Context: an optimization exercise on an open-source flow, tuned for small area and a short achievable clock period. The choices shown serve that exercise and are no tape-out recipe. Where RTL was checked, it was by simulation tests only, not by an equivalence proof against the original. The series may have gaps, and a smaller design here may also do less where the tests do not look. Function not checked in runs 1, 2, 7 and 9 to 11: the RTL went through the layout flow alone. No activity file was given, so power comes from the tool's default toggle rates.

[flow/config.mk]
export PLATFORM = sky130hd
export DESIGN_NAME = FPU
export DESIGN_NICKNAME = FPU
export VERILOG_FILES = /design/flow/design.v
export SDC_FILE = /design/flow/constraint.sdc
export NUM_CORES = 4
export LEC_CHECK = 0
export CAP_MARGIN = 20
export CORE_MARGIN = 2
export CORE_UTILIZATION = 40
export SETUP_SLACK_MARGIN = 5
export SLEW_MARGIN = 20
[flow/constraint.sdc]
create_clock -name core_clock -period 13.0 [get_ports {clk}]
set_input_delay 2.6000 -clock core_clock [delete_from_list [all_inputs] [get_ports {clk}]]
set_output_delay 2.6000 -clock core_clock [all_outputs]
set_load 0.01 [all_outputs]
[flow/design.v]
module control(
    input clk,
    input [59:0] d_st,
    input [1:0] d_tag,
    input [2:0] d_flg,
    output reg [59:0] q_st,
    output reg [1:0] q_tag,
    output reg [2:0] q_flg
    );
always @(posedge clk) begin
    q_st <= d_st;
    q_tag <= d_tag;
    q_flg <= d_flg;
end
endmodule
module ieeesub_pre(
    input sub,
    input [31:0] A,
    input [31:0] B,
    input gt,
    input eq,
    output [34:0] st
    );
wire bs = B[31] ^ sub;
wire [22:0] mxm = gt ? A[22:0] : B[22:0];
wire [22:0] mnm = gt ? B[22:0] : A[22:0];
wire [7:0] mxe = gt ? A[30:23] : B[30:23];
wire sign = gt ? A[31] : bs;
wire effsub = (A[31] ^ bs) & ~eq;
wire [8:0] dab = {1'b0, A[30:23]} - {1'b0, B[30:23]};
wire [7:0] dba = B[30:23] - A[30:23];
wire [7:0] ediff = dab[8] ? dba : dab[7:0];
wire far = ({1'b0, A[30:23]} >= {1'b0, B[30:23]} + 9'd24) |
           ({1'b0, B[30:23]} >= {1'b0, A[30:23]} + 9'd24);
wire [23:0] t0 = ediff[0] ? {1'b0, 1'b1, mnm[22:1]} : {1'b1, mnm};
wire [23:0] t1 = ediff[1] ? {2'b0, t0[23:2]} : t0;
wire [23:0] t2 = ediff[2] ? {4'b0, t1[23:4]} : t1;
wire [23:0] t3 = ediff[3] ? {8'b0, t2[23:8]} : t2;
wire [23:0] t4 = ediff[4] ? {16'b0, t3[23:16]} : t3;
wire [23:0] sm = far ? 24'd0 : t4;
wire [24:0] mb = {2'b01, mxm};
wire [24:0] s;
wire s_co;
as_add25 ad(mb, {1'b0, sm} ^ {25{effsub}}, effsub, s, s_co);
assign st = {effsub, sign, mxe, s};
endmodule
module ieeesub_post(
    input [34:0] st,
    output [31:0] out
    );
wire [24:0] s = st[24:0];
wire [7:0] e = st[32:25];
wire sign = st[33];
wire effsub = st[34];
wire [22:0] am = s[24] ? s[23:1] : s[22:0];
wire [7:0]  ae = e + {7'd0, s[24]};
reg [4:0] lz;
integer i;
always @* begin
    lz = 5'd0;
    for (i = 1; i <= 23; i = i + 1)
        if (s[i]) lz = 5'd23 - i[4:0];
end
wire [23:0] sl = s[23:0] << lz;
wire [7:0]  se = e - {3'd0, lz};
assign out = effsub ? {sign, se, sl[22:0]} : {sign, ae, am};
endmodule
module as_add25(input [24:0] x, input [24:0] y, input ci, output [24:0] s, output co);
wire a_g0_0 = x[0] & y[0];
wire a_p0_0 = x[0] ^ y[0];
wire a_g1_1 = x[1] & y[1];
wire a_p1_1 = x[1] ^ y[1];
wire a_g2_2 = x[2] & y[2];
wire a_p2_2 = x[2] ^ y[2];
wire a_g3_3 = x[3] & y[3];
wire a_p3_3 = x[3] ^ y[3];
wire a_g4_4 = x[4] & y[4];
wire a_p4_4 = x[4] ^ y[4];
wire a_g5_5 = x[5] & y[5];
wire a_p5_5 = x[5] ^ y[5];
wire a_g6_6 = x[6] & y[6];
wire a_p6_6 = x[6] ^ y[6];
wire a_g7_7 = x[7] & y[7];
wire a_p7_7 = x[7] ^ y[7];
wire a_g8_8 = x[8] & y[8];
wire a_p8_8 = x[8] ^ y[8];
wire a_g9_9 = x[9] & y[9];
wire a_p9_9 = x[9] ^ y[9];
wire a_g10_10 = x[10] & y[10];
wire a_p10_10 = x[10] ^ y[10];
wire a_g11_11 = x[11] & y[11];
wire a_p11_11 = x[11] ^ y[11];
wire a_g12_12 = x[12] & y[12];
wire a_p12_12 = x[12] ^ y[12];
wire a_g13_13 = x[13] & y[13];
wire a_p13_13 = x[13] ^ y[13];
wire a_g14_14 = x[14] & y[14];
wire a_p14_14 = x[14] ^ y[14];
wire a_g15_15 = x[15] & y[15];
wire a_p15_15 = x[15] ^ y[15];
wire a_g16_16 = x[16] & y[16];
wire a_p16_16 = x[16] ^ y[16];
wire a_g17_17 = x[17] & y[17];
wire a_p17_17 = x[17] ^ y[17];
wire a_g18_18 = x[18] & y[18];
wire a_p18_18 = x[18] ^ y[18];
wire a_g19_19 = x[19] & y[19];
wire a_p19_19 = x[19] ^ y[19];
wire a_g20_20 = x[20] & y[20];
wire a_p20_20 = x[20] ^ y[20];
wire a_g21_21 = x[21] & y[21];
wire a_p21_21 = x[21] ^ y[21];
wire a_g22_22 = x[22] & y[22];
wire a_p22_22 = x[22] ^ y[22];
wire a_g23_23 = x[23] & y[23];
wire a_p23_23 = x[23] ^ y[23];
wire a_g24_24 = x[24] & y[24];
wire a_p24_24 = x[24] ^ y[24];
wire a_g0c = a_g0_0 | (a_p0_0 & ci);
wire a_G1 = a_g1_1 | (a_p1_1 & a_g0c);
wire a_P1 = a_p1_1 & a_p0_0;
wire a_G2 = a_g3_3 | (a_p3_3 & a_g2_2);
wire a_P2 = a_p3_3 & a_p2_2;
wire a_G3 = a_g5_5 | (a_p5_5 & a_g4_4);
wire a_P3 = a_p5_5 & a_p4_4;
wire a_G4 = a_g7_7 | (a_p7_7 & a_g6_6);
wire a_P4 = a_p7_7 & a_p6_6;
wire a_G5 = a_g9_9 | (a_p9_9 & a_g8_8);
wire a_P5 = a_p9_9 & a_p8_8;
wire a_G6 = a_g11_11 | (a_p11_11 & a_g10_10);
wire a_P6 = a_p11_11 & a_p10_10;
wire a_G7 = a_g13_13 | (a_p13_13 & a_g12_12);
wire a_P7 = a_p13_13 & a_p12_12;
wire a_G8 = a_g15_15 | (a_p15_15 & a_g14_14);
wire a_P8 = a_p15_15 & a_p14_14;
wire a_G9 = a_g17_17 | (a_p17_17 & a_g16_16);
wire a_P9 = a_p17_17 & a_p16_16;
wire a_G10 = a_g19_19 | (a_p19_19 & a_g18_18);
wire a_P10 = a_p19_19 & a_p18_18;
wire a_G11 = a_g21_21 | (a_p21_21 & a_g20_20);
wire a_P11 = a_p21_21 & a_p20_20;
wire a_G12 = a_g23_23 | (a_p23_23 & a_g22_22);
wire a_P12 = a_p23_23 & a_p22_22;
wire a_G13 = a_g2_2 | (a_p2_2 & a_G1);
wire a_P13 = a_p2_2 & a_P1;
wire a_G14 = a_G2 | (a_P2 & a_G1);
wire a_P14 = a_P2 & a_P1;
wire a_G15 = a_g6_6 | (a_p6_6 & a_G3);
wire a_P15 = a_p6_6 & a_P3;
wire a_G16 = a_G4 | (a_P4 & a_G3);
wire a_P16 = a_P4 & a_P3;
wire a_G17 = a_g10_10 | (a_p10_10 & a_G5);
wire a_P17 = a_p10_10 & a_P5;
wire a_G18 = a_G6 | (a_P6 & a_G5);
wire a_P18 = a_P6 & a_P5;
wire a_G19 = a_g14_14 | (a_p14_14 & a_G7);
wire a_P19 = a_p14_14 & a_P7;
wire a_G20 = a_G8 | (a_P8 & a_G7);
wire a_P20 = a_P8 & a_P7;
wire a_G21 = a_g18_18 | (a_p18_18 & a_G9);
wire a_P21 = a_p18_18 & a_P9;
wire a_G22 = a_G10 | (a_P10 & a_G9);
wire a_P22 = a_P10 & a_P9;
wire a_G23 = a_g22_22 | (a_p22_22 & a_G11);
wire a_P23 = a_p22_22 & a_P11;
wire a_G24 = a_G12 | (a_P12 & a_G11);
wire a_P24 = a_P12 & a_P11;
wire a_G25 = a_g4_4 | (a_p4_4 & a_G14);
wire a_P25 = a_p4_4 & a_P14;
wire a_G26 = a_G3 | (a_P3 & a_G14);
wire a_P26 = a_P3 & a_P14;
wire a_G27 = a_G15 | (a_P15 & a_G14);
wire a_P27 = a_P15 & a_P14;
wire a_G28 = a_G16 | (a_P16 & a_G14);
wire a_P28 = a_P16 & a_P14;
wire a_G29 = a_g12_12 | (a_p12_12 & a_G18);
wire a_P29 = a_p12_12 & a_P18;
wire a_G30 = a_G7 | (a_P7 & a_G18);
wire a_P30 = a_P7 & a_P18;
wire a_G31 = a_G19 | (a_P19 & a_G18);
wire a_P31 = a_P19 & a_P18;
wire a_G32 = a_G20 | (a_P20 & a_G18);
wire a_P32 = a_P20 & a_P18;
wire a_G33 = a_g20_20 | (a_p20_20 & a_G22);
wire a_P33 = a_p20_20 & a_P22;
wire a_G34 = a_G11 | (a_P11 & a_G22);
wire a_P34 = a_P11 & a_P22;
wire a_G35 = a_G23 | (a_P23 & a_G22);
wire a_P35 = a_P23 & a_P22;
wire a_G36 = a_G24 | (a_P24 & a_G22);
wire a_P36 = a_P24 & a_P22;
wire a_G37 = a_g8_8 | (a_p8_8 & a_G28);
wire a_P37 = a_p8_8 & a_P28;
wire a_G38 = a_G5 | (a_P5 & a_G28);
wire a_P38 = a_P5 & a_P28;
wire a_G39 = a_G17 | (a_P17 & a_G28);
wire a_P39 = a_P17 & a_P28;
wire a_G40 = a_G18 | (a_P18 & a_G28);
wire a_P40 = a_P18 & a_P28;
wire a_G41 = a_G29 | (a_P29 & a_G28);
wire a_P41 = a_P29 & a_P28;
wire a_G42 = a_G30 | (a_P30 & a_G28);
wire a_P42 = a_P30 & a_P28;
wire a_G43 = a_G31 | (a_P31 & a_G28);
wire a_P43 = a_P31 & a_P28;
wire a_G44 = a_G32 | (a_P32 & a_G28);
wire a_P44 = a_P32 & a_P28;
wire a_G45 = a_g24_24 | (a_p24_24 & a_G36);
wire a_P45 = a_p24_24 & a_P36;
wire a_G46 = a_g16_16 | (a_p16_16 & a_G44);
wire a_P46 = a_p16_16 & a_P44;
wire a_G47 = a_G9 | (a_P9 & a_G44);
wire a_P47 = a_P9 & a_P44;
wire a_G48 = a_G21 | (a_P21 & a_G44);
wire a_P48 = a_P21 & a_P44;
wire a_G49 = a_G22 | (a_P22 & a_G44);
wire a_P49 = a_P22 & a_P44;
wire a_G50 = a_G33 | (a_P33 & a_G44);
wire a_P50 = a_P33 & a_P44;
wire a_G51 = a_G34 | (a_P34 & a_G44);
wire a_P51 = a_P34 & a_P44;
wire a_G52 = a_G35 | (a_P35 & a_G44);
wire a_P52 = a_P35 & a_P44;
wire a_G53 = a_G36 | (a_P36 & a_G44);
wire a_P53 = a_P36 & a_P44;
wire a_G54 = a_G45 | (a_P45 & a_G44);
wire a_P54 = a_P45 & a_P44;
wire a_s0 = a_p0_0 ^ ci;
wire a_s1 = a_p1_1 ^ a_g0c;
wire a_s2 = a_p2_2 ^ a_G1;
wire a_s3 = a_p3_3 ^ a_G13;
wire a_s4 = a_p4_4 ^ a_G14;
wire a_s5 = a_p5_5 ^ a_G25;
wire a_s6 = a_p6_6 ^ a_G26;
wire a_s7 = a_p7_7 ^ a_G27;
wire a_s8 = a_p8_8 ^ a_G28;
wire a_s9 = a_p9_9 ^ a_G37;
wire a_s10 = a_p10_10 ^ a_G38;
wire a_s11 = a_p11_11 ^ a_G39;
wire a_s12 = a_p12_12 ^ a_G40;
wire a_s13 = a_p13_13 ^ a_G41;
wire a_s14 = a_p14_14 ^ a_G42;
wire a_s15 = a_p15_15 ^ a_G43;
wire a_s16 = a_p16_16 ^ a_G44;
wire a_s17 = a_p17_17 ^ a_G46;
wire a_s18 = a_p18_18 ^ a_G47;
wire a_s19 = a_p19_19 ^ a_G48;
wire a_s20 = a_p20_20 ^ a_G49;
wire a_s21 = a_p21_21 ^ a_G50;
wire a_s22 = a_p22_22 ^ a_G51;
wire a_s23 = a_p23_23 ^ a_G52;
wire a_s24 = a_p24_24 ^ a_G53;
assign s = {a_s24, a_s23, a_s22, a_s21, a_s20, a_s19, a_s18, a_s17, a_s16, a_s15, a_s14, a_s13, a_s12, a_s11, a_s10, a_s9, a_s8, a_s7, a_s6, a_s5, a_s4, a_s3, a_s2, a_s1, a_s0};
assign co = a_G54;
endmodule
module mul_tree(input [23:0] a, input [23:0] b, output [47:0] r0, output [47:0] r1);
wire w1 = (b[1] & ~b[0]);
wire w2 = ((b[0] & a[0]) ^ b[1]);
wire w3 = (((b[0] & a[1]) | (w1 & a[0])) ^ b[1]);
wire w4 = (((b[0] & a[2]) | (w1 & a[1])) ^ b[1]);
wire w5 = (((b[0] & a[3]) | (w1 & a[2])) ^ b[1]);
wire w6 = (((b[0] & a[4]) | (w1 & a[3])) ^ b[1]);
wire w7 = (((b[0] & a[5]) | (w1 & a[4])) ^ b[1]);
wire w8 = (((b[0] & a[6]) | (w1 & a[5])) ^ b[1]);
wire w9 = (((b[0] & a[7]) | (w1 & a[6])) ^ b[1]);
wire w10 = (((b[0] & a[8]) | (w1 & a[7])) ^ b[1]);
wire w11 = (((b[0] & a[9]) | (w1 & a[8])) ^ b[1]);
wire w12 = (((b[0] & a[10]) | (w1 & a[9])) ^ b[1]);
wire w13 = (((b[0] & a[11]) | (w1 & a[10])) ^ b[1]);
wire w14 = (((b[0] & a[12]) | (w1 & a[11])) ^ b[1]);
wire w15 = (((b[0] & a[13]) | (w1 & a[12])) ^ b[1]);
wire w16 = (((b[0] & a[14]) | (w1 & a[13])) ^ b[1]);
wire w17 = (((b[0] & a[15]) | (w1 & a[14])) ^ b[1]);
wire w18 = (((b[0] & a[16]) | (w1 & a[15])) ^ b[1]);
wire w19 = (((b[0] & a[17]) | (w1 & a[16])) ^ b[1]);
wire w20 = (((b[0] & a[18]) | (w1 & a[17])) ^ b[1]);
wire w21 = (((b[0] & a[19]) | (w1 & a[18])) ^ b[1]);
wire w22 = (((b[0] & a[20]) | (w1 & a[19])) ^ b[1]);
wire w23 = (((b[0] & a[21]) | (w1 & a[20])) ^ b[1]);
wire w24 = (((b[0] & a[22]) | (w1 & a[21])) ^ b[1]);
wire w25 = ((b[0] | (w1 & a[22])) ^ b[1]);
wire w26 = (w1 ^ b[1]);
wire w27 = ~b[1];
wire w28 = (b[2] ^ b[1]);
wire w29 = (((b[3] & ~b[2]) & ~b[1]) | ((~b[3] & b[2]) & b[1]));
wire w30 = ((w28 & a[0]) ^ b[3]);
wire w31 = (((w28 & a[1]) | (w29 & a[0])) ^ b[3]);
wire w32 = (((w28 & a[2]) | (w29 & a[1])) ^ b[3]);
wire w33 = (((w28 & a[3]) | (w29 & a[2])) ^ b[3]);
wire w34 = (((w28 & a[4]) | (w29 & a[3])) ^ b[3]);
wire w35 = (((w28 & a[5]) | (w29 & a[4])) ^ b[3]);
wire w36 = (((w28 & a[6]) | (w29 & a[5])) ^ b[3]);
wire w37 = (((w28 & a[7]) | (w29 & a[6])) ^ b[3]);
wire w38 = (((w28 & a[8]) | (w29 & a[7])) ^ b[3]);
wire w39 = (((w28 & a[9]) | (w29 & a[8])) ^ b[3]);
wire w40 = (((w28 & a[10]) | (w29 & a[9])) ^ b[3]);
wire w41 = (((w28 & a[11]) | (w29 & a[10])) ^ b[3]);
wire w42 = (((w28 & a[12]) | (w29 & a[11])) ^ b[3]);
wire w43 = (((w28 & a[13]) | (w29 & a[12])) ^ b[3]);
wire w44 = (((w28 & a[14]) | (w29 & a[13])) ^ b[3]);
wire w45 = (((w28 & a[15]) | (w29 & a[14])) ^ b[3]);
wire w46 = (((w28 & a[16]) | (w29 & a[15])) ^ b[3]);
wire w47 = (((w28 & a[17]) | (w29 & a[16])) ^ b[3]);
wire w48 = (((w28 & a[18]) | (w29 & a[17])) ^ b[3]);
wire w49 = (((w28 & a[19]) | (w29 & a[18])) ^ b[3]);
wire w50 = (((w28 & a[20]) | (w29 & a[19])) ^ b[3]);
wire w51 = (((w28 & a[21]) | (w29 & a[20])) ^ b[3]);
wire w52 = (((w28 & a[22]) | (w29 & a[21])) ^ b[3]);
wire w53 = ((w28 | (w29 & a[22])) ^ b[3]);
wire w54 = (w29 ^ b[3]);
wire w55 = ~b[3];
wire w56 = (b[4] ^ b[3]);
wire w57 = (((b[5] & ~b[4]) & ~b[3]) | ((~b[5] & b[4]) & b[3]));
wire w58 = ((w56 & a[0]) ^ b[5]);
wire w59 = (((w56 & a[1]) | (w57 & a[0])) ^ b[5]);
wire w60 = (((w56 & a[2]) | (w57 & a[1])) ^ b[5]);
wire w61 = (((w56 & a[3]) | (w57 & a[2])) ^ b[5]);
wire w62 = (((w56 & a[4]) | (w57 & a[3])) ^ b[5]);
wire w63 = (((w56 & a[5]) | (w57 & a[4])) ^ b[5]);
wire w64 = (((w56 & a[6]) | (w57 & a[5])) ^ b[5]);
wire w65 = (((w56 & a[7]) | (w57 & a[6])) ^ b[5]);
wire w66 = (((w56 & a[8]) | (w57 & a[7])) ^ b[5]);
wire w67 = (((w56 & a[9]) | (w57 & a[8])) ^ b[5]);
wire w68 = (((w56 & a[10]) | (w57 & a[9])) ^ b[5]);
wire w69 = (((w56 & a[11]) | (w57 & a[10])) ^ b[5]);
wire w70 = (((w56 & a[12]) | (w57 & a[11])) ^ b[5]);
wire w71 = (((w56 & a[13]) | (w57 & a[12])) ^ b[5]);
wire w72 = (((w56 & a[14]) | (w57 & a[13])) ^ b[5]);
wire w73 = (((w56 & a[15]) | (w57 & a[14])) ^ b[5]);
wire w74 = (((w56 & a[16]) | (w57 & a[15])) ^ b[5]);
wire w75 = (((w56 & a[17]) | (w57 & a[16])) ^ b[5]);
wire w76 = (((w56 & a[18]) | (w57 & a[17])) ^ b[5]);
wire w77 = (((w56 & a[19]) | (w57 & a[18])) ^ b[5]);
wire w78 = (((w56 & a[20]) | (w57 & a[19])) ^ b[5]);
wire w79 = (((w56 & a[21]) | (w57 & a[20])) ^ b[5]);
wire w80 = (((w56 & a[22]) | (w57 & a[21])) ^ b[5]);
wire w81 = ((w56 | (w57 & a[22])) ^ b[5]);
wire w82 = (w57 ^ b[5]);
wire w83 = ~b[5];
wire w84 = (b[6] ^ b[5]);
wire w85 = (((b[7] & ~b[6]) & ~b[5]) | ((~b[7] & b[6]) & b[5]));
wire w86 = ((w84 & a[0]) ^ b[7]);
wire w87 = (((w84 & a[1]) | (w85 & a[0])) ^ b[7]);
wire w88 = (((w84 & a[2]) | (w85 & a[1])) ^ b[7]);
wire w89 = (((w84 & a[3]) | (w85 & a[2])) ^ b[7]);
wire w90 = (((w84 & a[4]) | (w85 & a[3])) ^ b[7]);
wire w91 = (((w84 & a[5]) | (w85 & a[4])) ^ b[7]);
wire w92 = (((w84 & a[6]) | (w85 & a[5])) ^ b[7]);
wire w93 = (((w84 & a[7]) | (w85 & a[6])) ^ b[7]);
wire w94 = (((w84 & a[8]) | (w85 & a[7])) ^ b[7]);
wire w95 = (((w84 & a[9]) | (w85 & a[8])) ^ b[7]);
wire w96 = (((w84 & a[10]) | (w85 & a[9])) ^ b[7]);
wire w97 = (((w84 & a[11]) | (w85 & a[10])) ^ b[7]);
wire w98 = (((w84 & a[12]) | (w85 & a[11])) ^ b[7]);
wire w99 = (((w84 & a[13]) | (w85 & a[12])) ^ b[7]);
wire w100 = (((w84 & a[14]) | (w85 & a[13])) ^ b[7]);
wire w101 = (((w84 & a[15]) | (w85 & a[14])) ^ b[7]);
wire w102 = (((w84 & a[16]) | (w85 & a[15])) ^ b[7]);
wire w103 = (((w84 & a[17]) | (w85 & a[16])) ^ b[7]);
wire w104 = (((w84 & a[18]) | (w85 & a[17])) ^ b[7]);
wire w105 = (((w84 & a[19]) | (w85 & a[18])) ^ b[7]);
wire w106 = (((w84 & a[20]) | (w85 & a[19])) ^ b[7]);
wire w107 = (((w84 & a[21]) | (w85 & a[20])) ^ b[7]);
wire w108 = (((w84 & a[22]) | (w85 & a[21])) ^ b[7]);
wire w109 = ((w84 | (w85 & a[22])) ^ b[7]);
wire w110 = (w85 ^ b[7]);
wire w111 = ~b[7];
wire w112 = (b[8] ^ b[7]);
wire w113 = (((b[9] & ~b[8]) & ~b[7]) | ((~b[9] & b[8]) & b[7]));
wire w114 = ((w112 & a[0]) ^ b[9]);
wire w115 = (((w112 & a[1]) | (w113 & a[0])) ^ b[9]);
wire w116 = (((w112 & a[2]) | (w113 & a[1])) ^ b[9]);
wire w117 = (((w112 & a[3]) | (w113 & a[2])) ^ b[9]);
wire w118 = (((w112 & a[4]) | (w113 & a[3])) ^ b[9]);
wire w119 = (((w112 & a[5]) | (w113 & a[4])) ^ b[9]);
wire w120 = (((w112 & a[6]) | (w113 & a[5])) ^ b[9]);
wire w121 = (((w112 & a[7]) | (w113 & a[6])) ^ b[9]);
wire w122 = (((w112 & a[8]) | (w113 & a[7])) ^ b[9]);
wire w123 = (((w112 & a[9]) | (w113 & a[8])) ^ b[9]);
wire w124 = (((w112 & a[10]) | (w113 & a[9])) ^ b[9]);
wire w125 = (((w112 & a[11]) | (w113 & a[10])) ^ b[9]);
wire w126 = (((w112 & a[12]) | (w113 & a[11])) ^ b[9]);
wire w127 = (((w112 & a[13]) | (w113 & a[12])) ^ b[9]);
wire w128 = (((w112 & a[14]) | (w113 & a[13])) ^ b[9]);
wire w129 = (((w112 & a[15]) | (w113 & a[14])) ^ b[9]);
wire w130 = (((w112 & a[16]) | (w113 & a[15])) ^ b[9]);
wire w131 = (((w112 & a[17]) | (w113 & a[16])) ^ b[9]);
wire w132 = (((w112 & a[18]) | (w113 & a[17])) ^ b[9]);
wire w133 = (((w112 & a[19]) | (w113 & a[18])) ^ b[9]);
wire w134 = (((w112 & a[20]) | (w113 & a[19])) ^ b[9]);
wire w135 = (((w112 & a[21]) | (w113 & a[20])) ^ b[9]);
wire w136 = (((w112 & a[22]) | (w113 & a[21])) ^ b[9]);
wire w137 = ((w112 | (w113 & a[22])) ^ b[9]);
wire w138 = (w113 ^ b[9]);
wire w139 = ~b[9];
wire w140 = (b[10] ^ b[9]);
wire w141 = (((b[11] & ~b[10]) & ~b[9]) | ((~b[11] & b[10]) & b[9]));
wire w142 = ((w140 & a[0]) ^ b[11]);
wire w143 = (((w140 & a[1]) | (w141 & a[0])) ^ b[11]);
wire w144 = (((w140 & a[2]) | (w141 & a[1])) ^ b[11]);
wire w145 = (((w140 & a[3]) | (w141 & a[2])) ^ b[11]);
wire w146 = (((w140 & a[4]) | (w141 & a[3])) ^ b[11]);
wire w147 = (((w140 & a[5]) | (w141 & a[4])) ^ b[11]);
wire w148 = (((w140 & a[6]) | (w141 & a[5])) ^ b[11]);
wire w149 = (((w140 & a[7]) | (w141 & a[6])) ^ b[11]);
wire w150 = (((w140 & a[8]) | (w141 & a[7])) ^ b[11]);
wire w151 = (((w140 & a[9]) | (w141 & a[8])) ^ b[11]);
wire w152 = (((w140 & a[10]) | (w141 & a[9])) ^ b[11]);
wire w153 = (((w140 & a[11]) | (w141 & a[10])) ^ b[11]);
wire w154 = (((w140 & a[12]) | (w141 & a[11])) ^ b[11]);
wire w155 = (((w140 & a[13]) | (w141 & a[12])) ^ b[11]);
wire w156 = (((w140 & a[14]) | (w141 & a[13])) ^ b[11]);
wire w157 = (((w140 & a[15]) | (w141 & a[14])) ^ b[11]);
wire w158 = (((w140 & a[16]) | (w141 & a[15])) ^ b[11]);
wire w159 = (((w140 & a[17]) | (w141 & a[16])) ^ b[11]);
wire w160 = (((w140 & a[18]) | (w141 & a[17])) ^ b[11]);
wire w161 = (((w140 & a[19]) | (w141 & a[18])) ^ b[11]);
wire w162 = (((w140 & a[20]) | (w141 & a[19])) ^ b[11]);
wire w163 = (((w140 & a[21]) | (w141 & a[20])) ^ b[11]);
wire w164 = (((w140 & a[22]) | (w141 & a[21])) ^ b[11]);
wire w165 = ((w140 | (w141 & a[22])) ^ b[11]);
wire w166 = (w141 ^ b[11]);
wire w167 = ~b[11];
wire w168 = (b[12] ^ b[11]);
wire w169 = (((b[13] & ~b[12]) & ~b[11]) | ((~b[13] & b[12]) & b[11]));
wire w170 = ((w168 & a[0]) ^ b[13]);
wire w171 = (((w168 & a[1]) | (w169 & a[0])) ^ b[13]);
wire w172 = (((w168 & a[2]) | (w169 & a[1])) ^ b[13]);
wire w173 = (((w168 & a[3]) | (w169 & a[2])) ^ b[13]);
wire w174 = (((w168 & a[4]) | (w169 & a[3])) ^ b[13]);
wire w175 = (((w168 & a[5]) | (w169 & a[4])) ^ b[13]);
wire w176 = (((w168 & a[6]) | (w169 & a[5])) ^ b[13]);
wire w177 = (((w168 & a[7]) | (w169 & a[6])) ^ b[13]);
wire w178 = (((w168 & a[8]) | (w169 & a[7])) ^ b[13]);
wire w179 = (((w168 & a[9]) | (w169 & a[8])) ^ b[13]);
wire w180 = (((w168 & a[10]) | (w169 & a[9])) ^ b[13]);
wire w181 = (((w168 & a[11]) | (w169 & a[10])) ^ b[13]);
wire w182 = (((w168 & a[12]) | (w169 & a[11])) ^ b[13]);
wire w183 = (((w168 & a[13]) | (w169 & a[12])) ^ b[13]);
wire w184 = (((w168 & a[14]) | (w169 & a[13])) ^ b[13]);
wire w185 = (((w168 & a[15]) | (w169 & a[14])) ^ b[13]);
wire w186 = (((w168 & a[16]) | (w169 & a[15])) ^ b[13]);
wire w187 = (((w168 & a[17]) | (w169 & a[16])) ^ b[13]);
wire w188 = (((w168 & a[18]) | (w169 & a[17])) ^ b[13]);
wire w189 = (((w168 & a[19]) | (w169 & a[18])) ^ b[13]);
wire w190 = (((w168 & a[20]) | (w169 & a[19])) ^ b[13]);
wire w191 = (((w168 & a[21]) | (w169 & a[20])) ^ b[13]);
wire w192 = (((w168 & a[22]) | (w169 & a[21])) ^ b[13]);
wire w193 = ((w168 | (w169 & a[22])) ^ b[13]);
wire w194 = (w169 ^ b[13]);
wire w195 = ~b[13];
wire w196 = (b[14] ^ b[13]);
wire w197 = (((b[15] & ~b[14]) & ~b[13]) | ((~b[15] & b[14]) & b[13]));
wire w198 = ((w196 & a[0]) ^ b[15]);
wire w199 = (((w196 & a[1]) | (w197 & a[0])) ^ b[15]);
wire w200 = (((w196 & a[2]) | (w197 & a[1])) ^ b[15]);
wire w201 = (((w196 & a[3]) | (w197 & a[2])) ^ b[15]);
wire w202 = (((w196 & a[4]) | (w197 & a[3])) ^ b[15]);
wire w203 = (((w196 & a[5]) | (w197 & a[4])) ^ b[15]);
wire w204 = (((w196 & a[6]) | (w197 & a[5])) ^ b[15]);
wire w205 = (((w196 & a[7]) | (w197 & a[6])) ^ b[15]);
wire w206 = (((w196 & a[8]) | (w197 & a[7])) ^ b[15]);
wire w207 = (((w196 & a[9]) | (w197 & a[8])) ^ b[15]);
wire w208 = (((w196 & a[10]) | (w197 & a[9])) ^ b[15]);
wire w209 = (((w196 & a[11]) | (w197 & a[10])) ^ b[15]);
wire w210 = (((w196 & a[12]) | (w197 & a[11])) ^ b[15]);
wire w211 = (((w196 & a[13]) | (w197 & a[12])) ^ b[15]);
wire w212 = (((w196 & a[14]) | (w197 & a[13])) ^ b[15]);
wire w213 = (((w196 & a[15]) | (w197 & a[14])) ^ b[15]);
wire w214 = (((w196 & a[16]) | (w197 & a[15])) ^ b[15]);
wire w215 = (((w196 & a[17]) | (w197 & a[16])) ^ b[15]);
wire w216 = (((w196 & a[18]) | (w197 & a[17])) ^ b[15]);
wire w217 = (((w196 & a[19]) | (w197 & a[18])) ^ b[15]);
wire w218 = (((w196 & a[20]) | (w197 & a[19])) ^ b[15]);
wire w219 = (((w196 & a[21]) | (w197 & a[20])) ^ b[15]);
wire w220 = (((w196 & a[22]) | (w197 & a[21])) ^ b[15]);
wire w221 = ((w196 | (w197 & a[22])) ^ b[15]);
wire w222 = (w197 ^ b[15]);
wire w223 = ~b[15];
wire w224 = (b[16] ^ b[15]);
wire w225 = (((b[17] & ~b[16]) & ~b[15]) | ((~b[17] & b[16]) & b[15]));
wire w226 = ((w224 & a[0]) ^ b[17]);
wire w227 = (((w224 & a[1]) | (w225 & a[0])) ^ b[17]);
wire w228 = (((w224 & a[2]) | (w225 & a[1])) ^ b[17]);
wire w229 = (((w224 & a[3]) | (w225 & a[2])) ^ b[17]);
wire w230 = (((w224 & a[4]) | (w225 & a[3])) ^ b[17]);
wire w231 = (((w224 & a[5]) | (w225 & a[4])) ^ b[17]);
wire w232 = (((w224 & a[6]) | (w225 & a[5])) ^ b[17]);
wire w233 = (((w224 & a[7]) | (w225 & a[6])) ^ b[17]);
wire w234 = (((w224 & a[8]) | (w225 & a[7])) ^ b[17]);
wire w235 = (((w224 & a[9]) | (w225 & a[8])) ^ b[17]);
wire w236 = (((w224 & a[10]) | (w225 & a[9])) ^ b[17]);
wire w237 = (((w224 & a[11]) | (w225 & a[10])) ^ b[17]);
wire w238 = (((w224 & a[12]) | (w225 & a[11])) ^ b[17]);
wire w239 = (((w224 & a[13]) | (w225 & a[12])) ^ b[17]);
wire w240 = (((w224 & a[14]) | (w225 & a[13])) ^ b[17]);
wire w241 = (((w224 & a[15]) | (w225 & a[14])) ^ b[17]);
wire w242 = (((w224 & a[16]) | (w225 & a[15])) ^ b[17]);
wire w243 = (((w224 & a[17]) | (w225 & a[16])) ^ b[17]);
wire w244 = (((w224 & a[18]) | (w225 & a[17])) ^ b[17]);
wire w245 = (((w224 & a[19]) | (w225 & a[18])) ^ b[17]);
wire w246 = (((w224 & a[20]) | (w225 & a[19])) ^ b[17]);
wire w247 = (((w224 & a[21]) | (w225 & a[20])) ^ b[17]);
wire w248 = (((w224 & a[22]) | (w225 & a[21])) ^ b[17]);
wire w249 = ((w224 | (w225 & a[22])) ^ b[17]);
wire w250 = (w225 ^ b[17]);
wire w251 = ~b[17];
wire w252 = (b[18] ^ b[17]);
wire w253 = (((b[19] & ~b[18]) & ~b[17]) | ((~b[19] & b[18]) & b[17]));
wire w254 = ((w252 & a[0]) ^ b[19]);
wire w255 = (((w252 & a[1]) | (w253 & a[0])) ^ b[19]);
wire w256 = (((w252 & a[2]) | (w253 & a[1])) ^ b[19]);
wire w257 = (((w252 & a[3]) | (w253 & a[2])) ^ b[19]);
wire w258 = (((w252 & a[4]) | (w253 & a[3])) ^ b[19]);
wire w259 = (((w252 & a[5]) | (w253 & a[4])) ^ b[19]);
wire w260 = (((w252 & a[6]) | (w253 & a[5])) ^ b[19]);
wire w261 = (((w252 & a[7]) | (w253 & a[6])) ^ b[19]);
wire w262 = (((w252 & a[8]) | (w253 & a[7])) ^ b[19]);
wire w263 = (((w252 & a[9]) | (w253 & a[8])) ^ b[19]);
wire w264 = (((w252 & a[10]) | (w253 & a[9])) ^ b[19]);
wire w265 = (((w252 & a[11]) | (w253 & a[10])) ^ b[19]);
wire w266 = (((w252 & a[12]) | (w253 & a[11])) ^ b[19]);
wire w267 = (((w252 & a[13]) | (w253 & a[12])) ^ b[19]);
wire w268 = (((w252 & a[14]) | (w253 & a[13])) ^ b[19]);
wire w269 = (((w252 & a[15]) | (w253 & a[14])) ^ b[19]);
wire w270 = (((w252 & a[16]) | (w253 & a[15])) ^ b[19]);
wire w271 = (((w252 & a[17]) | (w253 & a[16])) ^ b[19]);
wire w272 = (((w252 & a[18]) | (w253 & a[17])) ^ b[19]);
wire w273 = (((w252 & a[19]) | (w253 & a[18])) ^ b[19]);
wire w274 = (((w252 & a[20]) | (w253 & a[19])) ^ b[19]);
wire w275 = (((w252 & a[21]) | (w253 & a[20])) ^ b[19]);
wire w276 = (((w252 & a[22]) | (w253 & a[21])) ^ b[19]);
wire w277 = ((w252 | (w253 & a[22])) ^ b[19]);
wire w278 = (w253 ^ b[19]);
wire w279 = ~b[19];
wire w280 = (b[20] ^ b[19]);
wire w281 = (((b[21] & ~b[20]) & ~b[19]) | ((~b[21] & b[20]) & b[19]));
wire w282 = ((w280 & a[0]) ^ b[21]);
wire w283 = (((w280 & a[1]) | (w281 & a[0])) ^ b[21]);
wire w284 = (((w280 & a[2]) | (w281 & a[1])) ^ b[21]);
wire w285 = (((w280 & a[3]) | (w281 & a[2])) ^ b[21]);
wire w286 = (((w280 & a[4]) | (w281 & a[3])) ^ b[21]);
wire w287 = (((w280 & a[5]) | (w281 & a[4])) ^ b[21]);
wire w288 = (((w280 & a[6]) | (w281 & a[5])) ^ b[21]);
wire w289 = (((w280 & a[7]) | (w281 & a[6])) ^ b[21]);
wire w290 = (((w280 & a[8]) | (w281 & a[7])) ^ b[21]);
wire w291 = (((w280 & a[9]) | (w281 & a[8])) ^ b[21]);
wire w292 = (((w280 & a[10]) | (w281 & a[9])) ^ b[21]);
wire w293 = (((w280 & a[11]) | (w281 & a[10])) ^ b[21]);
wire w294 = (((w280 & a[12]) | (w281 & a[11])) ^ b[21]);
wire w295 = (((w280 & a[13]) | (w281 & a[12])) ^ b[21]);
wire w296 = (((w280 & a[14]) | (w281 & a[13])) ^ b[21]);
wire w297 = (((w280 & a[15]) | (w281 & a[14])) ^ b[21]);
wire w298 = (((w280 & a[16]) | (w281 & a[15])) ^ b[21]);
wire w299 = (((w280 & a[17]) | (w281 & a[16])) ^ b[21]);
wire w300 = (((w280 & a[18]) | (w281 & a[17])) ^ b[21]);
wire w301 = (((w280 & a[19]) | (w281 & a[18])) ^ b[21]);
wire w302 = (((w280 & a[20]) | (w281 & a[19])) ^ b[21]);
wire w303 = (((w280 & a[21]) | (w281 & a[20])) ^ b[21]);
wire w304 = (((w280 & a[22]) | (w281 & a[21])) ^ b[21]);
wire w305 = ((w280 | (w281 & a[22])) ^ b[21]);
wire w306 = (w281 ^ b[21]);
wire w307 = ~b[21];
wire w308 = (b[22] ^ b[21]);
wire w309 = (~b[22] & ~b[21]);
wire w310 = ~(w308 & a[0]);
wire w311 = ~((w308 & a[1]) | (w309 & a[0]));
wire w312 = ~((w308 & a[2]) | (w309 & a[1]));
wire w313 = ~((w308 & a[3]) | (w309 & a[2]));
wire w314 = ~((w308 & a[4]) | (w309 & a[3]));
wire w315 = ~((w308 & a[5]) | (w309 & a[4]));
wire w316 = ~((w308 & a[6]) | (w309 & a[5]));
wire w317 = ~((w308 & a[7]) | (w309 & a[6]));
wire w318 = ~((w308 & a[8]) | (w309 & a[7]));
wire w319 = ~((w308 & a[9]) | (w309 & a[8]));
wire w320 = ~((w308 & a[10]) | (w309 & a[9]));
wire w321 = ~((w308 & a[11]) | (w309 & a[10]));
wire w322 = ~((w308 & a[12]) | (w309 & a[11]));
wire w323 = ~((w308 & a[13]) | (w309 & a[12]));
wire w324 = ~((w308 & a[14]) | (w309 & a[13]));
wire w325 = ~((w308 & a[15]) | (w309 & a[14]));
wire w326 = ~((w308 & a[16]) | (w309 & a[15]));
wire w327 = ~((w308 & a[17]) | (w309 & a[16]));
wire w328 = ~((w308 & a[18]) | (w309 & a[17]));
wire w329 = ~((w308 & a[19]) | (w309 & a[18]));
wire w330 = ~((w308 & a[20]) | (w309 & a[19]));
wire w331 = ~((w308 & a[21]) | (w309 & a[20]));
wire w332 = ~((w308 & a[22]) | (w309 & a[21]));
wire w333 = ~(w308 | (w309 & a[22]));
wire w334 = ~w309;
wire hs0 = w18 ^ w44;
wire hc0 = w18 & w44;
wire hs1 = w19 ^ w45;
wire hc1 = w19 & w45;
wire fs0 = w20 ^ w46 ^ w72;
wire fc0 = (w20 & w46) | (w20 & w72) | (w46 & w72);
wire hs2 = w98 ^ w124;
wire hc2 = w98 & w124;
wire fs1 = w21 ^ w47 ^ w73;
wire fc1 = (w21 & w47) | (w21 & w73) | (w47 & w73);
wire hs3 = w99 ^ w125;
wire hc3 = w99 & w125;
wire fs2 = w22 ^ w48 ^ w74;
wire fc2 = (w22 & w48) | (w22 & w74) | (w48 & w74);
wire fs3 = w100 ^ w126 ^ w152;
wire fc3 = (w100 & w126) | (w100 & w152) | (w126 & w152);
wire hs4 = w178 ^ w204;
wire hc4 = w178 & w204;
wire fs4 = w23 ^ w49 ^ w75;
wire fc4 = (w23 & w49) | (w23 & w75) | (w49 & w75);
wire fs5 = w101 ^ w127 ^ w153;
wire fc5 = (w101 & w127) | (w101 & w153) | (w127 & w153);
wire hs5 = w179 ^ w205;
wire hc5 = w179 & w205;
wire fs6 = w24 ^ w50 ^ w76;
wire fc6 = (w24 & w50) | (w24 & w76) | (w50 & w76);
wire fs7 = w102 ^ w128 ^ w154;
wire fc7 = (w102 & w128) | (w102 & w154) | (w128 & w154);
wire fs8 = w180 ^ w206 ^ w232;
wire fc8 = (w180 & w206) | (w180 & w232) | (w206 & w232);
wire fs9 = w25 ^ w51 ^ w77;
wire fc9 = (w25 & w51) | (w25 & w77) | (w51 & w77);
wire fs10 = w103 ^ w129 ^ w155;
wire fc10 = (w103 & w129) | (w103 & w155) | (w129 & w155);
wire fs11 = w181 ^ w207 ^ w233;
wire fc11 = (w181 & w207) | (w181 & w233) | (w207 & w233);
wire hs6 = w259 ^ w285;
wire hc6 = w259 & w285;
wire fs12 = w26 ^ w52 ^ w78;
wire fc12 = (w26 & w52) | (w26 & w78) | (w52 & w78);
wire fs13 = w104 ^ w130 ^ w156;
wire fc13 = (w104 & w130) | (w104 & w156) | (w130 & w156);
wire fs14 = w182 ^ w208 ^ w234;
wire fc14 = (w182 & w208) | (w182 & w234) | (w208 & w234);
wire fs15 = w260 ^ w286 ^ w312;
wire fc15 = (w260 & w286) | (w260 & w312) | (w286 & w312);
wire fs16 = w53 ^ w79 ^ w105;
wire fc16 = (w53 & w79) | (w53 & w105) | (w79 & w105);
wire fs17 = w131 ^ w157 ^ w183;
wire fc17 = (w131 & w157) | (w131 & w183) | (w157 & w183);
wire fs18 = w209 ^ w235 ^ w261;
wire fc18 = (w209 & w235) | (w209 & w261) | (w235 & w261);
wire fs19 = w287 ^ w313 ^ a[1];
wire fc19 = (w287 & w313) | (w287 & a[1]) | (w313 & a[1]);
wire fs20 = w54 ^ w80 ^ w106;
wire fc20 = (w54 & w80) | (w54 & w106) | (w80 & w106);
wire fs21 = w132 ^ w158 ^ w184;
wire fc21 = (w132 & w158) | (w132 & w184) | (w158 & w184);
wire fs22 = w210 ^ w236 ^ w262;
wire fc22 = (w210 & w236) | (w210 & w262) | (w236 & w262);
wire fs23 = w288 ^ a[2] ^ w27;
wire fc23 = (w288 & a[2]) | (w288 & w27) | (a[2] & w27);
wire fs24 = w55 ^ w81 ^ w107;
wire fc24 = (w55 & w81) | (w55 & w107) | (w81 & w107);
wire fs25 = w133 ^ w159 ^ w185;
wire fc25 = (w133 & w159) | (w133 & w185) | (w159 & w185);
wire fs26 = w211 ^ w237 ^ w263;
wire fc26 = (w211 & w237) | (w211 & w263) | (w237 & w263);
wire fs27 = w289 ^ w315 ^ a[3];
wire fc27 = (w289 & w315) | (w289 & a[3]) | (w315 & a[3]);
wire fs28 = w82 ^ w108 ^ w134;
wire fc28 = (w82 & w108) | (w82 & w134) | (w108 & w134);
wire fs29 = w160 ^ w186 ^ w212;
wire fc29 = (w160 & w186) | (w160 & w212) | (w186 & w212);
wire fs30 = w238 ^ w264 ^ w290;
wire fc30 = (w238 & w264) | (w238 & w290) | (w264 & w290);
wire hs7 = w316 ^ a[4];
wire hc7 = w316 & a[4];
wire fs31 = w83 ^ w109 ^ w135;
wire fc31 = (w83 & w109) | (w83 & w135) | (w109 & w135);
wire fs32 = w161 ^ w187 ^ w213;
wire fc32 = (w161 & w187) | (w161 & w213) | (w187 & w213);
wire fs33 = w239 ^ w265 ^ w291;
wire fc33 = (w239 & w265) | (w239 & w291) | (w265 & w291);
wire fs34 = w110 ^ w136 ^ w162;
wire fc34 = (w110 & w136) | (w110 & w162) | (w136 & w162);
wire fs35 = w188 ^ w214 ^ w240;
wire fc35 = (w188 & w214) | (w188 & w240) | (w214 & w240);
wire hs8 = w266 ^ w292;
wire hc8 = w266 & w292;
wire fs36 = w111 ^ w137 ^ w163;
wire fc36 = (w111 & w137) | (w111 & w163) | (w137 & w163);
wire fs37 = w189 ^ w215 ^ w241;
wire fc37 = (w189 & w215) | (w189 & w241) | (w215 & w241);
wire fs38 = w138 ^ w164 ^ w190;
wire fc38 = (w138 & w164) | (w138 & w190) | (w164 & w190);
wire hs9 = w216 ^ w242;
wire hc9 = w216 & w242;
wire fs39 = w139 ^ w165 ^ w191;
wire fc39 = (w139 & w165) | (w139 & w191) | (w165 & w191);
wire hs10 = w166 ^ w192;
wire hc10 = w166 & w192;
wire hs11 = w12 ^ w38;
wire hc11 = w12 & w38;
wire hs12 = w13 ^ w39;
wire hc12 = w13 & w39;
wire fs40 = w14 ^ w40 ^ w66;
wire fc40 = (w14 & w40) | (w14 & w66) | (w40 & w66);
wire hs13 = w92 ^ w118;
wire hc13 = w92 & w118;
wire fs41 = w15 ^ w41 ^ w67;
wire fc41 = (w15 & w41) | (w15 & w67) | (w41 & w67);
wire hs14 = w93 ^ w119;
wire hc14 = w93 & w119;
wire fs42 = w16 ^ w42 ^ w68;
wire fc42 = (w16 & w42) | (w16 & w68) | (w42 & w68);
wire fs43 = w94 ^ w120 ^ w146;
wire fc43 = (w94 & w120) | (w94 & w146) | (w120 & w146);
wire hs15 = w172 ^ w198;
wire hc15 = w172 & w198;
wire fs44 = w17 ^ w43 ^ w69;
wire fc44 = (w17 & w43) | (w17 & w69) | (w43 & w69);
wire fs45 = w95 ^ w121 ^ w147;
wire fc45 = (w95 & w121) | (w95 & w147) | (w121 & w147);
wire hs16 = w173 ^ w199;
wire hc16 = w173 & w199;
wire fs46 = hs0 ^ w70 ^ w96;
wire fc46 = (hs0 & w70) | (hs0 & w96) | (w70 & w96);
wire fs47 = w122 ^ w148 ^ w174;
wire fc47 = (w122 & w148) | (w122 & w174) | (w148 & w174);
wire fs48 = w200 ^ w226 ^ b[17];
wire fc48 = (w200 & w226) | (w200 & b[17]) | (w226 & b[17]);
wire fs49 = hc0 ^ hs1 ^ w71;
wire fc49 = (hc0 & hs1) | (hc0 & w71) | (hs1 & w71);
wire fs50 = w97 ^ w123 ^ w149;
wire fc50 = (w97 & w123) | (w97 & w149) | (w123 & w149);
wire fs51 = w175 ^ w201 ^ w227;
wire fc51 = (w175 & w201) | (w175 & w227) | (w201 & w227);
wire fs52 = hc1 ^ fs0 ^ hs2;
wire fc52 = (hc1 & fs0) | (hc1 & hs2) | (fs0 & hs2);
wire fs53 = w150 ^ w176 ^ w202;
wire fc53 = (w150 & w176) | (w150 & w202) | (w176 & w202);
wire fs54 = w228 ^ w254 ^ b[19];
wire fc54 = (w228 & w254) | (w228 & b[19]) | (w254 & b[19]);
wire fs55 = fc0 ^ hc2 ^ fs1;
wire fc55 = (fc0 & hc2) | (fc0 & fs1) | (hc2 & fs1);
wire fs56 = hs3 ^ w151 ^ w177;
wire fc56 = (hs3 & w151) | (hs3 & w177) | (w151 & w177);
wire fs57 = w203 ^ w229 ^ w255;
wire fc57 = (w203 & w229) | (w203 & w255) | (w229 & w255);
wire fs58 = fc1 ^ hc3 ^ fs2;
wire fc58 = (fc1 & hc3) | (fc1 & fs2) | (hc3 & fs2);
wire fs59 = fs3 ^ hs4 ^ w230;
wire fc59 = (fs3 & hs4) | (fs3 & w230) | (hs4 & w230);
wire fs60 = w256 ^ w282 ^ b[21];
wire fc60 = (w256 & w282) | (w256 & b[21]) | (w282 & b[21]);
wire fs61 = fc2 ^ fc3 ^ hc4;
wire fc61 = (fc2 & fc3) | (fc2 & hc4) | (fc3 & hc4);
wire fs62 = fs4 ^ fs5 ^ hs5;
wire fc62 = (fs4 & fs5) | (fs4 & hs5) | (fs5 & hs5);
wire fs63 = w231 ^ w257 ^ w283;
wire fc63 = (w231 & w257) | (w231 & w283) | (w257 & w283);
wire fs64 = fc4 ^ fc5 ^ hc5;
wire fc64 = (fc4 & fc5) | (fc4 & hc5) | (fc5 & hc5);
wire fs65 = fs6 ^ fs7 ^ fs8;
wire fc65 = (fs6 & fs7) | (fs6 & fs8) | (fs7 & fs8);
wire fs66 = w258 ^ w284 ^ (w308 & a[0]);
wire fc66 = (w258 & w284) | (w258 & (w308 & a[0])) | (w284 & (w308 & a[0]));
wire fs67 = fc6 ^ fc7 ^ fc8;
wire fc67 = (fc6 & fc7) | (fc6 & fc8) | (fc7 & fc8);
wire fs68 = fs9 ^ fs10 ^ fs11;
wire fc68 = (fs9 & fs10) | (fs9 & fs11) | (fs10 & fs11);
wire fs69 = hs6 ^ w311 ^ w310;
wire fc69 = (hs6 & w311) | (hs6 & w310) | (w311 & w310);
wire fs70 = fc9 ^ fc10 ^ fc11;
wire fc70 = (fc9 & fc10) | (fc9 & fc11) | (fc10 & fc11);
wire fs71 = hc6 ^ fs12 ^ fs13;
wire fc71 = (hc6 & fs12) | (hc6 & fs13) | (fs12 & fs13);
wire fs72 = fs14 ^ fs15 ^ a[0];
wire fc72 = (fs14 & fs15) | (fs14 & a[0]) | (fs15 & a[0]);
wire fs73 = fc12 ^ fc13 ^ fc14;
wire fc73 = (fc12 & fc13) | (fc12 & fc14) | (fc13 & fc14);
wire fs74 = fc15 ^ fs16 ^ fs17;
wire fc74 = (fc15 & fs16) | (fc15 & fs17) | (fs16 & fs17);
wire fs75 = fs18 ^ fs19 ^ b[1];
wire fc75 = (fs18 & fs19) | (fs18 & b[1]) | (fs19 & b[1]);
wire fs76 = fc16 ^ fc17 ^ fc18;
wire fc76 = (fc16 & fc17) | (fc16 & fc18) | (fc17 & fc18);
wire fs77 = fc19 ^ fs20 ^ fs21;
wire fc77 = (fc19 & fs20) | (fc19 & fs21) | (fs20 & fs21);
wire fs78 = fs22 ^ fs23 ^ ((w308 & a[4]) | (w309 & a[3]));
wire fc78 = (fs22 & fs23) | (fs22 & ((w308 & a[4]) | (w309 & a[3]))) | (fs23 & ((w308 & a[4]) | (w309 & a[3])));
wire fs79 = fc20 ^ fc21 ^ fc22;
wire fc79 = (fc20 & fc21) | (fc20 & fc22) | (fc21 & fc22);
wire fs80 = fc23 ^ fs24 ^ fs25;
wire fc80 = (fc23 & fs24) | (fc23 & fs25) | (fs24 & fs25);
wire fs81 = fs26 ^ fs27 ^ w314;
wire fc81 = (fs26 & fs27) | (fs26 & w314) | (fs27 & w314);
wire fs82 = fc24 ^ fc25 ^ fc26;
wire fc82 = (fc24 & fc25) | (fc24 & fc26) | (fc25 & fc26);
wire fs83 = fc27 ^ fs28 ^ fs29;
wire fc83 = (fc27 & fs28) | (fc27 & fs29) | (fs28 & fs29);
wire fs84 = fs30 ^ hs7 ^ 1'b1;
wire fc84 = (fs30 & hs7) | (fs30 & 1'b1) | (hs7 & 1'b1);
wire fs85 = fc28 ^ fc29 ^ fc30;
wire fc85 = (fc28 & fc29) | (fc28 & fc30) | (fc29 & fc30);
wire fs86 = hc7 ^ fs31 ^ fs32;
wire fc86 = (hc7 & fs31) | (hc7 & fs32) | (fs31 & fs32);
wire fs87 = fs33 ^ w317 ^ a[5];
wire fc87 = (fs33 & w317) | (fs33 & a[5]) | (w317 & a[5]);
wire fs88 = fc31 ^ fc32 ^ fc33;
wire fc88 = (fc31 & fc32) | (fc31 & fc33) | (fc32 & fc33);
wire fs89 = fs34 ^ fs35 ^ hs8;
wire fc89 = (fs34 & fs35) | (fs34 & hs8) | (fs35 & hs8);
wire fs90 = w318 ^ a[6] ^ 1'b1;
wire fc90 = (w318 & a[6]) | (w318 & 1'b1) | (a[6] & 1'b1);
wire fs91 = fc34 ^ fc35 ^ hc8;
wire fc91 = (fc34 & fc35) | (fc34 & hc8) | (fc35 & hc8);
wire fs92 = fs36 ^ fs37 ^ w267;
wire fc92 = (fs36 & fs37) | (fs36 & w267) | (fs37 & w267);
wire fs93 = w293 ^ w319 ^ a[7];
wire fc93 = (w293 & w319) | (w293 & a[7]) | (w319 & a[7]);
wire fs94 = fc36 ^ fc37 ^ fs38;
wire fc94 = (fc36 & fc37) | (fc36 & fs38) | (fc37 & fs38);
wire fs95 = hs9 ^ w268 ^ w294;
wire fc95 = (hs9 & w268) | (hs9 & w294) | (w268 & w294);
wire fs96 = w320 ^ a[8] ^ 1'b1;
wire fc96 = (w320 & a[8]) | (w320 & 1'b1) | (a[8] & 1'b1);
wire fs97 = fc38 ^ hc9 ^ fs39;
wire fc97 = (fc38 & hc9) | (fc38 & fs39) | (hc9 & fs39);
wire fs98 = w217 ^ w243 ^ w269;
wire fc98 = (w217 & w243) | (w217 & w269) | (w243 & w269);
wire fs99 = w295 ^ w321 ^ a[9];
wire fc99 = (w295 & w321) | (w295 & a[9]) | (w321 & a[9]);
wire fs100 = fc39 ^ hs10 ^ w218;
wire fc100 = (fc39 & hs10) | (fc39 & w218) | (hs10 & w218);
wire fs101 = w244 ^ w270 ^ w296;
wire fc101 = (w244 & w270) | (w244 & w296) | (w270 & w296);
wire fs102 = w322 ^ a[10] ^ 1'b1;
wire fc102 = (w322 & a[10]) | (w322 & 1'b1) | (a[10] & 1'b1);
wire fs103 = hc10 ^ w167 ^ w193;
wire fc103 = (hc10 & w167) | (hc10 & w193) | (w167 & w193);
wire fs104 = w219 ^ w245 ^ w271;
wire fc104 = (w219 & w245) | (w219 & w271) | (w245 & w271);
wire fs105 = w297 ^ w323 ^ a[11];
wire fc105 = (w297 & w323) | (w297 & a[11]) | (w323 & a[11]);
wire fs106 = w194 ^ w220 ^ w246;
wire fc106 = (w194 & w220) | (w194 & w246) | (w220 & w246);
wire fs107 = w272 ^ w298 ^ w324;
wire fc107 = (w272 & w298) | (w272 & w324) | (w298 & w324);
wire hs17 = a[12] ^ 1'b1;
wire hc17 = a[12] & 1'b1;
wire fs108 = w195 ^ w221 ^ w247;
wire fc108 = (w195 & w221) | (w195 & w247) | (w221 & w247);
wire fs109 = w273 ^ w299 ^ w325;
wire fc109 = (w273 & w299) | (w273 & w325) | (w299 & w325);
wire fs110 = w222 ^ w248 ^ w274;
wire fc110 = (w222 & w248) | (w222 & w274) | (w248 & w274);
wire hs18 = w300 ^ w326;
wire hc18 = w300 & w326;
wire fs111 = w223 ^ w249 ^ w275;
wire fc111 = (w223 & w249) | (w223 & w275) | (w249 & w275);
wire hs19 = w250 ^ w276;
wire hc19 = w250 & w276;
wire hs20 = w8 ^ w34;
wire hc20 = w8 & w34;
wire hs21 = w9 ^ w35;
wire hc21 = w9 & w35;
wire fs112 = w10 ^ w36 ^ w62;
wire fc112 = (w10 & w36) | (w10 & w62) | (w36 & w62);
wire hs22 = w88 ^ w114;
wire hc22 = w88 & w114;
wire fs113 = w11 ^ w37 ^ w63;
wire fc113 = (w11 & w37) | (w11 & w63) | (w37 & w63);
wire hs23 = w89 ^ w115;
wire hc23 = w89 & w115;
wire fs114 = hs11 ^ w64 ^ w90;
wire fc114 = (hs11 & w64) | (hs11 & w90) | (w64 & w90);
wire fs115 = w116 ^ w142 ^ b[11];
wire fc115 = (w116 & w142) | (w116 & b[11]) | (w142 & b[11]);
wire fs116 = hc11 ^ hs12 ^ w65;
wire fc116 = (hc11 & hs12) | (hc11 & w65) | (hs12 & w65);
wire fs117 = w91 ^ w117 ^ w143;
wire fc117 = (w91 & w117) | (w91 & w143) | (w117 & w143);
wire fs118 = hc12 ^ fs40 ^ hs13;
wire fc118 = (hc12 & fs40) | (hc12 & hs13) | (fs40 & hs13);
wire fs119 = w144 ^ w170 ^ b[13];
wire fc119 = (w144 & w170) | (w144 & b[13]) | (w170 & b[13]);
wire fs120 = fc40 ^ hc13 ^ fs41;
wire fc120 = (fc40 & hc13) | (fc40 & fs41) | (hc13 & fs41);
wire fs121 = hs14 ^ w145 ^ w171;
wire fc121 = (hs14 & w145) | (hs14 & w171) | (w145 & w171);
wire fs122 = fc41 ^ hc14 ^ fs42;
wire fc122 = (fc41 & hc14) | (fc41 & fs42) | (hc14 & fs42);
wire fs123 = fs43 ^ hs15 ^ b[15];
wire fc123 = (fs43 & hs15) | (fs43 & b[15]) | (hs15 & b[15]);
wire fs124 = fc42 ^ fc43 ^ hc15;
wire fc124 = (fc42 & fc43) | (fc42 & hc15) | (fc43 & hc15);
wire fs125 = fs44 ^ fs45 ^ hs16;
wire fc125 = (fs44 & fs45) | (fs44 & hs16) | (fs45 & hs16);
wire fs126 = fc44 ^ fc45 ^ hc16;
wire fc126 = (fc44 & fc45) | (fc44 & hc16) | (fc45 & hc16);
wire fs127 = fs46 ^ fs47 ^ fs48;
wire fc127 = (fs46 & fs47) | (fs46 & fs48) | (fs47 & fs48);
wire fs128 = fc46 ^ fc47 ^ fc48;
wire fc128 = (fc46 & fc47) | (fc46 & fc48) | (fc47 & fc48);
wire fs129 = fs49 ^ fs50 ^ fs51;
wire fc129 = (fs49 & fs50) | (fs49 & fs51) | (fs50 & fs51);
wire fs130 = fc49 ^ fc50 ^ fc51;
wire fc130 = (fc49 & fc50) | (fc49 & fc51) | (fc50 & fc51);
wire fs131 = fs52 ^ fs53 ^ fs54;
wire fc131 = (fs52 & fs53) | (fs52 & fs54) | (fs53 & fs54);
wire fs132 = fc52 ^ fc53 ^ fc54;
wire fc132 = (fc52 & fc53) | (fc52 & fc54) | (fc53 & fc54);
wire fs133 = fs55 ^ fs56 ^ fs57;
wire fc133 = (fs55 & fs56) | (fs55 & fs57) | (fs56 & fs57);
wire fs134 = fc55 ^ fc56 ^ fc57;
wire fc134 = (fc55 & fc56) | (fc55 & fc57) | (fc56 & fc57);
wire fs135 = fs58 ^ fs59 ^ fs60;
wire fc135 = (fs58 & fs59) | (fs58 & fs60) | (fs59 & fs60);
wire fs136 = fc58 ^ fc59 ^ fc60;
wire fc136 = (fc58 & fc59) | (fc58 & fc60) | (fc59 & fc60);
wire fs137 = fs61 ^ fs62 ^ fs63;
wire fc137 = (fs61 & fs62) | (fs61 & fs63) | (fs62 & fs63);
wire fs138 = fc61 ^ fc62 ^ fc63;
wire fc138 = (fc61 & fc62) | (fc61 & fc63) | (fc62 & fc63);
wire fs139 = fs64 ^ fs65 ^ fs66;
wire fc139 = (fs64 & fs65) | (fs64 & fs66) | (fs65 & fs66);
wire fs140 = fc64 ^ fc65 ^ fc66;
wire fc140 = (fc64 & fc65) | (fc64 & fc66) | (fc65 & fc66);
wire fs141 = fs67 ^ fs68 ^ fs69;
wire fc141 = (fs67 & fs68) | (fs67 & fs69) | (fs68 & fs69);
wire fs142 = fc67 ^ fc68 ^ fc69;
wire fc142 = (fc67 & fc68) | (fc67 & fc69) | (fc68 & fc69);
wire fs143 = fs70 ^ fs71 ^ fs72;
wire fc143 = (fs70 & fs71) | (fs70 & fs72) | (fs71 & fs72);
wire fs144 = fc70 ^ fc71 ^ fc72;
wire fc144 = (fc70 & fc71) | (fc70 & fc72) | (fc71 & fc72);
wire fs145 = fs73 ^ fs74 ^ fs75;
wire fc145 = (fs73 & fs74) | (fs73 & fs75) | (fs74 & fs75);
wire fs146 = fc73 ^ fc74 ^ fc75;
wire fc146 = (fc73 & fc74) | (fc73 & fc75) | (fc74 & fc75);
wire fs147 = fs76 ^ fs77 ^ fs78;
wire fc147 = (fs76 & fs77) | (fs76 & fs78) | (fs77 & fs78);
wire fs148 = fc76 ^ fc77 ^ fc78;
wire fc148 = (fc76 & fc77) | (fc76 & fc78) | (fc77 & fc78);
wire fs149 = fs79 ^ fs80 ^ fs81;
wire fc149 = (fs79 & fs80) | (fs79 & fs81) | (fs80 & fs81);
wire fs150 = fc79 ^ fc80 ^ fc81;
wire fc150 = (fc79 & fc80) | (fc79 & fc81) | (fc80 & fc81);
wire fs151 = fs82 ^ fs83 ^ fs84;
wire fc151 = (fs82 & fs83) | (fs82 & fs84) | (fs83 & fs84);
wire fs152 = fc82 ^ fc83 ^ fc84;
wire fc152 = (fc82 & fc83) | (fc82 & fc84) | (fc83 & fc84);
wire fs153 = fs85 ^ fs86 ^ fs87;
wire fc153 = (fs85 & fs86) | (fs85 & fs87) | (fs86 & fs87);
wire fs154 = fc85 ^ fc86 ^ fc87;
wire fc154 = (fc85 & fc86) | (fc85 & fc87) | (fc86 & fc87);
wire fs155 = fs88 ^ fs89 ^ fs90;
wire fc155 = (fs88 & fs89) | (fs88 & fs90) | (fs89 & fs90);
wire fs156 = fc88 ^ fc89 ^ fc90;
wire fc156 = (fc88 & fc89) | (fc88 & fc90) | (fc89 & fc90);
wire fs157 = fs91 ^ fs92 ^ fs93;
wire fc157 = (fs91 & fs92) | (fs91 & fs93) | (fs92 & fs93);
wire fs158 = fc91 ^ fc92 ^ fc93;
wire fc158 = (fc91 & fc92) | (fc91 & fc93) | (fc92 & fc93);
wire fs159 = fs94 ^ fs95 ^ fs96;
wire fc159 = (fs94 & fs95) | (fs94 & fs96) | (fs95 & fs96);
wire fs160 = fc94 ^ fc95 ^ fc96;
wire fc160 = (fc94 & fc95) | (fc94 & fc96) | (fc95 & fc96);
wire fs161 = fs97 ^ fs98 ^ fs99;
wire fc161 = (fs97 & fs98) | (fs97 & fs99) | (fs98 & fs99);
wire fs162 = fc97 ^ fc98 ^ fc99;
wire fc162 = (fc97 & fc98) | (fc97 & fc99) | (fc98 & fc99);
wire fs163 = fs100 ^ fs101 ^ fs102;
wire fc163 = (fs100 & fs101) | (fs100 & fs102) | (fs101 & fs102);
wire fs164 = fc100 ^ fc101 ^ fc102;
wire fc164 = (fc100 & fc101) | (fc100 & fc102) | (fc101 & fc102);
wire fs165 = fs103 ^ fs104 ^ fs105;
wire fc165 = (fs103 & fs104) | (fs103 & fs105) | (fs104 & fs105);
wire fs166 = fc103 ^ fc104 ^ fc105;
wire fc166 = (fc103 & fc104) | (fc103 & fc105) | (fc104 & fc105);
wire fs167 = fs106 ^ fs107 ^ hs17;
wire fc167 = (fs106 & fs107) | (fs106 & hs17) | (fs107 & hs17);
wire fs168 = fc106 ^ fc107 ^ hc17;
wire fc168 = (fc106 & fc107) | (fc106 & hc17) | (fc107 & hc17);
wire fs169 = fs108 ^ fs109 ^ a[13];
wire fc169 = (fs108 & fs109) | (fs108 & a[13]) | (fs109 & a[13]);
wire fs170 = fc108 ^ fc109 ^ fs110;
wire fc170 = (fc108 & fc109) | (fc108 & fs110) | (fc109 & fs110);
wire fs171 = hs18 ^ a[14] ^ 1'b1;
wire fc171 = (hs18 & a[14]) | (hs18 & 1'b1) | (a[14] & 1'b1);
wire fs172 = fc110 ^ hc18 ^ fs111;
wire fc172 = (fc110 & hc18) | (fc110 & fs111) | (hc18 & fs111);
wire fs173 = w301 ^ w327 ^ a[15];
wire fc173 = (w301 & w327) | (w301 & a[15]) | (w327 & a[15]);
wire fs174 = fc111 ^ hs19 ^ w302;
wire fc174 = (fc111 & hs19) | (fc111 & w302) | (hs19 & w302);
wire fs175 = w328 ^ a[16] ^ 1'b1;
wire fc175 = (w328 & a[16]) | (w328 & 1'b1) | (a[16] & 1'b1);
wire fs176 = hc19 ^ w251 ^ w277;
wire fc176 = (hc19 & w251) | (hc19 & w277) | (w251 & w277);
wire fs177 = w303 ^ w329 ^ a[17];
wire fc177 = (w303 & w329) | (w303 & a[17]) | (w329 & a[17]);
wire fs178 = w278 ^ w304 ^ w330;
wire fc178 = (w278 & w304) | (w278 & w330) | (w304 & w330);
wire hs24 = a[18] ^ 1'b1;
wire hc24 = a[18] & 1'b1;
wire fs179 = w279 ^ w305 ^ w331;
wire fc179 = (w279 & w305) | (w279 & w331) | (w305 & w331);
wire hs25 = w306 ^ w332;
wire hc25 = w306 & w332;
wire hs26 = w6 ^ w32;
wire hc26 = w6 & w32;
wire hs27 = w7 ^ w33;
wire hc27 = w7 & w33;
wire fs180 = hs20 ^ w60 ^ w86;
wire fc180 = (hs20 & w60) | (hs20 & w86) | (w60 & w86);
wire fs181 = hc20 ^ hs21 ^ w61;
wire fc181 = (hc20 & hs21) | (hc20 & w61) | (hs21 & w61);
wire fs182 = hc21 ^ fs112 ^ hs22;
wire fc182 = (hc21 & fs112) | (hc21 & hs22) | (fs112 & hs22);
wire fs183 = fc112 ^ hc22 ^ fs113;
wire fc183 = (fc112 & hc22) | (fc112 & fs113) | (hc22 & fs113);
wire fs184 = fc113 ^ hc23 ^ fs114;
wire fc184 = (fc113 & hc23) | (fc113 & fs114) | (hc23 & fs114);
wire fs185 = fc114 ^ fc115 ^ fs116;
wire fc185 = (fc114 & fc115) | (fc114 & fs116) | (fc115 & fs116);
wire fs186 = fc116 ^ fc117 ^ fs118;
wire fc186 = (fc116 & fc117) | (fc116 & fs118) | (fc117 & fs118);
wire fs187 = fc118 ^ fc119 ^ fs120;
wire fc187 = (fc118 & fc119) | (fc118 & fs120) | (fc119 & fs120);
wire fs188 = fc120 ^ fc121 ^ fs122;
wire fc188 = (fc120 & fc121) | (fc120 & fs122) | (fc121 & fs122);
wire fs189 = fc122 ^ fc123 ^ fs124;
wire fc189 = (fc122 & fc123) | (fc122 & fs124) | (fc123 & fs124);
wire fs190 = fc124 ^ fc125 ^ fs126;
wire fc190 = (fc124 & fc125) | (fc124 & fs126) | (fc125 & fs126);
wire fs191 = fc126 ^ fc127 ^ fs128;
wire fc191 = (fc126 & fc127) | (fc126 & fs128) | (fc127 & fs128);
wire fs192 = fc128 ^ fc129 ^ fs130;
wire fc192 = (fc128 & fc129) | (fc128 & fs130) | (fc129 & fs130);
wire fs193 = fc130 ^ fc131 ^ fs132;
wire fc193 = (fc130 & fc131) | (fc130 & fs132) | (fc131 & fs132);
wire fs194 = fc132 ^ fc133 ^ fs134;
wire fc194 = (fc132 & fc133) | (fc132 & fs134) | (fc133 & fs134);
wire fs195 = fc134 ^ fc135 ^ fs136;
wire fc195 = (fc134 & fc135) | (fc134 & fs136) | (fc135 & fs136);
wire fs196 = fc136 ^ fc137 ^ fs138;
wire fc196 = (fc136 & fc137) | (fc136 & fs138) | (fc137 & fs138);
wire fs197 = fc138 ^ fc139 ^ fs140;
wire fc197 = (fc138 & fc139) | (fc138 & fs140) | (fc139 & fs140);
wire fs198 = fc140 ^ fc141 ^ fs142;
wire fc198 = (fc140 & fc141) | (fc140 & fs142) | (fc141 & fs142);
wire fs199 = fc142 ^ fc143 ^ fs144;
wire fc199 = (fc142 & fc143) | (fc142 & fs144) | (fc143 & fs144);
wire fs200 = fc144 ^ fc145 ^ fs146;
wire fc200 = (fc144 & fc145) | (fc144 & fs146) | (fc145 & fs146);
wire fs201 = fc146 ^ fc147 ^ fs148;
wire fc201 = (fc146 & fc147) | (fc146 & fs148) | (fc147 & fs148);
wire fs202 = fc148 ^ fc149 ^ fs150;
wire fc202 = (fc148 & fc149) | (fc148 & fs150) | (fc149 & fs150);
wire fs203 = fc150 ^ fc151 ^ fs152;
wire fc203 = (fc150 & fc151) | (fc150 & fs152) | (fc151 & fs152);
wire fs204 = fc152 ^ fc153 ^ fs154;
wire fc204 = (fc152 & fc153) | (fc152 & fs154) | (fc153 & fs154);
wire fs205 = fc154 ^ fc155 ^ fs156;
wire fc205 = (fc154 & fc155) | (fc154 & fs156) | (fc155 & fs156);
wire fs206 = fc156 ^ fc157 ^ fs158;
wire fc206 = (fc156 & fc157) | (fc156 & fs158) | (fc157 & fs158);
wire fs207 = fc158 ^ fc159 ^ fs160;
wire fc207 = (fc158 & fc159) | (fc158 & fs160) | (fc159 & fs160);
wire fs208 = fc160 ^ fc161 ^ fs162;
wire fc208 = (fc160 & fc161) | (fc160 & fs162) | (fc161 & fs162);
wire fs209 = fc162 ^ fc163 ^ fs164;
wire fc209 = (fc162 & fc163) | (fc162 & fs164) | (fc163 & fs164);
wire fs210 = fc164 ^ fc165 ^ fs166;
wire fc210 = (fc164 & fc165) | (fc164 & fs166) | (fc165 & fs166);
wire fs211 = fc166 ^ fc167 ^ fs168;
wire fc211 = (fc166 & fc167) | (fc166 & fs168) | (fc167 & fs168);
wire fs212 = fc168 ^ fc169 ^ fs170;
wire fc212 = (fc168 & fc169) | (fc168 & fs170) | (fc169 & fs170);
wire fs213 = fc170 ^ fc171 ^ fs172;
wire fc213 = (fc170 & fc171) | (fc170 & fs172) | (fc171 & fs172);
wire fs214 = fc172 ^ fc173 ^ fs174;
wire fc214 = (fc172 & fc173) | (fc172 & fs174) | (fc173 & fs174);
wire fs215 = fc174 ^ fc175 ^ fs176;
wire fc215 = (fc174 & fc175) | (fc174 & fs176) | (fc175 & fs176);
wire fs216 = fc176 ^ fc177 ^ fs178;
wire fc216 = (fc176 & fc177) | (fc176 & fs178) | (fc177 & fs178);
wire fs217 = fc178 ^ hc24 ^ fs179;
wire fc217 = (fc178 & hc24) | (fc178 & fs179) | (hc24 & fs179);
wire fs218 = fc179 ^ hs25 ^ a[20];
wire fc218 = (fc179 & hs25) | (fc179 & a[20]) | (hs25 & a[20]);
wire fs219 = hc25 ^ w307 ^ w333;
wire fc219 = (hc25 & w307) | (hc25 & w333) | (w307 & w333);
wire hs28 = w334 ^ a[22];
wire hc28 = w334 & a[22];
wire hs29 = w4 ^ w30;
wire hc29 = w4 & w30;
wire hs30 = w5 ^ w31;
wire hc30 = w5 & w31;
wire fs220 = hs26 ^ w58 ^ b[5];
wire fc220 = (hs26 & w58) | (hs26 & b[5]) | (w58 & b[5]);
wire fs221 = hc26 ^ hs27 ^ w59;
wire fc221 = (hc26 & hs27) | (hc26 & w59) | (hs27 & w59);
wire fs222 = hc27 ^ fs180 ^ b[7];
wire fc222 = (hc27 & fs180) | (hc27 & b[7]) | (fs180 & b[7]);
wire fs223 = fc180 ^ fs181 ^ w87;
wire fc223 = (fc180 & fs181) | (fc180 & w87) | (fs181 & w87);
wire fs224 = fc181 ^ fs182 ^ b[9];
wire fc224 = (fc181 & fs182) | (fc181 & b[9]) | (fs182 & b[9]);
wire fs225 = fc182 ^ fs183 ^ hs23;
wire fc225 = (fc182 & fs183) | (fc182 & hs23) | (fs183 & hs23);
wire fs226 = fc183 ^ fs184 ^ fs115;
wire fc226 = (fc183 & fs184) | (fc183 & fs115) | (fs184 & fs115);
wire fs227 = fc184 ^ fs185 ^ fs117;
wire fc227 = (fc184 & fs185) | (fc184 & fs117) | (fs185 & fs117);
wire fs228 = fc185 ^ fs186 ^ fs119;
wire fc228 = (fc185 & fs186) | (fc185 & fs119) | (fs186 & fs119);
wire fs229 = fc186 ^ fs187 ^ fs121;
wire fc229 = (fc186 & fs187) | (fc186 & fs121) | (fs187 & fs121);
wire fs230 = fc187 ^ fs188 ^ fs123;
wire fc230 = (fc187 & fs188) | (fc187 & fs123) | (fs188 & fs123);
wire fs231 = fc188 ^ fs189 ^ fs125;
wire fc231 = (fc188 & fs189) | (fc188 & fs125) | (fs189 & fs125);
wire fs232 = fc189 ^ fs190 ^ fs127;
wire fc232 = (fc189 & fs190) | (fc189 & fs127) | (fs190 & fs127);
wire fs233 = fc190 ^ fs191 ^ fs129;
wire fc233 = (fc190 & fs191) | (fc190 & fs129) | (fs191 & fs129);
wire fs234 = fc191 ^ fs192 ^ fs131;
wire fc234 = (fc191 & fs192) | (fc191 & fs131) | (fs192 & fs131);
wire fs235 = fc192 ^ fs193 ^ fs133;
wire fc235 = (fc192 & fs193) | (fc192 & fs133) | (fs193 & fs133);
wire fs236 = fc193 ^ fs194 ^ fs135;
wire fc236 = (fc193 & fs194) | (fc193 & fs135) | (fs194 & fs135);
wire fs237 = fc194 ^ fs195 ^ fs137;
wire fc237 = (fc194 & fs195) | (fc194 & fs137) | (fs195 & fs137);
wire fs238 = fc195 ^ fs196 ^ fs139;
wire fc238 = (fc195 & fs196) | (fc195 & fs139) | (fs196 & fs139);
wire fs239 = fc196 ^ fs197 ^ fs141;
wire fc239 = (fc196 & fs197) | (fc196 & fs141) | (fs197 & fs141);
wire fs240 = fc197 ^ fs198 ^ fs143;
wire fc240 = (fc197 & fs198) | (fc197 & fs143) | (fs198 & fs143);
wire fs241 = fc198 ^ fs199 ^ fs145;
wire fc241 = (fc198 & fs199) | (fc198 & fs145) | (fs199 & fs145);
wire fs242 = fc199 ^ fs200 ^ fs147;
wire fc242 = (fc199 & fs200) | (fc199 & fs147) | (fs200 & fs147);
wire fs243 = fc200 ^ fs201 ^ fs149;
wire fc243 = (fc200 & fs201) | (fc200 & fs149) | (fs201 & fs149);
wire fs244 = fc201 ^ fs202 ^ fs151;
wire fc244 = (fc201 & fs202) | (fc201 & fs151) | (fs202 & fs151);
wire fs245 = fc202 ^ fs203 ^ fs153;
wire fc245 = (fc202 & fs203) | (fc202 & fs153) | (fs203 & fs153);
wire fs246 = fc203 ^ fs204 ^ fs155;
wire fc246 = (fc203 & fs204) | (fc203 & fs155) | (fs204 & fs155);
wire fs247 = fc204 ^ fs205 ^ fs157;
wire fc247 = (fc204 & fs205) | (fc204 & fs157) | (fs205 & fs157);
wire fs248 = fc205 ^ fs206 ^ fs159;
wire fc248 = (fc205 & fs206) | (fc205 & fs159) | (fs206 & fs159);
wire fs249 = fc206 ^ fs207 ^ fs161;
wire fc249 = (fc206 & fs207) | (fc206 & fs161) | (fs207 & fs161);
wire fs250 = fc207 ^ fs208 ^ fs163;
wire fc250 = (fc207 & fs208) | (fc207 & fs163) | (fs208 & fs163);
wire fs251 = fc208 ^ fs209 ^ fs165;
wire fc251 = (fc208 & fs209) | (fc208 & fs165) | (fs209 & fs165);
wire fs252 = fc209 ^ fs210 ^ fs167;
wire fc252 = (fc209 & fs210) | (fc209 & fs167) | (fs210 & fs167);
wire fs253 = fc210 ^ fs211 ^ fs169;
wire fc253 = (fc210 & fs211) | (fc210 & fs169) | (fs211 & fs169);
wire fs254 = fc211 ^ fs212 ^ fs171;
wire fc254 = (fc211 & fs212) | (fc211 & fs171) | (fs212 & fs171);
wire fs255 = fc212 ^ fs213 ^ fs173;
wire fc255 = (fc212 & fs213) | (fc212 & fs173) | (fs213 & fs173);
wire fs256 = fc213 ^ fs214 ^ fs175;
wire fc256 = (fc213 & fs214) | (fc213 & fs175) | (fs214 & fs175);
wire fs257 = fc214 ^ fs215 ^ fs177;
wire fc257 = (fc214 & fs215) | (fc214 & fs177) | (fs215 & fs177);
wire fs258 = fc215 ^ fs216 ^ hs24;
wire fc258 = (fc215 & fs216) | (fc215 & hs24) | (fs216 & hs24);
wire fs259 = fc216 ^ fs217 ^ a[19];
wire fc259 = (fc216 & fs217) | (fc216 & a[19]) | (fs217 & a[19]);
wire fs260 = fc217 ^ fs218 ^ 1'b1;
wire fc260 = (fc217 & fs218) | (fc217 & 1'b1) | (fs218 & 1'b1);
wire fs261 = fc218 ^ fs219 ^ a[21];
wire fc261 = (fc218 & fs219) | (fc218 & a[21]) | (fs219 & a[21]);
wire fs262 = fc219 ^ hs28 ^ 1'b1;
wire fc262 = (fc219 & hs28) | (fc219 & 1'b1) | (hs28 & 1'b1);
wire hs31 = hc28 ^ 1'b1;
wire hc31 = hc28 & 1'b1;
assign r0 = {fc262, fc261, fc260, fc259, fc258, fc257, fc256, fc255, fc254, fc253, fc252, fc251, fc250, fc249, fc248, fc247, fc246, fc245, fc244, fc243, fc242, fc241, fc240, fc239, fc238, fc237, fc236, fc235, fc234, fc233, fc232, fc231, fc230, fc229, fc228, fc227, fc226, fc225, fc224, fc223, fc222, fc221, fc220, hc30, hc29, hs29, w3, w2};
assign r1 = {hs31, fs262, fs261, fs260, fs259, fs258, fs257, fs256, fs255, fs254, fs253, fs252, fs251, fs250, fs249, fs248, fs247, fs246, fs245, fs244, fs243, fs242, fs241, fs240, fs239, fs238, fs237, fs236, fs235, fs234, fs233, fs232, fs231, fs230, fs229, fs228, fs227, fs226, fs225, fs224, fs223, fs222, fs221, fs220, hs30, b[3], 1'b0, b[1]};
endmodule
module ieeemul_pre(
    input [31:0] A,
    input [31:0] B,
    output [59:0] st,
    output zero
    );
wire [47:0] r0, r1;
mul_tree t({1'b1, A[22:0]}, {1'b1, B[22:0]}, r0, r1);
wire [22:0] lo;
wire cin;
mul_lo23 lc(r0[22:0], r1[22:0], 1'b0, lo, cin);
wire [7:0] eb = A[30:23] + B[30:23] + 8'd129;
assign zero = (A == 32'd0) | (B == 32'd0);
assign st = {A[31] ^ B[31], eb, cin, r1[47:23], r0[47:23]};
endmodule
module ieeemul_post(
    input [59:0] st,
    output [31:0] ans
    );
wire [24:0] p;   
wire p_co;
mul_hi25 hc(st[24:0], st[49:25], st[50], p, p_co);
wire [7:0] eb = st[58:51];
wire [7:0] e = eb + {7'd0, p[24]};
wire [22:0] m = p[24] ? p[23:1] : p[22:0];
assign ans = {st[59], e, m};
endmodule
module mul_lo23(input [22:0] x, input [22:0] y, input ci, output [22:0] s, output co);
wire a_g0_0 = x[0] & y[0];
wire a_p0_0 = x[0] ^ y[0];
wire a_g1_1 = x[1] & y[1];
wire a_p1_1 = x[1] ^ y[1];
wire a_g2_2 = x[2] & y[2];
wire a_p2_2 = x[2] ^ y[2];
wire a_g3_3 = x[3] & y[3];
wire a_p3_3 = x[3] ^ y[3];
wire a_g4_4 = x[4] & y[4];
wire a_p4_4 = x[4] ^ y[4];
wire a_g5_5 = x[5] & y[5];
wire a_p5_5 = x[5] ^ y[5];
wire a_g6_6 = x[6] & y[6];
wire a_p6_6 = x[6] ^ y[6];
wire a_g7_7 = x[7] & y[7];
wire a_p7_7 = x[7] ^ y[7];
wire a_g8_8 = x[8] & y[8];
wire a_p8_8 = x[8] ^ y[8];
wire a_g9_9 = x[9] & y[9];
wire a_p9_9 = x[9] ^ y[9];
wire a_g10_10 = x[10] & y[10];
wire a_p10_10 = x[10] ^ y[10];
wire a_g11_11 = x[11] & y[11];
wire a_p11_11 = x[11] ^ y[11];
wire a_g12_12 = x[12] & y[12];
wire a_p12_12 = x[12] ^ y[12];
wire a_g13_13 = x[13] & y[13];
wire a_p13_13 = x[13] ^ y[13];
wire a_g14_14 = x[14] & y[14];
wire a_p14_14 = x[14] ^ y[14];
wire a_g15_15 = x[15] & y[15];
wire a_p15_15 = x[15] ^ y[15];
wire a_g16_16 = x[16] & y[16];
wire a_p16_16 = x[16] ^ y[16];
wire a_g17_17 = x[17] & y[17];
wire a_p17_17 = x[17] ^ y[17];
wire a_g18_18 = x[18] & y[18];
wire a_p18_18 = x[18] ^ y[18];
wire a_g19_19 = x[19] & y[19];
wire a_p19_19 = x[19] ^ y[19];
wire a_g20_20 = x[20] & y[20];
wire a_p20_20 = x[20] ^ y[20];
wire a_g21_21 = x[21] & y[21];
wire a_p21_21 = x[21] ^ y[21];
wire a_g22_22 = x[22] & y[22];
wire a_p22_22 = x[22] ^ y[22];
wire a_g0c = a_g0_0 | (a_p0_0 & ci);
wire a_G1 = a_g1_1 | (a_p1_1 & a_g0c);
wire a_P1 = a_p1_1 & a_p0_0;
wire a_G2 = a_g3_3 | (a_p3_3 & a_g2_2);
wire a_P2 = a_p3_3 & a_p2_2;
wire a_G3 = a_g5_5 | (a_p5_5 & a_g4_4);
wire a_P3 = a_p5_5 & a_p4_4;
wire a_G4 = a_g7_7 | (a_p7_7 & a_g6_6);
wire a_P4 = a_p7_7 & a_p6_6;
wire a_G5 = a_g9_9 | (a_p9_9 & a_g8_8);
wire a_P5 = a_p9_9 & a_p8_8;
wire a_G6 = a_g11_11 | (a_p11_11 & a_g10_10);
wire a_P6 = a_p11_11 & a_p10_10;
wire a_G7 = a_g13_13 | (a_p13_13 & a_g12_12);
wire a_P7 = a_p13_13 & a_p12_12;
wire a_G8 = a_g15_15 | (a_p15_15 & a_g14_14);
wire a_P8 = a_p15_15 & a_p14_14;
wire a_G9 = a_g17_17 | (a_p17_17 & a_g16_16);
wire a_P9 = a_p17_17 & a_p16_16;
wire a_G10 = a_g19_19 | (a_p19_19 & a_g18_18);
wire a_P10 = a_p19_19 & a_p18_18;
wire a_G11 = a_g21_21 | (a_p21_21 & a_g20_20);
wire a_P11 = a_p21_21 & a_p20_20;
wire a_G12 = a_G2 | (a_P2 & a_G1);
wire a_P12 = a_P2 & a_P1;
wire a_G13 = a_G4 | (a_P4 & a_G3);
wire a_P13 = a_P4 & a_P3;
wire a_G14 = a_G6 | (a_P6 & a_G5);
wire a_P14 = a_P6 & a_P5;
wire a_G15 = a_G8 | (a_P8 & a_G7);
wire a_P15 = a_P8 & a_P7;
wire a_G16 = a_G10 | (a_P10 & a_G9);
wire a_P16 = a_P10 & a_P9;
wire a_G17 = a_G13 | (a_P13 & a_G12);
wire a_P17 = a_P13 & a_P12;
wire a_G18 = a_G15 | (a_P15 & a_G14);
wire a_P18 = a_P15 & a_P14;
wire a_G19 = a_G18 | (a_P18 & a_G17);
wire a_P19 = a_P18 & a_P17;
wire a_G20 = a_G14 | (a_P14 & a_G17);
wire a_P20 = a_P14 & a_P17;
wire a_G21 = a_G16 | (a_P16 & a_G19);
wire a_P21 = a_P16 & a_P19;
wire a_G22 = a_G3 | (a_P3 & a_G12);
wire a_P22 = a_P3 & a_P12;
wire a_G23 = a_G5 | (a_P5 & a_G17);
wire a_P23 = a_P5 & a_P17;
wire a_G24 = a_G7 | (a_P7 & a_G20);
wire a_P24 = a_P7 & a_P20;
wire a_G25 = a_G9 | (a_P9 & a_G19);
wire a_P25 = a_P9 & a_P19;
wire a_G26 = a_G11 | (a_P11 & a_G21);
wire a_P26 = a_P11 & a_P21;
wire a_G27 = a_g2_2 | (a_p2_2 & a_G1);
wire a_P27 = a_p2_2 & a_P1;
wire a_G28 = a_g4_4 | (a_p4_4 & a_G12);
wire a_P28 = a_p4_4 & a_P12;
wire a_G29 = a_g6_6 | (a_p6_6 & a_G22);
wire a_P29 = a_p6_6 & a_P22;
wire a_G30 = a_g8_8 | (a_p8_8 & a_G17);
wire a_P30 = a_p8_8 & a_P17;
wire a_G31 = a_g10_10 | (a_p10_10 & a_G23);
wire a_P31 = a_p10_10 & a_P23;
wire a_G32 = a_g12_12 | (a_p12_12 & a_G20);
wire a_P32 = a_p12_12 & a_P20;
wire a_G33 = a_g14_14 | (a_p14_14 & a_G24);
wire a_P33 = a_p14_14 & a_P24;
wire a_G34 = a_g16_16 | (a_p16_16 & a_G19);
wire a_P34 = a_p16_16 & a_P19;
wire a_G35 = a_g18_18 | (a_p18_18 & a_G25);
wire a_P35 = a_p18_18 & a_P25;
wire a_G36 = a_g20_20 | (a_p20_20 & a_G21);
wire a_P36 = a_p20_20 & a_P21;
wire a_G37 = a_g22_22 | (a_p22_22 & a_G26);
wire a_P37 = a_p22_22 & a_P26;
wire a_s0 = a_p0_0 ^ ci;
wire a_s1 = a_p1_1 ^ a_g0c;
wire a_s2 = a_p2_2 ^ a_G1;
wire a_s3 = a_p3_3 ^ a_G27;
wire a_s4 = a_p4_4 ^ a_G12;
wire a_s5 = a_p5_5 ^ a_G28;
wire a_s6 = a_p6_6 ^ a_G22;
wire a_s7 = a_p7_7 ^ a_G29;
wire a_s8 = a_p8_8 ^ a_G17;
wire a_s9 = a_p9_9 ^ a_G30;
wire a_s10 = a_p10_10 ^ a_G23;
wire a_s11 = a_p11_11 ^ a_G31;
wire a_s12 = a_p12_12 ^ a_G20;
wire a_s13 = a_p13_13 ^ a_G32;
wire a_s14 = a_p14_14 ^ a_G24;
wire a_s15 = a_p15_15 ^ a_G33;
wire a_s16 = a_p16_16 ^ a_G19;
wire a_s17 = a_p17_17 ^ a_G34;
wire a_s18 = a_p18_18 ^ a_G25;
wire a_s19 = a_p19_19 ^ a_G35;
wire a_s20 = a_p20_20 ^ a_G21;
wire a_s21 = a_p21_21 ^ a_G36;
wire a_s22 = a_p22_22 ^ a_G26;
assign s = {a_s22, a_s21, a_s20, a_s19, a_s18, a_s17, a_s16, a_s15, a_s14, a_s13, a_s12, a_s11, a_s10, a_s9, a_s8, a_s7, a_s6, a_s5, a_s4, a_s3, a_s2, a_s1, a_s0};
assign co = a_G37;
endmodule
module mul_hi25(input [24:0] x, input [24:0] y, input ci, output [24:0] s, output co);
wire a_g0_0 = x[0] & y[0];
wire a_p0_0 = x[0] ^ y[0];
wire a_g1_1 = x[1] & y[1];
wire a_p1_1 = x[1] ^ y[1];
wire a_g2_2 = x[2] & y[2];
wire a_p2_2 = x[2] ^ y[2];
wire a_g3_3 = x[3] & y[3];
wire a_p3_3 = x[3] ^ y[3];
wire a_g4_4 = x[4] & y[4];
wire a_p4_4 = x[4] ^ y[4];
wire a_g5_5 = x[5] & y[5];
wire a_p5_5 = x[5] ^ y[5];
wire a_g6_6 = x[6] & y[6];
wire a_p6_6 = x[6] ^ y[6];
wire a_g7_7 = x[7] & y[7];
wire a_p7_7 = x[7] ^ y[7];
wire a_g8_8 = x[8] & y[8];
wire a_p8_8 = x[8] ^ y[8];
wire a_g9_9 = x[9] & y[9];
wire a_p9_9 = x[9] ^ y[9];
wire a_g10_10 = x[10] & y[10];
wire a_p10_10 = x[10] ^ y[10];
wire a_g11_11 = x[11] & y[11];
wire a_p11_11 = x[11] ^ y[11];
wire a_g12_12 = x[12] & y[12];
wire a_p12_12 = x[12] ^ y[12];
wire a_g13_13 = x[13] & y[13];
wire a_p13_13 = x[13] ^ y[13];
wire a_g14_14 = x[14] & y[14];
wire a_p14_14 = x[14] ^ y[14];
wire a_g15_15 = x[15] & y[15];
wire a_p15_15 = x[15] ^ y[15];
wire a_g16_16 = x[16] & y[16];
wire a_p16_16 = x[16] ^ y[16];
wire a_g17_17 = x[17] & y[17];
wire a_p17_17 = x[17] ^ y[17];
wire a_g18_18 = x[18] & y[18];
wire a_p18_18 = x[18] ^ y[18];
wire a_g19_19 = x[19] & y[19];
wire a_p19_19 = x[19] ^ y[19];
wire a_g20_20 = x[20] & y[20];
wire a_p20_20 = x[20] ^ y[20];
wire a_g21_21 = x[21] & y[21];
wire a_p21_21 = x[21] ^ y[21];
wire a_g22_22 = x[22] & y[22];
wire a_p22_22 = x[22] ^ y[22];
wire a_g23_23 = x[23] & y[23];
wire a_p23_23 = x[23] ^ y[23];
wire a_g24_24 = x[24] & y[24];
wire a_p24_24 = x[24] ^ y[24];
wire a_g0c = a_g0_0 | (a_p0_0 & ci);
wire a_G1 = a_g1_1 | (a_p1_1 & a_g0c);
wire a_P1 = a_p1_1 & a_p0_0;
wire a_G2 = a_g3_3 | (a_p3_3 & a_g2_2);
wire a_P2 = a_p3_3 & a_p2_2;
wire a_G3 = a_g5_5 | (a_p5_5 & a_g4_4);
wire a_P3 = a_p5_5 & a_p4_4;
wire a_G4 = a_g7_7 | (a_p7_7 & a_g6_6);
wire a_P4 = a_p7_7 & a_p6_6;
wire a_G5 = a_g9_9 | (a_p9_9 & a_g8_8);
wire a_P5 = a_p9_9 & a_p8_8;
wire a_G6 = a_g11_11 | (a_p11_11 & a_g10_10);
wire a_P6 = a_p11_11 & a_p10_10;
wire a_G7 = a_g13_13 | (a_p13_13 & a_g12_12);
wire a_P7 = a_p13_13 & a_p12_12;
wire a_G8 = a_g15_15 | (a_p15_15 & a_g14_14);
wire a_P8 = a_p15_15 & a_p14_14;
wire a_G9 = a_g17_17 | (a_p17_17 & a_g16_16);
wire a_P9 = a_p17_17 & a_p16_16;
wire a_G10 = a_g19_19 | (a_p19_19 & a_g18_18);
wire a_P10 = a_p19_19 & a_p18_18;
wire a_G11 = a_g21_21 | (a_p21_21 & a_g20_20);
wire a_P11 = a_p21_21 & a_p20_20;
wire a_G12 = a_g23_23 | (a_p23_23 & a_g22_22);
wire a_P12 = a_p23_23 & a_p22_22;
wire a_G13 = a_g2_2 | (a_p2_2 & a_G1);
wire a_P13 = a_p2_2 & a_P1;
wire a_G14 = a_G2 | (a_P2 & a_G1);
wire a_P14 = a_P2 & a_P1;
wire a_G15 = a_g6_6 | (a_p6_6 & a_G3);
wire a_P15 = a_p6_6 & a_P3;
wire a_G16 = a_G4 | (a_P4 & a_G3);
wire a_P16 = a_P4 & a_P3;
wire a_G17 = a_g10_10 | (a_p10_10 & a_G5);
wire a_P17 = a_p10_10 & a_P5;
wire a_G18 = a_G6 | (a_P6 & a_G5);
wire a_P18 = a_P6 & a_P5;
wire a_G19 = a_g14_14 | (a_p14_14 & a_G7);
wire a_P19 = a_p14_14 & a_P7;
wire a_G20 = a_G8 | (a_P8 & a_G7);
wire a_P20 = a_P8 & a_P7;
wire a_G21 = a_g18_18 | (a_p18_18 & a_G9);
wire a_P21 = a_p18_18 & a_P9;
wire a_G22 = a_G10 | (a_P10 & a_G9);
wire a_P22 = a_P10 & a_P9;
wire a_G23 = a_g22_22 | (a_p22_22 & a_G11);
wire a_P23 = a_p22_22 & a_P11;
wire a_G24 = a_G12 | (a_P12 & a_G11);
wire a_P24 = a_P12 & a_P11;
wire a_G25 = a_g4_4 | (a_p4_4 & a_G14);
wire a_P25 = a_p4_4 & a_P14;
wire a_G26 = a_G3 | (a_P3 & a_G14);
wire a_P26 = a_P3 & a_P14;
wire a_G27 = a_G15 | (a_P15 & a_G14);
wire a_P27 = a_P15 & a_P14;
wire a_G28 = a_G16 | (a_P16 & a_G14);
wire a_P28 = a_P16 & a_P14;
wire a_G29 = a_g12_12 | (a_p12_12 & a_G18);
wire a_P29 = a_p12_12 & a_P18;
wire a_G30 = a_G7 | (a_P7 & a_G18);
wire a_P30 = a_P7 & a_P18;
wire a_G31 = a_G19 | (a_P19 & a_G18);
wire a_P31 = a_P19 & a_P18;
wire a_G32 = a_G20 | (a_P20 & a_G18);
wire a_P32 = a_P20 & a_P18;
wire a_G33 = a_g20_20 | (a_p20_20 & a_G22);
wire a_P33 = a_p20_20 & a_P22;
wire a_G34 = a_G11 | (a_P11 & a_G22);
wire a_P34 = a_P11 & a_P22;
wire a_G35 = a_G23 | (a_P23 & a_G22);
wire a_P35 = a_P23 & a_P22;
wire a_G36 = a_G24 | (a_P24 & a_G22);
wire a_P36 = a_P24 & a_P22;
wire a_G37 = a_g8_8 | (a_p8_8 & a_G28);
wire a_P37 = a_p8_8 & a_P28;
wire a_G38 = a_G5 | (a_P5 & a_G28);
wire a_P38 = a_P5 & a_P28;
wire a_G39 = a_G17 | (a_P17 & a_G28);
wire a_P39 = a_P17 & a_P28;
wire a_G40 = a_G18 | (a_P18 & a_G28);
wire a_P40 = a_P18 & a_P28;
wire a_G41 = a_G29 | (a_P29 & a_G28);
wire a_P41 = a_P29 & a_P28;
wire a_G42 = a_G30 | (a_P30 & a_G28);
wire a_P42 = a_P30 & a_P28;
wire a_G43 = a_G31 | (a_P31 & a_G28);
wire a_P43 = a_P31 & a_P28;
wire a_G44 = a_G32 | (a_P32 & a_G28);
wire a_P44 = a_P32 & a_P28;
wire a_G45 = a_g24_24 | (a_p24_24 & a_G36);
wire a_P45 = a_p24_24 & a_P36;
wire a_G46 = a_g16_16 | (a_p16_16 & a_G44);
wire a_P46 = a_p16_16 & a_P44;
wire a_G47 = a_G9 | (a_P9 & a_G44);
wire a_P47 = a_P9 & a_P44;
wire a_G48 = a_G21 | (a_P21 & a_G44);
wire a_P48 = a_P21 & a_P44;
wire a_G49 = a_G22 | (a_P22 & a_G44);
wire a_P49 = a_P22 & a_P44;
wire a_G50 = a_G33 | (a_P33 & a_G44);
wire a_P50 = a_P33 & a_P44;
wire a_G51 = a_G34 | (a_P34 & a_G44);
wire a_P51 = a_P34 & a_P44;
wire a_G52 = a_G35 | (a_P35 & a_G44);
wire a_P52 = a_P35 & a_P44;
wire a_G53 = a_G36 | (a_P36 & a_G44);
wire a_P53 = a_P36 & a_P44;
wire a_G54 = a_G45 | (a_P45 & a_G44);
wire a_P54 = a_P45 & a_P44;
wire a_s0 = a_p0_0 ^ ci;
wire a_s1 = a_p1_1 ^ a_g0c;
wire a_s2 = a_p2_2 ^ a_G1;
wire a_s3 = a_p3_3 ^ a_G13;
wire a_s4 = a_p4_4 ^ a_G14;
wire a_s5 = a_p5_5 ^ a_G25;
wire a_s6 = a_p6_6 ^ a_G26;
wire a_s7 = a_p7_7 ^ a_G27;
wire a_s8 = a_p8_8 ^ a_G28;
wire a_s9 = a_p9_9 ^ a_G37;
wire a_s10 = a_p10_10 ^ a_G38;
wire a_s11 = a_p11_11 ^ a_G39;
wire a_s12 = a_p12_12 ^ a_G40;
wire a_s13 = a_p13_13 ^ a_G41;
wire a_s14 = a_p14_14 ^ a_G42;
wire a_s15 = a_p15_15 ^ a_G43;
wire a_s16 = a_p16_16 ^ a_G44;
wire a_s17 = a_p17_17 ^ a_G46;
wire a_s18 = a_p18_18 ^ a_G47;
wire a_s19 = a_p19_19 ^ a_G48;
wire a_s20 = a_p20_20 ^ a_G49;
wire a_s21 = a_p21_21 ^ a_G50;
wire a_s22 = a_p22_22 ^ a_G51;
wire a_s23 = a_p23_23 ^ a_G52;
wire a_s24 = a_p24_24 ^ a_G53;
assign s = {a_s24, a_s23, a_s22, a_s21, a_s20, a_s19, a_s18, a_s17, a_s16, a_s15, a_s14, a_s13, a_s12, a_s11, a_s10, a_s9, a_s8, a_s7, a_s6, a_s5, a_s4, a_s3, a_s2, a_s1, a_s0};
assign co = a_G54;
endmodule
module ieeedivision(
    input [31:0] A,
    input [31:0] B,
    output [31:0] out
    );
wire [23:0] a = {1'b1, A[22:0]};
wire [24:0] a3;
wire a3_co;
div_add25 ad({1'b0, a}, {a, 1'b0}, 1'b0, a3, a3_co);
wire q2 = B[22:0] > 23'd2796202;    
wire q4 = B[22:0] == 23'd0;
wire [22:0] m = q2 ? a[23:1] : (q4 ? a[22:0] : a3[24:2]);
wire [7:0] e = A[30:23] - B[30:23] + 8'd127;
assign out = {A[31] ^ B[31], e, m};
endmodule
module div_add25(input [24:0] x, input [24:0] y, input ci, output [24:0] s, output co);
wire a_g0_0 = x[0] & y[0];
wire a_p0_0 = x[0] ^ y[0];
wire a_g1_1 = x[1] & y[1];
wire a_p1_1 = x[1] ^ y[1];
wire a_g2_2 = x[2] & y[2];
wire a_p2_2 = x[2] ^ y[2];
wire a_g3_3 = x[3] & y[3];
wire a_p3_3 = x[3] ^ y[3];
wire a_g4_4 = x[4] & y[4];
wire a_p4_4 = x[4] ^ y[4];
wire a_g5_5 = x[5] & y[5];
wire a_p5_5 = x[5] ^ y[5];
wire a_g6_6 = x[6] & y[6];
wire a_p6_6 = x[6] ^ y[6];
wire a_g7_7 = x[7] & y[7];
wire a_p7_7 = x[7] ^ y[7];
wire a_g8_8 = x[8] & y[8];
wire a_p8_8 = x[8] ^ y[8];
wire a_g9_9 = x[9] & y[9];
wire a_p9_9 = x[9] ^ y[9];
wire a_g10_10 = x[10] & y[10];
wire a_p10_10 = x[10] ^ y[10];
wire a_g11_11 = x[11] & y[11];
wire a_p11_11 = x[11] ^ y[11];
wire a_g12_12 = x[12] & y[12];
wire a_p12_12 = x[12] ^ y[12];
wire a_g13_13 = x[13] & y[13];
wire a_p13_13 = x[13] ^ y[13];
wire a_g14_14 = x[14] & y[14];
wire a_p14_14 = x[14] ^ y[14];
wire a_g15_15 = x[15] & y[15];
wire a_p15_15 = x[15] ^ y[15];
wire a_g16_16 = x[16] & y[16];
wire a_p16_16 = x[16] ^ y[16];
wire a_g17_17 = x[17] & y[17];
wire a_p17_17 = x[17] ^ y[17];
wire a_g18_18 = x[18] & y[18];
wire a_p18_18 = x[18] ^ y[18];
wire a_g19_19 = x[19] & y[19];
wire a_p19_19 = x[19] ^ y[19];
wire a_g20_20 = x[20] & y[20];
wire a_p20_20 = x[20] ^ y[20];
wire a_g21_21 = x[21] & y[21];
wire a_p21_21 = x[21] ^ y[21];
wire a_g22_22 = x[22] & y[22];
wire a_p22_22 = x[22] ^ y[22];
wire a_g23_23 = x[23] & y[23];
wire a_p23_23 = x[23] ^ y[23];
wire a_g24_24 = x[24] & y[24];
wire a_p24_24 = x[24] ^ y[24];
wire a_g0c = a_g0_0 | (a_p0_0 & ci);
wire a_G1 = a_g1_1 | (a_p1_1 & a_g0c);
wire a_P1 = a_p1_1 & a_p0_0;
wire a_G2 = a_g3_3 | (a_p3_3 & a_g2_2);
wire a_P2 = a_p3_3 & a_p2_2;
wire a_G3 = a_g5_5 | (a_p5_5 & a_g4_4);
wire a_P3 = a_p5_5 & a_p4_4;
wire a_G4 = a_g7_7 | (a_p7_7 & a_g6_6);
wire a_P4 = a_p7_7 & a_p6_6;
wire a_G5 = a_g9_9 | (a_p9_9 & a_g8_8);
wire a_P5 = a_p9_9 & a_p8_8;
wire a_G6 = a_g11_11 | (a_p11_11 & a_g10_10);
wire a_P6 = a_p11_11 & a_p10_10;
wire a_G7 = a_g13_13 | (a_p13_13 & a_g12_12);
wire a_P7 = a_p13_13 & a_p12_12;
wire a_G8 = a_g15_15 | (a_p15_15 & a_g14_14);
wire a_P8 = a_p15_15 & a_p14_14;
wire a_G9 = a_g17_17 | (a_p17_17 & a_g16_16);
wire a_P9 = a_p17_17 & a_p16_16;
wire a_G10 = a_g19_19 | (a_p19_19 & a_g18_18);
wire a_P10 = a_p19_19 & a_p18_18;
wire a_G11 = a_g21_21 | (a_p21_21 & a_g20_20);
wire a_P11 = a_p21_21 & a_p20_20;
wire a_G12 = a_g23_23 | (a_p23_23 & a_g22_22);
wire a_P12 = a_p23_23 & a_p22_22;
wire a_G13 = a_G2 | (a_P2 & a_G1);
wire a_P13 = a_P2 & a_P1;
wire a_G14 = a_G4 | (a_P4 & a_G3);
wire a_P14 = a_P4 & a_P3;
wire a_G15 = a_G6 | (a_P6 & a_G5);
wire a_P15 = a_P6 & a_P5;
wire a_G16 = a_G8 | (a_P8 & a_G7);
wire a_P16 = a_P8 & a_P7;
wire a_G17 = a_G10 | (a_P10 & a_G9);
wire a_P17 = a_P10 & a_P9;
wire a_G18 = a_G12 | (a_P12 & a_G11);
wire a_P18 = a_P12 & a_P11;
wire a_G19 = a_G14 | (a_P14 & a_G13);
wire a_P19 = a_P14 & a_P13;
wire a_G20 = a_G16 | (a_P16 & a_G15);
wire a_P20 = a_P16 & a_P15;
wire a_G21 = a_G18 | (a_P18 & a_G17);
wire a_P21 = a_P18 & a_P17;
wire a_G22 = a_G20 | (a_P20 & a_G19);
wire a_P22 = a_P20 & a_P19;
wire a_G23 = a_G21 | (a_P21 & a_G22);
wire a_P23 = a_P21 & a_P22;
wire a_G24 = a_G15 | (a_P15 & a_G19);
wire a_P24 = a_P15 & a_P19;
wire a_G25 = a_G17 | (a_P17 & a_G22);
wire a_P25 = a_P17 & a_P22;
wire a_G26 = a_G3 | (a_P3 & a_G13);
wire a_P26 = a_P3 & a_P13;
wire a_G27 = a_G5 | (a_P5 & a_G19);
wire a_P27 = a_P5 & a_P19;
wire a_G28 = a_G7 | (a_P7 & a_G24);
wire a_P28 = a_P7 & a_P24;
wire a_G29 = a_G9 | (a_P9 & a_G22);
wire a_P29 = a_P9 & a_P22;
wire a_G30 = a_G11 | (a_P11 & a_G25);
wire a_P30 = a_P11 & a_P25;
wire a_G31 = a_g2_2 | (a_p2_2 & a_G1);
wire a_P31 = a_p2_2 & a_P1;
wire a_G32 = a_g4_4 | (a_p4_4 & a_G13);
wire a_P32 = a_p4_4 & a_P13;
wire a_G33 = a_g6_6 | (a_p6_6 & a_G26);
wire a_P33 = a_p6_6 & a_P26;
wire a_G34 = a_g8_8 | (a_p8_8 & a_G19);
wire a_P34 = a_p8_8 & a_P19;
wire a_G35 = a_g10_10 | (a_p10_10 & a_G27);
wire a_P35 = a_p10_10 & a_P27;
wire a_G36 = a_g12_12 | (a_p12_12 & a_G24);
wire a_P36 = a_p12_12 & a_P24;
wire a_G37 = a_g14_14 | (a_p14_14 & a_G28);
wire a_P37 = a_p14_14 & a_P28;
wire a_G38 = a_g16_16 | (a_p16_16 & a_G22);
wire a_P38 = a_p16_16 & a_P22;
wire a_G39 = a_g18_18 | (a_p18_18 & a_G29);
wire a_P39 = a_p18_18 & a_P29;
wire a_G40 = a_g20_20 | (a_p20_20 & a_G25);
wire a_P40 = a_p20_20 & a_P25;
wire a_G41 = a_g22_22 | (a_p22_22 & a_G30);
wire a_P41 = a_p22_22 & a_P30;
wire a_G42 = a_g24_24 | (a_p24_24 & a_G23);
wire a_P42 = a_p24_24 & a_P23;
wire a_s0 = a_p0_0 ^ ci;
wire a_s1 = a_p1_1 ^ a_g0c;
wire a_s2 = a_p2_2 ^ a_G1;
wire a_s3 = a_p3_3 ^ a_G31;
wire a_s4 = a_p4_4 ^ a_G13;
wire a_s5 = a_p5_5 ^ a_G32;
wire a_s6 = a_p6_6 ^ a_G26;
wire a_s7 = a_p7_7 ^ a_G33;
wire a_s8 = a_p8_8 ^ a_G19;
wire a_s9 = a_p9_9 ^ a_G34;
wire a_s10 = a_p10_10 ^ a_G27;
wire a_s11 = a_p11_11 ^ a_G35;
wire a_s12 = a_p12_12 ^ a_G24;
wire a_s13 = a_p13_13 ^ a_G36;
wire a_s14 = a_p14_14 ^ a_G28;
wire a_s15 = a_p15_15 ^ a_G37;
wire a_s16 = a_p16_16 ^ a_G22;
wire a_s17 = a_p17_17 ^ a_G38;
wire a_s18 = a_p18_18 ^ a_G29;
wire a_s19 = a_p19_19 ^ a_G39;
wire a_s20 = a_p20_20 ^ a_G25;
wire a_s21 = a_p21_21 ^ a_G40;
wire a_s22 = a_p22_22 ^ a_G30;
wire a_s23 = a_p23_23 ^ a_G41;
wire a_s24 = a_p24_24 ^ a_G23;
assign s = {a_s24, a_s23, a_s22, a_s21, a_s20, a_s19, a_s18, a_s17, a_s16, a_s15, a_s14, a_s13, a_s12, a_s11, a_s10, a_s9, a_s8, a_s7, a_s6, a_s5, a_s4, a_s3, a_s2, a_s1, a_s0};
assign co = a_G42;
endmodule
module ieecomp(
    input [31:0] A,
    input [31:0] B,
    output gt,
    output eq,
    output ceq,
    output clt,
    output cgt
    );
assign gt = A[30:0] > B[30:0];
assign eq = A[30:0] == B[30:0];
wire lt = ~gt & ~eq;
wire same = ~(A[31] ^ B[31]);
assign ceq = same & eq;
assign cgt = same ? (~eq & (lt ^ A[31])) : ~A[31];
assign clt = same ? (~eq & ~(lt ^ A[31])) : A[31];
endmodule
module finalmux_pre(
    input [2:0] opc,
    input [34:0] st_as,
    input [59:0] st_mul,
    input mul_zero,
    input [31:0] div_r,
    input ceq,
    input clt,
    input cgt,
    output reg [59:0] st,
    output reg [1:0] tag,
    output [2:0] flg
    );
always @* begin
    st = 60'd0;
    tag = 2'd0;
    case (opc)
        3'd0, 3'd1: begin st = {25'd0, st_as}; tag = 2'd2; end
        3'd2: if (!mul_zero) begin st = st_mul; tag = 2'd1; end
        3'd3: st = {28'd0, div_r};
        default: ;
    endcase
end
wire is_cmp = (opc == 3'd4);
assign flg = {is_cmp & ceq, is_cmp & clt, is_cmp & cgt};
endmodule
module finalmux_post(
    input [1:0] tag,
    input [31:0] st_lo,
    input [31:0] p_mul,
    input [31:0] p_as,
    input [2:0] flg,
    output [31:0] out,
    output aeb,
    output alb,
    output agb
    );
assign out = tag[0] ? p_mul : (tag[1] ? p_as : st_lo);
assign {aeb, alb, agb} = flg;
endmodule
module FPU(
    input clk,
    input [31:0] A,
    input [31:0] B,
    input [2:0] OPC,
    output [31:0] OUT,
    output AEB,
    output ALB,
    output AGB
    );
wire gt, eq;
wire ceq, clt, cgt;
wire [59:0] st_mul;
wire [34:0] st_as;
wire [31:0] o_div;
wire mul_zero;
wire [59:0] d_st, q_st;
wire [1:0] d_tag, q_tag;
wire [2:0] d_flg, q_flg;
wire [31:0] p_mul, p_as;
ieecomp      x6(A, B, gt, eq, ceq, clt, cgt);
ieeesub_pre  x2(OPC[0], A, B, gt, eq, st_as);
ieeemul_pre  x4(A, B, st_mul, mul_zero);
ieeedivision x5(A, B, o_div);
finalmux_pre x7(OPC, st_as, st_mul, mul_zero, o_div, ceq, clt, cgt, d_st, d_tag, d_flg);
control      x1(clk, d_st, d_tag, d_flg, q_st, q_tag, q_flg);
ieeemul_post x8(q_st, p_mul);
ieeesub_post x9(q_st[34:0], p_as);
finalmux_post x10(q_tag, q_st[31:0], p_mul, p_as, q_flg, OUT, AEB, ALB, AGB);
endmodule
[flow/flow/run.sh]
#!/bin/bash
set -euo pipefail
bash standard.sh SETUP_SLACK_MARGIN=7 \
  "BUFFER_PORTS_ARGS=-buffer_cell sky130_fd_sc_hd__buf_2" finish > layout.log 2>&1
[flow/standard.sh]
#!/bin/bash
# synth_recipe.tcl (not shown) runs the flow's synth.tcl, then flattens the netlist and writes it again
# the make line also repeats each setting of config.mk as NAME=value (left out here)
make -C /OpenROAD-flow-scripts/flow DESIGN_CONFIG=/design/flow/config.mk WORK_HOME=/design/flow/orfs CLKGATE_MAP_FILE= SYNTH_SCRIPT=/design/flow/synth_recipe.tcl "${@:-finish}"
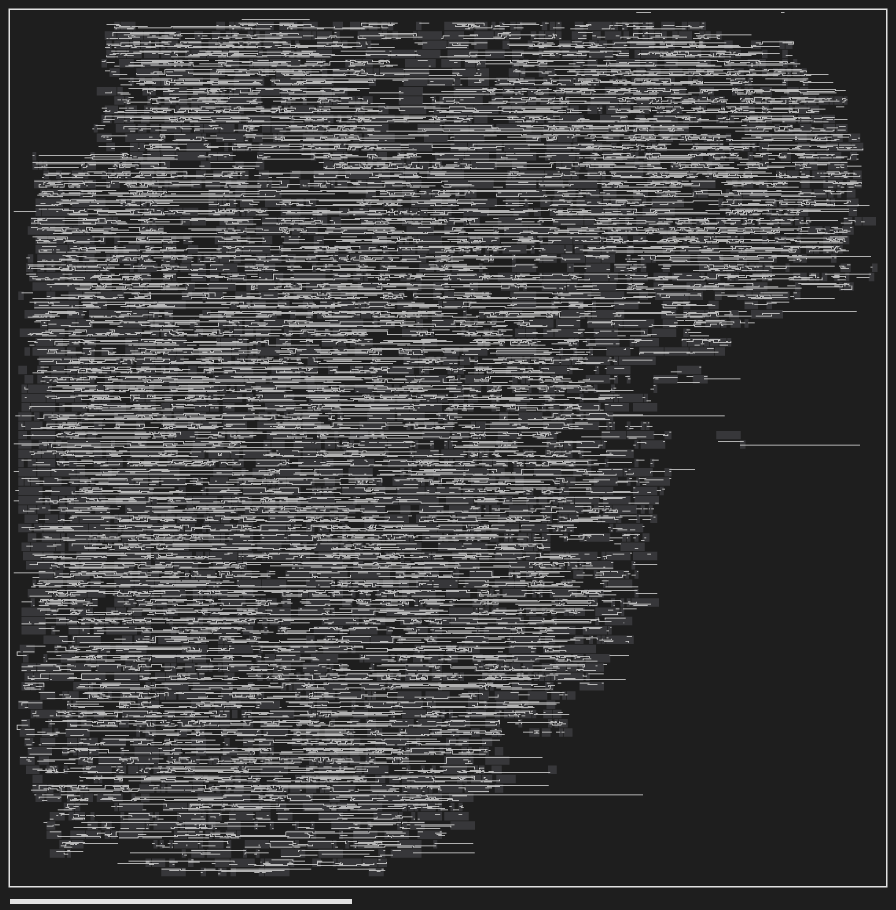
*Signal wires on met1, run 1*
Bar = 100 microns.
main direction: horizontal
longest straight run: 75.4 microns

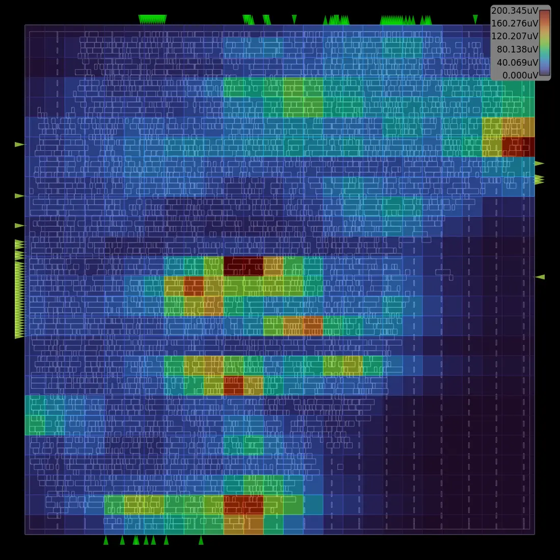
*IR drop over the die, run 1*
Pint: 2860 uW
Total Power: 6490 uW

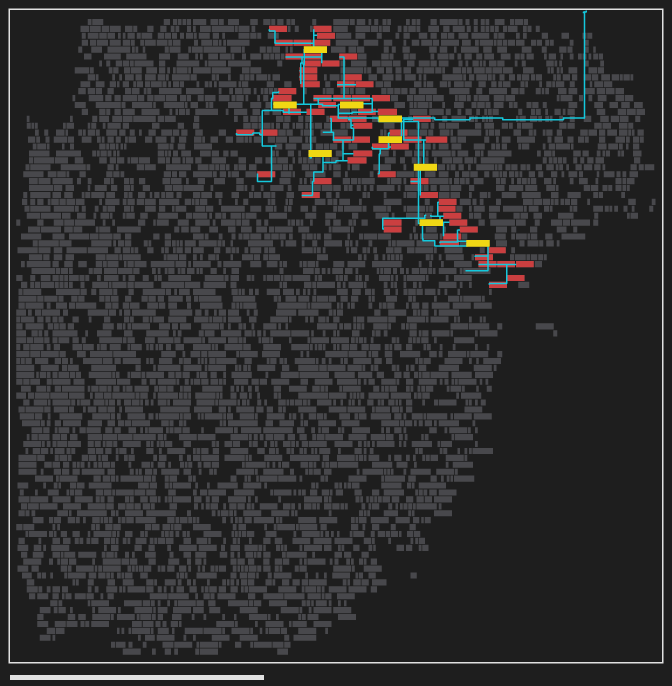
*Clock network drawn from the DEF, run 1*
Bar = 100 microns.
[flip-flops] red | count: 65
[clock-net drivers] yellow | count: 9
[clock wires] cyan | length: 836 microns
flops lie: north

==> key figures, run 1 <==
GRT
  • Met1 Use GR: 44.5%
  • Grt total ovfl: 0
  • GR Layer Usage met3: 8.22%
  • Met2 Track Usage GR: 48.9%
  • Global-route wire length before repair: 166000 microns
  • Total Routing Usage GR: 33.4%
  • Number of global-route vias before repair: 25512
  • Layer with the highest usage: met2
  • Initial antenna violation count: 1
  • Largest net degree at the start of global routing: 73

Logic synthesis
  • EDFF count, synth: 0
  • Ys async rst share: 0%
  • Post-synthesis cell type count: 93
  • Share of the synthesized area in the top cell type: 21.9%
  • Synth Register Bits: 65
  • Sequential element share of the synthesized area: 5.11%
  • Area leader, netlist: fa_1
  • Largest cells by area after synthesis: fa_1 (22%), ha_1 (11%), xnor2_1 (11%)
  • Syn_nets: 3893
  • Ys Warns: 3
  • Dominant synthesized flop cell: dfxtp_1
  • Synthesized cell area: 25500 sq um
  • Syn Area/Cell: 7.66 sq um
  • Mapped Cells: 3324
  • Commonest cells post-synth: nand2_1 (382), inv_1 (363), xnor2_1 (313), o21ai_0 (311), fa_1 (278)
  • Most frequent cell after synthesis: nand2_1

Routing
  • Via Count: 26553
  • Met3 routed WL: 14400 microns
  • Met1 wire length: 44600 microns
  • Routed Antenna Nets: 0
  • 1st-pass router iterations: 6
  • Mean routed wirelength per cell: 26.6 microns
  • Via/cell ratio: 6.15
  • Met2 wire length: 47100 microns
  • Initial DRC Count: 3205
  • Top sig layer: met4
  • DRC: 0
  • Routed WL: 115000 microns

Clock network
  • Clk slew on worst S/H paths: 0.06 ns
  • Number of buffers inserted during clock tree synthesis: 9
  • Post-CTS Setup Repair Bufs: 110
  • CTS Hold Bufs: 0
  • CTS Root Cell: clkbuf_16
  • Count of cells resized by post-cts repair: 356
  • TritonCTS clock tree: done
  • Clk sinks: 65
  • Clock Path Buffers: 2
  • CTS HTree Levels: 3

Final layout
  • Number of antenna diodes: 0
  • Fin area: 32100 sq um
  • Layout cell share with drive strength beyond 1: 23.7%
  • Layout area overhead: 26.1%
  • # fillers: 5959
  • Layout Nets: 4037
  • Most common cell after layout, fill and taps aside: nand2_1
  • Final std cells w/o fill: 4319
  • Most frequent cells in the layout: nand2_1 (367), inv_1 (314), xnor2_1 (302), o21ai_0 (268), fa_1 (212)
  • Core Util, Final: 51.0%

Setup path
  • Req. time, crit path: 13.23 ns
  • Kind of critical path: in2reg
  • CP bufs+invs: 6
  • WP data arrival: 8.20 ns
  • Worst path max stage delay: 0.38 ns
  • CP max FO: 13
  • CP Capture Type: register
  • Delay-heaviest family, CP: compound AO/OA/AOI/OAI gates
  • CP max stage cell: o41ai_4
  • CP startpoint kind: primary input

Power and ir drop
  • Total power density per cell area: 202 nW/um^2
  • Max VDD drop: 0.192 mV
  • Combinational cell power: 5820 uW
  • Switch Pwr: 3620 uW
  • Comb pwr share: 89.7%
  • Leak: 0.0134 uW
  • Clock power share: 4.1%
  • Switching Share: 55.9%
  • Main power group: combinational cells
  • Sequential power: 402 uW
  • Sequential power share: 6.2%
  • Clk pwr: 268 uW

Floorplanning
  • Die H: 256 microns
  • Row count: 92
  • Die area: 65700 sq um
  • Initial Utilization: 40.4%
  • Die width: 256 microns
  • Ports: 103
  • Core Region: 63000 sq um

Timing
  • Tightest Pin Transition: 1.06 ns
  • Final min period: 7.97 ns
  • Hold Vio Cnt, Final: 0
  • Upper clock frequency limit: 125 MHz
  • Tcrit/Tclk final: 61.3%
  • Setup TNS: 0 ns
  • Final setup fails: 0
  • Rel. slew slack: 29.1%
  • Final setup margin: 5.03 ns
  • Final Max Slew Viols: 0
  • RSZ-0062 raised after global routing: yes
  • Final hold slack: 2.54 ns

Place
  • Worst slack at placement: 3.77 ns
  • Placed Cells: 4091
  • Post-DP Area: 27100 sq um
  • I/O Buffers: 102
  • Detailed Place HPWL: 74600 microns
  • GPL Wtd Cong: 0.971

Job
  • Max_cap viols: 0

Worst hold path
  • Tightest Hold Check Type: in2reg

Status
  • Run status: timing/DRC/antenna clean
## run 1: path summary, 6_finish.rpt
| check | startpoint | end | slack [ns] | depth (start not counted) |
|---|---|---|---|---|
| worst max-delay path | A[0] | x1.q_st[22]$_DFF_P_ | 5.03 | 29 |
| worst min-delay path | OPC[2] | x1.q_st[26]$_DFF_P_ | 2.54 | 2 |
## run 1: flip-flops by register name (all words and copies together) (netlist names)
register,flops
x1.q_flg,3
x1.q_tag,2
x1.q_st,60
## run 1: final cells by class
cell class | instances | area (sq um) | area share [%]
Tap cell | 846 | 1060 | 3.30
Timing Repair inverter | 2 | 15.0 | 0.0468
Timing Repair Buffer | 378 | 3880 | 12.1
Clock inverter | 6 | 97.6 | 0.304
Sequential cell | 65 | 1320 | 4.10
Clock buffer | 10 | 239 | 0.744
Inverter | 375 | 1580 | 4.91
Multi-Input combinational cell | 2637 | 23900 | 74.5
## run 1: logic make-up after synthesis
kind of cell	synth area share, %
adder cells (fa/ha/maj)	33.1
AND/OR/NAND/NOR	13.8
buffers and inverters	9.36
multiplexers	5.10
flip-flops	5.11
AO/OA/AOI/OAI	20.8
XOR/XNOR	12.8
==> run 2, diff against run 1 <==
==> flow/flow/run.sh (replaced) <==
#!/bin/bash
# Standard layout (standard.sh: standard synthesis, floorplan, place,
# CTS, route, finish) with two changes to how timing is repaired:
#  - port buffers are buf_2 cells instead of the slow delay-buffer cell the
#    resizer picks by default (every input and output still gets a buffer);
#  - timing repair aims at 5 ns of setup slack.
# The design is still laid out and signed off at the design's clock period.
# make's full output goes to layout.log; each ORFS step logs under orfs/logs.
set -euo pipefail
bash standard.sh SETUP_SLACK_MARGIN=5 \
  "BUFFER_PORTS_ARGS=-buffer_cell sky130_fd_sc_hd__buf_2" finish > layout.log 2>&1
==> key figures, run 2 <==
Final layout
  • Final std cells w/o fill: 4213
  • Largest register by flop count: x1.q_st
  • Fin area: 29000 sq um
  • Most frequent cells in the layout: nand2_1 (380), inv_1 (344), xnor2_1 (312), o21ai_0 (307), fa_1 (273)
  • Footprint of the multi-input gates: 22600 sq um
  • Layout Nets: 3930
  • Layout cell share with drive strength beyond 1: 13.8%
  • Sequential cell area: 1300 sq um
  • # fillers: 6306
  • Layout area overhead: 14.0%
  • Largest regs: x1.q_st x60, x1.q_flg x3, x1.q_tag x2
  • Max FFs per register: 60
  • Most common cell after layout, fill and taps aside: nand2_1

Place
  • Detailed Place HPWL: 74000 microns
  • Post-DP Area: 26800 sq um
  • Placed Cells: 4100
  • I/O Buffers: 102
  • GPL Wtd Cong: 0.957

Clock network
  • CTS Root Cell: clkbuf_16
  • Clk slew on worst S/H paths: 0.06 ns
  • CTS HTree Levels: 3
  • Clock Path Buffers: 2
  • Number of buffers inserted during clock tree synthesis: 9
  • TritonCTS clock tree: done
  • Count of cells resized by post-cts repair: 138
  • Clk sinks: 65
  • CTS Hold Bufs: 0
  • Post-CTS Setup Repair Bufs: 47

Power and ir drop
  • Main power group: combinational cells
  • Switch Pwr: 3390 uW
  • Switching Share: 57.6%
  • Clk pwr: 247 uW
  • Comb pwr share: 89.2%
  • Max VDD drop: 0.192 mV
  • Sequential power share: 6.6%
  • Sequential power: 390 uW
  • Clock power share: 4.2%
  • Leak: 0.0124 uW
  • Combinational cell power: 5250 uW

Setup path
  • Req. time, crit path: 13.28 ns
  • CP Capture Type: register
  • CP max FO: 16
  • Kind of critical path: in2reg
  • WP data arrival: 8.27 ns
  • CP bufs+invs: 5
  • CP max stage cell: mux4_2
  • Worst path max stage delay: 0.51 ns
  • Delay-heaviest family, CP: compound AO/OA/AOI/OAI gates
  • CP startpoint kind: primary input
  • Most used cell, CP: buf_4

Routing
  • Routed WL: 106000 microns
  • Routed Antenna Nets: 0
  • Met3 routed WL: 12400 microns
  • Via Count: 25424
  • Initial DRC Count: 3311
  • Met1 wire length: 42600 microns
  • DRC: 0
  • Top sig layer: met4
  • Via/cell ratio: 6.03
  • Met2 wire length: 45000 microns
  • 1st-pass router iterations: 6
  • Mean routed wirelength per cell: 25.2 microns

Floorplanning
  • Die width: 256 microns
  • Row count: 92
  • Die H: 256 microns
  • Ports: 103
  • Die area: 65700 sq um
  • Core Region: 63000 sq um
  • Initial Utilization: 40.4%

Timing
  • Setup TNS: 0 ns
  • Upper clock frequency limit: 125 MHz
  • Tcrit/Tclk final: 61.5%
  • Final min period: 7.99 ns
  • Final Max Slew Viols: 0
  • Rel. slew slack: 19.8%
  • Hold Vio Cnt, Final: 0
  • Final setup fails: 0
  • Tightest Pin Transition: 1.19 ns
  • RSZ-0062 raised after global routing: yes

Logic synthesis
  • Xor and xnor area share after synthesis: 12.8%
  • Main combinational cell family by area after synthesis: adder cells
  • Area leader, netlist: fa_1
  • EDFF count, synth: 0
  • Share of the synthesized area in the top cell type: 21.9%
  • Post-Synth Adder-Cell Area: 33.0%
  • Mapped Cells: 3324
  • Dominant synthesized flop cell: dfxtp_1
  • Simple-Gate Fraction of Synth Area: 13.8%
  • Syn_nets: 3893
  • Syn Area/Cell: 7.66 sq um
  • Post-synthesis compound-gate area fraction: 20.8%
  • Sequential element share of the synthesized area: 5.11%
  • Synthesized cell area: 25500 sq um
  • Largest cells by area after synthesis: fa_1 (22%), ha_1 (11%), xnor2_1 (11%)
  • Ys Warns: 3
  • Post-synthesis cell type count: 93
  • Most frequent cell after synthesis: nand2_1
  • Synth Register Bits: 65
  • Ys async rst share: 0%
  • Multiplexer share of the synthesized area: 5.10%
  • Commonest cells post-synth: nand2_1 (382), inv_1 (363), xnor2_1 (313), o21ai_0 (311), fa_1 (278)

GRT
  • Met1 Use GR: 43.0%
  • Layer with the highest usage: met2
  • Global-route wire length before repair: 158000 microns
  • Number of global-route vias before repair: 24334
  • Largest net degree at the start of global routing: 73
  • Grt total ovfl: 0
  • Initial antenna violation count: 2
  • GR Layer Usage met3: 5.54%
  • Total Routing Usage GR: 31.4%
  • Met2 Track Usage GR: 47.9%

Status
  • Run status: timing/DRC/antenna clean

Worst hold path
  • Tightest Hold Check Type: in2reg

Job
  • Max_cap viols: 0
[run 2: cell count changes in the layout (fill, tap and decap cells not counted), sizes merged, moves of 2 or more]
| cell | delta |
|---|---|
| buf | -100 |
| inv | +6 |
| bufbuf | -4 |
| clkinvlp | -4 |
| o21ai | -3 |
| clkbuf | -2 |
[run 2: through the flow]
| step | hold WS [ns] | setup slack [ns] | util (%) |
|---|---|---|---|
| floorplan | 2.67 | 5.01 | - |
| global placement | 2.87 | 3.09 | 42.5 |
| detailed placement | 2.89 | 2.93 | 42.5 |
| CTS | 2.53 | 5.00 | 45.0 |
| global route | 2.56 | 4.81 | 46.1 |
| finish | 2.55 | 5.01 | 46.1 |
[run 2: area by class of cell]
cell class / instances / share of cell area, %
Multi-Input combinational cell: 2636 / 77.8
Timing Repair Buffer: 273 / 7.73
Inverter: 375 / 5.26
Sequential cell: 65 / 4.49
Tap cell: 846 / 3.65
Clock buffer: 9 / 0.776
Clock inverter: 7 / 0.289
Timing Repair inverter: 1 / 0.0172
Antenna cell: 1 / 0.00862
[run 2: path summary, 6_finish.rpt]
check | startpoint | to | depth (start not counted)
max | B[20] | x1.q_st[24]$_DFF_P_ | 29
min | OPC[2] | x1.q_st[26]$_DFF_P_ | 2
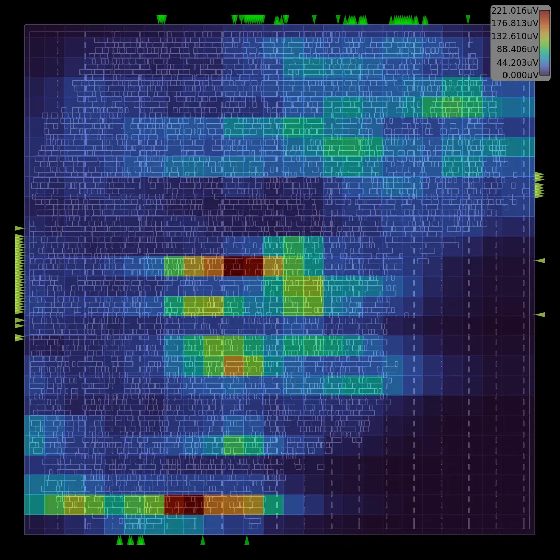
*IR drop over the die, run 2*
Pint: 2500 uW
Total Power: 5890 uW
total power density per cell area: 203 nW/um^2

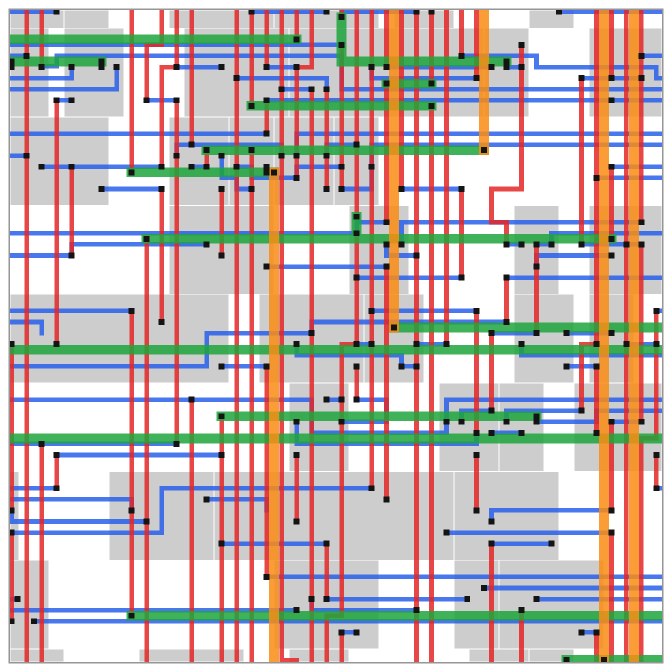
*A small window of the routed layout, run 2*
Region (54, 54) to (74, 74) microns. Cells in grey, sequential cells in the stronger grey; small squares are vias.
[M2] red
[M3] green
[M4] orange
[M1] blue
cells with their middle in the window: 31
sequential cells in the window: 0
most frequent: xnor2_1 (10), nand2_1 (6), a21oi_1 (5)

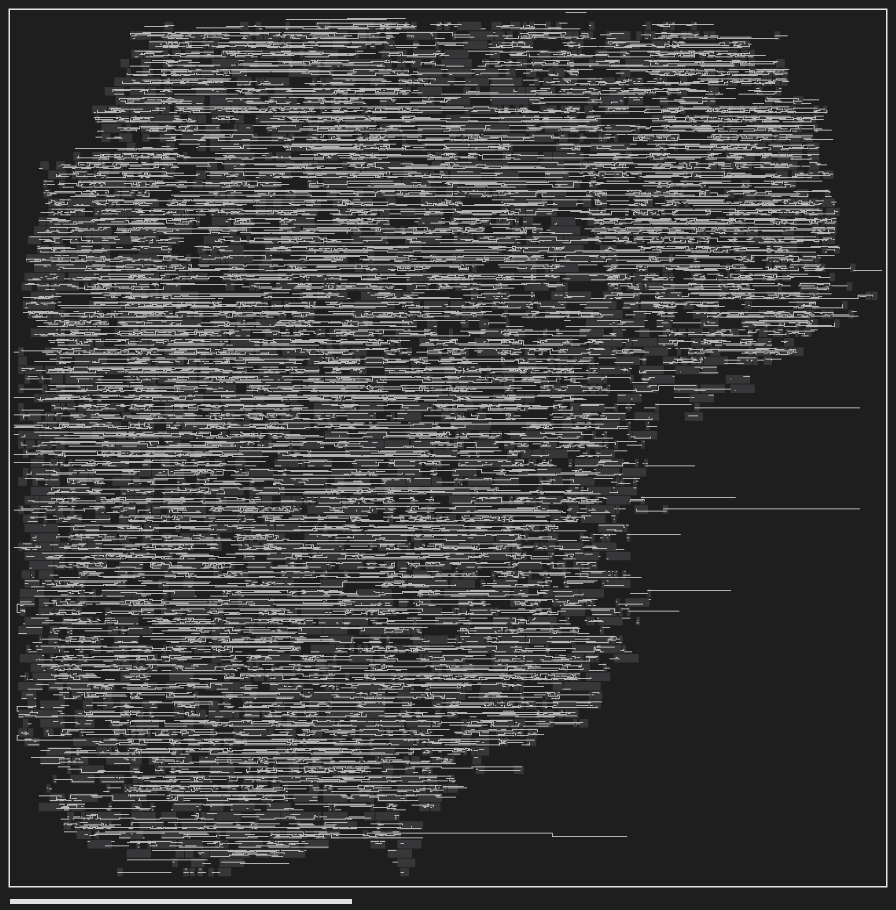
*Signal wires on met1, run 2*
Bar = 100 microns.
wire length on this layer: 42.6 mm
longest straight run: 82.6 microns
nets with wire on the layer: 3640
main direction: horizontal

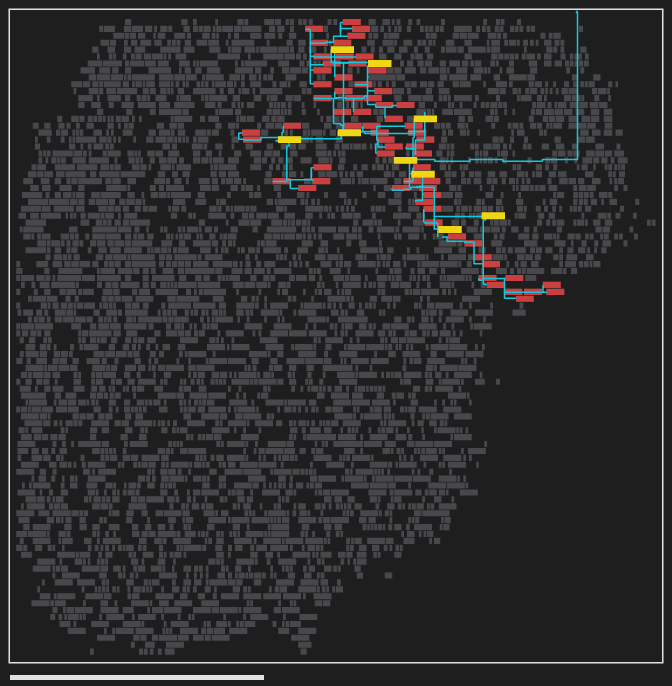
*Clock network drawn from the DEF, run 2*
Bar = 100 microns.
[clock-net drivers] yellow | count: 9
[clock wires] cyan | length: 839 microns
[flip-flops] red | count: 65
routed clock nets: 10

==> run 3, diff against run 2 <==
--- a/flow/design.v
+++ b/flow/design.v
@@ -23,25 +23,19 @@
     );
 wire bs = B[31] ^ sub;
 wire [22:0] mxm = gt ? A[22:0] : B[22:0];
-wire [22:0] mnm = gt ? B[22:0] : A[22:0];
 wire [7:0] mxe = gt ? A[30:23] : B[30:23];
 wire sign = gt ? A[31] : bs;
 wire effsub = (A[31] ^ bs) & ~eq;
-wire [8:0] dab = {1'b0, A[30:23]} - {1'b0, B[30:23]};
+wire [7:0] dab = A[30:23] - B[30:23];
 wire [7:0] dba = B[30:23] - A[30:23];
-wire [7:0] ediff = dab[8] ? dba : dab[7:0];
-wire far = ({1'b0, A[30:23]} >= {1'b0, B[30:23]} + 9'd24) |
-           ({1'b0, B[30:23]} >= {1'b0, A[30:23]} + 9'd24);
-wire [23:0] t0 = ediff[0] ? {1'b0, 1'b1, mnm[22:1]} : {1'b1, mnm};
-wire [23:0] t1 = ediff[1] ? {2'b0, t0[23:2]} : t0;
-wire [23:0] t2 = ediff[2] ? {4'b0, t1[23:4]} : t1;
-wire [23:0] t3 = ediff[3] ? {8'b0, t2[23:8]} : t2;
-wire [23:0] t4 = ediff[4] ? {16'b0, t3[23:16]} : t3;
-wire [23:0] sm = far ? 24'd0 : t4;
+wire [23:0] sb, sa;
+align al_b({1'b1, B[22:0]}, dab, effsub, sb);
+align al_a({1'b1, A[22:0]}, dba, effsub, sa);
+wire [23:0] smx = gt ? sb : sa;
 wire [24:0] mb = {2'b01, mxm};
 wire [24:0] s;
 wire s_co;
-as_add25 ad(mb, {1'b0, sm} ^ {25{effsub}}, effsub, s, s_co);
+as_add25 ad(mb, {effsub, smx}, effsub, s, s_co);
 assign st = {effsub, sign, mxe, s};
 endmodule
 module ieeesub_post(
@@ -253,6 +247,22 @@
 assign s = {a_s24, a_s23, a_s22, a_s21, a_s20, a_s19, a_s18, a_s17, a_s16, a_s15, a_s14, a_s13, a_s12, a_s11, a_s10, a_s9, a_s8, a_s7, a_s6, a_s5, a_s4, a_s3, a_s2, a_s1, a_s0};
 assign co = a_G54;
 endmodule
+module align(
+    input [23:0] x,
+    input [7:0] d,
+    input inv,
+    output [23:0] y
+    );
+wire [23:0] xi = x ^ {24{inv}};
+wire [23:0] f = {24{inv}};
+wire [23:0] t0 = d[0] ? {f[0],    xi[23:1]}  : xi;
+wire [23:0] t1 = d[1] ? {f[1:0],  t0[23:2]}  : t0;
+wire [23:0] t2 = d[2] ? {f[3:0],  t1[23:4]}  : t1;
+wire [23:0] t3 = d[3] ? {f[7:0],  t2[23:8]}  : t2;
+wire [23:0] t4 = d[4] ? {f[15:0], t3[23:16]} : t3;
+wire out_all = (d[7:5] != 3'd0) | (d[4] & d[3]);
+assign y = out_all ? f : t4;
+endmodule
 module mul_tree(input [23:0] a, input [23:0] b, output [47:0] r0, output [47:0] r1);
 wire w1 = (b[1] & ~b[0]);
 wire w2 = ((b[0] & a[0]) ^ b[1]);
--- a/flow/config.mk
+++ b/flow/config.mk
@@ -7,6 +7,6 @@
 export LEC_CHECK = 0
 export CAP_MARGIN = 20
 export CORE_MARGIN = 2
-export CORE_UTILIZATION = 40
+export CORE_UTILIZATION = 60
 export SETUP_SLACK_MARGIN = 5
 export SLEW_MARGIN = 20
==> key figures, run 3 <==
Final layout
  • Fin area: 28000 sq um
  • Core Util, Final: 64.8%
  • Sequential cell count: 65
  • Layout Nets: 3895
  • Largest regs: x1.q_st x60, x1.q_flg x3, x1.q_tag x2
  • #MultiIn Comb: 2666
  • Cell type taking the most area: multi-input gates
  • Final std cells w/o fill: 3939
  • Fraction of area in multi-input gates: 81.0%
  • Layout cell share with drive strength beyond 1: 9.99%
  • Non-CTS buffers: 206
  • Inverter count: 399
  • Layout area overhead: 5.97%
  • Clk_buf instances: 9
  • # fillers: 3779
  • Buffering overhead: 5.17%
  • Largest register by flop count: x1.q_st
  • Most frequent cells in the layout: inv_1 (382), xnor2_1 (329), nand2_1 (323), fa_1 (271), o21ai_0 (241)
  • Clock-cell share of area: 1.08%
  • Footprint of the multi-input gates: 22700 sq um
  • Sequential cell area: 1300 sq um
  • Number of antenna diodes: 2
  • Sequential share of cell area: 4.64%
  • Most common cell after layout, fill and taps aside: inv_1
  • Max FFs per register: 60

Timing
  • Final min period: 7.86 ns
  • Tightest Pin Transition: 1.22 ns
  • Final Max Slew Viols: 0
  • Final setup margin: 5.14 ns
  • Rel. slew slack: 18.7%
  • RSZ-0062 raised after global routing: yes
  • Hold Vio Cnt, Final: 0
  • Setup TNS: 0 ns
  • Final setup fails: 0
  • Final hold slack: 2.49 ns
  • Tcrit/Tclk final: 60.5%
  • Upper clock frequency limit: 127 MHz

Routing
  • 1st-pass router iterations: 11
  • Routed WL: 113000 microns
  • Initial DRC Count: 3778
  • Via/cell ratio: 6.99
  • Via Count: 27538
  • DRC: 0
  • Routed Antenna Nets: 0

Logic synthesis
  • Sequential element share of the synthesized area: 4.92%
  • EDFF count, synth: 0
  • Commonest cells post-synth: inv_1 (386), xnor2_1 (331), nand2_1 (324), fa_1 (273), o21ai_0 (244)
  • Synthesized cell area: 26500 sq um
  • Largest cells by area after synthesis: fa_1 (21%), xnor2_1 (11%), ha_1 (9.8%)
  • Post-Synth Adder-Cell Area: 30.6%
  • Post-synthesis cell type count: 93
  • Simple-Gate Fraction of Synth Area: 12.8%
  • Ys Warns: 3
  • Synth Register Bits: 65
  • Main combinational cell family by area after synthesis: adder cells
  • Syn_nets: 3958
  • Share of the synthesized area in the top cell type: 20.7%
  • Dominant synthesized flop cell: dfxtp_1
  • Multiplexer share of the synthesized area: 6.33%
  • Most frequent cell after synthesis: inv_1
  • Syn Area/Cell: 7.76 sq um
  • Xor and xnor area share after synthesis: 12.3%
  • Area leader, netlist: fa_1
  • Ys async rst share: 0%
  • Mapped Cells: 3410
  • Post-synthesis compound-gate area fraction: 23.0%

Worst hold path
  • Tightest Hold Check Type: in2reg

GRT
  • Grt total ovfl: 0
  • Initial antenna violation count: 7
  • Global-route wire length before repair: 167000 microns
  • Number of global-route vias before repair: 27321
  • Largest net degree at the start of global routing: 78

Setup path
  • CP bufs+invs: 4
  • CP max FO: 15
  • CP startpoint kind: primary input
  • CP Capture Type: register
  • Req. time, crit path: 13.21 ns
  • CP max stage cell: nor4_2
  • WP data arrival: 8.07 ns
  • Critical Path, Cell by Cell: buf_2 -> inv_1 -> ha_1 -> inv_1 -> fa_1 -> nand3_1 -> and3_1 -> nor2_1 -> buf_4 -> nor4_2 -> o21ai_4 -> o21ai_0 -> xnor2_1 -> ha_1 -> a21o_1 -> or3b_2 -> o21ai_2 -> o21bai_2 -> a21o_1 -> fa_1 -> xor2_1 -> nand2_1 -> o221ai_1
  • Kind of critical path: in2reg
  • Delay-heaviest family, CP: simple AND/OR/NAND/NOR gates
  • Worst path max stage delay: 0.82 ns

Floorplanning
  • Die H: 214 microns
  • Row count: 76
  • Ports: 103
  • Initial Utilization: 61.1%
  • Well-Tap Cells: 585
  • Die width: 214 microns
  • Core Region: 43300 sq um
  • Die area: 45800 sq um

Clock network
  • Count of cells resized by post-cts repair: 39
  • Number of buffers inserted during clock tree synthesis: 9
  • TritonCTS clock tree: done
  • Post-CTS Setup Repair Bufs: 5
  • CTS HTree Levels: 3
  • Clk slew on worst S/H paths: 0.06 ns
  • CTS Root Cell: clkbuf_16
  • Clk sinks: 65
  • Clock Path Buffers: 2
  • CTS Hold Bufs: 0

Status
  • Run status: timing/DRC/antenna clean

Place
  • Post-DP Area: 27200 sq um
  • Worst slack at placement: 3.50 ns
  • I/O Buffers: 102
  • GPL Wtd Cong: 1.05
  • Detailed Place HPWL: 80200 microns
  • Placed Cells: 3898

Job
  • Max_cap viols: 0

Power and ir drop
  • Leak: 0.0122 uW
  • Max VDD drop: 0.849 mV
  • Total Power: 6160 uW
  • Total power density per cell area: 220 nW/um^2
-- run 3: cell count changes after synthesis, sizes merged, moves of 19 or more --
cell,before,now
a211oi,30,55
a2bb2oi,3,83
buf,43,87
inv,368,396
nand2,383,324
o211ai,5,24
o21ai,326,261
-- run 3: final timing paths --
| kind | from | endpoint | cells past startpoint |
|---|---|---|---|
| setup / recovery | B[23] | x1.q_st[17]$_DFF_P_ | 23 |
| hold / removal | OPC[2] | x1.q_st[34]$_DFF_P_ | 2 |
-- run 3: cells by family after synthesis --
family,Yosys count
AO/OA/AOI/OAI,922
AND/OR/NAND/NOR,751
buffers and inverters,679
adder cells (fa/ha/maj),485
XOR/XNOR,371
multiplexers,137
flip-flops,65
-- run 3: where the power goes --
part           total, uW  switching (uW)  leakage (uW)  internal (uW)
logic               5510            3430        0.0115           2080
clock network        261             110      0.000146            150
registers            384             130      0.000535            254
total               6160            3670        0.0122           2490
-- run 3: per-layer routing --
| metal | share of wire [%] | routed length [microns] | global-route usage [%] |
|---|---|---|---|
| met1 | 34 | 38700 | 57.9 |
| met2 | 42 | 47400 | 71.8 |
| met3 | 14 | 15400 | 12.8 |
| met4 | 9.9 | 11100 | 38.0 |
| met5 | 0.056 | 63 | 0 |
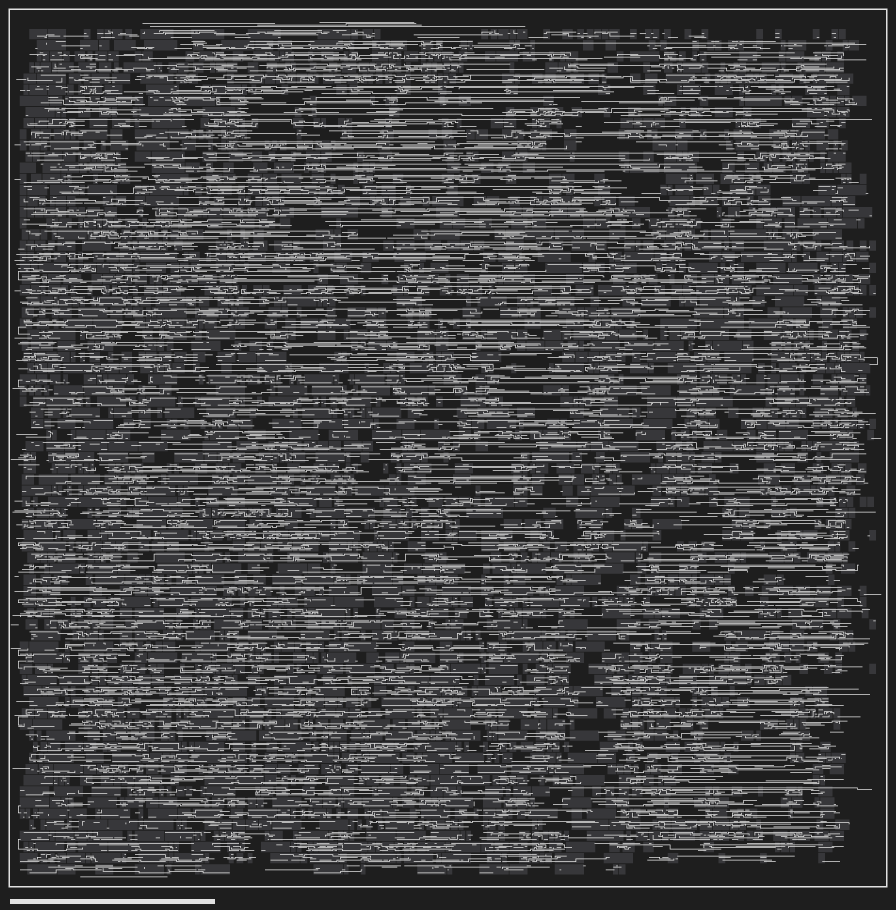
*Signal wires on met1, run 3*
Bar = 50 microns.
share of all routed wire: 34%
longest straight run: 92.0 microns
wire length on this layer: 38.7 mm
main direction: horizontal
nets with wire on the layer: 3606

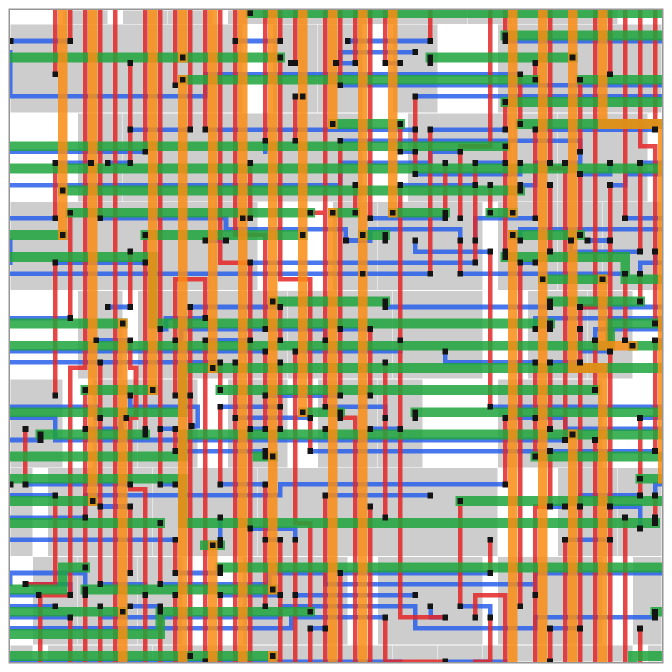
*A small window of the routed layout, run 3*
Region (43, 43) to (63, 63) microns. Cells in grey, sequential cells in the stronger grey; small squares are vias.
[M4] orange
[M2] red
[M3] green
[M1] blue
cells with their middle in the window: 41
most frequent: nand2_1 (9)
sequential cells in the window: 0

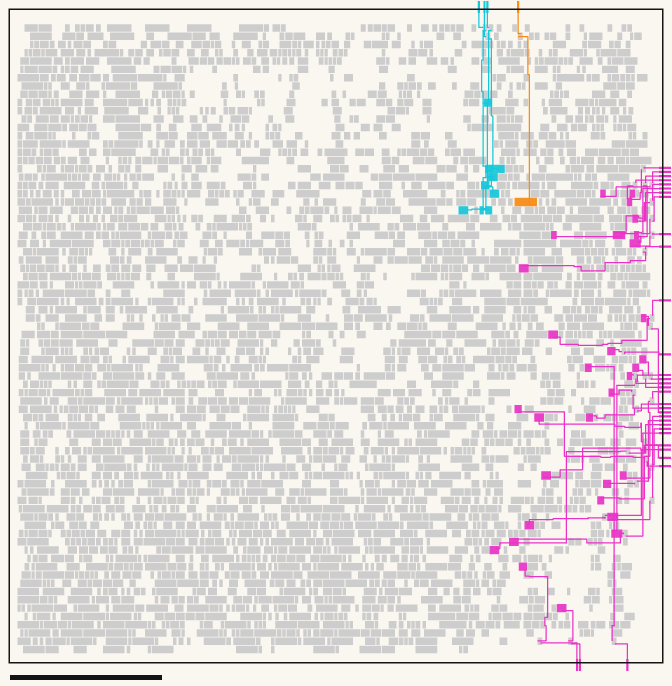
*Port wiring, run 3*
Bar = 50 microns.
[OUT] magenta | bits: 32 | direction: output | edge: 29 east, 3 south | end cells: 32 | buffers: 32 | wire: 1300 microns
[ALB] orange | bits: 1 | direction: output | edge: north | end cells: 1 | buffers: 1 | wire: 69.5 microns
[OPC] cyan | bits: 3 | direction: input | edge: north | end cells: 9 | buffers: 3 | wire: 220 microns

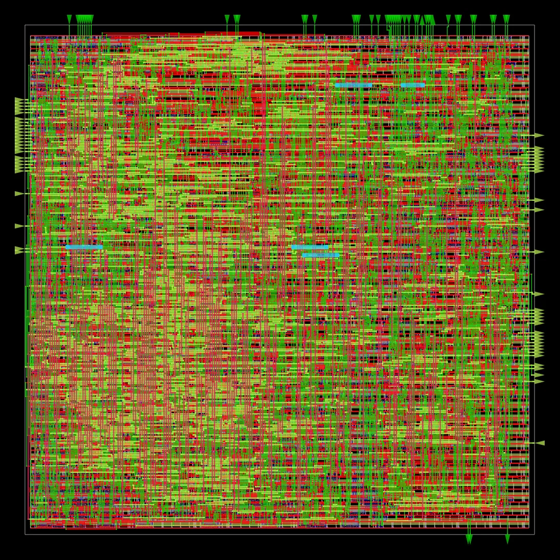
*Wires after detailed routing, run 3*
Total Routing Usage GR: 47.8%
mean routed wirelength per cell: 28.6 microns

==> run 4, diff against run 3 <==
--- a/flow/config.mk
+++ b/flow/config.mk
@@ -7,6 +7,6 @@
 export LEC_CHECK = 0
 export CAP_MARGIN = 20
 export CORE_MARGIN = 2
-export CORE_UTILIZATION = 60
+export CORE_UTILIZATION = 40
 export SETUP_SLACK_MARGIN = 5
 export SLEW_MARGIN = 20
==> key figures, run 4 <==
Timing
  • Upper clock frequency limit: 128 MHz
  • Tcrit/Tclk final: 59.9%
  • Final hold slack: 2.49 ns
  • RSZ-0062 raised after global routing: yes
  • Setup TNS: 0 ns
  • Tightest Pin Transition: 1.07 ns
  • Final setup margin: 5.21 ns
  • Rel. slew slack: 28.7%
  • Final setup fails: 0
  • Final min period: 7.79 ns
  • Hold Vio Cnt, Final: 0
  • Final Max Slew Viols: 0

Logic synthesis
  • Dominant synthesized flop cell: dfxtp_1
  • Syn Area/Cell: 7.76 sq um
  • Most frequent cell after synthesis: inv_1
  • Area leader, netlist: fa_1
  • Share of the synthesized area in the top cell type: 20.7%
  • Syn_nets: 3958
  • Ys Warns: 3
  • Post-synthesis cell type count: 93
  • Largest cells by area after synthesis: fa_1 (21%), xnor2_1 (11%), ha_1 (9.8%)
  • Mapped Cells: 3410
  • Commonest cells post-synth: inv_1 (386), xnor2_1 (331), nand2_1 (324), fa_1 (273), o21ai_0 (244)
  • EDFF count, synth: 0
  • Synthesized cell area: 26500 sq um
  • Sequential element share of the synthesized area: 4.92%
  • Synth Register Bits: 65
  • Ys async rst share: 0%

GRT
  • Number of global-route vias before repair: 24341
  • Total Routing Usage GR: 31.1%
  • Largest net degree at the start of global routing: 57
  • Global-route wire length before repair: 159000 microns
  • Initial antenna violation count: 4
  • Grt total ovfl: 0

Power and ir drop
  • Total power density per cell area: 206 nW/um^2
  • Clk pwr: 271 uW
  • Clock power share: 4.6%
  • Main power group: combinational cells
  • Max VDD drop: 0.249 mV
  • Comb pwr share: 88.8%
  • Combinational cell power: 5180 uW
  • Sequential power: 382 uW
  • Sequential power share: 6.5%
  • Switching Share: 57.5%
  • Leak: 0.0122 uW
  • Pint: 2480 uW

Clock network
  • Clk slew on worst S/H paths: 0.06 ns
  • Clk sinks: 65
  • Count of cells resized by post-cts repair: 43
  • TritonCTS clock tree: done
  • Post-CTS Setup Repair Bufs: 8
  • Number of buffers inserted during clock tree synthesis: 9
  • CTS Root Cell: clkbuf_16
  • CTS Hold Bufs: 0
  • Clock Path Buffers: 2
  • CTS HTree Levels: 3

Final layout
  • Layout area overhead: 6.93%
  • Largest regs: x1.q_st x60, x1.q_flg x3, x1.q_tag x2
  • Core Util, Final: 43.1%
  • Layout Nets: 3888
  • Most frequent cells in the layout: inv_1 (384), xnor2_1 (329), nand2_1 (323), fa_1 (271), o21ai_0 (239)
  • Most common cell after layout, fill and taps aside: inv_1
  • Largest register by flop count: x1.q_st
  • Max FFs per register: 60
  • Layout cell share with drive strength beyond 1: 9.84%
  • Final std cells w/o fill: 4210

Worst hold path
  • Tightest Hold Check Type: in2reg

Status
  • Run status: timing/DRC/antenna clean

Place
  • GPL Wtd Cong: 0.967
  • Detailed Place HPWL: 76300 microns
  • I/O Buffers: 102
  • Worst slack at placement: 3.13 ns
  • Placed Cells: 4178

Setup path
  • CP max FO: 14
  • Worst path max stage delay: 0.58 ns
  • WP data arrival: 7.98 ns
  • CP max stage cell: fa_2
  • Critical Path, Cell by Cell: buf_2 -> inv_1 -> ha_1 -> inv_1 -> fa_2 -> buf_12 -> mux4_2 -> mux2i_2 -> mux2i_2 -> xnor2_1 -> a22oi_1 -> o21ai_0 -> mux2_2 -> fa_1 -> fa_2 -> nor2b_2 -> o31a_1 -> o221a_4 -> o21ai_2 -> o21bai_1 -> a21o_1 -> fa_1 -> a22oi_1 -> o21ai_1
  • CP Capture Type: register
  • CP startpoint kind: primary input
  • Kind of critical path: in2reg
  • Delay-heaviest family, CP: adder cells
  • Req. time, crit path: 13.18 ns
  • CP bufs+invs: 4

Routing
  • Via/cell ratio: 6.12
  • Initial DRC Count: 3099
  • Routed WL: 108000 microns
  • 1st-pass router iterations: 6
  • DRC: 0
  • Via Count: 25758
  • Routed Antenna Nets: 0

Floorplanning
  • Row count: 94
  • Die width: 261 microns
  • Die H: 261 microns
  • Die area: 68200 sq um
  • Core Region: 65600 sq um
  • Initial Utilization: 40.3%
  • Ports: 103

Job
  • Max_cap viols: 0
==> run 4: cell counts after synthesis <==
No cell type changed its count.
==> run 4: worst paths after layout <==
kind	end	start	depth (start not counted)
worst max-delay path	x1.q_st[16]$_DFF_P_	A[23]	24
worst min-delay path	x1.q_st[34]$_DFF_P_	OPC[2]	2
==> run 4: cell type report <==
cell class	count	area [sq um]
antenna	1	2.50
clock buffer	9	225
sequential	65	1300
fill	6729	37300
tap	864	1080
clock inverter	7	100
multi-input combinational	2668	22700
inverter	399	1540
timing repair buffer	197	1350
==> run 4: cell families after synthesis <==
family          synth area share (%)
flops                           4.92
mux                             6.33
fa+ha+maj                       30.6
xor+xnor                        12.3
buf+inv                         10.1
simple gates                    12.8
compound gates                  23.0
==> run 4: metrics by stage <==
stage               area [sq um]  power (uW)
floorplan                  26500        3640
global placement           27600        5410
detailed placement         27600        5440
CTS                        28100        5780
global route               28300        6370
finish                     28300        5830
==> run 4: metal layers <==
layer	wire (microns)	vias to the layer above	GRT usage [%]
li1	-	11480	-
met1	44700	12301	43.9
met2	45500	1695	46.3
met3	12800	280	6.04
met4	5060	2	12.7
met5	17	-	0
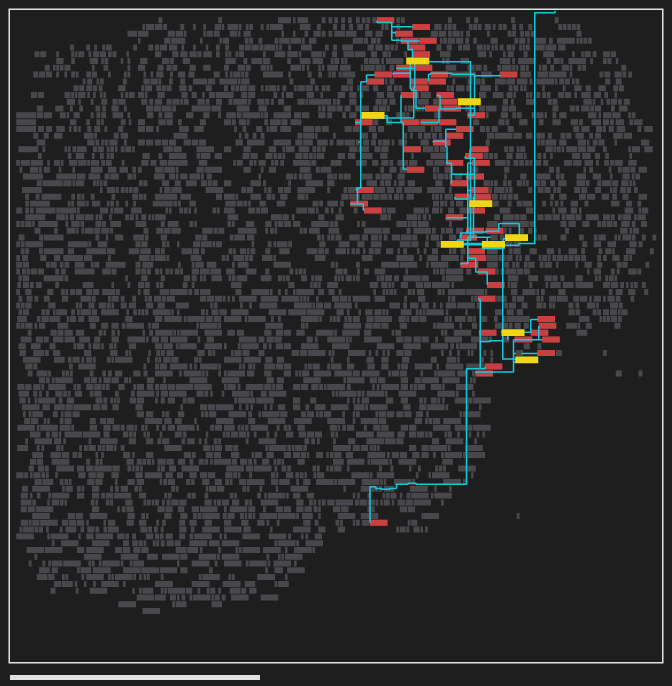
*Clock network drawn from the DEF, run 4*
Bar = 100 microns.
[flip-flops] red | count: 65
[clock wires] cyan | length: 1110 microns
[clock-net drivers] yellow | count: 9
routed clock nets: 10

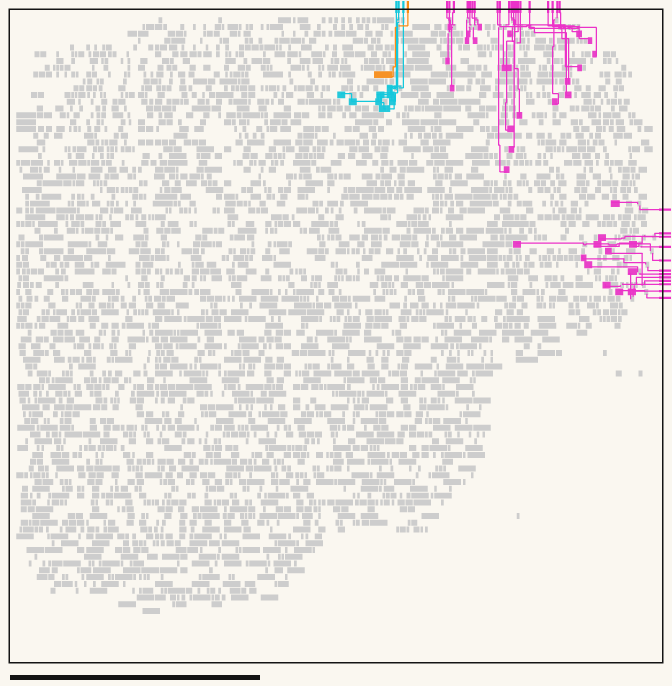
*Port wiring, run 4*
Bar = 100 microns.
[OUT] magenta | bits: 32 | direction: output | edge: 20 north, 12 east | end cells: 32 | buffers: 32 | wire: 970 microns
[OPC] cyan | bits: 3 | direction: input | edge: north | end cells: 9 | buffers: 3 | wire: 183 microns
[ALB] orange | bits: 1 | direction: output | edge: north | end cells: 1 | buffers: 1 | wire: 31.2 microns

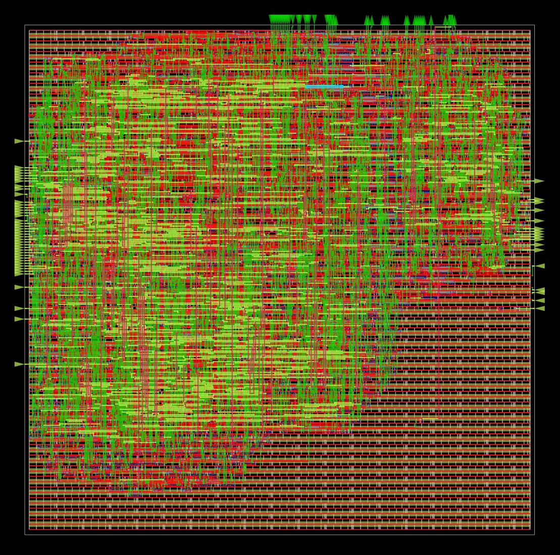
*Wires after detailed routing, run 4*
top sig layer: met5
mean routed wirelength per cell: 25.7 microns

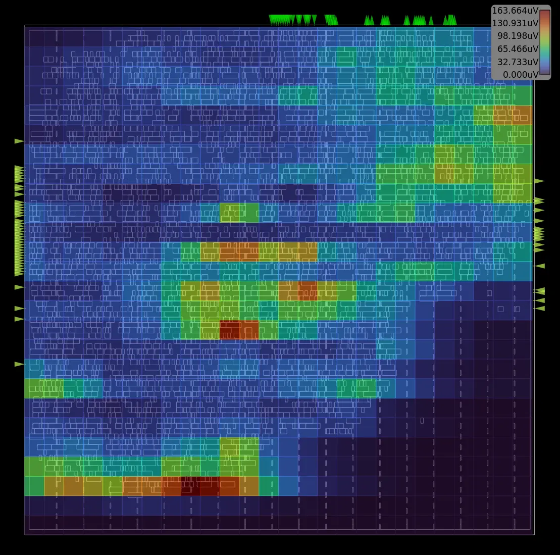
*IR drop over the die, run 4*
Total Power: 5830 uW
Switch Pwr: 3360 uW

==> run 5, diff against run 4 <==
--- a/flow/config.mk
+++ b/flow/config.mk
@@ -8,5 +8,6 @@
 export CAP_MARGIN = 20
 export CORE_MARGIN = 2
 export CORE_UTILIZATION = 40
+export PLACE_DENSITY = 0.72
 export SETUP_SLACK_MARGIN = 5
 export SLEW_MARGIN = 20
==> key figures, run 5 <==
Status
  • Run status: timing/DRC/antenna clean

Final layout
  • Layout area overhead: 6.43%
  • Number of antenna diodes: 0
  • Max FFs per register: 60
  • Most frequent cells in the layout: inv_1 (384), xnor2_1 (329), nand2_1 (323), fa_1 (271), o21ai_0 (242)
  • Core Util, Final: 42.9%
  • Final std cells w/o fill: 4203
  • Layout cell share with drive strength beyond 1: 9.46%
  • Largest register by flop count: x1.q_st
  • Largest regs: x1.q_st x60, x1.q_flg x3, x1.q_tag x2
  • Layout Nets: 3882
  • Fin area: 28200 sq um
  • Most common cell after layout, fill and taps aside: inv_1

Logic synthesis
  • Dominant synthesized flop cell: dfxtp_1
  • Sequential element share of the synthesized area: 4.92%
  • Post-Synth Adder-Cell Area: 30.6%
  • Share of the synthesized area in the top cell type: 20.7%
  • Synth Register Bits: 65
  • Ys async rst share: 0%
  • Xor and xnor area share after synthesis: 12.3%
  • Syn_nets: 3958
  • Largest cells by area after synthesis: fa_1 (21%), xnor2_1 (11%), ha_1 (9.8%)
  • EDFF count, synth: 0
  • Simple-Gate Fraction of Synth Area: 12.8%
  • Multiplexer share of the synthesized area: 6.33%
  • Area leader, netlist: fa_1
  • Synthesized cell area: 26500 sq um
  • Commonest cells post-synth: inv_1 (386), xnor2_1 (331), nand2_1 (324), fa_1 (273), o21ai_0 (244)
  • Mapped Cells: 3410
  • Main combinational cell family by area after synthesis: adder cells

Routing
  • Via Count: 26267
  • DRC: 0
  • Via/cell ratio: 6.25
  • 1st-pass router iterations: 8
  • Initial DRC Count: 3451

Timing
  • Upper clock frequency limit: 127 MHz
  • Setup TNS: 0 ns
  • RSZ-0062 raised after global routing: no
  • Final setup margin: 5.15 ns
  • Final hold slack: 2.48 ns
  • Hold Vio Cnt, Final: 0
  • Tightest Pin Transition: 1.16 ns
  • Final min period: 7.85 ns
  • Final setup fails: 0
  • Final Max Slew Viols: 0
  • Tcrit/Tclk final: 60.4%

Power and ir drop
  • Pint: 2460 uW
  • Combinational cell power: 5140 uW
  • Leak: 0.0121 uW
  • Total Power: 5800 uW
  • Switch Pwr: 3340 uW
  • Clock power share: 4.7%
  • Clk pwr: 275 uW
  • Sequential power: 379 uW
  • Comb pwr share: 88.7%
  • Switching Share: 57.7%
  • Main power group: combinational cells

Place
  • GPL Wtd Cong: 1.02
  • Worst slack at placement: 3.83 ns
  • Post-DP Area: 27500 sq um
  • I/O Buffers: 102
  • Placed Cells: 4176
  • Detailed Place HPWL: 72700 microns

GRT
  • Layer with the highest usage: met2
  • GR Layer Usage met3: 7.21%
  • Met1 Use GR: 40.4%
  • Grt total ovfl: 0
  • Global-route wire length before repair: 154000 microns
  • Number of global-route vias before repair: 24636
  • Initial antenna violation count: 2

Clock network
  • Clk slew on worst S/H paths: 0.08 ns
  • TritonCTS clock tree: done
  • Number of buffers inserted during clock tree synthesis: 9
  • CTS HTree Levels: 3
  • Post-CTS Setup Repair Bufs: 8
  • Count of cells resized by post-cts repair: 30
  • Clk sinks: 65
  • CTS Hold Bufs: 0

Floorplanning
  • Ports: 103
  • Initial Utilization: 40.3%
  • Core Region: 65600 sq um
  • Die H: 261 microns
  • Die area: 68200 sq um

Setup path
  • CP max FO: 27
  • WP data arrival: 8.06 ns
  • CP startpoint kind: primary input
  • Kind of critical path: in2reg
  • Req. time, crit path: 13.22 ns

Worst hold path
  • Hold Path Stages: 2
  • Tightest Hold Check Type: in2reg
==> run 5: cell counts after synthesis <==
Identical to the previous run, type by type.
==> run 5: routing by layer <==
metal	wire length (microns)	part of all wire [%]	vias up
met1	39700	38	12381
met3	15000	14	426
met2	42500	41	1993
met4	6370	6.1	4
met5	22	0.021	-
li1	-	-	11463
==> run 5: final timing paths <==
check,endpoint,slack (ns)
worst max-delay path,x1.q_st[50]$_DFF_P_,5.15
worst min-delay path,x1.q_st[34]$_DFF_P_,2.48
==> run 5: worst max-delay path, stage by stage <==
cell and delay [ns]:
buf_2 0.74, clkinvlp_4 0.77, o21ai_0 0.39, xnor2_1 0.17, mux2i_1 0.30, fa_1 0.49
fa_1 0.47, fa_1 0.52, inv_1 0.04, ha_1 0.28, a21o_1 0.19, a21oi_1 0.15
nor2b_1 0.06, o21ai_0 0.15, nand2b_1 0.07, a211o_1 0.32, a21oi_1 0.26, nor3_1 0.09
==> run 5: area by class of cell <==
class	count	area, sq um	area share (%)
clock buffer	9	225	0.800
clock inverter	7	100	0.356
inverter	399	1530	5.42
multi-input combinational	2667	22700	80.5
sequential	65	1300	4.62
tap	864	1080	3.84
timing repair buffer	192	1270	4.51
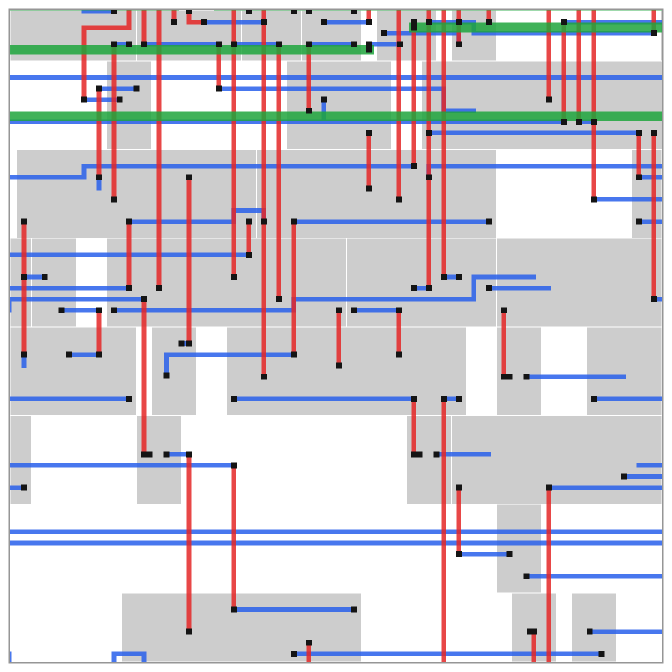
*A small window of the routed layout, run 5*
Region (55, 55) to (75, 75) microns. Cells in grey, sequential cells in the stronger grey; small squares are vias.
[M1] blue
[M2] red
[M3] green
most frequent: fa_1 (10), inv_1 (9)
cells with their middle in the window: 26
sequential cells in the window: 0

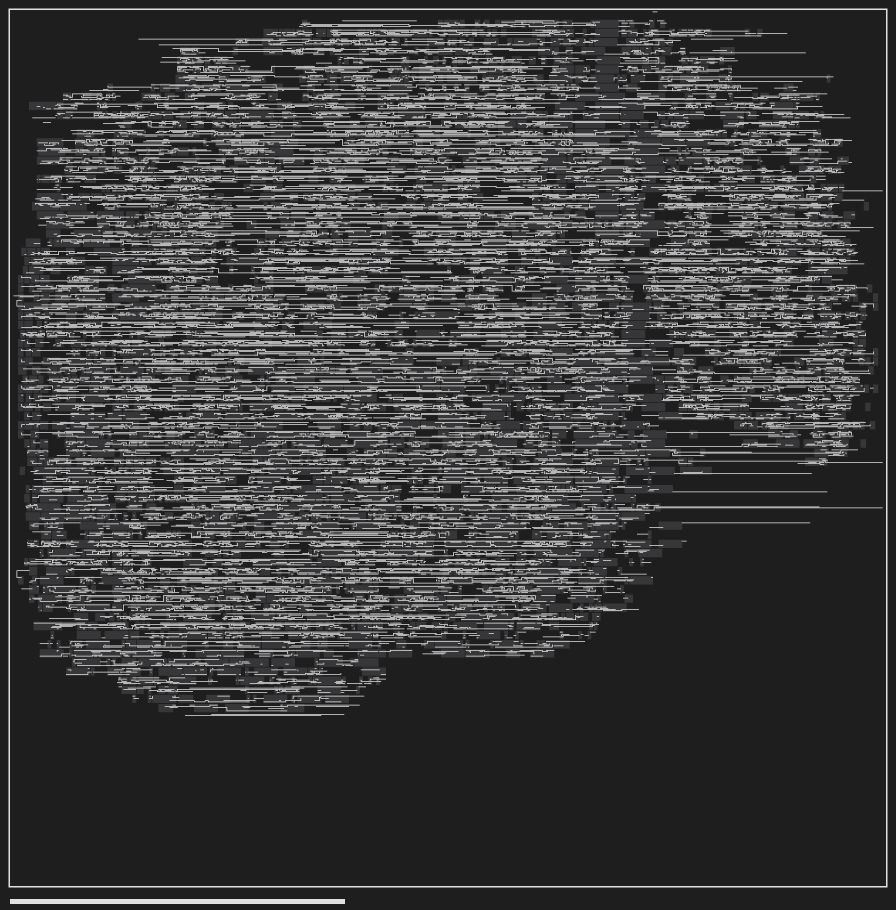
*Signal wires on met1, run 5*
Bar = 100 microns.
share of all routed wire: 38%
nets with wire on the layer: 3557
main direction: horizontal
wire length on this layer: 39.7 mm

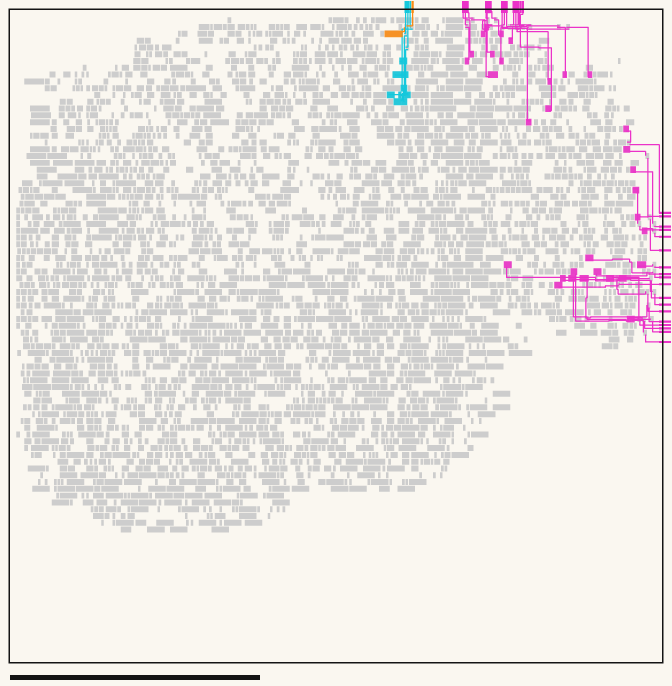
*Port wiring, run 5*
Bar = 100 microns.
[ALB] orange | bits: 1 | direction: output | edge: north | end cells: 1 | buffers: 1 | wire: 10.9 microns
[OPC] cyan | bits: 3 | direction: input | edge: north | end cells: 9 | buffers: 3 | wire: 132 microns
[OUT] magenta | bits: 32 | direction: output | edge: 18 east, 14 north | end cells: 32 | buffers: 32 | wire: 1100 microns

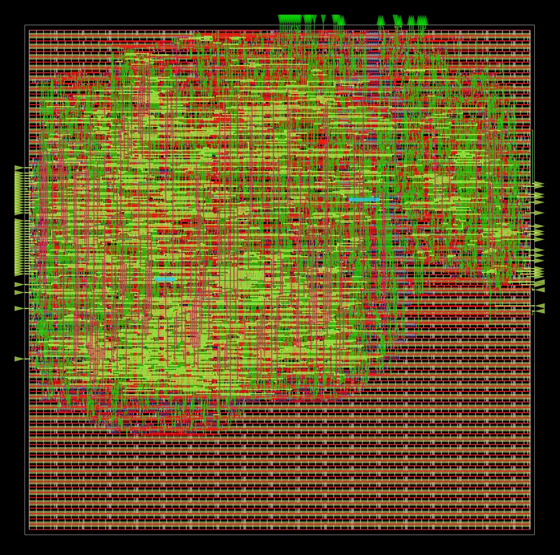
*Wires after detailed routing, run 5*
Total Routing Usage GR: 29.5%
mean routed wirelength per cell: 24.7 microns
Routed WL: 104000 microns
met1 wire length: 39700 microns
met3 routed WL: 15000 microns

==> run 6, diff against run 5 <==
==> flow/config.mk (replaced) <==
export PLATFORM = sky130hd
export DESIGN_NAME = FPU
export DESIGN_NICKNAME = FPU
export VERILOG_FILES = /design/flow/design.v
export SDC_FILE = /design/flow/constraint.sdc
export NUM_CORES = 4
export LEC_CHECK = 0
export CAP_MARGIN = 0
export CORE_MARGIN = 2
export CORE_UTILIZATION = 40
export SETUP_SLACK_MARGIN = 5
export SLEW_MARGIN = 0
==> key figures, run 6 <==
Status
  • Run status: timing/DRC/antenna clean

Timing
  • Upper clock frequency limit: 128 MHz
  • Hold Vio Cnt, Final: 0
  • RSZ-0062 raised after global routing: yes
  • Rel. slew slack: 28.7%
  • Final hold slack: 2.49 ns
  • Final setup margin: 5.21 ns
  • Setup TNS: 0 ns
  • Tightest Pin Transition: 1.07 ns
  • Tcrit/Tclk final: 59.9%

Logic synthesis
  • Sequential element share of the synthesized area: 4.92%
  • Area leader, netlist: fa_1
  • Syn Area/Cell: 7.76 sq um
  • Syn_nets: 3958
  • Dominant synthesized flop cell: dfxtp_1
  • Synthesized cell area: 26500 sq um
  • Ys Warns: 3
  • Synth Register Bits: 65
  • Post-synthesis cell type count: 93
  • Commonest cells post-synth: inv_1 (386), xnor2_1 (331), nand2_1 (324), fa_1 (273), o21ai_0 (244)
  • Mapped Cells: 3410
  • EDFF count, synth: 0
  • Share of the synthesized area in the top cell type: 20.7%
  • Ys async rst share: 0%

Clock network
  • Post-CTS Setup Repair Bufs: 8
  • Number of buffers inserted during clock tree synthesis: 9
  • Clock Path Buffers: 2
  • Clk slew on worst S/H paths: 0.06 ns
  • CTS Root Cell: clkbuf_16
  • Count of cells resized by post-cts repair: 43
  • Clk sinks: 65
  • TritonCTS clock tree: done
  • CTS Hold Bufs: 0
  • CTS HTree Levels: 3

Setup path
  • CP startpoint kind: primary input
  • CP bufs+invs: 4
  • Delay-heaviest family, CP: adder cells
  • Critical Path, Cell by Cell: buf_2 -> inv_1 -> ha_1 -> inv_1 -> fa_2 -> buf_12 -> mux4_2 -> mux2i_2 -> mux2i_2 -> xnor2_1 -> a22oi_1 -> o21ai_0 -> mux2_2 -> fa_1 -> fa_2 -> nor2b_2 -> o31a_1 -> o221a_4 -> o21ai_2 -> o21bai_1 -> a21o_1 -> fa_1 -> a22oi_1 -> o21ai_1
  • Worst path max stage delay: 0.58 ns
  • CP Depth: 24
  • Req. time, crit path: 13.18 ns
  • WP data arrival: 7.98 ns
  • CP max FO: 14
  • CP max stage cell: fa_2
  • Kind of critical path: in2reg

Final layout
  • Final std cells w/o fill: 4210
  • Layout cell share with drive strength beyond 1: 9.84%
  • Fin area: 28300 sq um
  • Max FFs per register: 60
  • Layout area overhead: 6.93%
  • Largest regs: x1.q_st x60, x1.q_flg x3, x1.q_tag x2
  • Core Util, Final: 43.1%
  • Layout Nets: 3888
  • Largest register by flop count: x1.q_st

GRT
  • Number of global-route vias before repair: 24341
  • Met1 Use GR: 43.9%
  • Met2 Track Usage GR: 46.3%
  • Total Routing Usage GR: 31.1%
  • Global-route wire length before repair: 159000 microns
  • Layer with the highest usage: met2
  • Grt total ovfl: 0
  • Initial antenna violation count: 4
  • Largest net degree at the start of global routing: 57

Floorplanning
  • Die area: 68200 sq um
  • Die H: 261 microns
  • Initial Utilization: 40.3%
  • Core Region: 65600 sq um
  • Die width: 261 microns
  • Row count: 94

Routing
  • Met1 wire length: 44700 microns
  • Met2 wire length: 45500 microns
  • Mean routed wirelength per cell: 25.7 microns
  • Routed Antenna Nets: 0
  • Routed WL: 108000 microns
  • DRC: 0
  • Via/cell ratio: 6.12
  • Via Count: 25758
  • Top sig layer: met5
  • Initial DRC Count: 3099
  • Met3 routed WL: 12800 microns

Place
  • Post-DP Area: 27600 sq um
  • Placed Cells: 4178
  • Detailed Place HPWL: 76300 microns
  • Worst slack at placement: 3.13 ns
  • I/O Buffers: 102
  • GPL Wtd Cong: 0.967

Worst hold path
  • Hold Path Stages: 2
  • Tightest Hold Check Type: in2reg

Job
  • Max_cap viols: 0

Power and ir drop
  • Leak: 0.0122 uW
  • Total Power: 5830 uW
## run 6: cell count changes in the layout (fill, tap and decap cells not counted), moves of 3 or more
| cell | delta |
|---|---|
| buf_6 | +4 |
| o21ai_0 | -3 |
| o21ai_2 | +4 |
| inv_4 | +3 |
## run 6: report_power, final
group,switching [uW],internal [uW],total (uW)
sequential,128,254,382
clock,101,170,271
combinational,3130,2050,5180
total,3360,2480,5830
## run 6: cell families after synthesis
family	Yosys count	synth area share (%)
and+or+nand+nor	751	12.8
buffers and inverters	679	10.1
xor gates and xnor gates	371	12.3
muxes	137	6.33
adders and majority gates	485	30.6
AOI/OAI and AO/OA	922	23.0
DFF	65	4.92
## run 6: path summary, 6_finish.rpt
| check | from | to |
|---|---|---|
| worst max-delay path | A[23] | x1.q_st[16]$_DFF_P_ |
| worst min-delay path | OPC[2] | x1.q_st[34]$_DFF_P_ |
## run 6: final cells by class
type	instances	area (sq um)	area share [%]
multi-input combinational	2668	22700	80.2
inverter	399	1540	5.43
timing repair buffer	197	1350	4.77
sequential	65	1300	4.60
tap	864	1080	3.82
clock buffer	9	225	0.796
clock inverter	7	100	0.354
antenna	1	2.50	0.00885
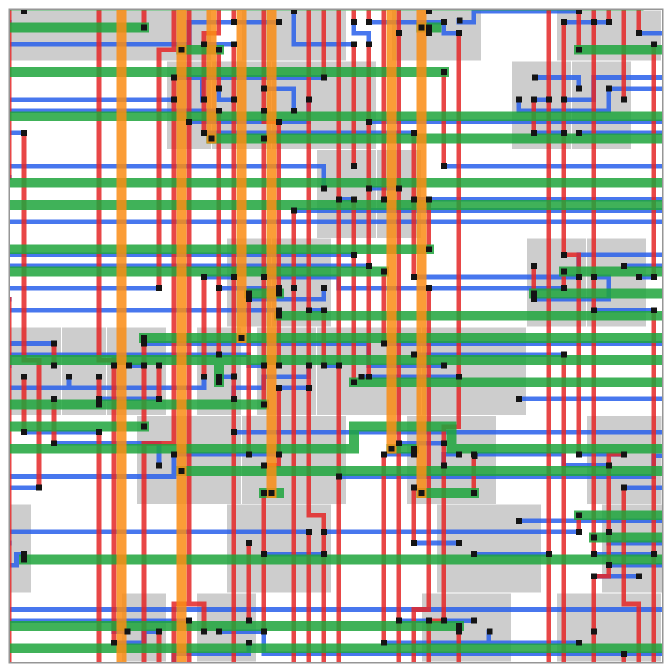
*A small window of the routed layout, run 6*
Region (55, 55) to (75, 75) microns. Cells in grey, sequential cells in the stronger grey; small squares are vias.
[M1] blue
[M3] green
[M2] red
[M4] orange
cells with their middle in the window: 33
most frequent: xnor2_1 (11), o21ai_0 (7), nand2_1 (6)
sequential cells in the window: 0

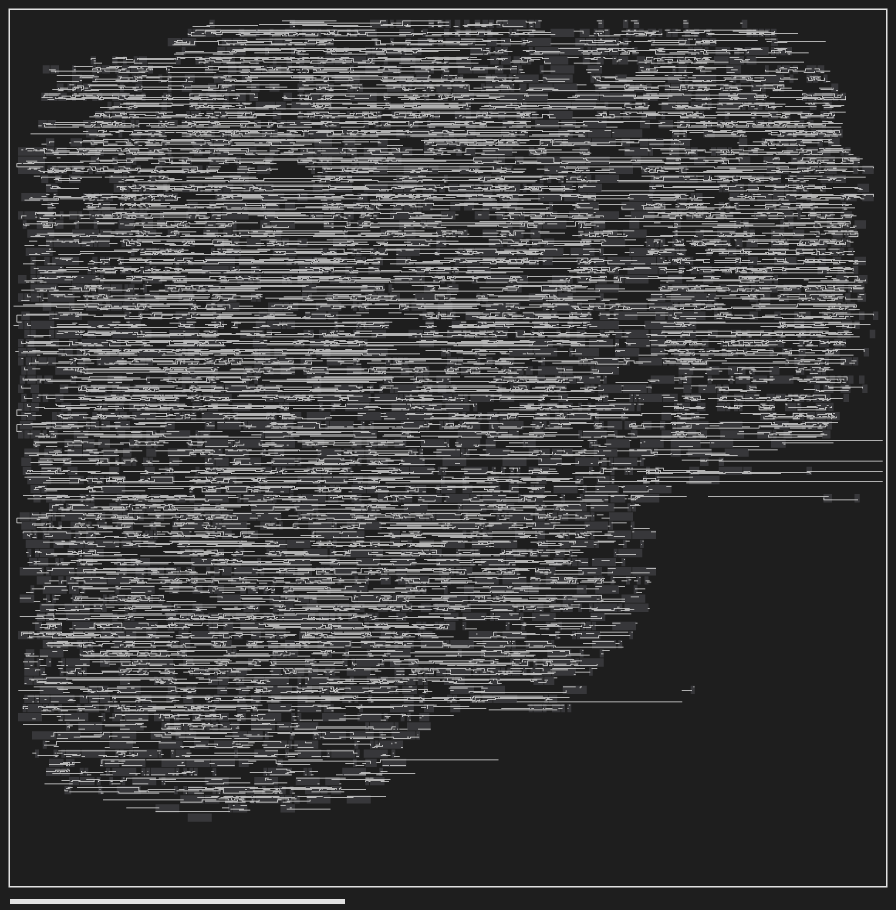
*Signal wires on met1, run 6*
Bar = 100 microns.
main direction: horizontal
wire length on this layer: 44.7 mm
longest straight run: 84.6 microns

==> run 7, diff against run 6 <==
--- a/flow/design.v
+++ b/flow/design.v
@@ -47,7 +47,8 @@
 wire sign = st[33];
 wire effsub = st[34];
 wire [22:0] am = s[24] ? s[23:1] : s[22:0];
-wire [7:0]  ae = e + {7'd0, s[24]};
+wire [7:0]  e1 = e + 8'd1;
+wire [7:0]  ae = s[24] ? e1 : e;
 reg [4:0] lz;
 integer i;
 always @* begin
@@ -1214,7 +1215,8 @@
 wire p_co;
 mul_hi25 hc(st[24:0], st[49:25], st[50], p, p_co);
 wire [7:0] eb = st[58:51];
-wire [7:0] e = eb + {7'd0, p[24]};
+wire [7:0] eb1 = eb + 8'd1;    
+wire [7:0] e = p[24] ? eb1 : eb;
 wire [22:0] m = p[24] ? p[23:1] : p[22:0];
 assign ans = {st[59], e, m};
 endmodule
--- a/flow/config.mk
+++ b/flow/config.mk
@@ -5,8 +5,8 @@
 export SDC_FILE = /design/flow/constraint.sdc
 export NUM_CORES = 4
 export LEC_CHECK = 0
-export CAP_MARGIN = 0
+export CAP_MARGIN = 20
 export CORE_MARGIN = 2
 export CORE_UTILIZATION = 40
 export SETUP_SLACK_MARGIN = 5
-export SLEW_MARGIN = 0
+export SLEW_MARGIN = 20
==> key figures, run 7 <==
Final layout
  • Layout Nets: 3943
  • Most frequent cells in the layout: inv_1 (374), nand2_1 (349), xnor2_1 (299), fa_1 (270), o21ai_0 (243)
  • Largest regs: x1.q_st x60, x1.q_flg x3, x1.q_tag x2
  • Largest register by flop count: x1.q_st
  • Fin area: 28600 sq um
  • # fillers: 6716
  • Layout cell share with drive strength beyond 1: 10.1%

Timing
  • Tightest Pin Transition: 0.998 ns
  • Final setup fails: 0
  • RSZ-0062 raised after global routing: yes
  • Setup TNS: 0 ns
  • Final setup margin: 5.22 ns
  • Tcrit/Tclk final: 59.9%
  • Final Max Slew Viols: 0
  • Hold Vio Cnt, Final: 0
  • Rel. slew slack: 33.5%

Routing
  • DRC: 0
  • Routed Antenna Nets: 0
  • Via/cell ratio: 6.13
  • Via Count: 26176
  • 1st-pass router iterations: 8

Setup path
  • CP max stage cell: o311a_4
  • WP data arrival: 8.03 ns
  • Delay-heaviest family, CP: compound AO/OA/AOI/OAI gates
  • CP startpoint kind: primary input
  • Crit path from: A[0]
  • CP max FO: 25
  • CP bufs+invs: 3
  • Critical path capture point: x1.q_st[24]$_DFF_P_
  • Req. time, crit path: 13.25 ns
  • CP Depth: 25
  • Worst path max stage delay: 0.47 ns

Clock network
  • TritonCTS clock tree: done
  • Post-CTS Setup Repair Bufs: 2
  • Clk slew on worst S/H paths: 0.10 ns
  • Count of cells resized by post-cts repair: 22
  • Clk sinks: 65

Logic synthesis
  • Syn Area/Cell: 7.69 sq um
  • Most frequent cell after synthesis: inv_1
  • Post-synthesis cell type count: 91
  • Ys Warns: 3
  • Ys async rst share: 0%
  • Sequential element share of the synthesized area: 4.89%
  • EDFF count, synth: 0
  • Share of the synthesized area in the top cell type: 20.5%
  • Mapped Cells: 3459
  • Commonest cells post-synth: inv_1 (374), nand2_1 (350), xnor2_1 (302), fa_1 (273), o21ai_0 (243)
  • Largest cells by area after synthesis: fa_1 (21%), xnor2_1 (9.9%), ha_1 (9.6%)
  • Area leader, netlist: fa_1
  • Synthesized cell area: 26600 sq um
  • Synth Register Bits: 65

Place
  • Worst slack at placement: 3.47 ns
  • Post-DP Area: 27800 sq um
  • GPL Wtd Cong: 0.965
  • I/O Buffers: 102

GRT
  • Number of global-route vias before repair: 25232
  • Global-route wire length before repair: 161000 microns
  • Grt total ovfl: 0
  • Initial antenna violation count: 4

Floorplanning
  • Core Region: 65900 sq um
  • Row count: 94
  • Die H: 262 microns
  • Ports: 103
  • Initial Utilization: 40.4%

Power and ir drop
  • Leak: 0.0124 uW
  • Max VDD drop: 0.241 mV
  • Total power density per cell area: 200 nW/um^2
  • Total Power: 5740 uW

Status
  • Run status: timing/DRC/antenna clean

Job
  • Max_cap viols: 0

Worst hold path
  • Tightest Hold Check Type: in2reg
## run 7: per-layer routing
layer	track usage, %	part of all wire, %	up-vias
li1	-	-	11614
met1	40.9	40	12602
met2	48.9	44	1595
met3	7.34	11	357
met4	13.6	5.3	8
met5	0	0.046	-
## run 7: cell families (layout without fill, tap and decap cells)
family	Yosys count	in the layout	synth area share [%]
buffers and inverters	671	614	9.83
DFF	65	65	4.89
and+or+nand+nor	807	807	13.6
AOI/OAI and AO/OA	924	924	22.7
other	0	1	0
adders and majority gates	482	482	30.3
muxes	128	128	5.90
xor gates and xnor gates	382	382	12.7
## run 7: final cells by class
class | count | area, sq um | area share (%)
diodes | 1 | 2.50 | 0.00874
repair buffers | 211 | 1460 | 5.09
flip-flops and latches | 65 | 1300 | 4.55
multi-input cells | 2723 | 23000 | 80.3
clock inverters | 7 | 103 | 0.358
clock buffers | 9 | 225 | 0.787
well taps | 864 | 1080 | 3.78
inverters | 387 | 1470 | 5.14
## run 7: power breakdown
part | switching [uW] | total (uW) | internal, uW
Sequential | 151 | 405 | 254
Combinational | 3040 | 5040 | 2010
Clock | 116 | 286 | 171
Total | 3300 | 5740 | 2430
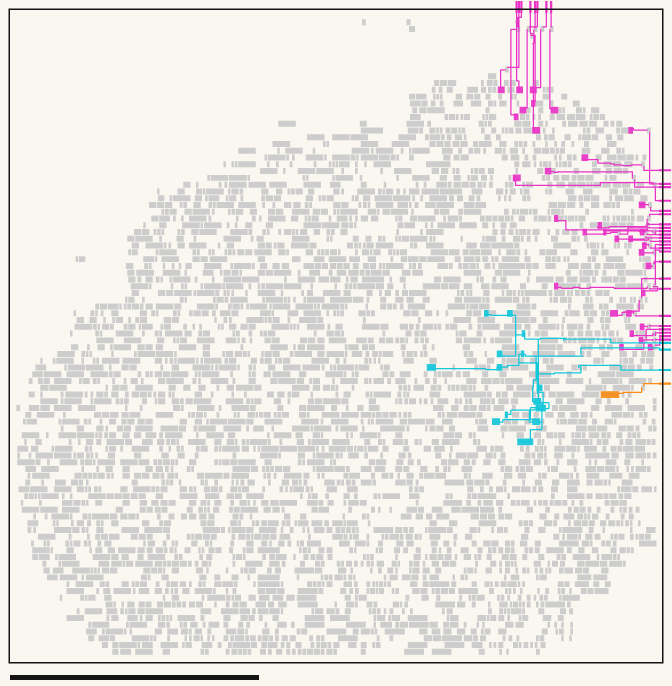
*Port wiring, run 7*
Bar = 100 microns.
[OUT] magenta | bits: 32 | direction: output | edge: 24 east, 8 north | end cells: 32 | buffers: 32 | wire: 887 microns
[ALB] orange | bits: 1 | direction: output | edge: east | end cells: 1 | buffers: 1 | wire: 19.6 microns
[OPC] cyan | bits: 3 | direction: input | edge: east | end cells: 16 | buffers: 3 | wire: 422 microns

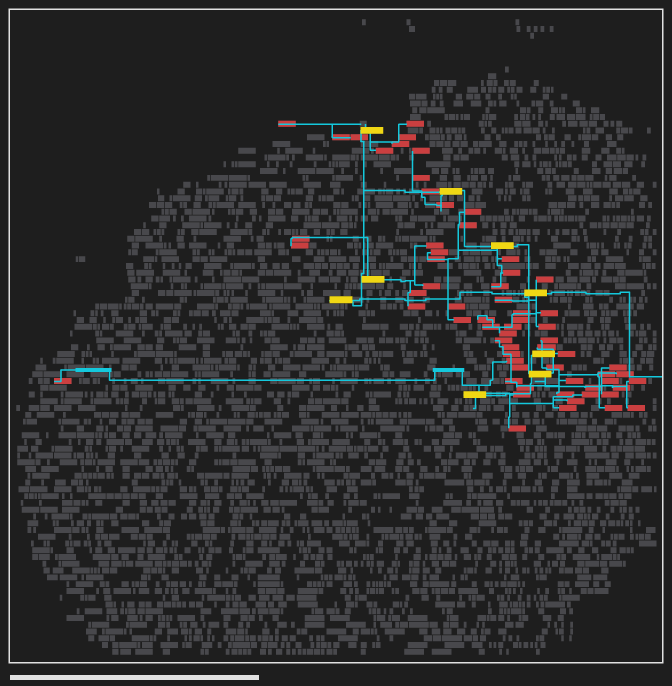
*Clock network drawn from the DEF, run 7*
Bar = 100 microns.
[clock wires] cyan | length: 1380 microns
[clock-net drivers] yellow | count: 9
[flip-flops] red | count: 65
routed clock nets: 10

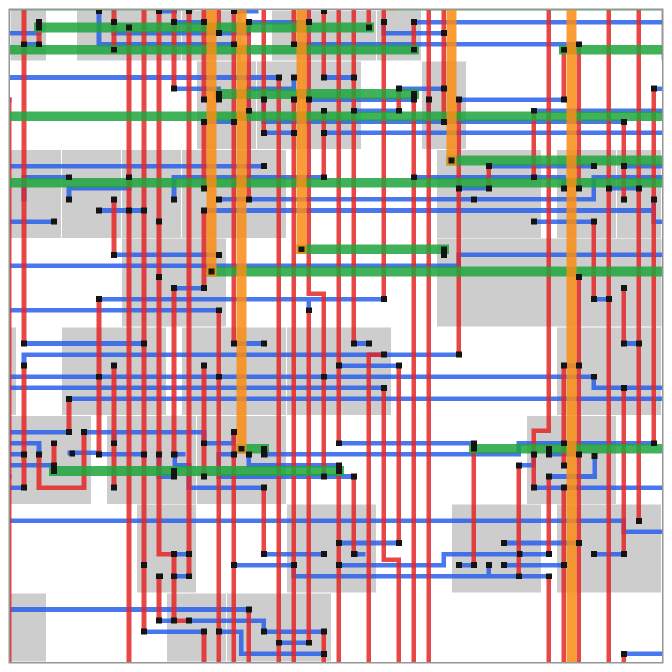
*A small window of the routed layout, run 7*
Region (55, 55) to (75, 75) microns. Cells in grey, sequential cells in the stronger grey; small squares are vias.
[M4] orange
[M1] blue
[M3] green
[M2] red
cells with their middle in the window: 30
most frequent: xnor2_1 (11), a22oi_1 (6)
sequential cells in the window: 0

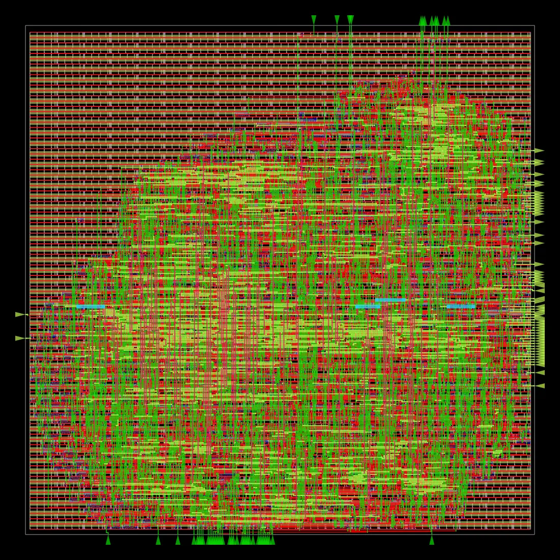
*Wires after detailed routing, run 7*
met3 routed WL: 11800 microns
met1 wire length: 43400 microns
Total Routing Usage GR: 31.2%
mean routed wirelength per cell: 25.3 microns
met2 wire length: 47100 microns

==> run 8, diff against run 7 <==
--- a/flow/design.v
+++ b/flow/design.v
@@ -47,8 +47,7 @@
 wire sign = st[33];
 wire effsub = st[34];
 wire [22:0] am = s[24] ? s[23:1] : s[22:0];
-wire [7:0]  e1 = e + 8'd1;
-wire [7:0]  ae = s[24] ? e1 : e;
+wire [7:0]  ae = e + {7'd0, s[24]};
 reg [4:0] lz;
 integer i;
 always @* begin
@@ -1215,8 +1214,7 @@
 wire p_co;
 mul_hi25 hc(st[24:0], st[49:25], st[50], p, p_co);
 wire [7:0] eb = st[58:51];
-wire [7:0] eb1 = eb + 8'd1;    
-wire [7:0] e = p[24] ? eb1 : eb;
+wire [7:0] e = eb + {7'd0, p[24]};
 wire [22:0] m = p[24] ? p[23:1] : p[22:0];
 assign ans = {st[59], e, m};
 endmodule
==> flow/flow/run.sh (replaced) <==
#!/bin/bash
set -euo pipefail
bash standard.sh SETUP_SLACK_MARGIN=6 \
  "BUFFER_PORTS_ARGS=-buffer_cell sky130_fd_sc_hd__buf_2" finish > layout.log 2>&1
==> key figures, run 8 <==
Logic synthesis
  • Synthesized cell area: 26500 sq um
  • Sequential element share of the synthesized area: 4.92%
  • Syn Area/Cell: 7.76 sq um
  • Share of the synthesized area in the top cell type: 20.7%
  • Xor and xnor area share after synthesis: 12.3%
  • Multiplexer share of the synthesized area: 6.33%
  • Largest cells by area after synthesis: fa_1 (21%), xnor2_1 (11%), ha_1 (9.8%)
  • Post-synthesis cell type count: 93
  • Simple-Gate Fraction of Synth Area: 12.8%
  • Ys async rst share: 0%
  • Dominant synthesized flop cell: dfxtp_1
  • EDFF count, synth: 0
  • Post-Synth Adder-Cell Area: 30.6%
  • Most frequent cell after synthesis: inv_1
  • Ys Warns: 3
  • Commonest cells post-synth: inv_1 (386), xnor2_1 (331), nand2_1 (324), fa_1 (273), o21ai_0 (244)
  • Post-synthesis compound-gate area fraction: 23.0%
  • Area leader, netlist: fa_1

Setup path
  • Critical path capture point: x1.q_st[16]$_DFF_P_
  • Delay-heaviest family, CP: adder cells
  • CP startpoint kind: primary input
  • Req. time, crit path: 13.19 ns
  • Worst path max stage delay: 0.56 ns
  • CP Capture Type: register
  • Crit path from: A[23]
  • CP max FO: 6
  • WP data arrival: 7.58 ns
  • Most used cell, CP: fa_2
  • CP max stage cell: fa_2
  • CP bufs+invs: 6

Clock network
  • CTS Root Cell: clkbuf_16
  • CTS Hold Bufs: 0
  • Clock Path Buffers: 2
  • Number of buffers inserted during clock tree synthesis: 9
  • CTS HTree Levels: 3
  • Post-CTS Setup Repair Bufs: 91
  • Clk slew on worst S/H paths: 0.06 ns
  • TritonCTS clock tree: done

Status
  • Run status: timing/DRC/antenna clean

Timing
  • Upper clock frequency limit: 135 MHz
  • Final setup fails: 0
  • Tightest Pin Transition: 1.10 ns
  • Hold Vio Cnt, Final: 0
  • Tcrit/Tclk final: 56.8%
  • RSZ-0062 raised after global routing: yes
  • Rel. slew slack: 26.5%
  • Final Max Slew Viols: 0

Power and ir drop
  • Sequential power: 388 uW
  • Clk pwr: 248 uW
  • Comb pwr share: 89.8%
  • Clock power share: 4.0%
  • Combinational cell power: 5590 uW
  • Switching Share: 56.9%
  • Main power group: combinational cells
  • Max VDD drop: 0.227 mV

Final layout
  • Most frequent cells in the layout: inv_1 (349), xnor2_1 (321), nand2_1 (318), fa_1 (252), o21ai_0 (221)
  • Most common cell after layout, fill and taps aside: inv_1
  • Layout cell share with drive strength beyond 1: 17.7%
  • Fin area: 30900 sq um
  • Layout Nets: 4026
  • Largest register by flop count: x1.q_st
  • Largest regs: x1.q_st x60, x1.q_flg x3, x1.q_tag x2
  • Sequential cell area: 1310 sq um
  • Max FFs per register: 60

Floorplanning
  • Core Region: 65600 sq um
  • Ports: 103
  • Row count: 94
  • Initial Utilization: 40.3%
  • Die width: 261 microns
  • Die H: 261 microns
  • Die area: 68200 sq um

Routing
  • Initial DRC Count: 3480
  • Via Count: 26994
  • Mean routed wirelength per cell: 26.8 microns
  • Via/cell ratio: 6.21
  • 1st-pass router iterations: 11

Worst hold path
  • Hold Path Stages: 2
  • Min-Delay Endpoint: x1.q_st[34]$_DFF_P_
  • Tightest Hold Check Type: in2reg
  • Min-Delay Startpoint: OPC[2]

GRT
  • Largest net degree at the start of global routing: 61
  • Global-route wire length before repair: 167000 microns
  • Initial antenna violation count: 3
  • Grt total ovfl: 0

Place
  • I/O Buffers: 102
  • Post-DP Area: 27600 sq um

Job
  • Max_cap viols: 0
run 8: cell count changes after synthesis, moves of 9 or more:
cell / change
xor2_1: -38
xnor2_1: +29
nand2_1: -26
nand3_1: +20
inv_1: +12
nor3_1: -12
a31oi_1: +11
o211ai_1: -11
o31ai_1: -10
a211o_1: +9
nor2_1: -9
o22ai_1: -9
run 8: metrics by stage:
stage               worst slack, ns  hold slack, ns  std cells
finish                         5.62            2.46       4348
global route                   5.51            2.48       4347
CTS                            5.68            2.45       4284
detailed placement             4.04            2.82       4167
global placement               4.23            2.82       4167
floorplan                      5.75            2.67       3410
run 8: metal layers:
| layer | up-vias | GRT usage (%) | part of all wire, % |
|---|---|---|---|
| met1 | 12932 | 44.5 | 40 |
| met4 | 2 | 17.0 | 6.5 |
| met2 | 1849 | 48.5 | 42 |
| met5 | - | 0 | 0.011 |
| li1 | 11770 | - | - |
| met3 | 441 | 7.86 | 12 |
run 8: cell type report:
cell class,count,share of cell area (%)
Multi-Input combinational cell,2666,75.7
Timing Repair Buffer,337,10.2
Inverter,399,5.35
Sequential cell,65,4.25
Tap cell,864,3.49
Clock buffer,10,0.740
Clock inverter,6,0.218
Antenna cell,1,0.00809
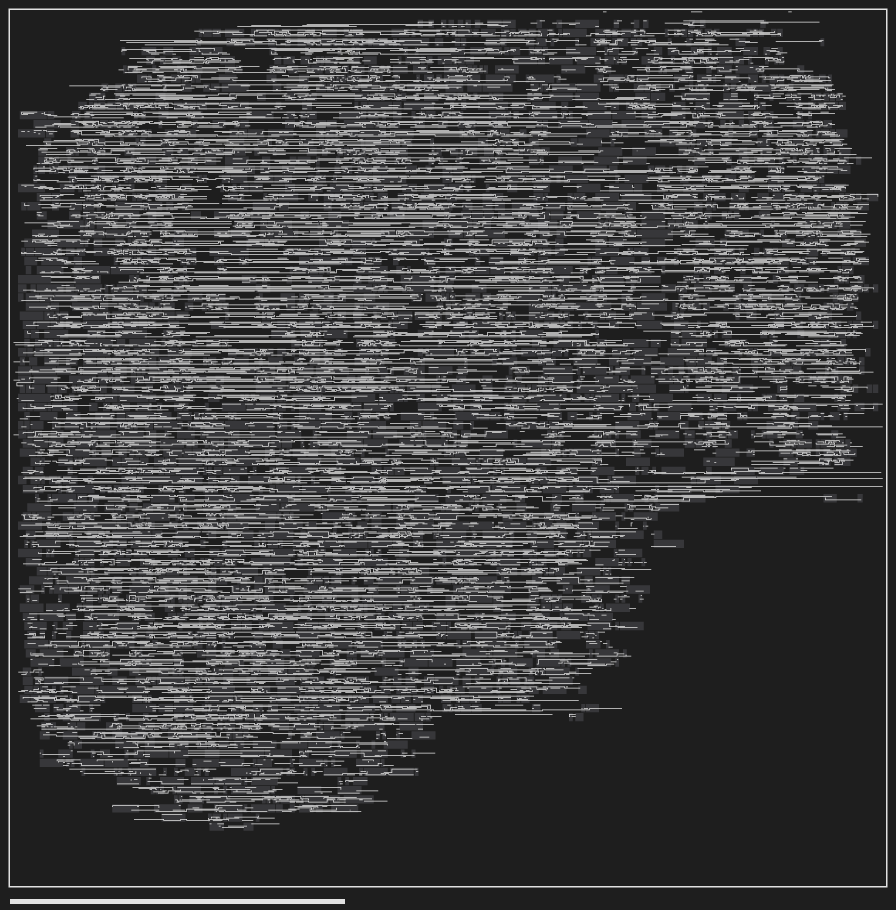
*Signal wires on met1, run 8*
Bar = 100 microns.
share of all routed wire: 40%
longest straight run: 91.1 microns
main direction: horizontal

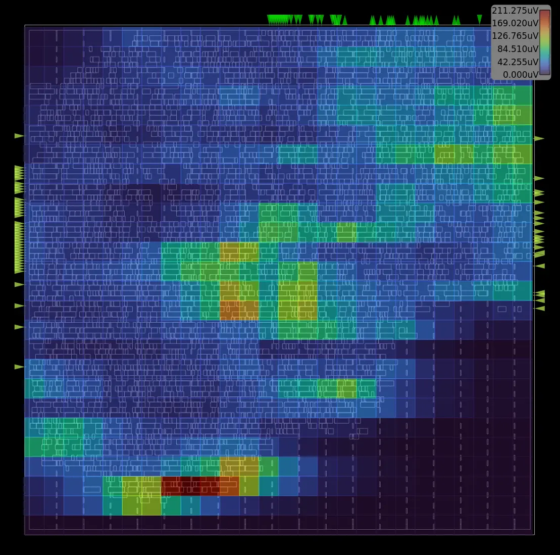
*IR drop over the die, run 8*
Total Power: 6230 uW
total power density per cell area: 201 nW/um^2
Pint: 2680 uW
Switch Pwr: 3550 uW

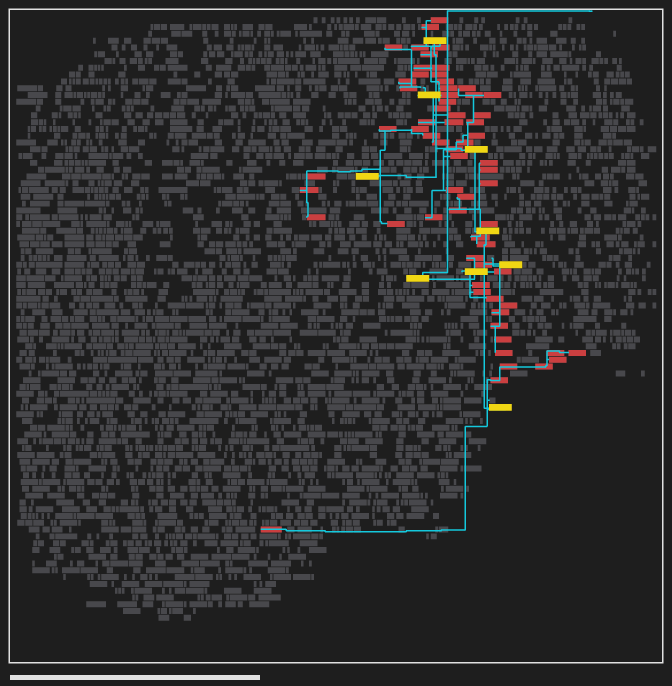
*Clock network drawn from the DEF, run 8*
Bar = 100 microns.
[flip-flops] red | count: 65
[clock-net drivers] yellow | count: 9
[clock wires] cyan | length: 1170 microns
routed clock nets: 10

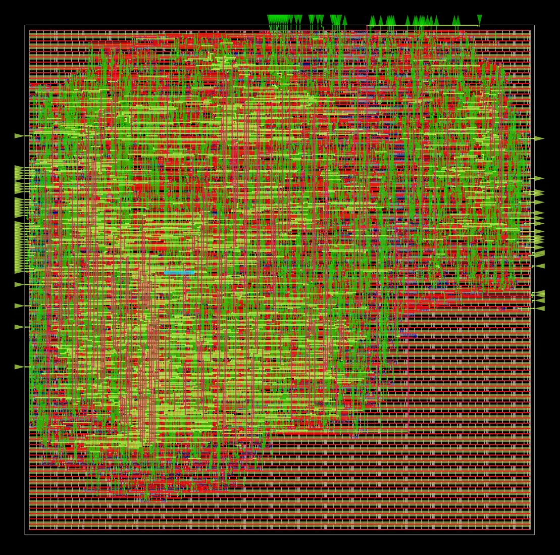
*Wires after detailed routing, run 8*
Routed WL: 116000 microns
met2 wire length: 48500 microns
Total Routing Usage GR: 32.8%

==> run 9, diff against run 8 <==
--- a/flow/design.v
+++ b/flow/design.v
@@ -1194,28 +1194,33 @@
 module ieeemul_pre(
     input [31:0] A,
     input [31:0] B,
+    input div3,
+    input [7:0] ediv,
     output [59:0] st,
     output zero
     );
+wire [22:0] bm = div3 ? {1'b1, 22'd0} : B[22:0];
 wire [47:0] r0, r1;
-mul_tree t({1'b1, A[22:0]}, {1'b1, B[22:0]}, r0, r1);
+mul_tree t({1'b1, A[22:0]}, {1'b1, bm}, r0, r1);
 wire [22:0] lo;
 wire cin;
 mul_lo23 lc(r0[22:0], r1[22:0], 1'b0, lo, cin);
-wire [7:0] eb = A[30:23] + B[30:23] + 8'd129;
+wire [7:0] eb = div3 ? ediv : A[30:23] + B[30:23] + 8'd129;
 assign zero = (A == 32'd0) | (B == 32'd0);
 assign st = {A[31] ^ B[31], eb, cin, r1[47:23], r0[47:23]};
 endmodule
 module ieeemul_post(
     input [59:0] st,
+    input fix,       
     output [31:0] ans
     );
 wire [24:0] p;   
 wire p_co;
 mul_hi25 hc(st[24:0], st[49:25], st[50], p, p_co);
 wire [7:0] eb = st[58:51];
-wire [7:0] e = eb + {7'd0, p[24]};
-wire [22:0] m = p[24] ? p[23:1] : p[22:0];
+wire top = p[24] | fix;
+wire [7:0] e = eb + {7'd0, top};
+wire [22:0] m = top ? p[23:1] : p[22:0];
 assign ans = {st[59], e, m};
 endmodule
 module mul_lo23(input [22:0] x, input [22:0] y, input ci, output [22:0] s, output co);
@@ -1557,182 +1562,19 @@
 module ieeedivision(
     input [31:0] A,
     input [31:0] B,
-    output [31:0] out
+    output [31:0] out,
+    output q3,
+    output [7:0] ediv
     );
 wire [23:0] a = {1'b1, A[22:0]};
-wire [24:0] a3;
-wire a3_co;
-div_add25 ad({1'b0, a}, {a, 1'b0}, 1'b0, a3, a3_co);
 wire q2 = B[22:0] > 23'd2796202;    
 wire q4 = B[22:0] == 23'd0;
-wire [22:0] m = q2 ? a[23:1] : (q4 ? a[22:0] : a3[24:2]);
+assign q3 = ~q2 & ~q4;
+wire [22:0] m = q2 ? a[23:1] : a[22:0];
 wire [7:0] e = A[30:23] - B[30:23] + 8'd127;
+assign ediv = A[30:23] - B[30:23] + 8'd126;
 assign out = {A[31] ^ B[31], e, m};
 endmodule
-module div_add25(input [24:0] x, input [24:0] y, input ci, output [24:0] s, output co);
-wire a_g0_0 = x[0] & y[0];
-wire a_p0_0 = x[0] ^ y[0];
-wire a_g1_1 = x[1] & y[1];
-wire a_p1_1 = x[1] ^ y[1];
-wire a_g2_2 = x[2] & y[2];
-wire a_p2_2 = x[2] ^ y[2];
-wire a_g3_3 = x[3] & y[3];
-wire a_p3_3 = x[3] ^ y[3];
-wire a_g4_4 = x[4] & y[4];
-wire a_p4_4 = x[4] ^ y[4];
-wire a_g5_5 = x[5] & y[5];
-wire a_p5_5 = x[5] ^ y[5];
-wire a_g6_6 = x[6] & y[6];
-wire a_p6_6 = x[6] ^ y[6];
-wire a_g7_7 = x[7] & y[7];
-wire a_p7_7 = x[7] ^ y[7];
-wire a_g8_8 = x[8] & y[8];
-wire a_p8_8 = x[8] ^ y[8];
-wire a_g9_9 = x[9] & y[9];
-wire a_p9_9 = x[9] ^ y[9];
-wire a_g10_10 = x[10] & y[10];
-wire a_p10_10 = x[10] ^ y[10];
-wire a_g11_11 = x[11] & y[11];
-wire a_p11_11 = x[11] ^ y[11];
-wire a_g12_12 = x[12] & y[12];
-wire a_p12_12 = x[12] ^ y[12];
-wire a_g13_13 = x[13] & y[13];
-wire a_p13_13 = x[13] ^ y[13];
-wire a_g14_14 = x[14] & y[14];
-wire a_p14_14 = x[14] ^ y[14];
-wire a_g15_15 = x[15] & y[15];
-wire a_p15_15 = x[15] ^ y[15];
-wire a_g16_16 = x[16] & y[16];
-wire a_p16_16 = x[16] ^ y[16];
-wire a_g17_17 = x[17] & y[17];
-wire a_p17_17 = x[17] ^ y[17];
-wire a_g18_18 = x[18] & y[18];
-wire a_p18_18 = x[18] ^ y[18];
-wire a_g19_19 = x[19] & y[19];
-wire a_p19_19 = x[19] ^ y[19];
-wire a_g20_20 = x[20] & y[20];
-wire a_p20_20 = x[20] ^ y[20];
-wire a_g21_21 = x[21] & y[21];
-wire a_p21_21 = x[21] ^ y[21];
-wire a_g22_22 = x[22] & y[22];
-wire a_p22_22 = x[22] ^ y[22];
-wire a_g23_23 = x[23] & y[23];
-wire a_p23_23 = x[23] ^ y[23];
-wire a_g24_24 = x[24] & y[24];
-wire a_p24_24 = x[24] ^ y[24];
-wire a_g0c = a_g0_0 | (a_p0_0 & ci);
-wire a_G1 = a_g1_1 | (a_p1_1 & a_g0c);
-wire a_P1 = a_p1_1 & a_p0_0;
-wire a_G2 = a_g3_3 | (a_p3_3 & a_g2_2);
-wire a_P2 = a_p3_3 & a_p2_2;
-wire a_G3 = a_g5_5 | (a_p5_5 & a_g4_4);
-wire a_P3 = a_p5_5 & a_p4_4;
-wire a_G4 = a_g7_7 | (a_p7_7 & a_g6_6);
-wire a_P4 = a_p7_7 & a_p6_6;
-wire a_G5 = a_g9_9 | (a_p9_9 & a_g8_8);
-wire a_P5 = a_p9_9 & a_p8_8;
-wire a_G6 = a_g11_11 | (a_p11_11 & a_g10_10);
-wire a_P6 = a_p11_11 & a_p10_10;
-wire a_G7 = a_g13_13 | (a_p13_13 & a_g12_12);
-wire a_P7 = a_p13_13 & a_p12_12;
-wire a_G8 = a_g15_15 | (a_p15_15 & a_g14_14);
-wire a_P8 = a_p15_15 & a_p14_14;
-wire a_G9 = a_g17_17 | (a_p17_17 & a_g16_16);
-wire a_P9 = a_p17_17 & a_p16_16;
-wire a_G10 = a_g19_19 | (a_p19_19 & a_g18_18);
-wire a_P10 = a_p19_19 & a_p18_18;
-wire a_G11 = a_g21_21 | (a_p21_21 & a_g20_20);
-wire a_P11 = a_p21_21 & a_p20_20;
-wire a_G12 = a_g23_23 | (a_p23_23 & a_g22_22);
-wire a_P12 = a_p23_23 & a_p22_22;
-wire a_G13 = a_G2 | (a_P2 & a_G1);
-wire a_P13 = a_P2 & a_P1;
-wire a_G14 = a_G4 | (a_P4 & a_G3);
-wire a_P14 = a_P4 & a_P3;
-wire a_G15 = a_G6 | (a_P6 & a_G5);
-wire a_P15 = a_P6 & a_P5;
-wire a_G16 = a_G8 | (a_P8 & a_G7);
-wire a_P16 = a_P8 & a_P7;
-wire a_G17 = a_G10 | (a_P10 & a_G9);
-wire a_P17 = a_P10 & a_P9;
-wire a_G18 = a_G12 | (a_P12 & a_G11);
-wire a_P18 = a_P12 & a_P11;
-wire a_G19 = a_G14 | (a_P14 & a_G13);
-wire a_P19 = a_P14 & a_P13;
-wire a_G20 = a_G16 | (a_P16 & a_G15);
-wire a_P20 = a_P16 & a_P15;
-wire a_G21 = a_G18 | (a_P18 & a_G17);
-wire a_P21 = a_P18 & a_P17;
-wire a_G22 = a_G20 | (a_P20 & a_G19);
-wire a_P22 = a_P20 & a_P19;
-wire a_G23 = a_G21 | (a_P21 & a_G22);
-wire a_P23 = a_P21 & a_P22;
-wire a_G24 = a_G15 | (a_P15 & a_G19);
-wire a_P24 = a_P15 & a_P19;
-wire a_G25 = a_G17 | (a_P17 & a_G22);
-wire a_P25 = a_P17 & a_P22;
-wire a_G26 = a_G3 | (a_P3 & a_G13);
-wire a_P26 = a_P3 & a_P13;
-wire a_G27 = a_G5 | (a_P5 & a_G19);
-wire a_P27 = a_P5 & a_P19;
-wire a_G28 = a_G7 | (a_P7 & a_G24);
-wire a_P28 = a_P7 & a_P24;
-wire a_G29 = a_G9 | (a_P9 & a_G22);
-wire a_P29 = a_P9 & a_P22;
-wire a_G30 = a_G11 | (a_P11 & a_G25);
-wire a_P30 = a_P11 & a_P25;
-wire a_G31 = a_g2_2 | (a_p2_2 & a_G1);
-wire a_P31 = a_p2_2 & a_P1;
-wire a_G32 = a_g4_4 | (a_p4_4 & a_G13);
-wire a_P32 = a_p4_4 & a_P13;
-wire a_G33 = a_g6_6 | (a_p6_6 & a_G26);
-wire a_P33 = a_p6_6 & a_P26;
-wire a_G34 = a_g8_8 | (a_p8_8 & a_G19);
-wire a_P34 = a_p8_8 & a_P19;
-wire a_G35 = a_g10_10 | (a_p10_10 & a_G27);
-wire a_P35 = a_p10_10 & a_P27;
-wire a_G36 = a_g12_12 | (a_p12_12 & a_G24);
-wire a_P36 = a_p12_12 & a_P24;
-wire a_G37 = a_g14_14 | (a_p14_14 & a_G28);
-wire a_P37 = a_p14_14 & a_P28;
-wire a_G38 = a_g16_16 | (a_p16_16 & a_G22);
-wire a_P38 = a_p16_16 & a_P22;
-wire a_G39 = a_g18_18 | (a_p18_18 & a_G29);
-wire a_P39 = a_p18_18 & a_P29;
-wire a_G40 = a_g20_20 | (a_p20_20 & a_G25);
-wire a_P40 = a_p20_20 & a_P25;
-wire a_G41 = a_g22_22 | (a_p22_22 & a_G30);
-wire a_P41 = a_p22_22 & a_P30;
-wire a_G42 = a_g24_24 | (a_p24_24 & a_G23);
-wire a_P42 = a_p24_24 & a_P23;
-wire a_s0 = a_p0_0 ^ ci;
-wire a_s1 = a_p1_1 ^ a_g0c;
-wire a_s2 = a_p2_2 ^ a_G1;
-wire a_s3 = a_p3_3 ^ a_G31;
-wire a_s4 = a_p4_4 ^ a_G13;
-wire a_s5 = a_p5_5 ^ a_G32;
-wire a_s6 = a_p6_6 ^ a_G26;
-wire a_s7 = a_p7_7 ^ a_G33;
-wire a_s8 = a_p8_8 ^ a_G19;
-wire a_s9 = a_p9_9 ^ a_G34;
-wire a_s10 = a_p10_10 ^ a_G27;
-wire a_s11 = a_p11_11 ^ a_G35;
-wire a_s12 = a_p12_12 ^ a_G24;
-wire a_s13 = a_p13_13 ^ a_G36;
-wire a_s14 = a_p14_14 ^ a_G28;
-wire a_s15 = a_p15_15 ^ a_G37;
-wire a_s16 = a_p16_16 ^ a_G22;
-wire a_s17 = a_p17_17 ^ a_G38;
-wire a_s18 = a_p18_18 ^ a_G29;
-wire a_s19 = a_p19_19 ^ a_G39;
-wire a_s20 = a_p20_20 ^ a_G25;
-wire a_s21 = a_p21_21 ^ a_G40;
-wire a_s22 = a_p22_22 ^ a_G30;
-wire a_s23 = a_p23_23 ^ a_G41;
-wire a_s24 = a_p24_24 ^ a_G23;
-assign s = {a_s24, a_s23, a_s22, a_s21, a_s20, a_s19, a_s18, a_s17, a_s16, a_s15, a_s14, a_s13, a_s12, a_s11, a_s10, a_s9, a_s8, a_s7, a_s6, a_s5, a_s4, a_s3, a_s2, a_s1, a_s0};
-assign co = a_G42;
-endmodule
 module ieecomp(
     input [31:0] A,
     input [31:0] B,
@@ -1756,6 +1598,7 @@
     input [59:0] st_mul,
     input mul_zero,
     input [31:0] div_r,
+    input div_q3,
     input ceq,
     input clt,
     input cgt,
@@ -1769,7 +1612,8 @@
     case (opc)
         3'd0, 3'd1: begin st = {25'd0, st_as}; tag = 2'd2; end
         3'd2: if (!mul_zero) begin st = st_mul; tag = 2'd1; end
-        3'd3: st = {28'd0, div_r};
+        3'd3: if (div_q3) begin st = st_mul; tag = 2'd3; end
+              else st = {28'd0, div_r};
         default: ;
     endcase
 end
@@ -1806,17 +1650,19 @@
 wire [34:0] st_as;
 wire [31:0] o_div;
 wire mul_zero;
+wire div_q3;
+wire [7:0] div_e;
 wire [59:0] d_st, q_st;
 wire [1:0] d_tag, q_tag;
 wire [2:0] d_flg, q_flg;
 wire [31:0] p_mul, p_as;
 ieecomp      x6(A, B, gt, eq, ceq, clt, cgt);
 ieeesub_pre  x2(OPC[0], A, B, gt, eq, st_as);
-ieeemul_pre  x4(A, B, st_mul, mul_zero);
-ieeedivision x5(A, B, o_div);
-finalmux_pre x7(OPC, st_as, st_mul, mul_zero, o_div, ceq, clt, cgt, d_st, d_tag, d_flg);
+ieeemul_pre  x4(A, B, OPC == 3'd3, div_e, st_mul, mul_zero);
+ieeedivision x5(A, B, o_div, div_q3, div_e);
+finalmux_pre x7(OPC, st_as, st_mul, mul_zero, o_div, div_q3, ceq, clt, cgt, d_st, d_tag, d_flg);
 control      x1(clk, d_st, d_tag, d_flg, q_st, q_tag, q_flg);
-ieeemul_post x8(q_st, p_mul);
+ieeemul_post x8(q_st, q_tag[1], p_mul);
 ieeesub_post x9(q_st[34:0], p_as);
 finalmux_post x10(q_tag, q_st[31:0], p_mul, p_as, q_flg, OUT, AEB, ALB, AGB);
 endmodule
==> flow/flow/run.sh (replaced) <==
#!/bin/bash
# Standard layout (standard.sh: standard synthesis, floorplan, place,
# CTS, route, finish) with two changes to how timing is repaired:
#  - port buffers are buf_2 cells instead of the slow delay-buffer cell the
#    resizer picks by default (every input and output still gets a buffer);
#  - timing repair aims at 5 ns of setup slack.
# The design is still laid out and signed off at the design's clock period.
# make's full output goes to layout.log; each ORFS step logs under orfs/logs.
set -euo pipefail
bash standard.sh SETUP_SLACK_MARGIN=5 \
  "BUFFER_PORTS_ARGS=-buffer_cell sky130_fd_sc_hd__buf_2" finish > layout.log 2>&1
==> key figures, run 9 <==
Setup path
  • CP startpoint kind: primary input
  • CP bufs+invs: 7
  • CP max stage cell: o311ai_1
  • Critical path capture point: x1.q_st[12]$_DFF_P_
  • CP max FO: 33
  • Delay-heaviest family, CP: adder cells
  • WP data arrival: 8.25 ns
  • Critical Path, Cell by Cell: buf_2 -> buf_4 -> inv_1 -> buf_4 -> nand2_1 -> nor2_1 -> o311ai_1 -> buf_4 -> fa_1 -> fa_1 -> fa_1 -> inv_1 -> fa_1 -> inv_1 -> fa_1 -> a221o_1 -> o221ai_1
  • CP Depth: 17
  • Kind of critical path: in2reg
  • Req. time, crit path: 13.26 ns
  • CP Capture Type: register
  • Crit path from: A[22]
  • Worst path max stage delay: 0.87 ns
  • Most used cell, CP: fa_1

Final layout
  • Non-CTS buffers: 303
  • Max FFs per register: 60
  • Clk_buf instances: 9
  • Largest register by flop count: x1.q_st
  • Sequential cell count: 65
  • # fillers: 7653
  • Clock-cell share of area: 0.843%
  • Sequential cell area: 1300 sq um
  • Number of antenna diodes: 1
  • Layout cell share with drive strength beyond 1: 11.8%
  • Footprint of the multi-input gates: 25400 sq um
  • Most common cell after layout, fill and taps aside: o21ai_0
  • #MultiIn Comb: 3380
  • Layout area overhead: 9.02%
  • Layout Nets: 4672
  • Cell type taking the most area: multi-input gates
  • Largest regs: x1.q_st x60, x1.q_flg x3, x1.q_tag x2
  • Buffering overhead: 7.85%
  • Inverter count: 417
  • Sequential share of cell area: 4.03%
  • Most frequent cells in the layout: o21ai_0 (534), nand2_1 (437), nor2_1 (408), inv_1 (391), a21oi_1 (260)
  • Fraction of area in multi-input gates: 78.5%

Worst hold path
  • Hold Path Stages: 3
  • Min-Delay Endpoint: x1.q_flg[1]$_DFF_P_
  • Min-Delay Startpoint: A[31]
  • Tightest Hold Check Type: in2reg

Logic synthesis
  • Synthesized cell area: 29700 sq um
  • Dominant synthesized flop cell: dfxtp_1
  • Synth Register Bits: 65
  • Post-synthesis compound-gate area fraction: 32.0%
  • Multiplexer share of the synthesized area: 6.03%
  • Syn_nets: 4804
  • Share of the synthesized area in the top cell type: 17.6%
  • Simple-Gate Fraction of Synth Area: 17.1%
  • Most frequent cell after synthesis: o21ai_0
  • Ys Warns: 3
  • Post-Synth Adder-Cell Area: 25.6%
  • Largest cells by area after synthesis: fa_1 (18%), o21ai_0 (9.1%), ha_1 (7.0%)
  • Mapped Cells: 4308
  • EDFF count, synth: 0
  • Syn Area/Cell: 6.89 sq um
  • Post-synthesis cell type count: 99
  • Commonest cells post-synth: o21ai_0 (542), nand2_1 (442), nor2_1 (414), inv_1 (402), clkbuf_1 (360)
  • Sequential element share of the synthesized area: 4.39%
  • Main combinational cell family by area after synthesis: compound AO/OA/AOI/OAI gates
  • Xor and xnor area share after synthesis: 3.74%
  • Area leader, netlist: fa_1
  • Ys async rst share: 0%

Power and ir drop
  • Switch Pwr: 3170 uW
  • Total Power: 5410 uW
  • Clock power share: 4.2%
  • Max VDD drop: 0.259 mV
  • Switching Share: 58.6%
  • Main power group: combinational cells
  • Comb pwr share: 88.7%
  • Total power density per cell area: 167 nW/um^2
  • Leak: 0.0140 uW
  • Sequential power: 386 uW
  • Pint: 2240 uW
  • Combinational cell power: 4800 uW
  • Clk pwr: 225 uW
  • Sequential power share: 7.1%

GRT
  • Initial antenna violation count: 4
  • Number of global-route vias before repair: 30612
  • Largest net degree at the start of global routing: 60
  • Total Routing Usage GR: 33.1%
  • Grt total ovfl: 0
  • Global-route wire length before repair: 197000 microns

Timing
  • Tcrit/Tclk final: 61.5%
  • Final min period: 7.99 ns
  • Upper clock frequency limit: 125 MHz
  • Final Max Slew Viols: 0
  • Tightest Pin Transition: 1.17 ns
  • RSZ-0062 raised after global routing: no
  • Setup TNS: 0 ns
  • Hold Vio Cnt, Final: 0
  • Final setup fails: 0
  • Rel. slew slack: 21.3%

Status
  • Run status: timing/DRC/antenna clean

Job
  • Max_cap viols: 0

Place
  • Detailed Place HPWL: 94200 microns
  • I/O Buffers: 102
  • GPL Wtd Cong: 1.00

Clock network
  • Clk sinks: 65
  • Clock Path Buffers: 2
  • Number of buffers inserted during clock tree synthesis: 9
  • CTS Hold Bufs: 0
  • CTS Root Cell: clkbuf_16
  • Clk slew on worst S/H paths: 0.06 ns
  • CTS HTree Levels: 3
  • TritonCTS clock tree: done

Floorplanning
  • Row count: 99
  • Die width: 276 microns
  • Ports: 103
  • Well-Tap Cells: 959
  • Initial Utilization: 40.5%
  • Core Region: 73200 sq um
  • Die H: 276 microns
  • Die area: 76400 sq um

Routing
  • Routed Antenna Nets: 0
  • Initial DRC Count: 5017
  • 1st-pass router iterations: 10
  • Via/cell ratio: 6.57
  • DRC: 0
run 9: cells by family (layout without fill, tap and decap cells):
group,Yosys count,after routing
adder cells (fa/ha/maj),456,456
XOR/XNOR,126,126
AO/OA/AOI/OAI,1500,1500
multiplexers,140,140
buffers and inverters,864,736
AND/OR/NAND/NOR,1157,1158
flip-flops,65,65
other,0,1
run 9: what timing repair did:
item,CTS,global route
gates resized for setup,50,125
pin swaps,3,22
setup buffers,14,58
gates cloned,4,13
endpoints found under the setup margin,24,15
run 9: metrics by stage:
step | area [sq um] | instances | util (%) | worst slack [ns] | hold WS [ns]
after floorplan | 29700 | 4308 | - | 5.01 | 2.67
after global placement | 30600 | 5035 | 41.7 | 3.31 | 2.92
after detailed placement | 30600 | 5035 | 41.7 | 3.16 | 2.93
after CTS | 31200 | 5069 | 42.6 | 4.93 | 2.54
after global routing | 32300 | 5140 | 44.2 | 4.94 | 2.59
final | 32300 | 5141 | 44.2 | 5.01 | 2.57
run 9: routing by layer:
metal / track usage (%) / wire [microns] / up-vias
met1: 44.2 / 52000 / 16046
met3: 4.99 / 14900 / 513
met5: 0 / 16 / -
met4: 17.8 / 10000 / 2
li1: - / - / 14877
met2: 51.6 / 58100 / 2362
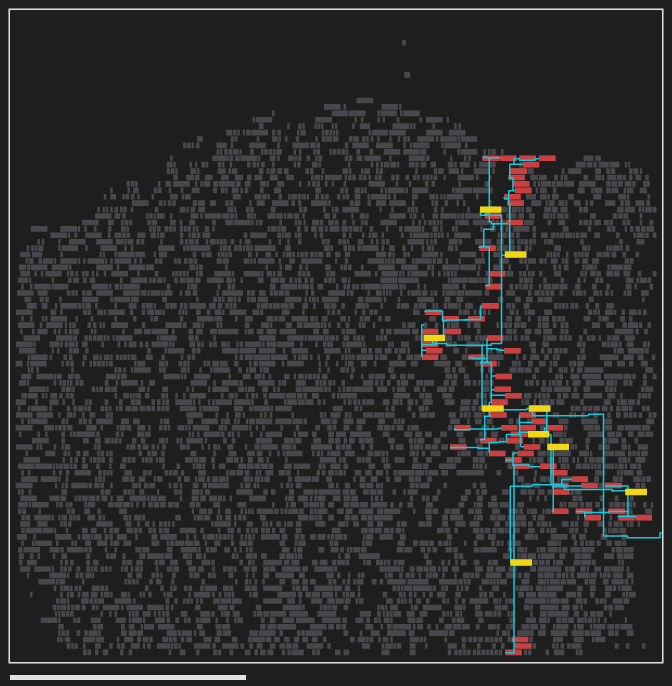
*Clock network drawn from the DEF, run 9*
Bar = 100 microns.
[clock wires] cyan | length: 1030 microns
[clock-net drivers] yellow | count: 9
[flip-flops] red | count: 65
routed clock nets: 10

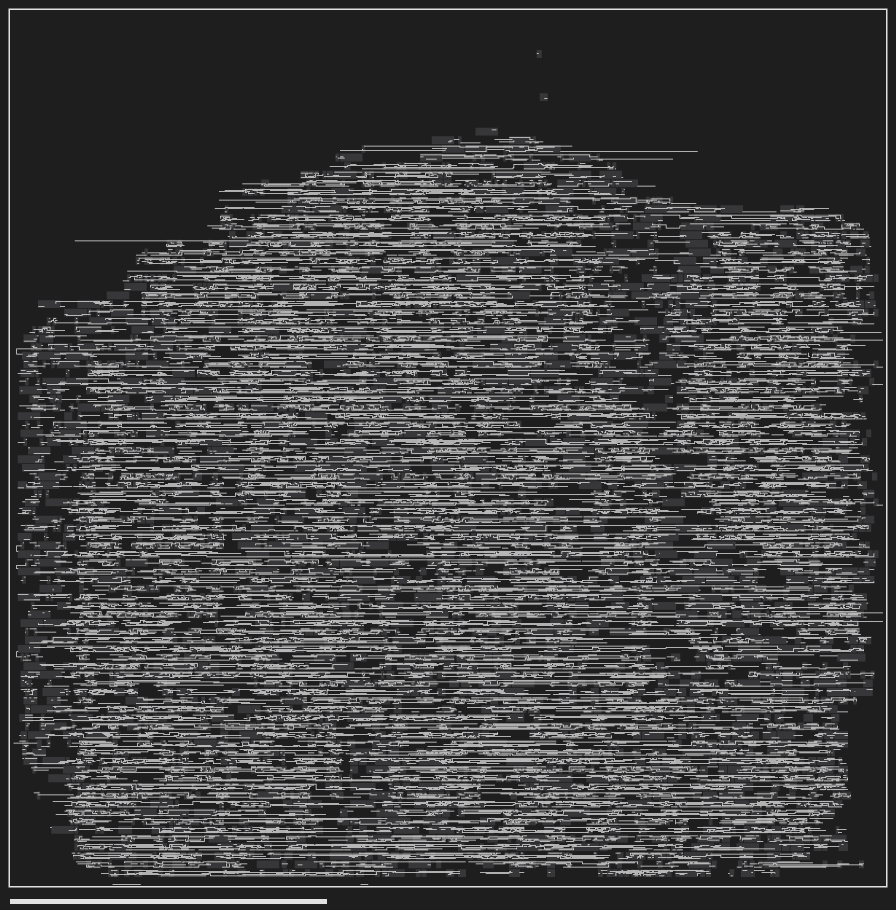
*Signal wires on met1, run 9*
Bar = 100 microns.
main direction: horizontal
longest straight run: 93.4 microns
wire length on this layer: 52.0 mm
share of all routed wire: 39%

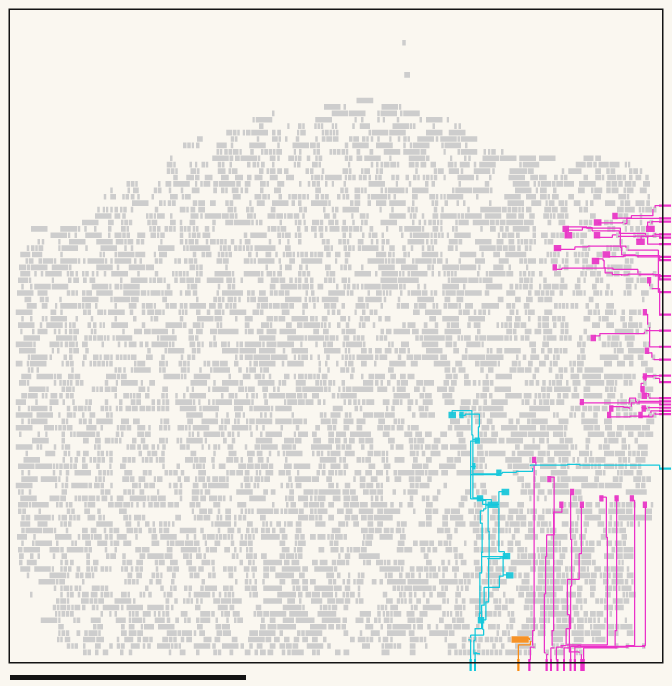
*Port wiring, run 9*
Bar = 100 microns.
[OPC] cyan | bits: 3 | direction: input | edge: 2 south, 1 east | end cells: 11 | buffers: 3 | wire: 474 microns
[ALB] orange | bits: 1 | direction: output | edge: south | end cells: 1 | buffers: 1 | wire: 15.0 microns
[OUT] magenta | bits: 32 | direction: output | edge: 23 east, 9 south | end cells: 32 | buffers: 32 | wire: 1340 microns

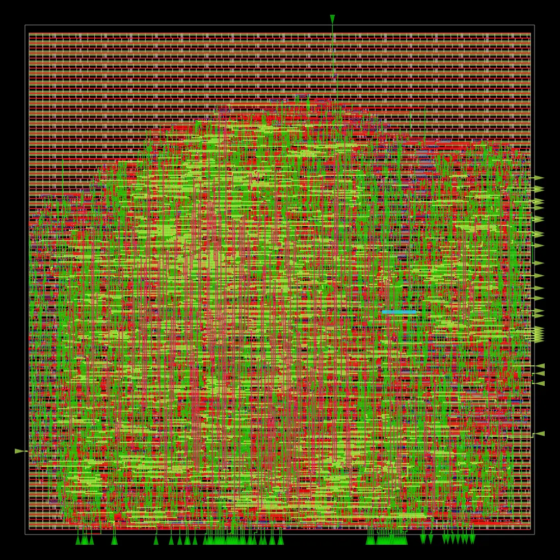
*Wires after detailed routing, run 9*
Via Count: 33800
met2 wire length: 58100 microns
met1 wire length: 52000 microns
Routed WL: 135000 microns
mean routed wirelength per cell: 26.3 microns

## Run 10: large edit since run 9, in outline
flow/design.v: 1668 -> 1300 lines; modules unchanged: 6
  ieeesub_pre: edited, 25 -> 24 lines
  ieeemul_pre: edited, 18 -> 14 lines
  ieeemul_post: edited, 14 -> 10 lines
  ieeedivision: edited, 16 -> 13 lines
  finalmux_pre: edited, 28 -> 26 lines
  FPU: edited, 32 -> 30 lines
  removed: align, mul_lo23, mul_hi25
==> module ieeesub_pre as of run 10 <==
module ieeesub_pre(
    input sub,
    input [31:0] A,
    input [31:0] B,
    input gt,
    input eq,
    output [34:0] st
    );
wire bs = B[31] ^ sub;
wire [22:0] mxm = gt ? A[22:0] : B[22:0];
wire [22:0] mnm = gt ? B[22:0] : A[22:0];
wire [7:0] mxe = gt ? A[30:23] : B[30:23];
wire sign = gt ? A[31] : bs;
wire effsub = (A[31] ^ bs) & ~eq;
wire [8:0] dab = {1'b0, A[30:23]} - {1'b0, B[30:23]};
wire [7:0] dba = B[30:23] - A[30:23];
wire [7:0] ediff = dab[8] ? dba : dab[7:0];
wire [23:0] sm = {1'b1, mnm} >> ediff;
wire [24:0] mb = {2'b01, mxm};
wire [24:0] s;
wire s_co;
as_add25 ad(mb, {1'b0, sm} ^ {25{effsub}}, effsub, s, s_co);
assign st = {effsub, sign, mxe, s};
endmodule
==> module ieeedivision as of run 10 <==
module ieeedivision(
    input [31:0] A,
    input [31:0] B,
    output [31:0] out
    );
wire [23:0] a = {1'b1, A[22:0]};
wire [25:0] a3 = {2'b00, a} + {1'b0, a, 1'b0};
wire q2 = B[22:0] > 23'd2796202;    
wire q4 = B[22:0] == 23'd0;
wire [22:0] m = q2 ? a[23:1] : (q4 ? a[22:0] : a3[24:2]);
wire [7:0] e = A[30:23] - B[30:23] + 8'd127;
assign out = {A[31] ^ B[31], e, m};
endmodule
==> module ieeemul_post as of run 10 <==
module ieeemul_post(
    input [59:0] st,
    output [31:0] ans
    );
wire [24:0] p = st[24:0] + st[49:25] + {24'd0, st[50]};   
wire [7:0] eb = st[58:51];
wire [7:0] e = eb + {7'd0, p[24]};
wire [22:0] m = p[24] ? p[23:1] : p[22:0];
assign ans = {st[59], e, m};
endmodule
==> module FPU as of run 10 <==
module FPU(
    input clk,
    input [31:0] A,
    input [31:0] B,
    input [2:0] OPC,
    output [31:0] OUT,
    output AEB,
    output ALB,
    output AGB
    );
wire gt, eq;
wire ceq, clt, cgt;
wire [59:0] st_mul;
wire [34:0] st_as;
wire [31:0] o_div;
wire mul_zero;
wire [59:0] d_st, q_st;
wire [1:0] d_tag, q_tag;
wire [2:0] d_flg, q_flg;
wire [31:0] p_mul, p_as;
ieecomp      x6(A, B, gt, eq, ceq, clt, cgt);
ieeesub_pre  x2(OPC[0], A, B, gt, eq, st_as);
ieeemul_pre  x4(A, B, st_mul, mul_zero);
ieeedivision x5(A, B, o_div);
finalmux_pre x7(OPC, st_as, st_mul, mul_zero, o_div, ceq, clt, cgt, d_st, d_tag, d_flg);
control      x1(clk, d_st, d_tag, d_flg, q_st, q_tag, q_flg);
ieeemul_post x8(q_st, p_mul);
ieeesub_post x9(q_st[34:0], p_as);
finalmux_post x10(q_tag, q_st[31:0], p_mul, p_as, q_flg, OUT, AEB, ALB, AGB);
endmodule
==> module ieeemul_pre as of run 10 <==
module ieeemul_pre(
    input [31:0] A,
    input [31:0] B,
    output [59:0] st,
    output zero
    );
wire [47:0] r0, r1;
mul_tree t({1'b1, A[22:0]}, {1'b1, B[22:0]}, r0, r1);
wire [23:0] lo = {1'b0, r0[22:0]} + {1'b0, r1[22:0]};
wire cin = lo[23];
wire [7:0] eb = A[30:23] + B[30:23] + 8'd129;
assign zero = (A == 32'd0) | (B == 32'd0);
assign st = {A[31] ^ B[31], eb, cin, r1[47:23], r0[47:23]};
endmodule
==> module finalmux_pre as of run 10 <==
module finalmux_pre(
    input [2:0] opc,
    input [34:0] st_as,
    input [59:0] st_mul,
    input mul_zero,
    input [31:0] div_r,
    input ceq,
    input clt,
    input cgt,
    output reg [59:0] st,
    output reg [1:0] tag,
    output [2:0] flg
    );
always @* begin
    st = 60'd0;
    tag = 2'd0;
    case (opc)
        3'd0, 3'd1: begin st = {25'd0, st_as}; tag = 2'd2; end
        3'd2: if (!mul_zero) begin st = st_mul; tag = 2'd1; end
        3'd3: st = {28'd0, div_r};
        default: ;
    endcase
end
wire is_cmp = (opc == 3'd4);
assign flg = {is_cmp & ceq, is_cmp & clt, is_cmp & cgt};
endmodule
==> flow/run.sh (new file) <==
#!/bin/bash
# synth_recipe.tcl (not shown) runs the flow's synth.tcl, then flattens the netlist and writes it again
# the make line also repeats each setting of config.mk as NAME=value (left out here)
make -C /OpenROAD-flow-scripts/flow DESIGN_CONFIG=/design/flow/config.mk WORK_HOME=/design/flow/orfs CLKGATE_MAP_FILE= SYNTH_SCRIPT=/design/flow/synth_recipe.tcl finish
--- a/flow/config.mk
+++ b/flow/config.mk
@@ -9,4 +9,3 @@
 export CORE_MARGIN = 2
 export CORE_UTILIZATION = 40
-export SETUP_SLACK_MARGIN = 5
 export SLEW_MARGIN = 20
removed: flow/flow/run.sh
removed: flow/standard.sh
==> key figures, run 10 <==
Clock network
  • CTS Hold Bufs: 0
  • Post-CTS Setup Repair Bufs: 0
  • Count of cells resized by post-cts repair: 0
  • TritonCTS clock tree: done
  • Clk slew on worst S/H paths: 0.06 ns
  • Clk sinks: 65
  • Clock Path Buffers: 2
  • CTS HTree Levels: 3
  • CTS Root Cell: clkbuf_16
  • Number of buffers inserted during clock tree synthesis: 9

GRT
  • Met2 Track Usage GR: 49.9%
  • Total Routing Usage GR: 31.8%
  • Layer with the highest usage: met2
  • Initial antenna violation count: 6
  • Grt total ovfl: 0
  • Global-route wire length before repair: 162000 microns
  • GR Layer Usage met3: 5.51%
  • Number of global-route vias before repair: 25228
  • Largest net degree at the start of global routing: 63
  • Met1 Use GR: 42.0%

Floorplanning
  • Die H: 258 microns
  • Die area: 66700 sq um
  • Row count: 93
  • Core Region: 64200 sq um
  • Die width: 258 microns
  • Ports: 103
  • Initial Utilization: 40.3%
  • Well-Tap Cells: 855

Place
  • GPL Wtd Cong: 0.992
  • Detailed Place HPWL: 76700 microns
  • Post-DP Area: 27600 sq um
  • Worst slack at placement: 2.06 ns
  • I/O Buffers: 102

Timing
  • Upper clock frequency limit: 92.2 MHz
  • Hold Vio Cnt, Final: 0
  • Setup TNS: 0 ns
  • Final setup fails: 0
  • Final min period: 10.84 ns
  • Final setup margin: 2.16 ns
  • Final Max Slew Viols: 0
  • RSZ-0062 raised after global routing: no
  • Tightest Pin Transition: 1.08 ns
  • Final hold slack: 3.09 ns
  • Rel. slew slack: 27.7%
  • Tcrit/Tclk final: 83.4%

Routing
  • Routed WL: 107000 microns
  • Met1 wire length: 41700 microns
  • 1st-pass router iterations: 5
  • DRC: 0
  • Via/cell ratio: 6.09
  • Via Count: 25548
  • Met3 routed WL: 11600 microns
  • Routed Antenna Nets: 0
  • Top sig layer: met4
  • Met2 wire length: 46800 microns
  • Mean routed wirelength per cell: 25.4 microns
  • Initial DRC Count: 2921

Logic synthesis
  • EDFF count, synth: 0
  • Syn_nets: 3929
  • Mapped Cells: 3380
  • Syn Area/Cell: 7.65 sq um
  • Sequential element share of the synthesized area: 5.03%
  • Synthesized cell area: 25900 sq um
  • Most frequent cell after synthesis: nand2_1
  • Commonest cells post-synth: nand2_1 (398), inv_1 (377), xnor2_1 (328), o21ai_0 (324), fa_1 (266)
  • Ys async rst share: 0%
  • Post-synthesis cell type count: 86
  • Area leader, netlist: fa_1
  • Share of the synthesized area in the top cell type: 20.6%
  • Dominant synthesized flop cell: dfxtp_1
  • Largest cells by area after synthesis: fa_1 (21%), xnor2_1 (11%), ha_1 (10%)
  • Ys Warns: 3
  • Synth Register Bits: 65

Final layout
  • Clk_buf instances: 9
  • Layout area overhead: 8.24%
  • Cell type taking the most area: multi-input gates
  • Footprint of the multi-input gates: 22200 sq um
  • Non-CTS buffers: 192
  • Fin area: 28000 sq um
  • Layout Nets: 3879
  • Sequential cell area: 1300 sq um
  • #MultiIn Comb: 2675
  • Most frequent cells in the layout: nand2_1 (398), inv_1 (377), xnor2_1 (327), o21ai_0 (323), fa_1 (266)
  • Number of antenna diodes: 4
  • Max FFs per register: 60
  • Layout cell share with drive strength beyond 1: 5.43%
  • Largest register by flop count: x1.q_st
  • # fillers: 6544
  • Sequential cell count: 65
  • Largest regs: x1.q_st x60, x1.q_flg x3, x1.q_tag x2
  • Buffering overhead: 6.03%
  • Fraction of area in multi-input gates: 79.2%
  • Sequential share of cell area: 4.65%
  • Inverter count: 387
  • Clock-cell share of area: 1.11%
  • Most common cell after layout, fill and taps aside: nand2_1

Power and ir drop
  • Main power group: combinational cells
  • Sequential power: 372 uW
  • Clk pwr: 253 uW
  • Sequential power share: 6.6%
  • Switching Share: 57.5%
  • Clock power share: 4.5%
  • Comb pwr share: 88.9%
  • Max VDD drop: 0.358 mV
  • Combinational cell power: 5010 uW
  • Leak: 0.0117 uW

Setup path
  • CP startpoint kind: primary input
  • WP data arrival: 11.02 ns
  • CP max FO: 62
  • CP max stage cell: nor2_8
  • CP Capture Type: register
  • Critical path capture point: x1.q_st[17]$_DFF_P_
  • Worst path max stage delay: 0.77 ns
  • Req. time, crit path: 13.18 ns
  • Kind of critical path: in2reg
  • Crit path from: B[21]

Status
  • Run status: timing/DRC/antenna clean

Worst hold path
  • Hold Path Stages: 2
  • Tightest Hold Check Type: in2reg
  • Min-Delay Startpoint: OPC[2]
  • Min-Delay Endpoint: x1.q_st[21]$_DFF_P_

Job
  • Max_cap viols: 0
-- run 10: cell count changes after synthesis, moves of 34 or more --
cell / delta
nor2_1: -272
xnor2_1: +228
o21ai_0: -218
a22oi_1: -168
clkbuf_1: -159
a21oi_1: -98
ha_1: +48
nand2_1: -44
o22ai_1: -34
-- run 10: logic make-up after synthesis --
logic type	Yosys count	synth area share, %
AND/OR/NAND/NOR	813	14.2
multiplexers	132	6.45
flip-flops	65	5.03
buffers and inverters	640	9.48
XOR/XNOR	369	12.5
adder cells (fa/ha/maj)	485	31.2
AO/OA/AOI/OAI	876	21.2
-- run 10: stage by stage --
step / std cells / util [%] / power [uW]
finish: 4194 / 43.6 / 5630
global route: 4190 / 43.6 / 6120
CTS: 4189 / 43.5 / 5520
detailed placement: 4173 / 43.0 / 5230
global placement: 4173 / 43.0 / 5210
floorplan: 3380 / - / 3350
-- run 10: worst max-delay path: cells and delay by family --
family,cells,cell delay (ns)
compound gates,8,1.71
fa+ha+maj,3,1.27
mux,2,0.99
simple gates,8,2.68
buf+inv,4,1.58
xor+xnor,1,0.14
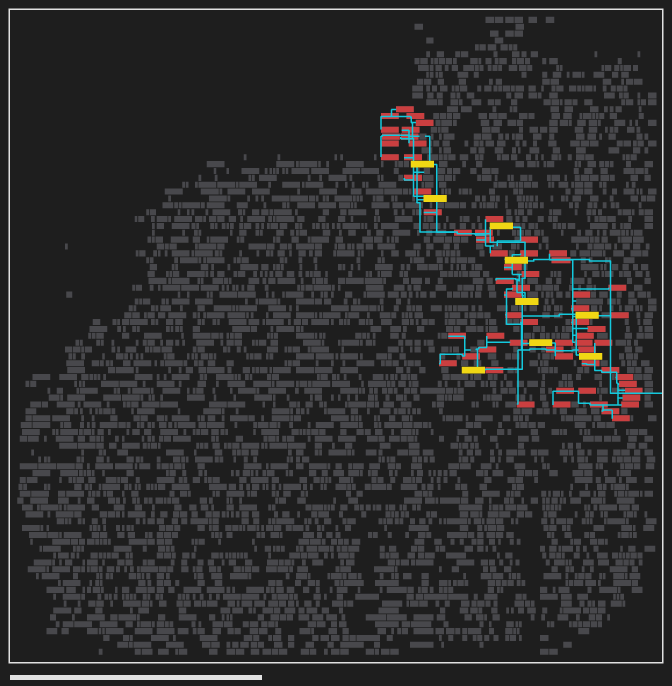
*Clock network drawn from the DEF, run 10*
Bar = 100 microns.
[flip-flops] red | count: 65
[clock-net drivers] yellow | count: 9
[clock wires] cyan | length: 905 microns
routed clock nets: 10
flops lie: east

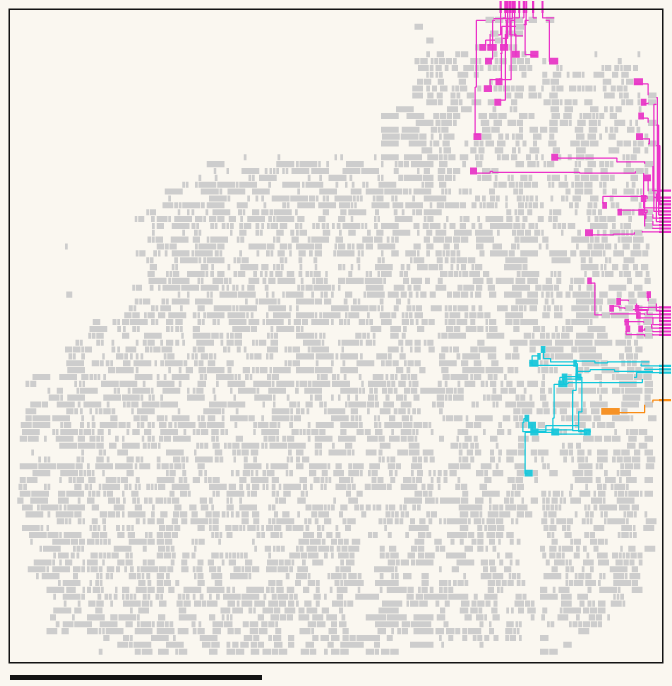
*Port wiring, run 10*
Bar = 100 microns.
[OUT] magenta | bits: 32 | direction: output | edge: 21 east, 11 north | end cells: 32 | buffers: 32 | wire: 869 microns
[ALB] orange | bits: 1 | direction: output | edge: east | end cells: 1 | buffers: 1 | wire: 17.5 microns
[OPC] cyan | bits: 3 | direction: input | edge: east | end cells: 15 | buffers: 3 | wire: 369 microns

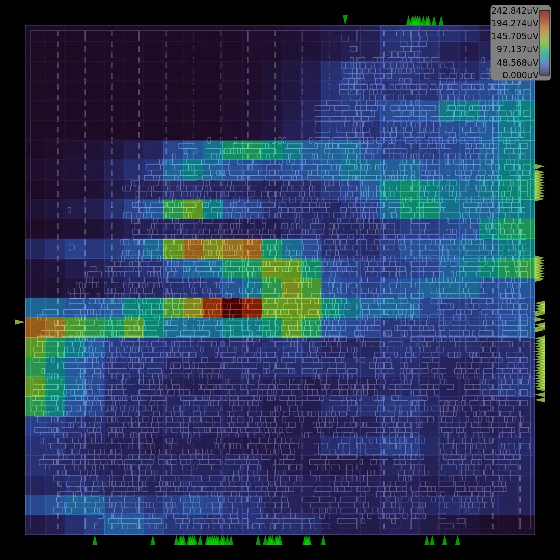
*IR drop over the die, run 10*
Pint: 2390 uW
Total Power: 5630 uW
total power density per cell area: 201 nW/um^2
Switch Pwr: 3240 uW

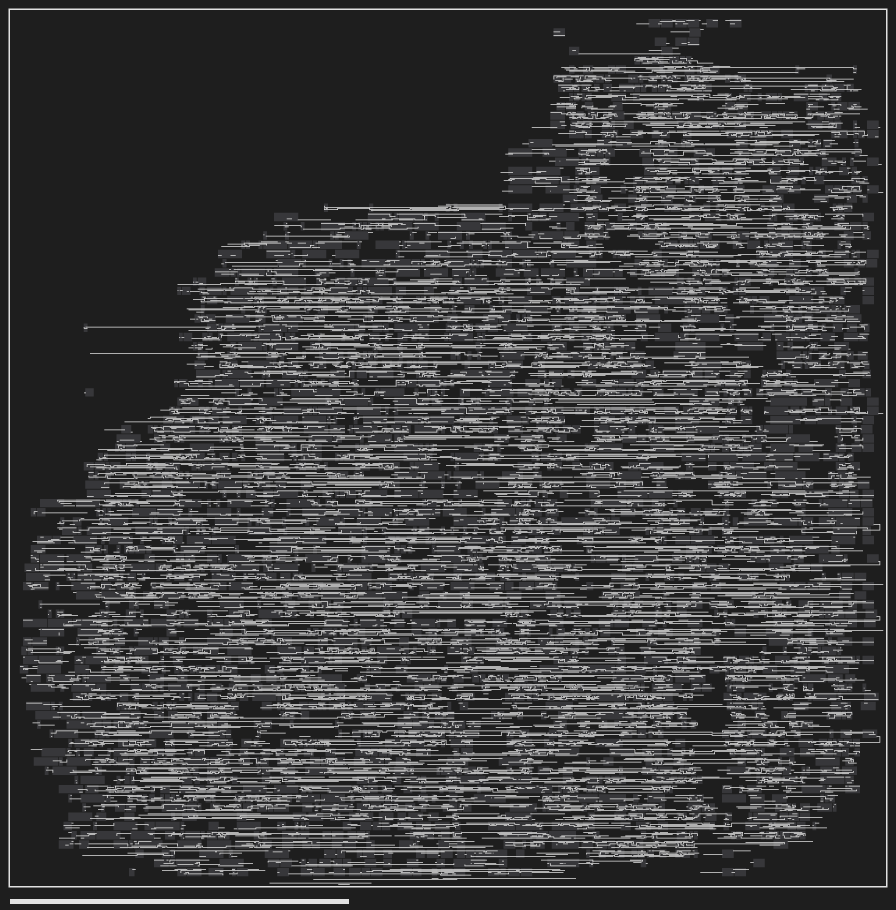
*Signal wires on met1, run 10*
Bar = 100 microns.
nets with wire on the layer: 3568
share of all routed wire: 39%

## Run 11: large edit since run 10, in outline
flow/design.v: 1300 -> 1817 lines; modules unchanged: 4
  ieeesub_pre: edited, 24 -> 28 lines
  ieeesub_post: edited, 21 -> 21 lines
  as_lo12: new, 81 lines
  as_hi13: new, 99 lines
  align: new, 16 lines
  ieeemul_pre: edited, 14 -> 15 lines
  ieeemul_post: edited, 10 -> 12 lines
  mul_lo23: new, 148 lines
  mul_hi25: new, 188 lines
  ieeedivision: edited, 13 -> 15 lines
  div_add25: new, 164 lines
  finalmux_pre: edited, 26 -> 26 lines
  FPU: edited, 30 -> 30 lines
  removed: as_add25
==> module as_hi13 as of run 11 <==
module as_hi13(input [12:0] x, input [12:0] y, output [12:0] s0, output [12:0] s1);
wire c_g0 = x[0] & y[0];
wire c_p0 = x[0] ^ y[0];
wire c_g1 = x[1] & y[1];
wire c_p1 = x[1] ^ y[1];
wire c_g2 = x[2] & y[2];
wire c_p2 = x[2] ^ y[2];
wire c_g3 = x[3] & y[3];
wire c_p3 = x[3] ^ y[3];
wire c_g4 = x[4] & y[4];
wire c_p4 = x[4] ^ y[4];
wire c_g5 = x[5] & y[5];
wire c_p5 = x[5] ^ y[5];
wire c_g6 = x[6] & y[6];
wire c_p6 = x[6] ^ y[6];
wire c_g7 = x[7] & y[7];
wire c_p7 = x[7] ^ y[7];
wire c_g8 = x[8] & y[8];
wire c_p8 = x[8] ^ y[8];
wire c_g9 = x[9] & y[9];
wire c_p9 = x[9] ^ y[9];
wire c_g10 = x[10] & y[10];
wire c_p10 = x[10] ^ y[10];
wire c_g11 = x[11] & y[11];
wire c_p11 = x[11] ^ y[11];
wire c_g12 = x[12] & y[12];
wire c_p12 = x[12] ^ y[12];
wire c_G1 = c_g1 | (c_p1 & c_g0);
wire c_P1 = c_p1 & c_p0;
wire c_G2 = c_g3 | (c_p3 & c_g2);
wire c_P2 = c_p3 & c_p2;
wire c_G3 = c_g5 | (c_p5 & c_g4);
wire c_P3 = c_p5 & c_p4;
wire c_G4 = c_g7 | (c_p7 & c_g6);
wire c_P4 = c_p7 & c_p6;
wire c_G5 = c_g9 | (c_p9 & c_g8);
wire c_P5 = c_p9 & c_p8;
wire c_G6 = c_g11 | (c_p11 & c_g10);
wire c_P6 = c_p11 & c_p10;
wire c_G7 = c_g2 | (c_p2 & c_G1);
wire c_P7 = c_p2 & c_P1;
wire c_G8 = c_G2 | (c_P2 & c_G1);
wire c_P8 = c_P2 & c_P1;
wire c_G9 = c_g6 | (c_p6 & c_G3);
wire c_P9 = c_p6 & c_P3;
wire c_G10 = c_G4 | (c_P4 & c_G3);
wire c_P10 = c_P4 & c_P3;
wire c_G11 = c_g10 | (c_p10 & c_G5);
wire c_P11 = c_p10 & c_P5;
wire c_G12 = c_G6 | (c_P6 & c_G5);
wire c_P12 = c_P6 & c_P5;
wire c_G13 = c_g4 | (c_p4 & c_G8);
wire c_P13 = c_p4 & c_P8;
wire c_G14 = c_G3 | (c_P3 & c_G8);
wire c_P14 = c_P3 & c_P8;
wire c_G15 = c_G9 | (c_P9 & c_G8);
wire c_P15 = c_P9 & c_P8;
wire c_G16 = c_G10 | (c_P10 & c_G8);
wire c_P16 = c_P10 & c_P8;
wire c_G17 = c_g12 | (c_p12 & c_G12);
wire c_P17 = c_p12 & c_P12;
wire c_G18 = c_g8 | (c_p8 & c_G16);
wire c_P18 = c_p8 & c_P16;
wire c_G19 = c_G5 | (c_P5 & c_G16);
wire c_P19 = c_P5 & c_P16;
wire c_G20 = c_G11 | (c_P11 & c_G16);
wire c_P20 = c_P11 & c_P16;
wire c_G21 = c_G12 | (c_P12 & c_G16);
wire c_P21 = c_P12 & c_P16;
wire c_G22 = c_G17 | (c_P17 & c_G16);
wire c_P22 = c_P17 & c_P16;
wire c_t0 = ~c_p0;
wire c_s0_1 = c_p1 ^ c_g0;
wire c_s1_1 = c_p1 ^ (c_g0 | c_p0);
wire c_s0_2 = c_p2 ^ c_G1;
wire c_s1_2 = c_p2 ^ (c_G1 | c_P1);
wire c_s0_3 = c_p3 ^ c_G7;
wire c_s1_3 = c_p3 ^ (c_G7 | c_P7);
wire c_s0_4 = c_p4 ^ c_G8;
wire c_s1_4 = c_p4 ^ (c_G8 | c_P8);
wire c_s0_5 = c_p5 ^ c_G13;
wire c_s1_5 = c_p5 ^ (c_G13 | c_P13);
wire c_s0_6 = c_p6 ^ c_G14;
wire c_s1_6 = c_p6 ^ (c_G14 | c_P14);
wire c_s0_7 = c_p7 ^ c_G15;
wire c_s1_7 = c_p7 ^ (c_G15 | c_P15);
wire c_s0_8 = c_p8 ^ c_G16;
wire c_s1_8 = c_p8 ^ (c_G16 | c_P16);
wire c_s0_9 = c_p9 ^ c_G18;
wire c_s1_9 = c_p9 ^ (c_G18 | c_P18);
wire c_s0_10 = c_p10 ^ c_G19;
wire c_s1_10 = c_p10 ^ (c_G19 | c_P19);
wire c_s0_11 = c_p11 ^ c_G20;
wire c_s1_11 = c_p11 ^ (c_G20 | c_P20);
wire c_s0_12 = c_p12 ^ c_G21;
wire c_s1_12 = c_p12 ^ (c_G21 | c_P21);
assign s0 = {c_s0_12, c_s0_11, c_s0_10, c_s0_9, c_s0_8, c_s0_7, c_s0_6, c_s0_5, c_s0_4, c_s0_3, c_s0_2, c_s0_1, c_p0};
assign s1 = {c_s1_12, c_s1_11, c_s1_10, c_s1_9, c_s1_8, c_s1_7, c_s1_6, c_s1_5, c_s1_4, c_s1_3, c_s1_2, c_s1_1, c_t0};
endmodule
==> module ieeemul_post as of run 11 <==
module ieeemul_post(
    input [59:0] st,
    output [31:0] ans
    );
wire [24:0] p;   
wire p_co;
mul_hi25 hc(st[24:0], st[49:25], st[50], p, p_co);
wire [7:0] eb = st[58:51];
wire [7:0] e = eb + {7'd0, p[24]};
wire [22:0] m = p[24] ? p[23:1] : p[22:0];
assign ans = {st[59], e, m};
endmodule
==> module align as of run 11 <==
module align(
    input [23:0] x,
    input [7:0] d,
    input inv,
    output [23:0] y
    );
wire [23:0] xi = x ^ {24{inv}};
wire [23:0] f = {24{inv}};
wire [23:0] t0 = d[0] ? {f[0],    xi[23:1]}  : xi;
wire [23:0] t1 = d[1] ? {f[1:0],  t0[23:2]}  : t0;
wire [23:0] t2 = d[2] ? {f[3:0],  t1[23:4]}  : t1;
wire [23:0] t3 = d[3] ? {f[7:0],  t2[23:8]}  : t2;
wire [23:0] t4 = d[4] ? {f[15:0], t3[23:16]} : t3;
wire out_all = (d[7:5] != 3'd0) | (d[4] & d[3]);
assign y = out_all ? f : t4;
endmodule
==> module ieeedivision as of run 11 <==
module ieeedivision(
    input [31:0] A,
    input [31:0] B,
    output [31:0] out
    );
wire [23:0] a = {1'b1, A[22:0]};
wire [24:0] a3;
wire a3_co;
div_add25 ad({1'b0, a}, {a, 1'b0}, 1'b0, a3, a3_co);
wire q2 = B[22:0] > 23'd2796202;    
wire q4 = B[22:0] == 23'd0;
wire [22:0] m = q2 ? a[23:1] : (q4 ? a[22:0] : a3[24:2]);
wire [7:0] e = A[30:23] - B[30:23] + 8'd127;
assign out = {A[31] ^ B[31], e, m};
endmodule
==> module ieeemul_pre as of run 11 <==
module ieeemul_pre(
    input [31:0] A,
    input [31:0] B,
    output [59:0] st,
    output zero
    );
wire [47:0] r0, r1;
mul_tree t({1'b1, A[22:0]}, {1'b1, B[22:0]}, r0, r1);
wire [22:0] lo;
wire cin;
mul_lo23 lc(r0[22:0], r1[22:0], 1'b0, lo, cin);
wire [7:0] eb = A[30:23] + B[30:23] + 8'd129;
assign zero = (A == 32'd0) | (B == 32'd0);
assign st = {A[31] ^ B[31], eb, cin, r1[47:23], r0[47:23]};
endmodule
==> flow/flow/run.sh (new file) <==
#!/bin/bash
# Standard layout (standard.sh: standard synthesis, floorplan, place,
# CTS, route, finish) with two changes to how timing is repaired:
#  - port buffers are buf_2 cells instead of the slow delay-buffer cell the
#    resizer picks by default (every input and output still gets a buffer);
#  - timing repair aims at 5 ns of setup slack.
# The design is still laid out and signed off at the design's clock period.
# make's full output goes to layout.log; each ORFS step logs under orfs/logs.
set -euo pipefail
bash standard.sh SETUP_SLACK_MARGIN=5 \
  "BUFFER_PORTS_ARGS=-buffer_cell sky130_fd_sc_hd__buf_2" finish > layout.log 2>&1
==> flow/standard.sh (new file) <==
#!/bin/bash
# synth_recipe.tcl (not shown) runs the flow's synth.tcl, then flattens the netlist and writes it again
# the make line also repeats each setting of config.mk as NAME=value (left out here)
make -C /OpenROAD-flow-scripts/flow DESIGN_CONFIG=/design/flow/config.mk WORK_HOME=/design/flow/orfs CLKGATE_MAP_FILE= SYNTH_SCRIPT=/design/flow/synth_recipe.tcl "${@:-finish}"
--- a/flow/config.mk
+++ b/flow/config.mk
@@ -9,3 +9,4 @@
 export CORE_MARGIN = 2
 export CORE_UTILIZATION = 40
+export SETUP_SLACK_MARGIN = 5
 export SLEW_MARGIN = 20
removed: flow/run.sh
==> key figures, run 11 <==
Clock network
  • Clock Path Buffers: 2
  • CTS Root Cell: clkbuf_16
  • Number of buffers inserted during clock tree synthesis: 9
  • CTS HTree Levels: 3
  • CTS Hold Bufs: 0
  • Clk sinks: 65
  • TritonCTS clock tree: done
  • Clk slew on worst S/H paths: 0.06 ns

Logic synthesis
  • Synth Register Bits: 65
  • Dominant synthesized flop cell: dfxtp_1
  • Mapped Cells: 3553
  • Area leader, netlist: fa_1
  • Syn Area/Cell: 7.68 sq um
  • Syn_nets: 4105
  • Ys Warns: 3
  • Ys async rst share: 0%
  • Largest cells by area after synthesis: fa_1 (20%), xnor2_1 (11%), ha_1 (9.5%)
  • EDFF count, synth: 0
  • Synthesized cell area: 27300 sq um
  • Most frequent cell after synthesis: inv_1
  • Post-synthesis cell type count: 91
  • Share of the synthesized area in the top cell type: 20.3%
  • Commonest cells post-synth: inv_1 (394), nand2_1 (380), xnor2_1 (333), o21ai_0 (282), fa_1 (276)

GRT
  • Layer with the highest usage: met2
  • Global-route wire length before repair: 169000 microns
  • Grt total ovfl: 0
  • Number of global-route vias before repair: 25758
  • Met2 Track Usage GR: 47.6%
  • Initial antenna violation count: 0
  • Total Routing Usage GR: 31.5%
  • Largest net degree at the start of global routing: 51
  • GR Layer Usage met3: 5.42%
  • Met1 Use GR: 43.9%

Setup path
  • WP data arrival: 8.04 ns
  • CP startpoint kind: primary input
  • Kind of critical path: in2reg
  • CP Depth: 26
  • CP max FO: 24
  • Worst path max stage delay: 0.50 ns
  • CP max stage cell: a2111o_1
  • Req. time, crit path: 13.21 ns
  • CP Capture Type: register
  • Delay-heaviest family, CP: compound AO/OA/AOI/OAI gates
  • CP bufs+invs: 7

Routing
  • Via/cell ratio: 6.21
  • Via Count: 27118
  • Met3 routed WL: 12700 microns
  • Top sig layer: met4
  • Routed Antenna Nets: 0
  • 1st-pass router iterations: 9
  • Met2 wire length: 48100 microns
  • Mean routed wirelength per cell: 26.0 microns
  • DRC: 0
  • Initial DRC Count: 3734

Final layout
  • # fillers: 6888
  • Non-CTS buffers: 202
  • Clk_buf instances: 10
  • Fin area: 29300 sq um
  • Most frequent cells in the layout: inv_1 (389), nand2_1 (379), xnor2_1 (330), o21ai_0 (278), fa_1 (274)
  • Sequential share of cell area: 4.45%
  • Most common cell after layout, fill and taps aside: inv_1
  • Number of antenna diodes: 0
  • Largest register by flop count: x1.q_st
  • Buffering overhead: 4.81%
  • Footprint of the multi-input gates: 23600 sq um
  • Fraction of area in multi-input gates: 80.6%
  • Layout cell share with drive strength beyond 1: 9.68%
  • Cell type taking the most area: multi-input gates
  • Largest regs: x1.q_st x60, x1.q_flg x3, x1.q_tag x2
  • Sequential cell count: 65
  • Core Util, Final: 43.5%
  • Clock-cell share of area: 1.12%
  • #MultiIn Comb: 2807
  • Sequential cell area: 1300 sq um
  • Max FFs per register: 60
  • Layout Nets: 4040
  • Inverter count: 403
  • Layout area overhead: 7.28%

Timing
  • Hold Vio Cnt, Final: 0
  • Final setup fails: 0
  • Final Max Slew Viols: 0
  • Rel. slew slack: 26.7%
  • Setup TNS: 0 ns
  • RSZ-0062 raised after global routing: yes
  • Tightest Pin Transition: 1.10 ns
  • Tcrit/Tclk final: 60.3%
  • Upper clock frequency limit: 128 MHz
  • Final hold slack: 2.55 ns

Floorplanning
  • Initial Utilization: 40.5%
  • Die area: 70300 sq um
  • Die H: 265 microns
  • Ports: 103
  • Core Region: 67300 sq um
  • Well-Tap Cells: 873
  • Row count: 95

Power and ir drop
  • Max VDD drop: 0.206 mV
  • Leak: 0.0125 uW

Place
  • GPL Wtd Cong: 0.974
  • Post-DP Area: 28400 sq um
  • Detailed Place HPWL: 82300 microns
  • I/O Buffers: 102

Status
  • Run status: timing/DRC/antenna clean

Worst hold path
  • Hold Path Stages: 2
  • Tightest Hold Check Type: in2reg

Job
  • Max_cap viols: 0
==> run 11: metrics by stage <==
stage | instances | setup WS, ns
2_1_floorplan | 3553 | 5.01
4_1_cts | 4353 | 5.00
5_1_grt | 4366 | 4.93
6_report | 4366 | 5.16
3_3_place_gp | 4326 | 3.54
3_5_place_dp | 4326 | 3.44
==> run 11: report_power, final <==
group          internal, uW  switching [uW]  leakage, uW
Sequential              257             165     0.000537
Clock                   174             102     0.000159
Combinational          2250            3700       0.0118
==> run 11: cell families (layout without fill, tap and decap cells) <==
group                      count (synthesis)  after routing  synth area share (%)
xor gates and xnor gates                 381            381                  12.3
muxes                                    159            159                  7.00
buffers and inverters                    682            621                  9.71
and+or+nand+nor                          833            833                  13.9
AOI/OAI and AO/OA                        944            945                  22.4
adders and majority gates                489            489                  30.0
DFF                                       65             65                  4.77
==> run 11: final timing paths <==
path	from	endpoint	slack [ns]
worst max-delay path	A[23]	x1.q_st[21]$_DFF_P_	5.16
worst min-delay path	OPC[2]	x1.q_st[31]$_DFF_P_	2.55
==> run 11: what timing repair did <==
item | CTS | global route
pin swaps | 3 | 5
cloned | 1 | 3
endpoints found under the setup margin | 38 | 19
gates resized for setup | 29 | 56
setup buffers | 10 | 10
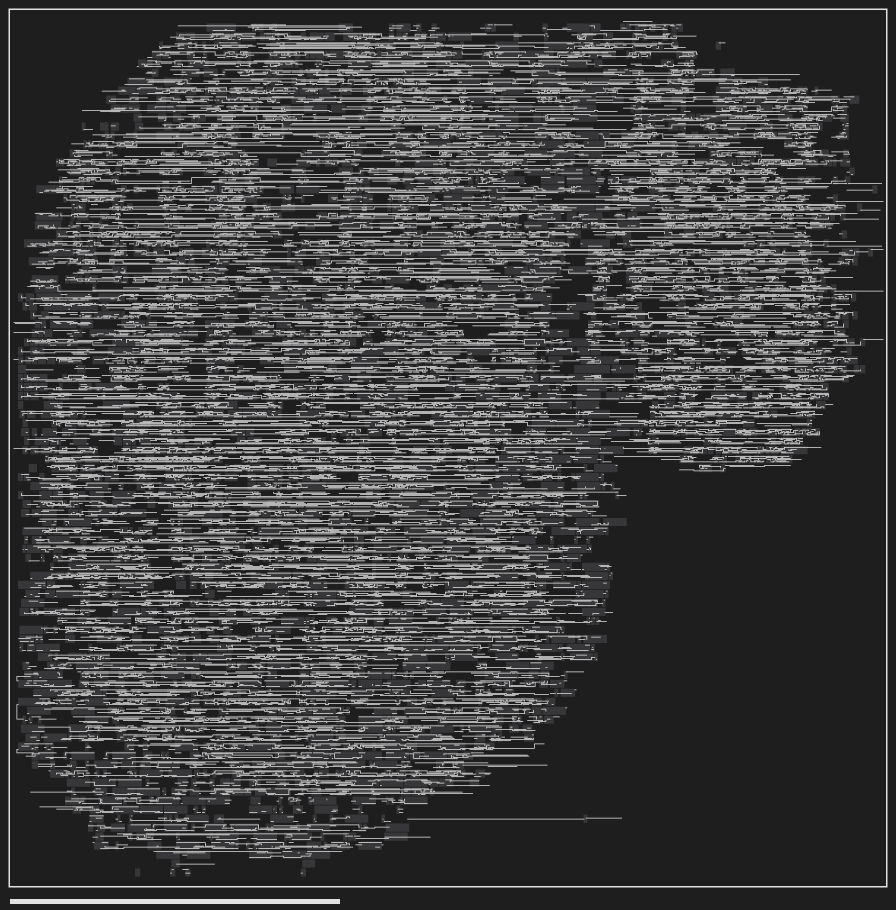
*Signal wires on met1, run 11*
Bar = 100 microns.
nets with wire on the layer: 3773
share of all routed wire: 41%

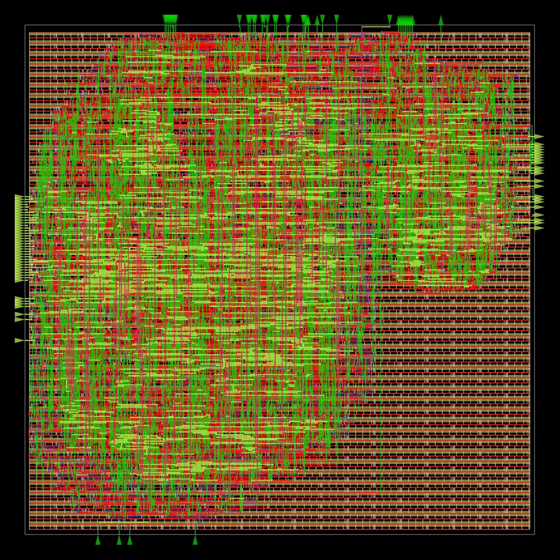
*Wires after detailed routing, run 11*
met1 wire length: 46500 microns
Routed WL: 114000 microns

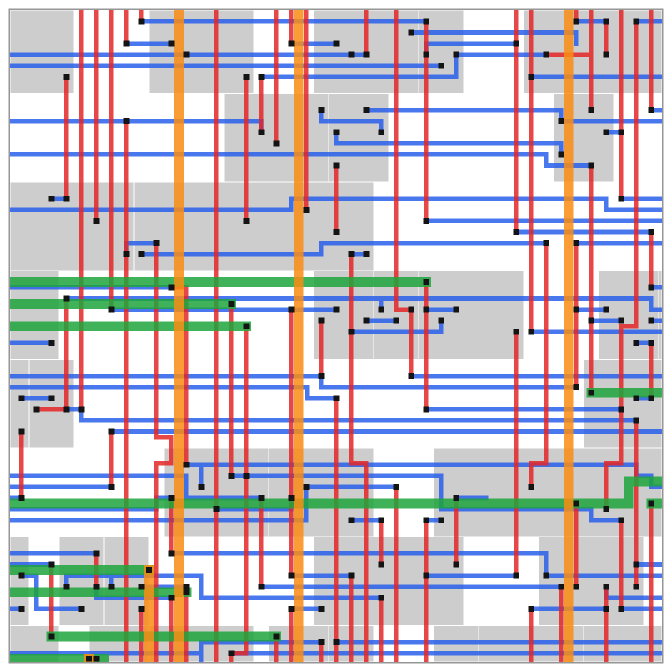
*A small window of the routed layout, run 11*
Region (56, 56) to (76, 76) microns. Cells in grey, sequential cells in the stronger grey; small squares are vias.
[M2] red
[M3] green
[M4] orange
[M1] blue
cells with their middle in the window: 23
most frequent: xnor2_1 (7), nand2_1 (5), fa_1 (3)
sequential cells in the window: 0

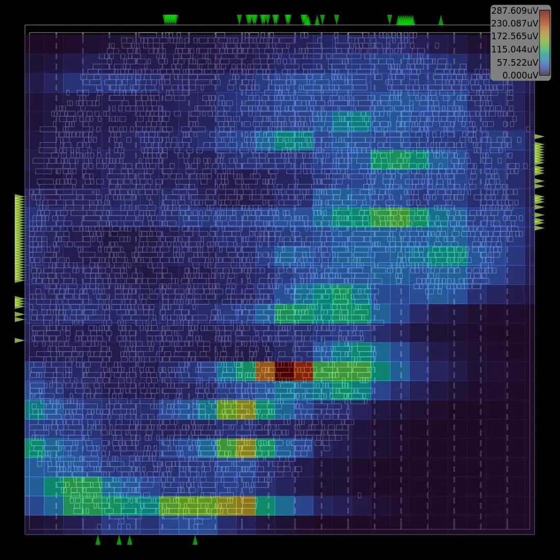
*IR drop over the die, run 11*
total power density per cell area: 227 nW/um^2
Pint: 2680 uW
Total Power: 6650 uW
Switch Pwr: 3970 uW

-- port drivers added, routing unchanged --
The flow's constraints put no driver on any port. The routed layouts listed below were extracted and timed again, unchanged, in two steps. Step 1 sets driving cells, clkbuf_16 on the clock port and buf_2 on the other inputs (assumed; they add their load-dependent delay and slew). Step 2 moves the port delays by t, midway between the first and last clock arrival at a register: inputs arrive t later, outputs are due t later. That takes back most of the time a late clock gives input paths. Three values: no drivers, after step 1, after step 2; two values: the first two.
run | t, ns | slack for setup (ns) | worst setup path after step 2 | slew at the worst register clock pin (ns)
run 1 | 0.380 | 5.028 / 5.036 / 4.657 | input to register | 0.06 / 0.06
run 2 | 0.379 | 5.006 / 5.001 / 4.622 | input to register | 0.06 / 0.06
run 3 | 0.412 | 5.140 / 5.169 / 4.757 | input to register | 0.08 / 0.08
run 4 | 0.391 | 5.208 / 5.227 / 4.836 | input to register | 0.07 / 0.07
run 5 | 0.385 | 5.154 / 5.175 / 4.790 | input to register | 0.08 / 0.08
run 6 | 0.391 | 5.208 / 5.227 / 4.836 | input to register | 0.07 / 0.07
run 7 | 0.423 | 5.219 / 5.245 / 4.822 | input to register | 0.10 / 0.10
run 8 | 0.399 | 5.616 / 5.614 / 5.214 | input to register | 0.07 / 0.07
run 9 | 0.391 | 5.007 / 5.028 / 4.637 | input to register | 0.06 / 0.06
run 10 | 0.379 | 2.160 / 2.178 / 1.800 | input to register | 0.06 / 0.06
run 11 | 0.397 | 5.164 / 5.180 / 4.784 | input to register | 0.07 / 0.07
After both steps setup and hold are still met in every run listed. For run 8, which loses most, drivers alone change the setup slack by -0.002 ns; drivers and shift together by -0.402 ns.
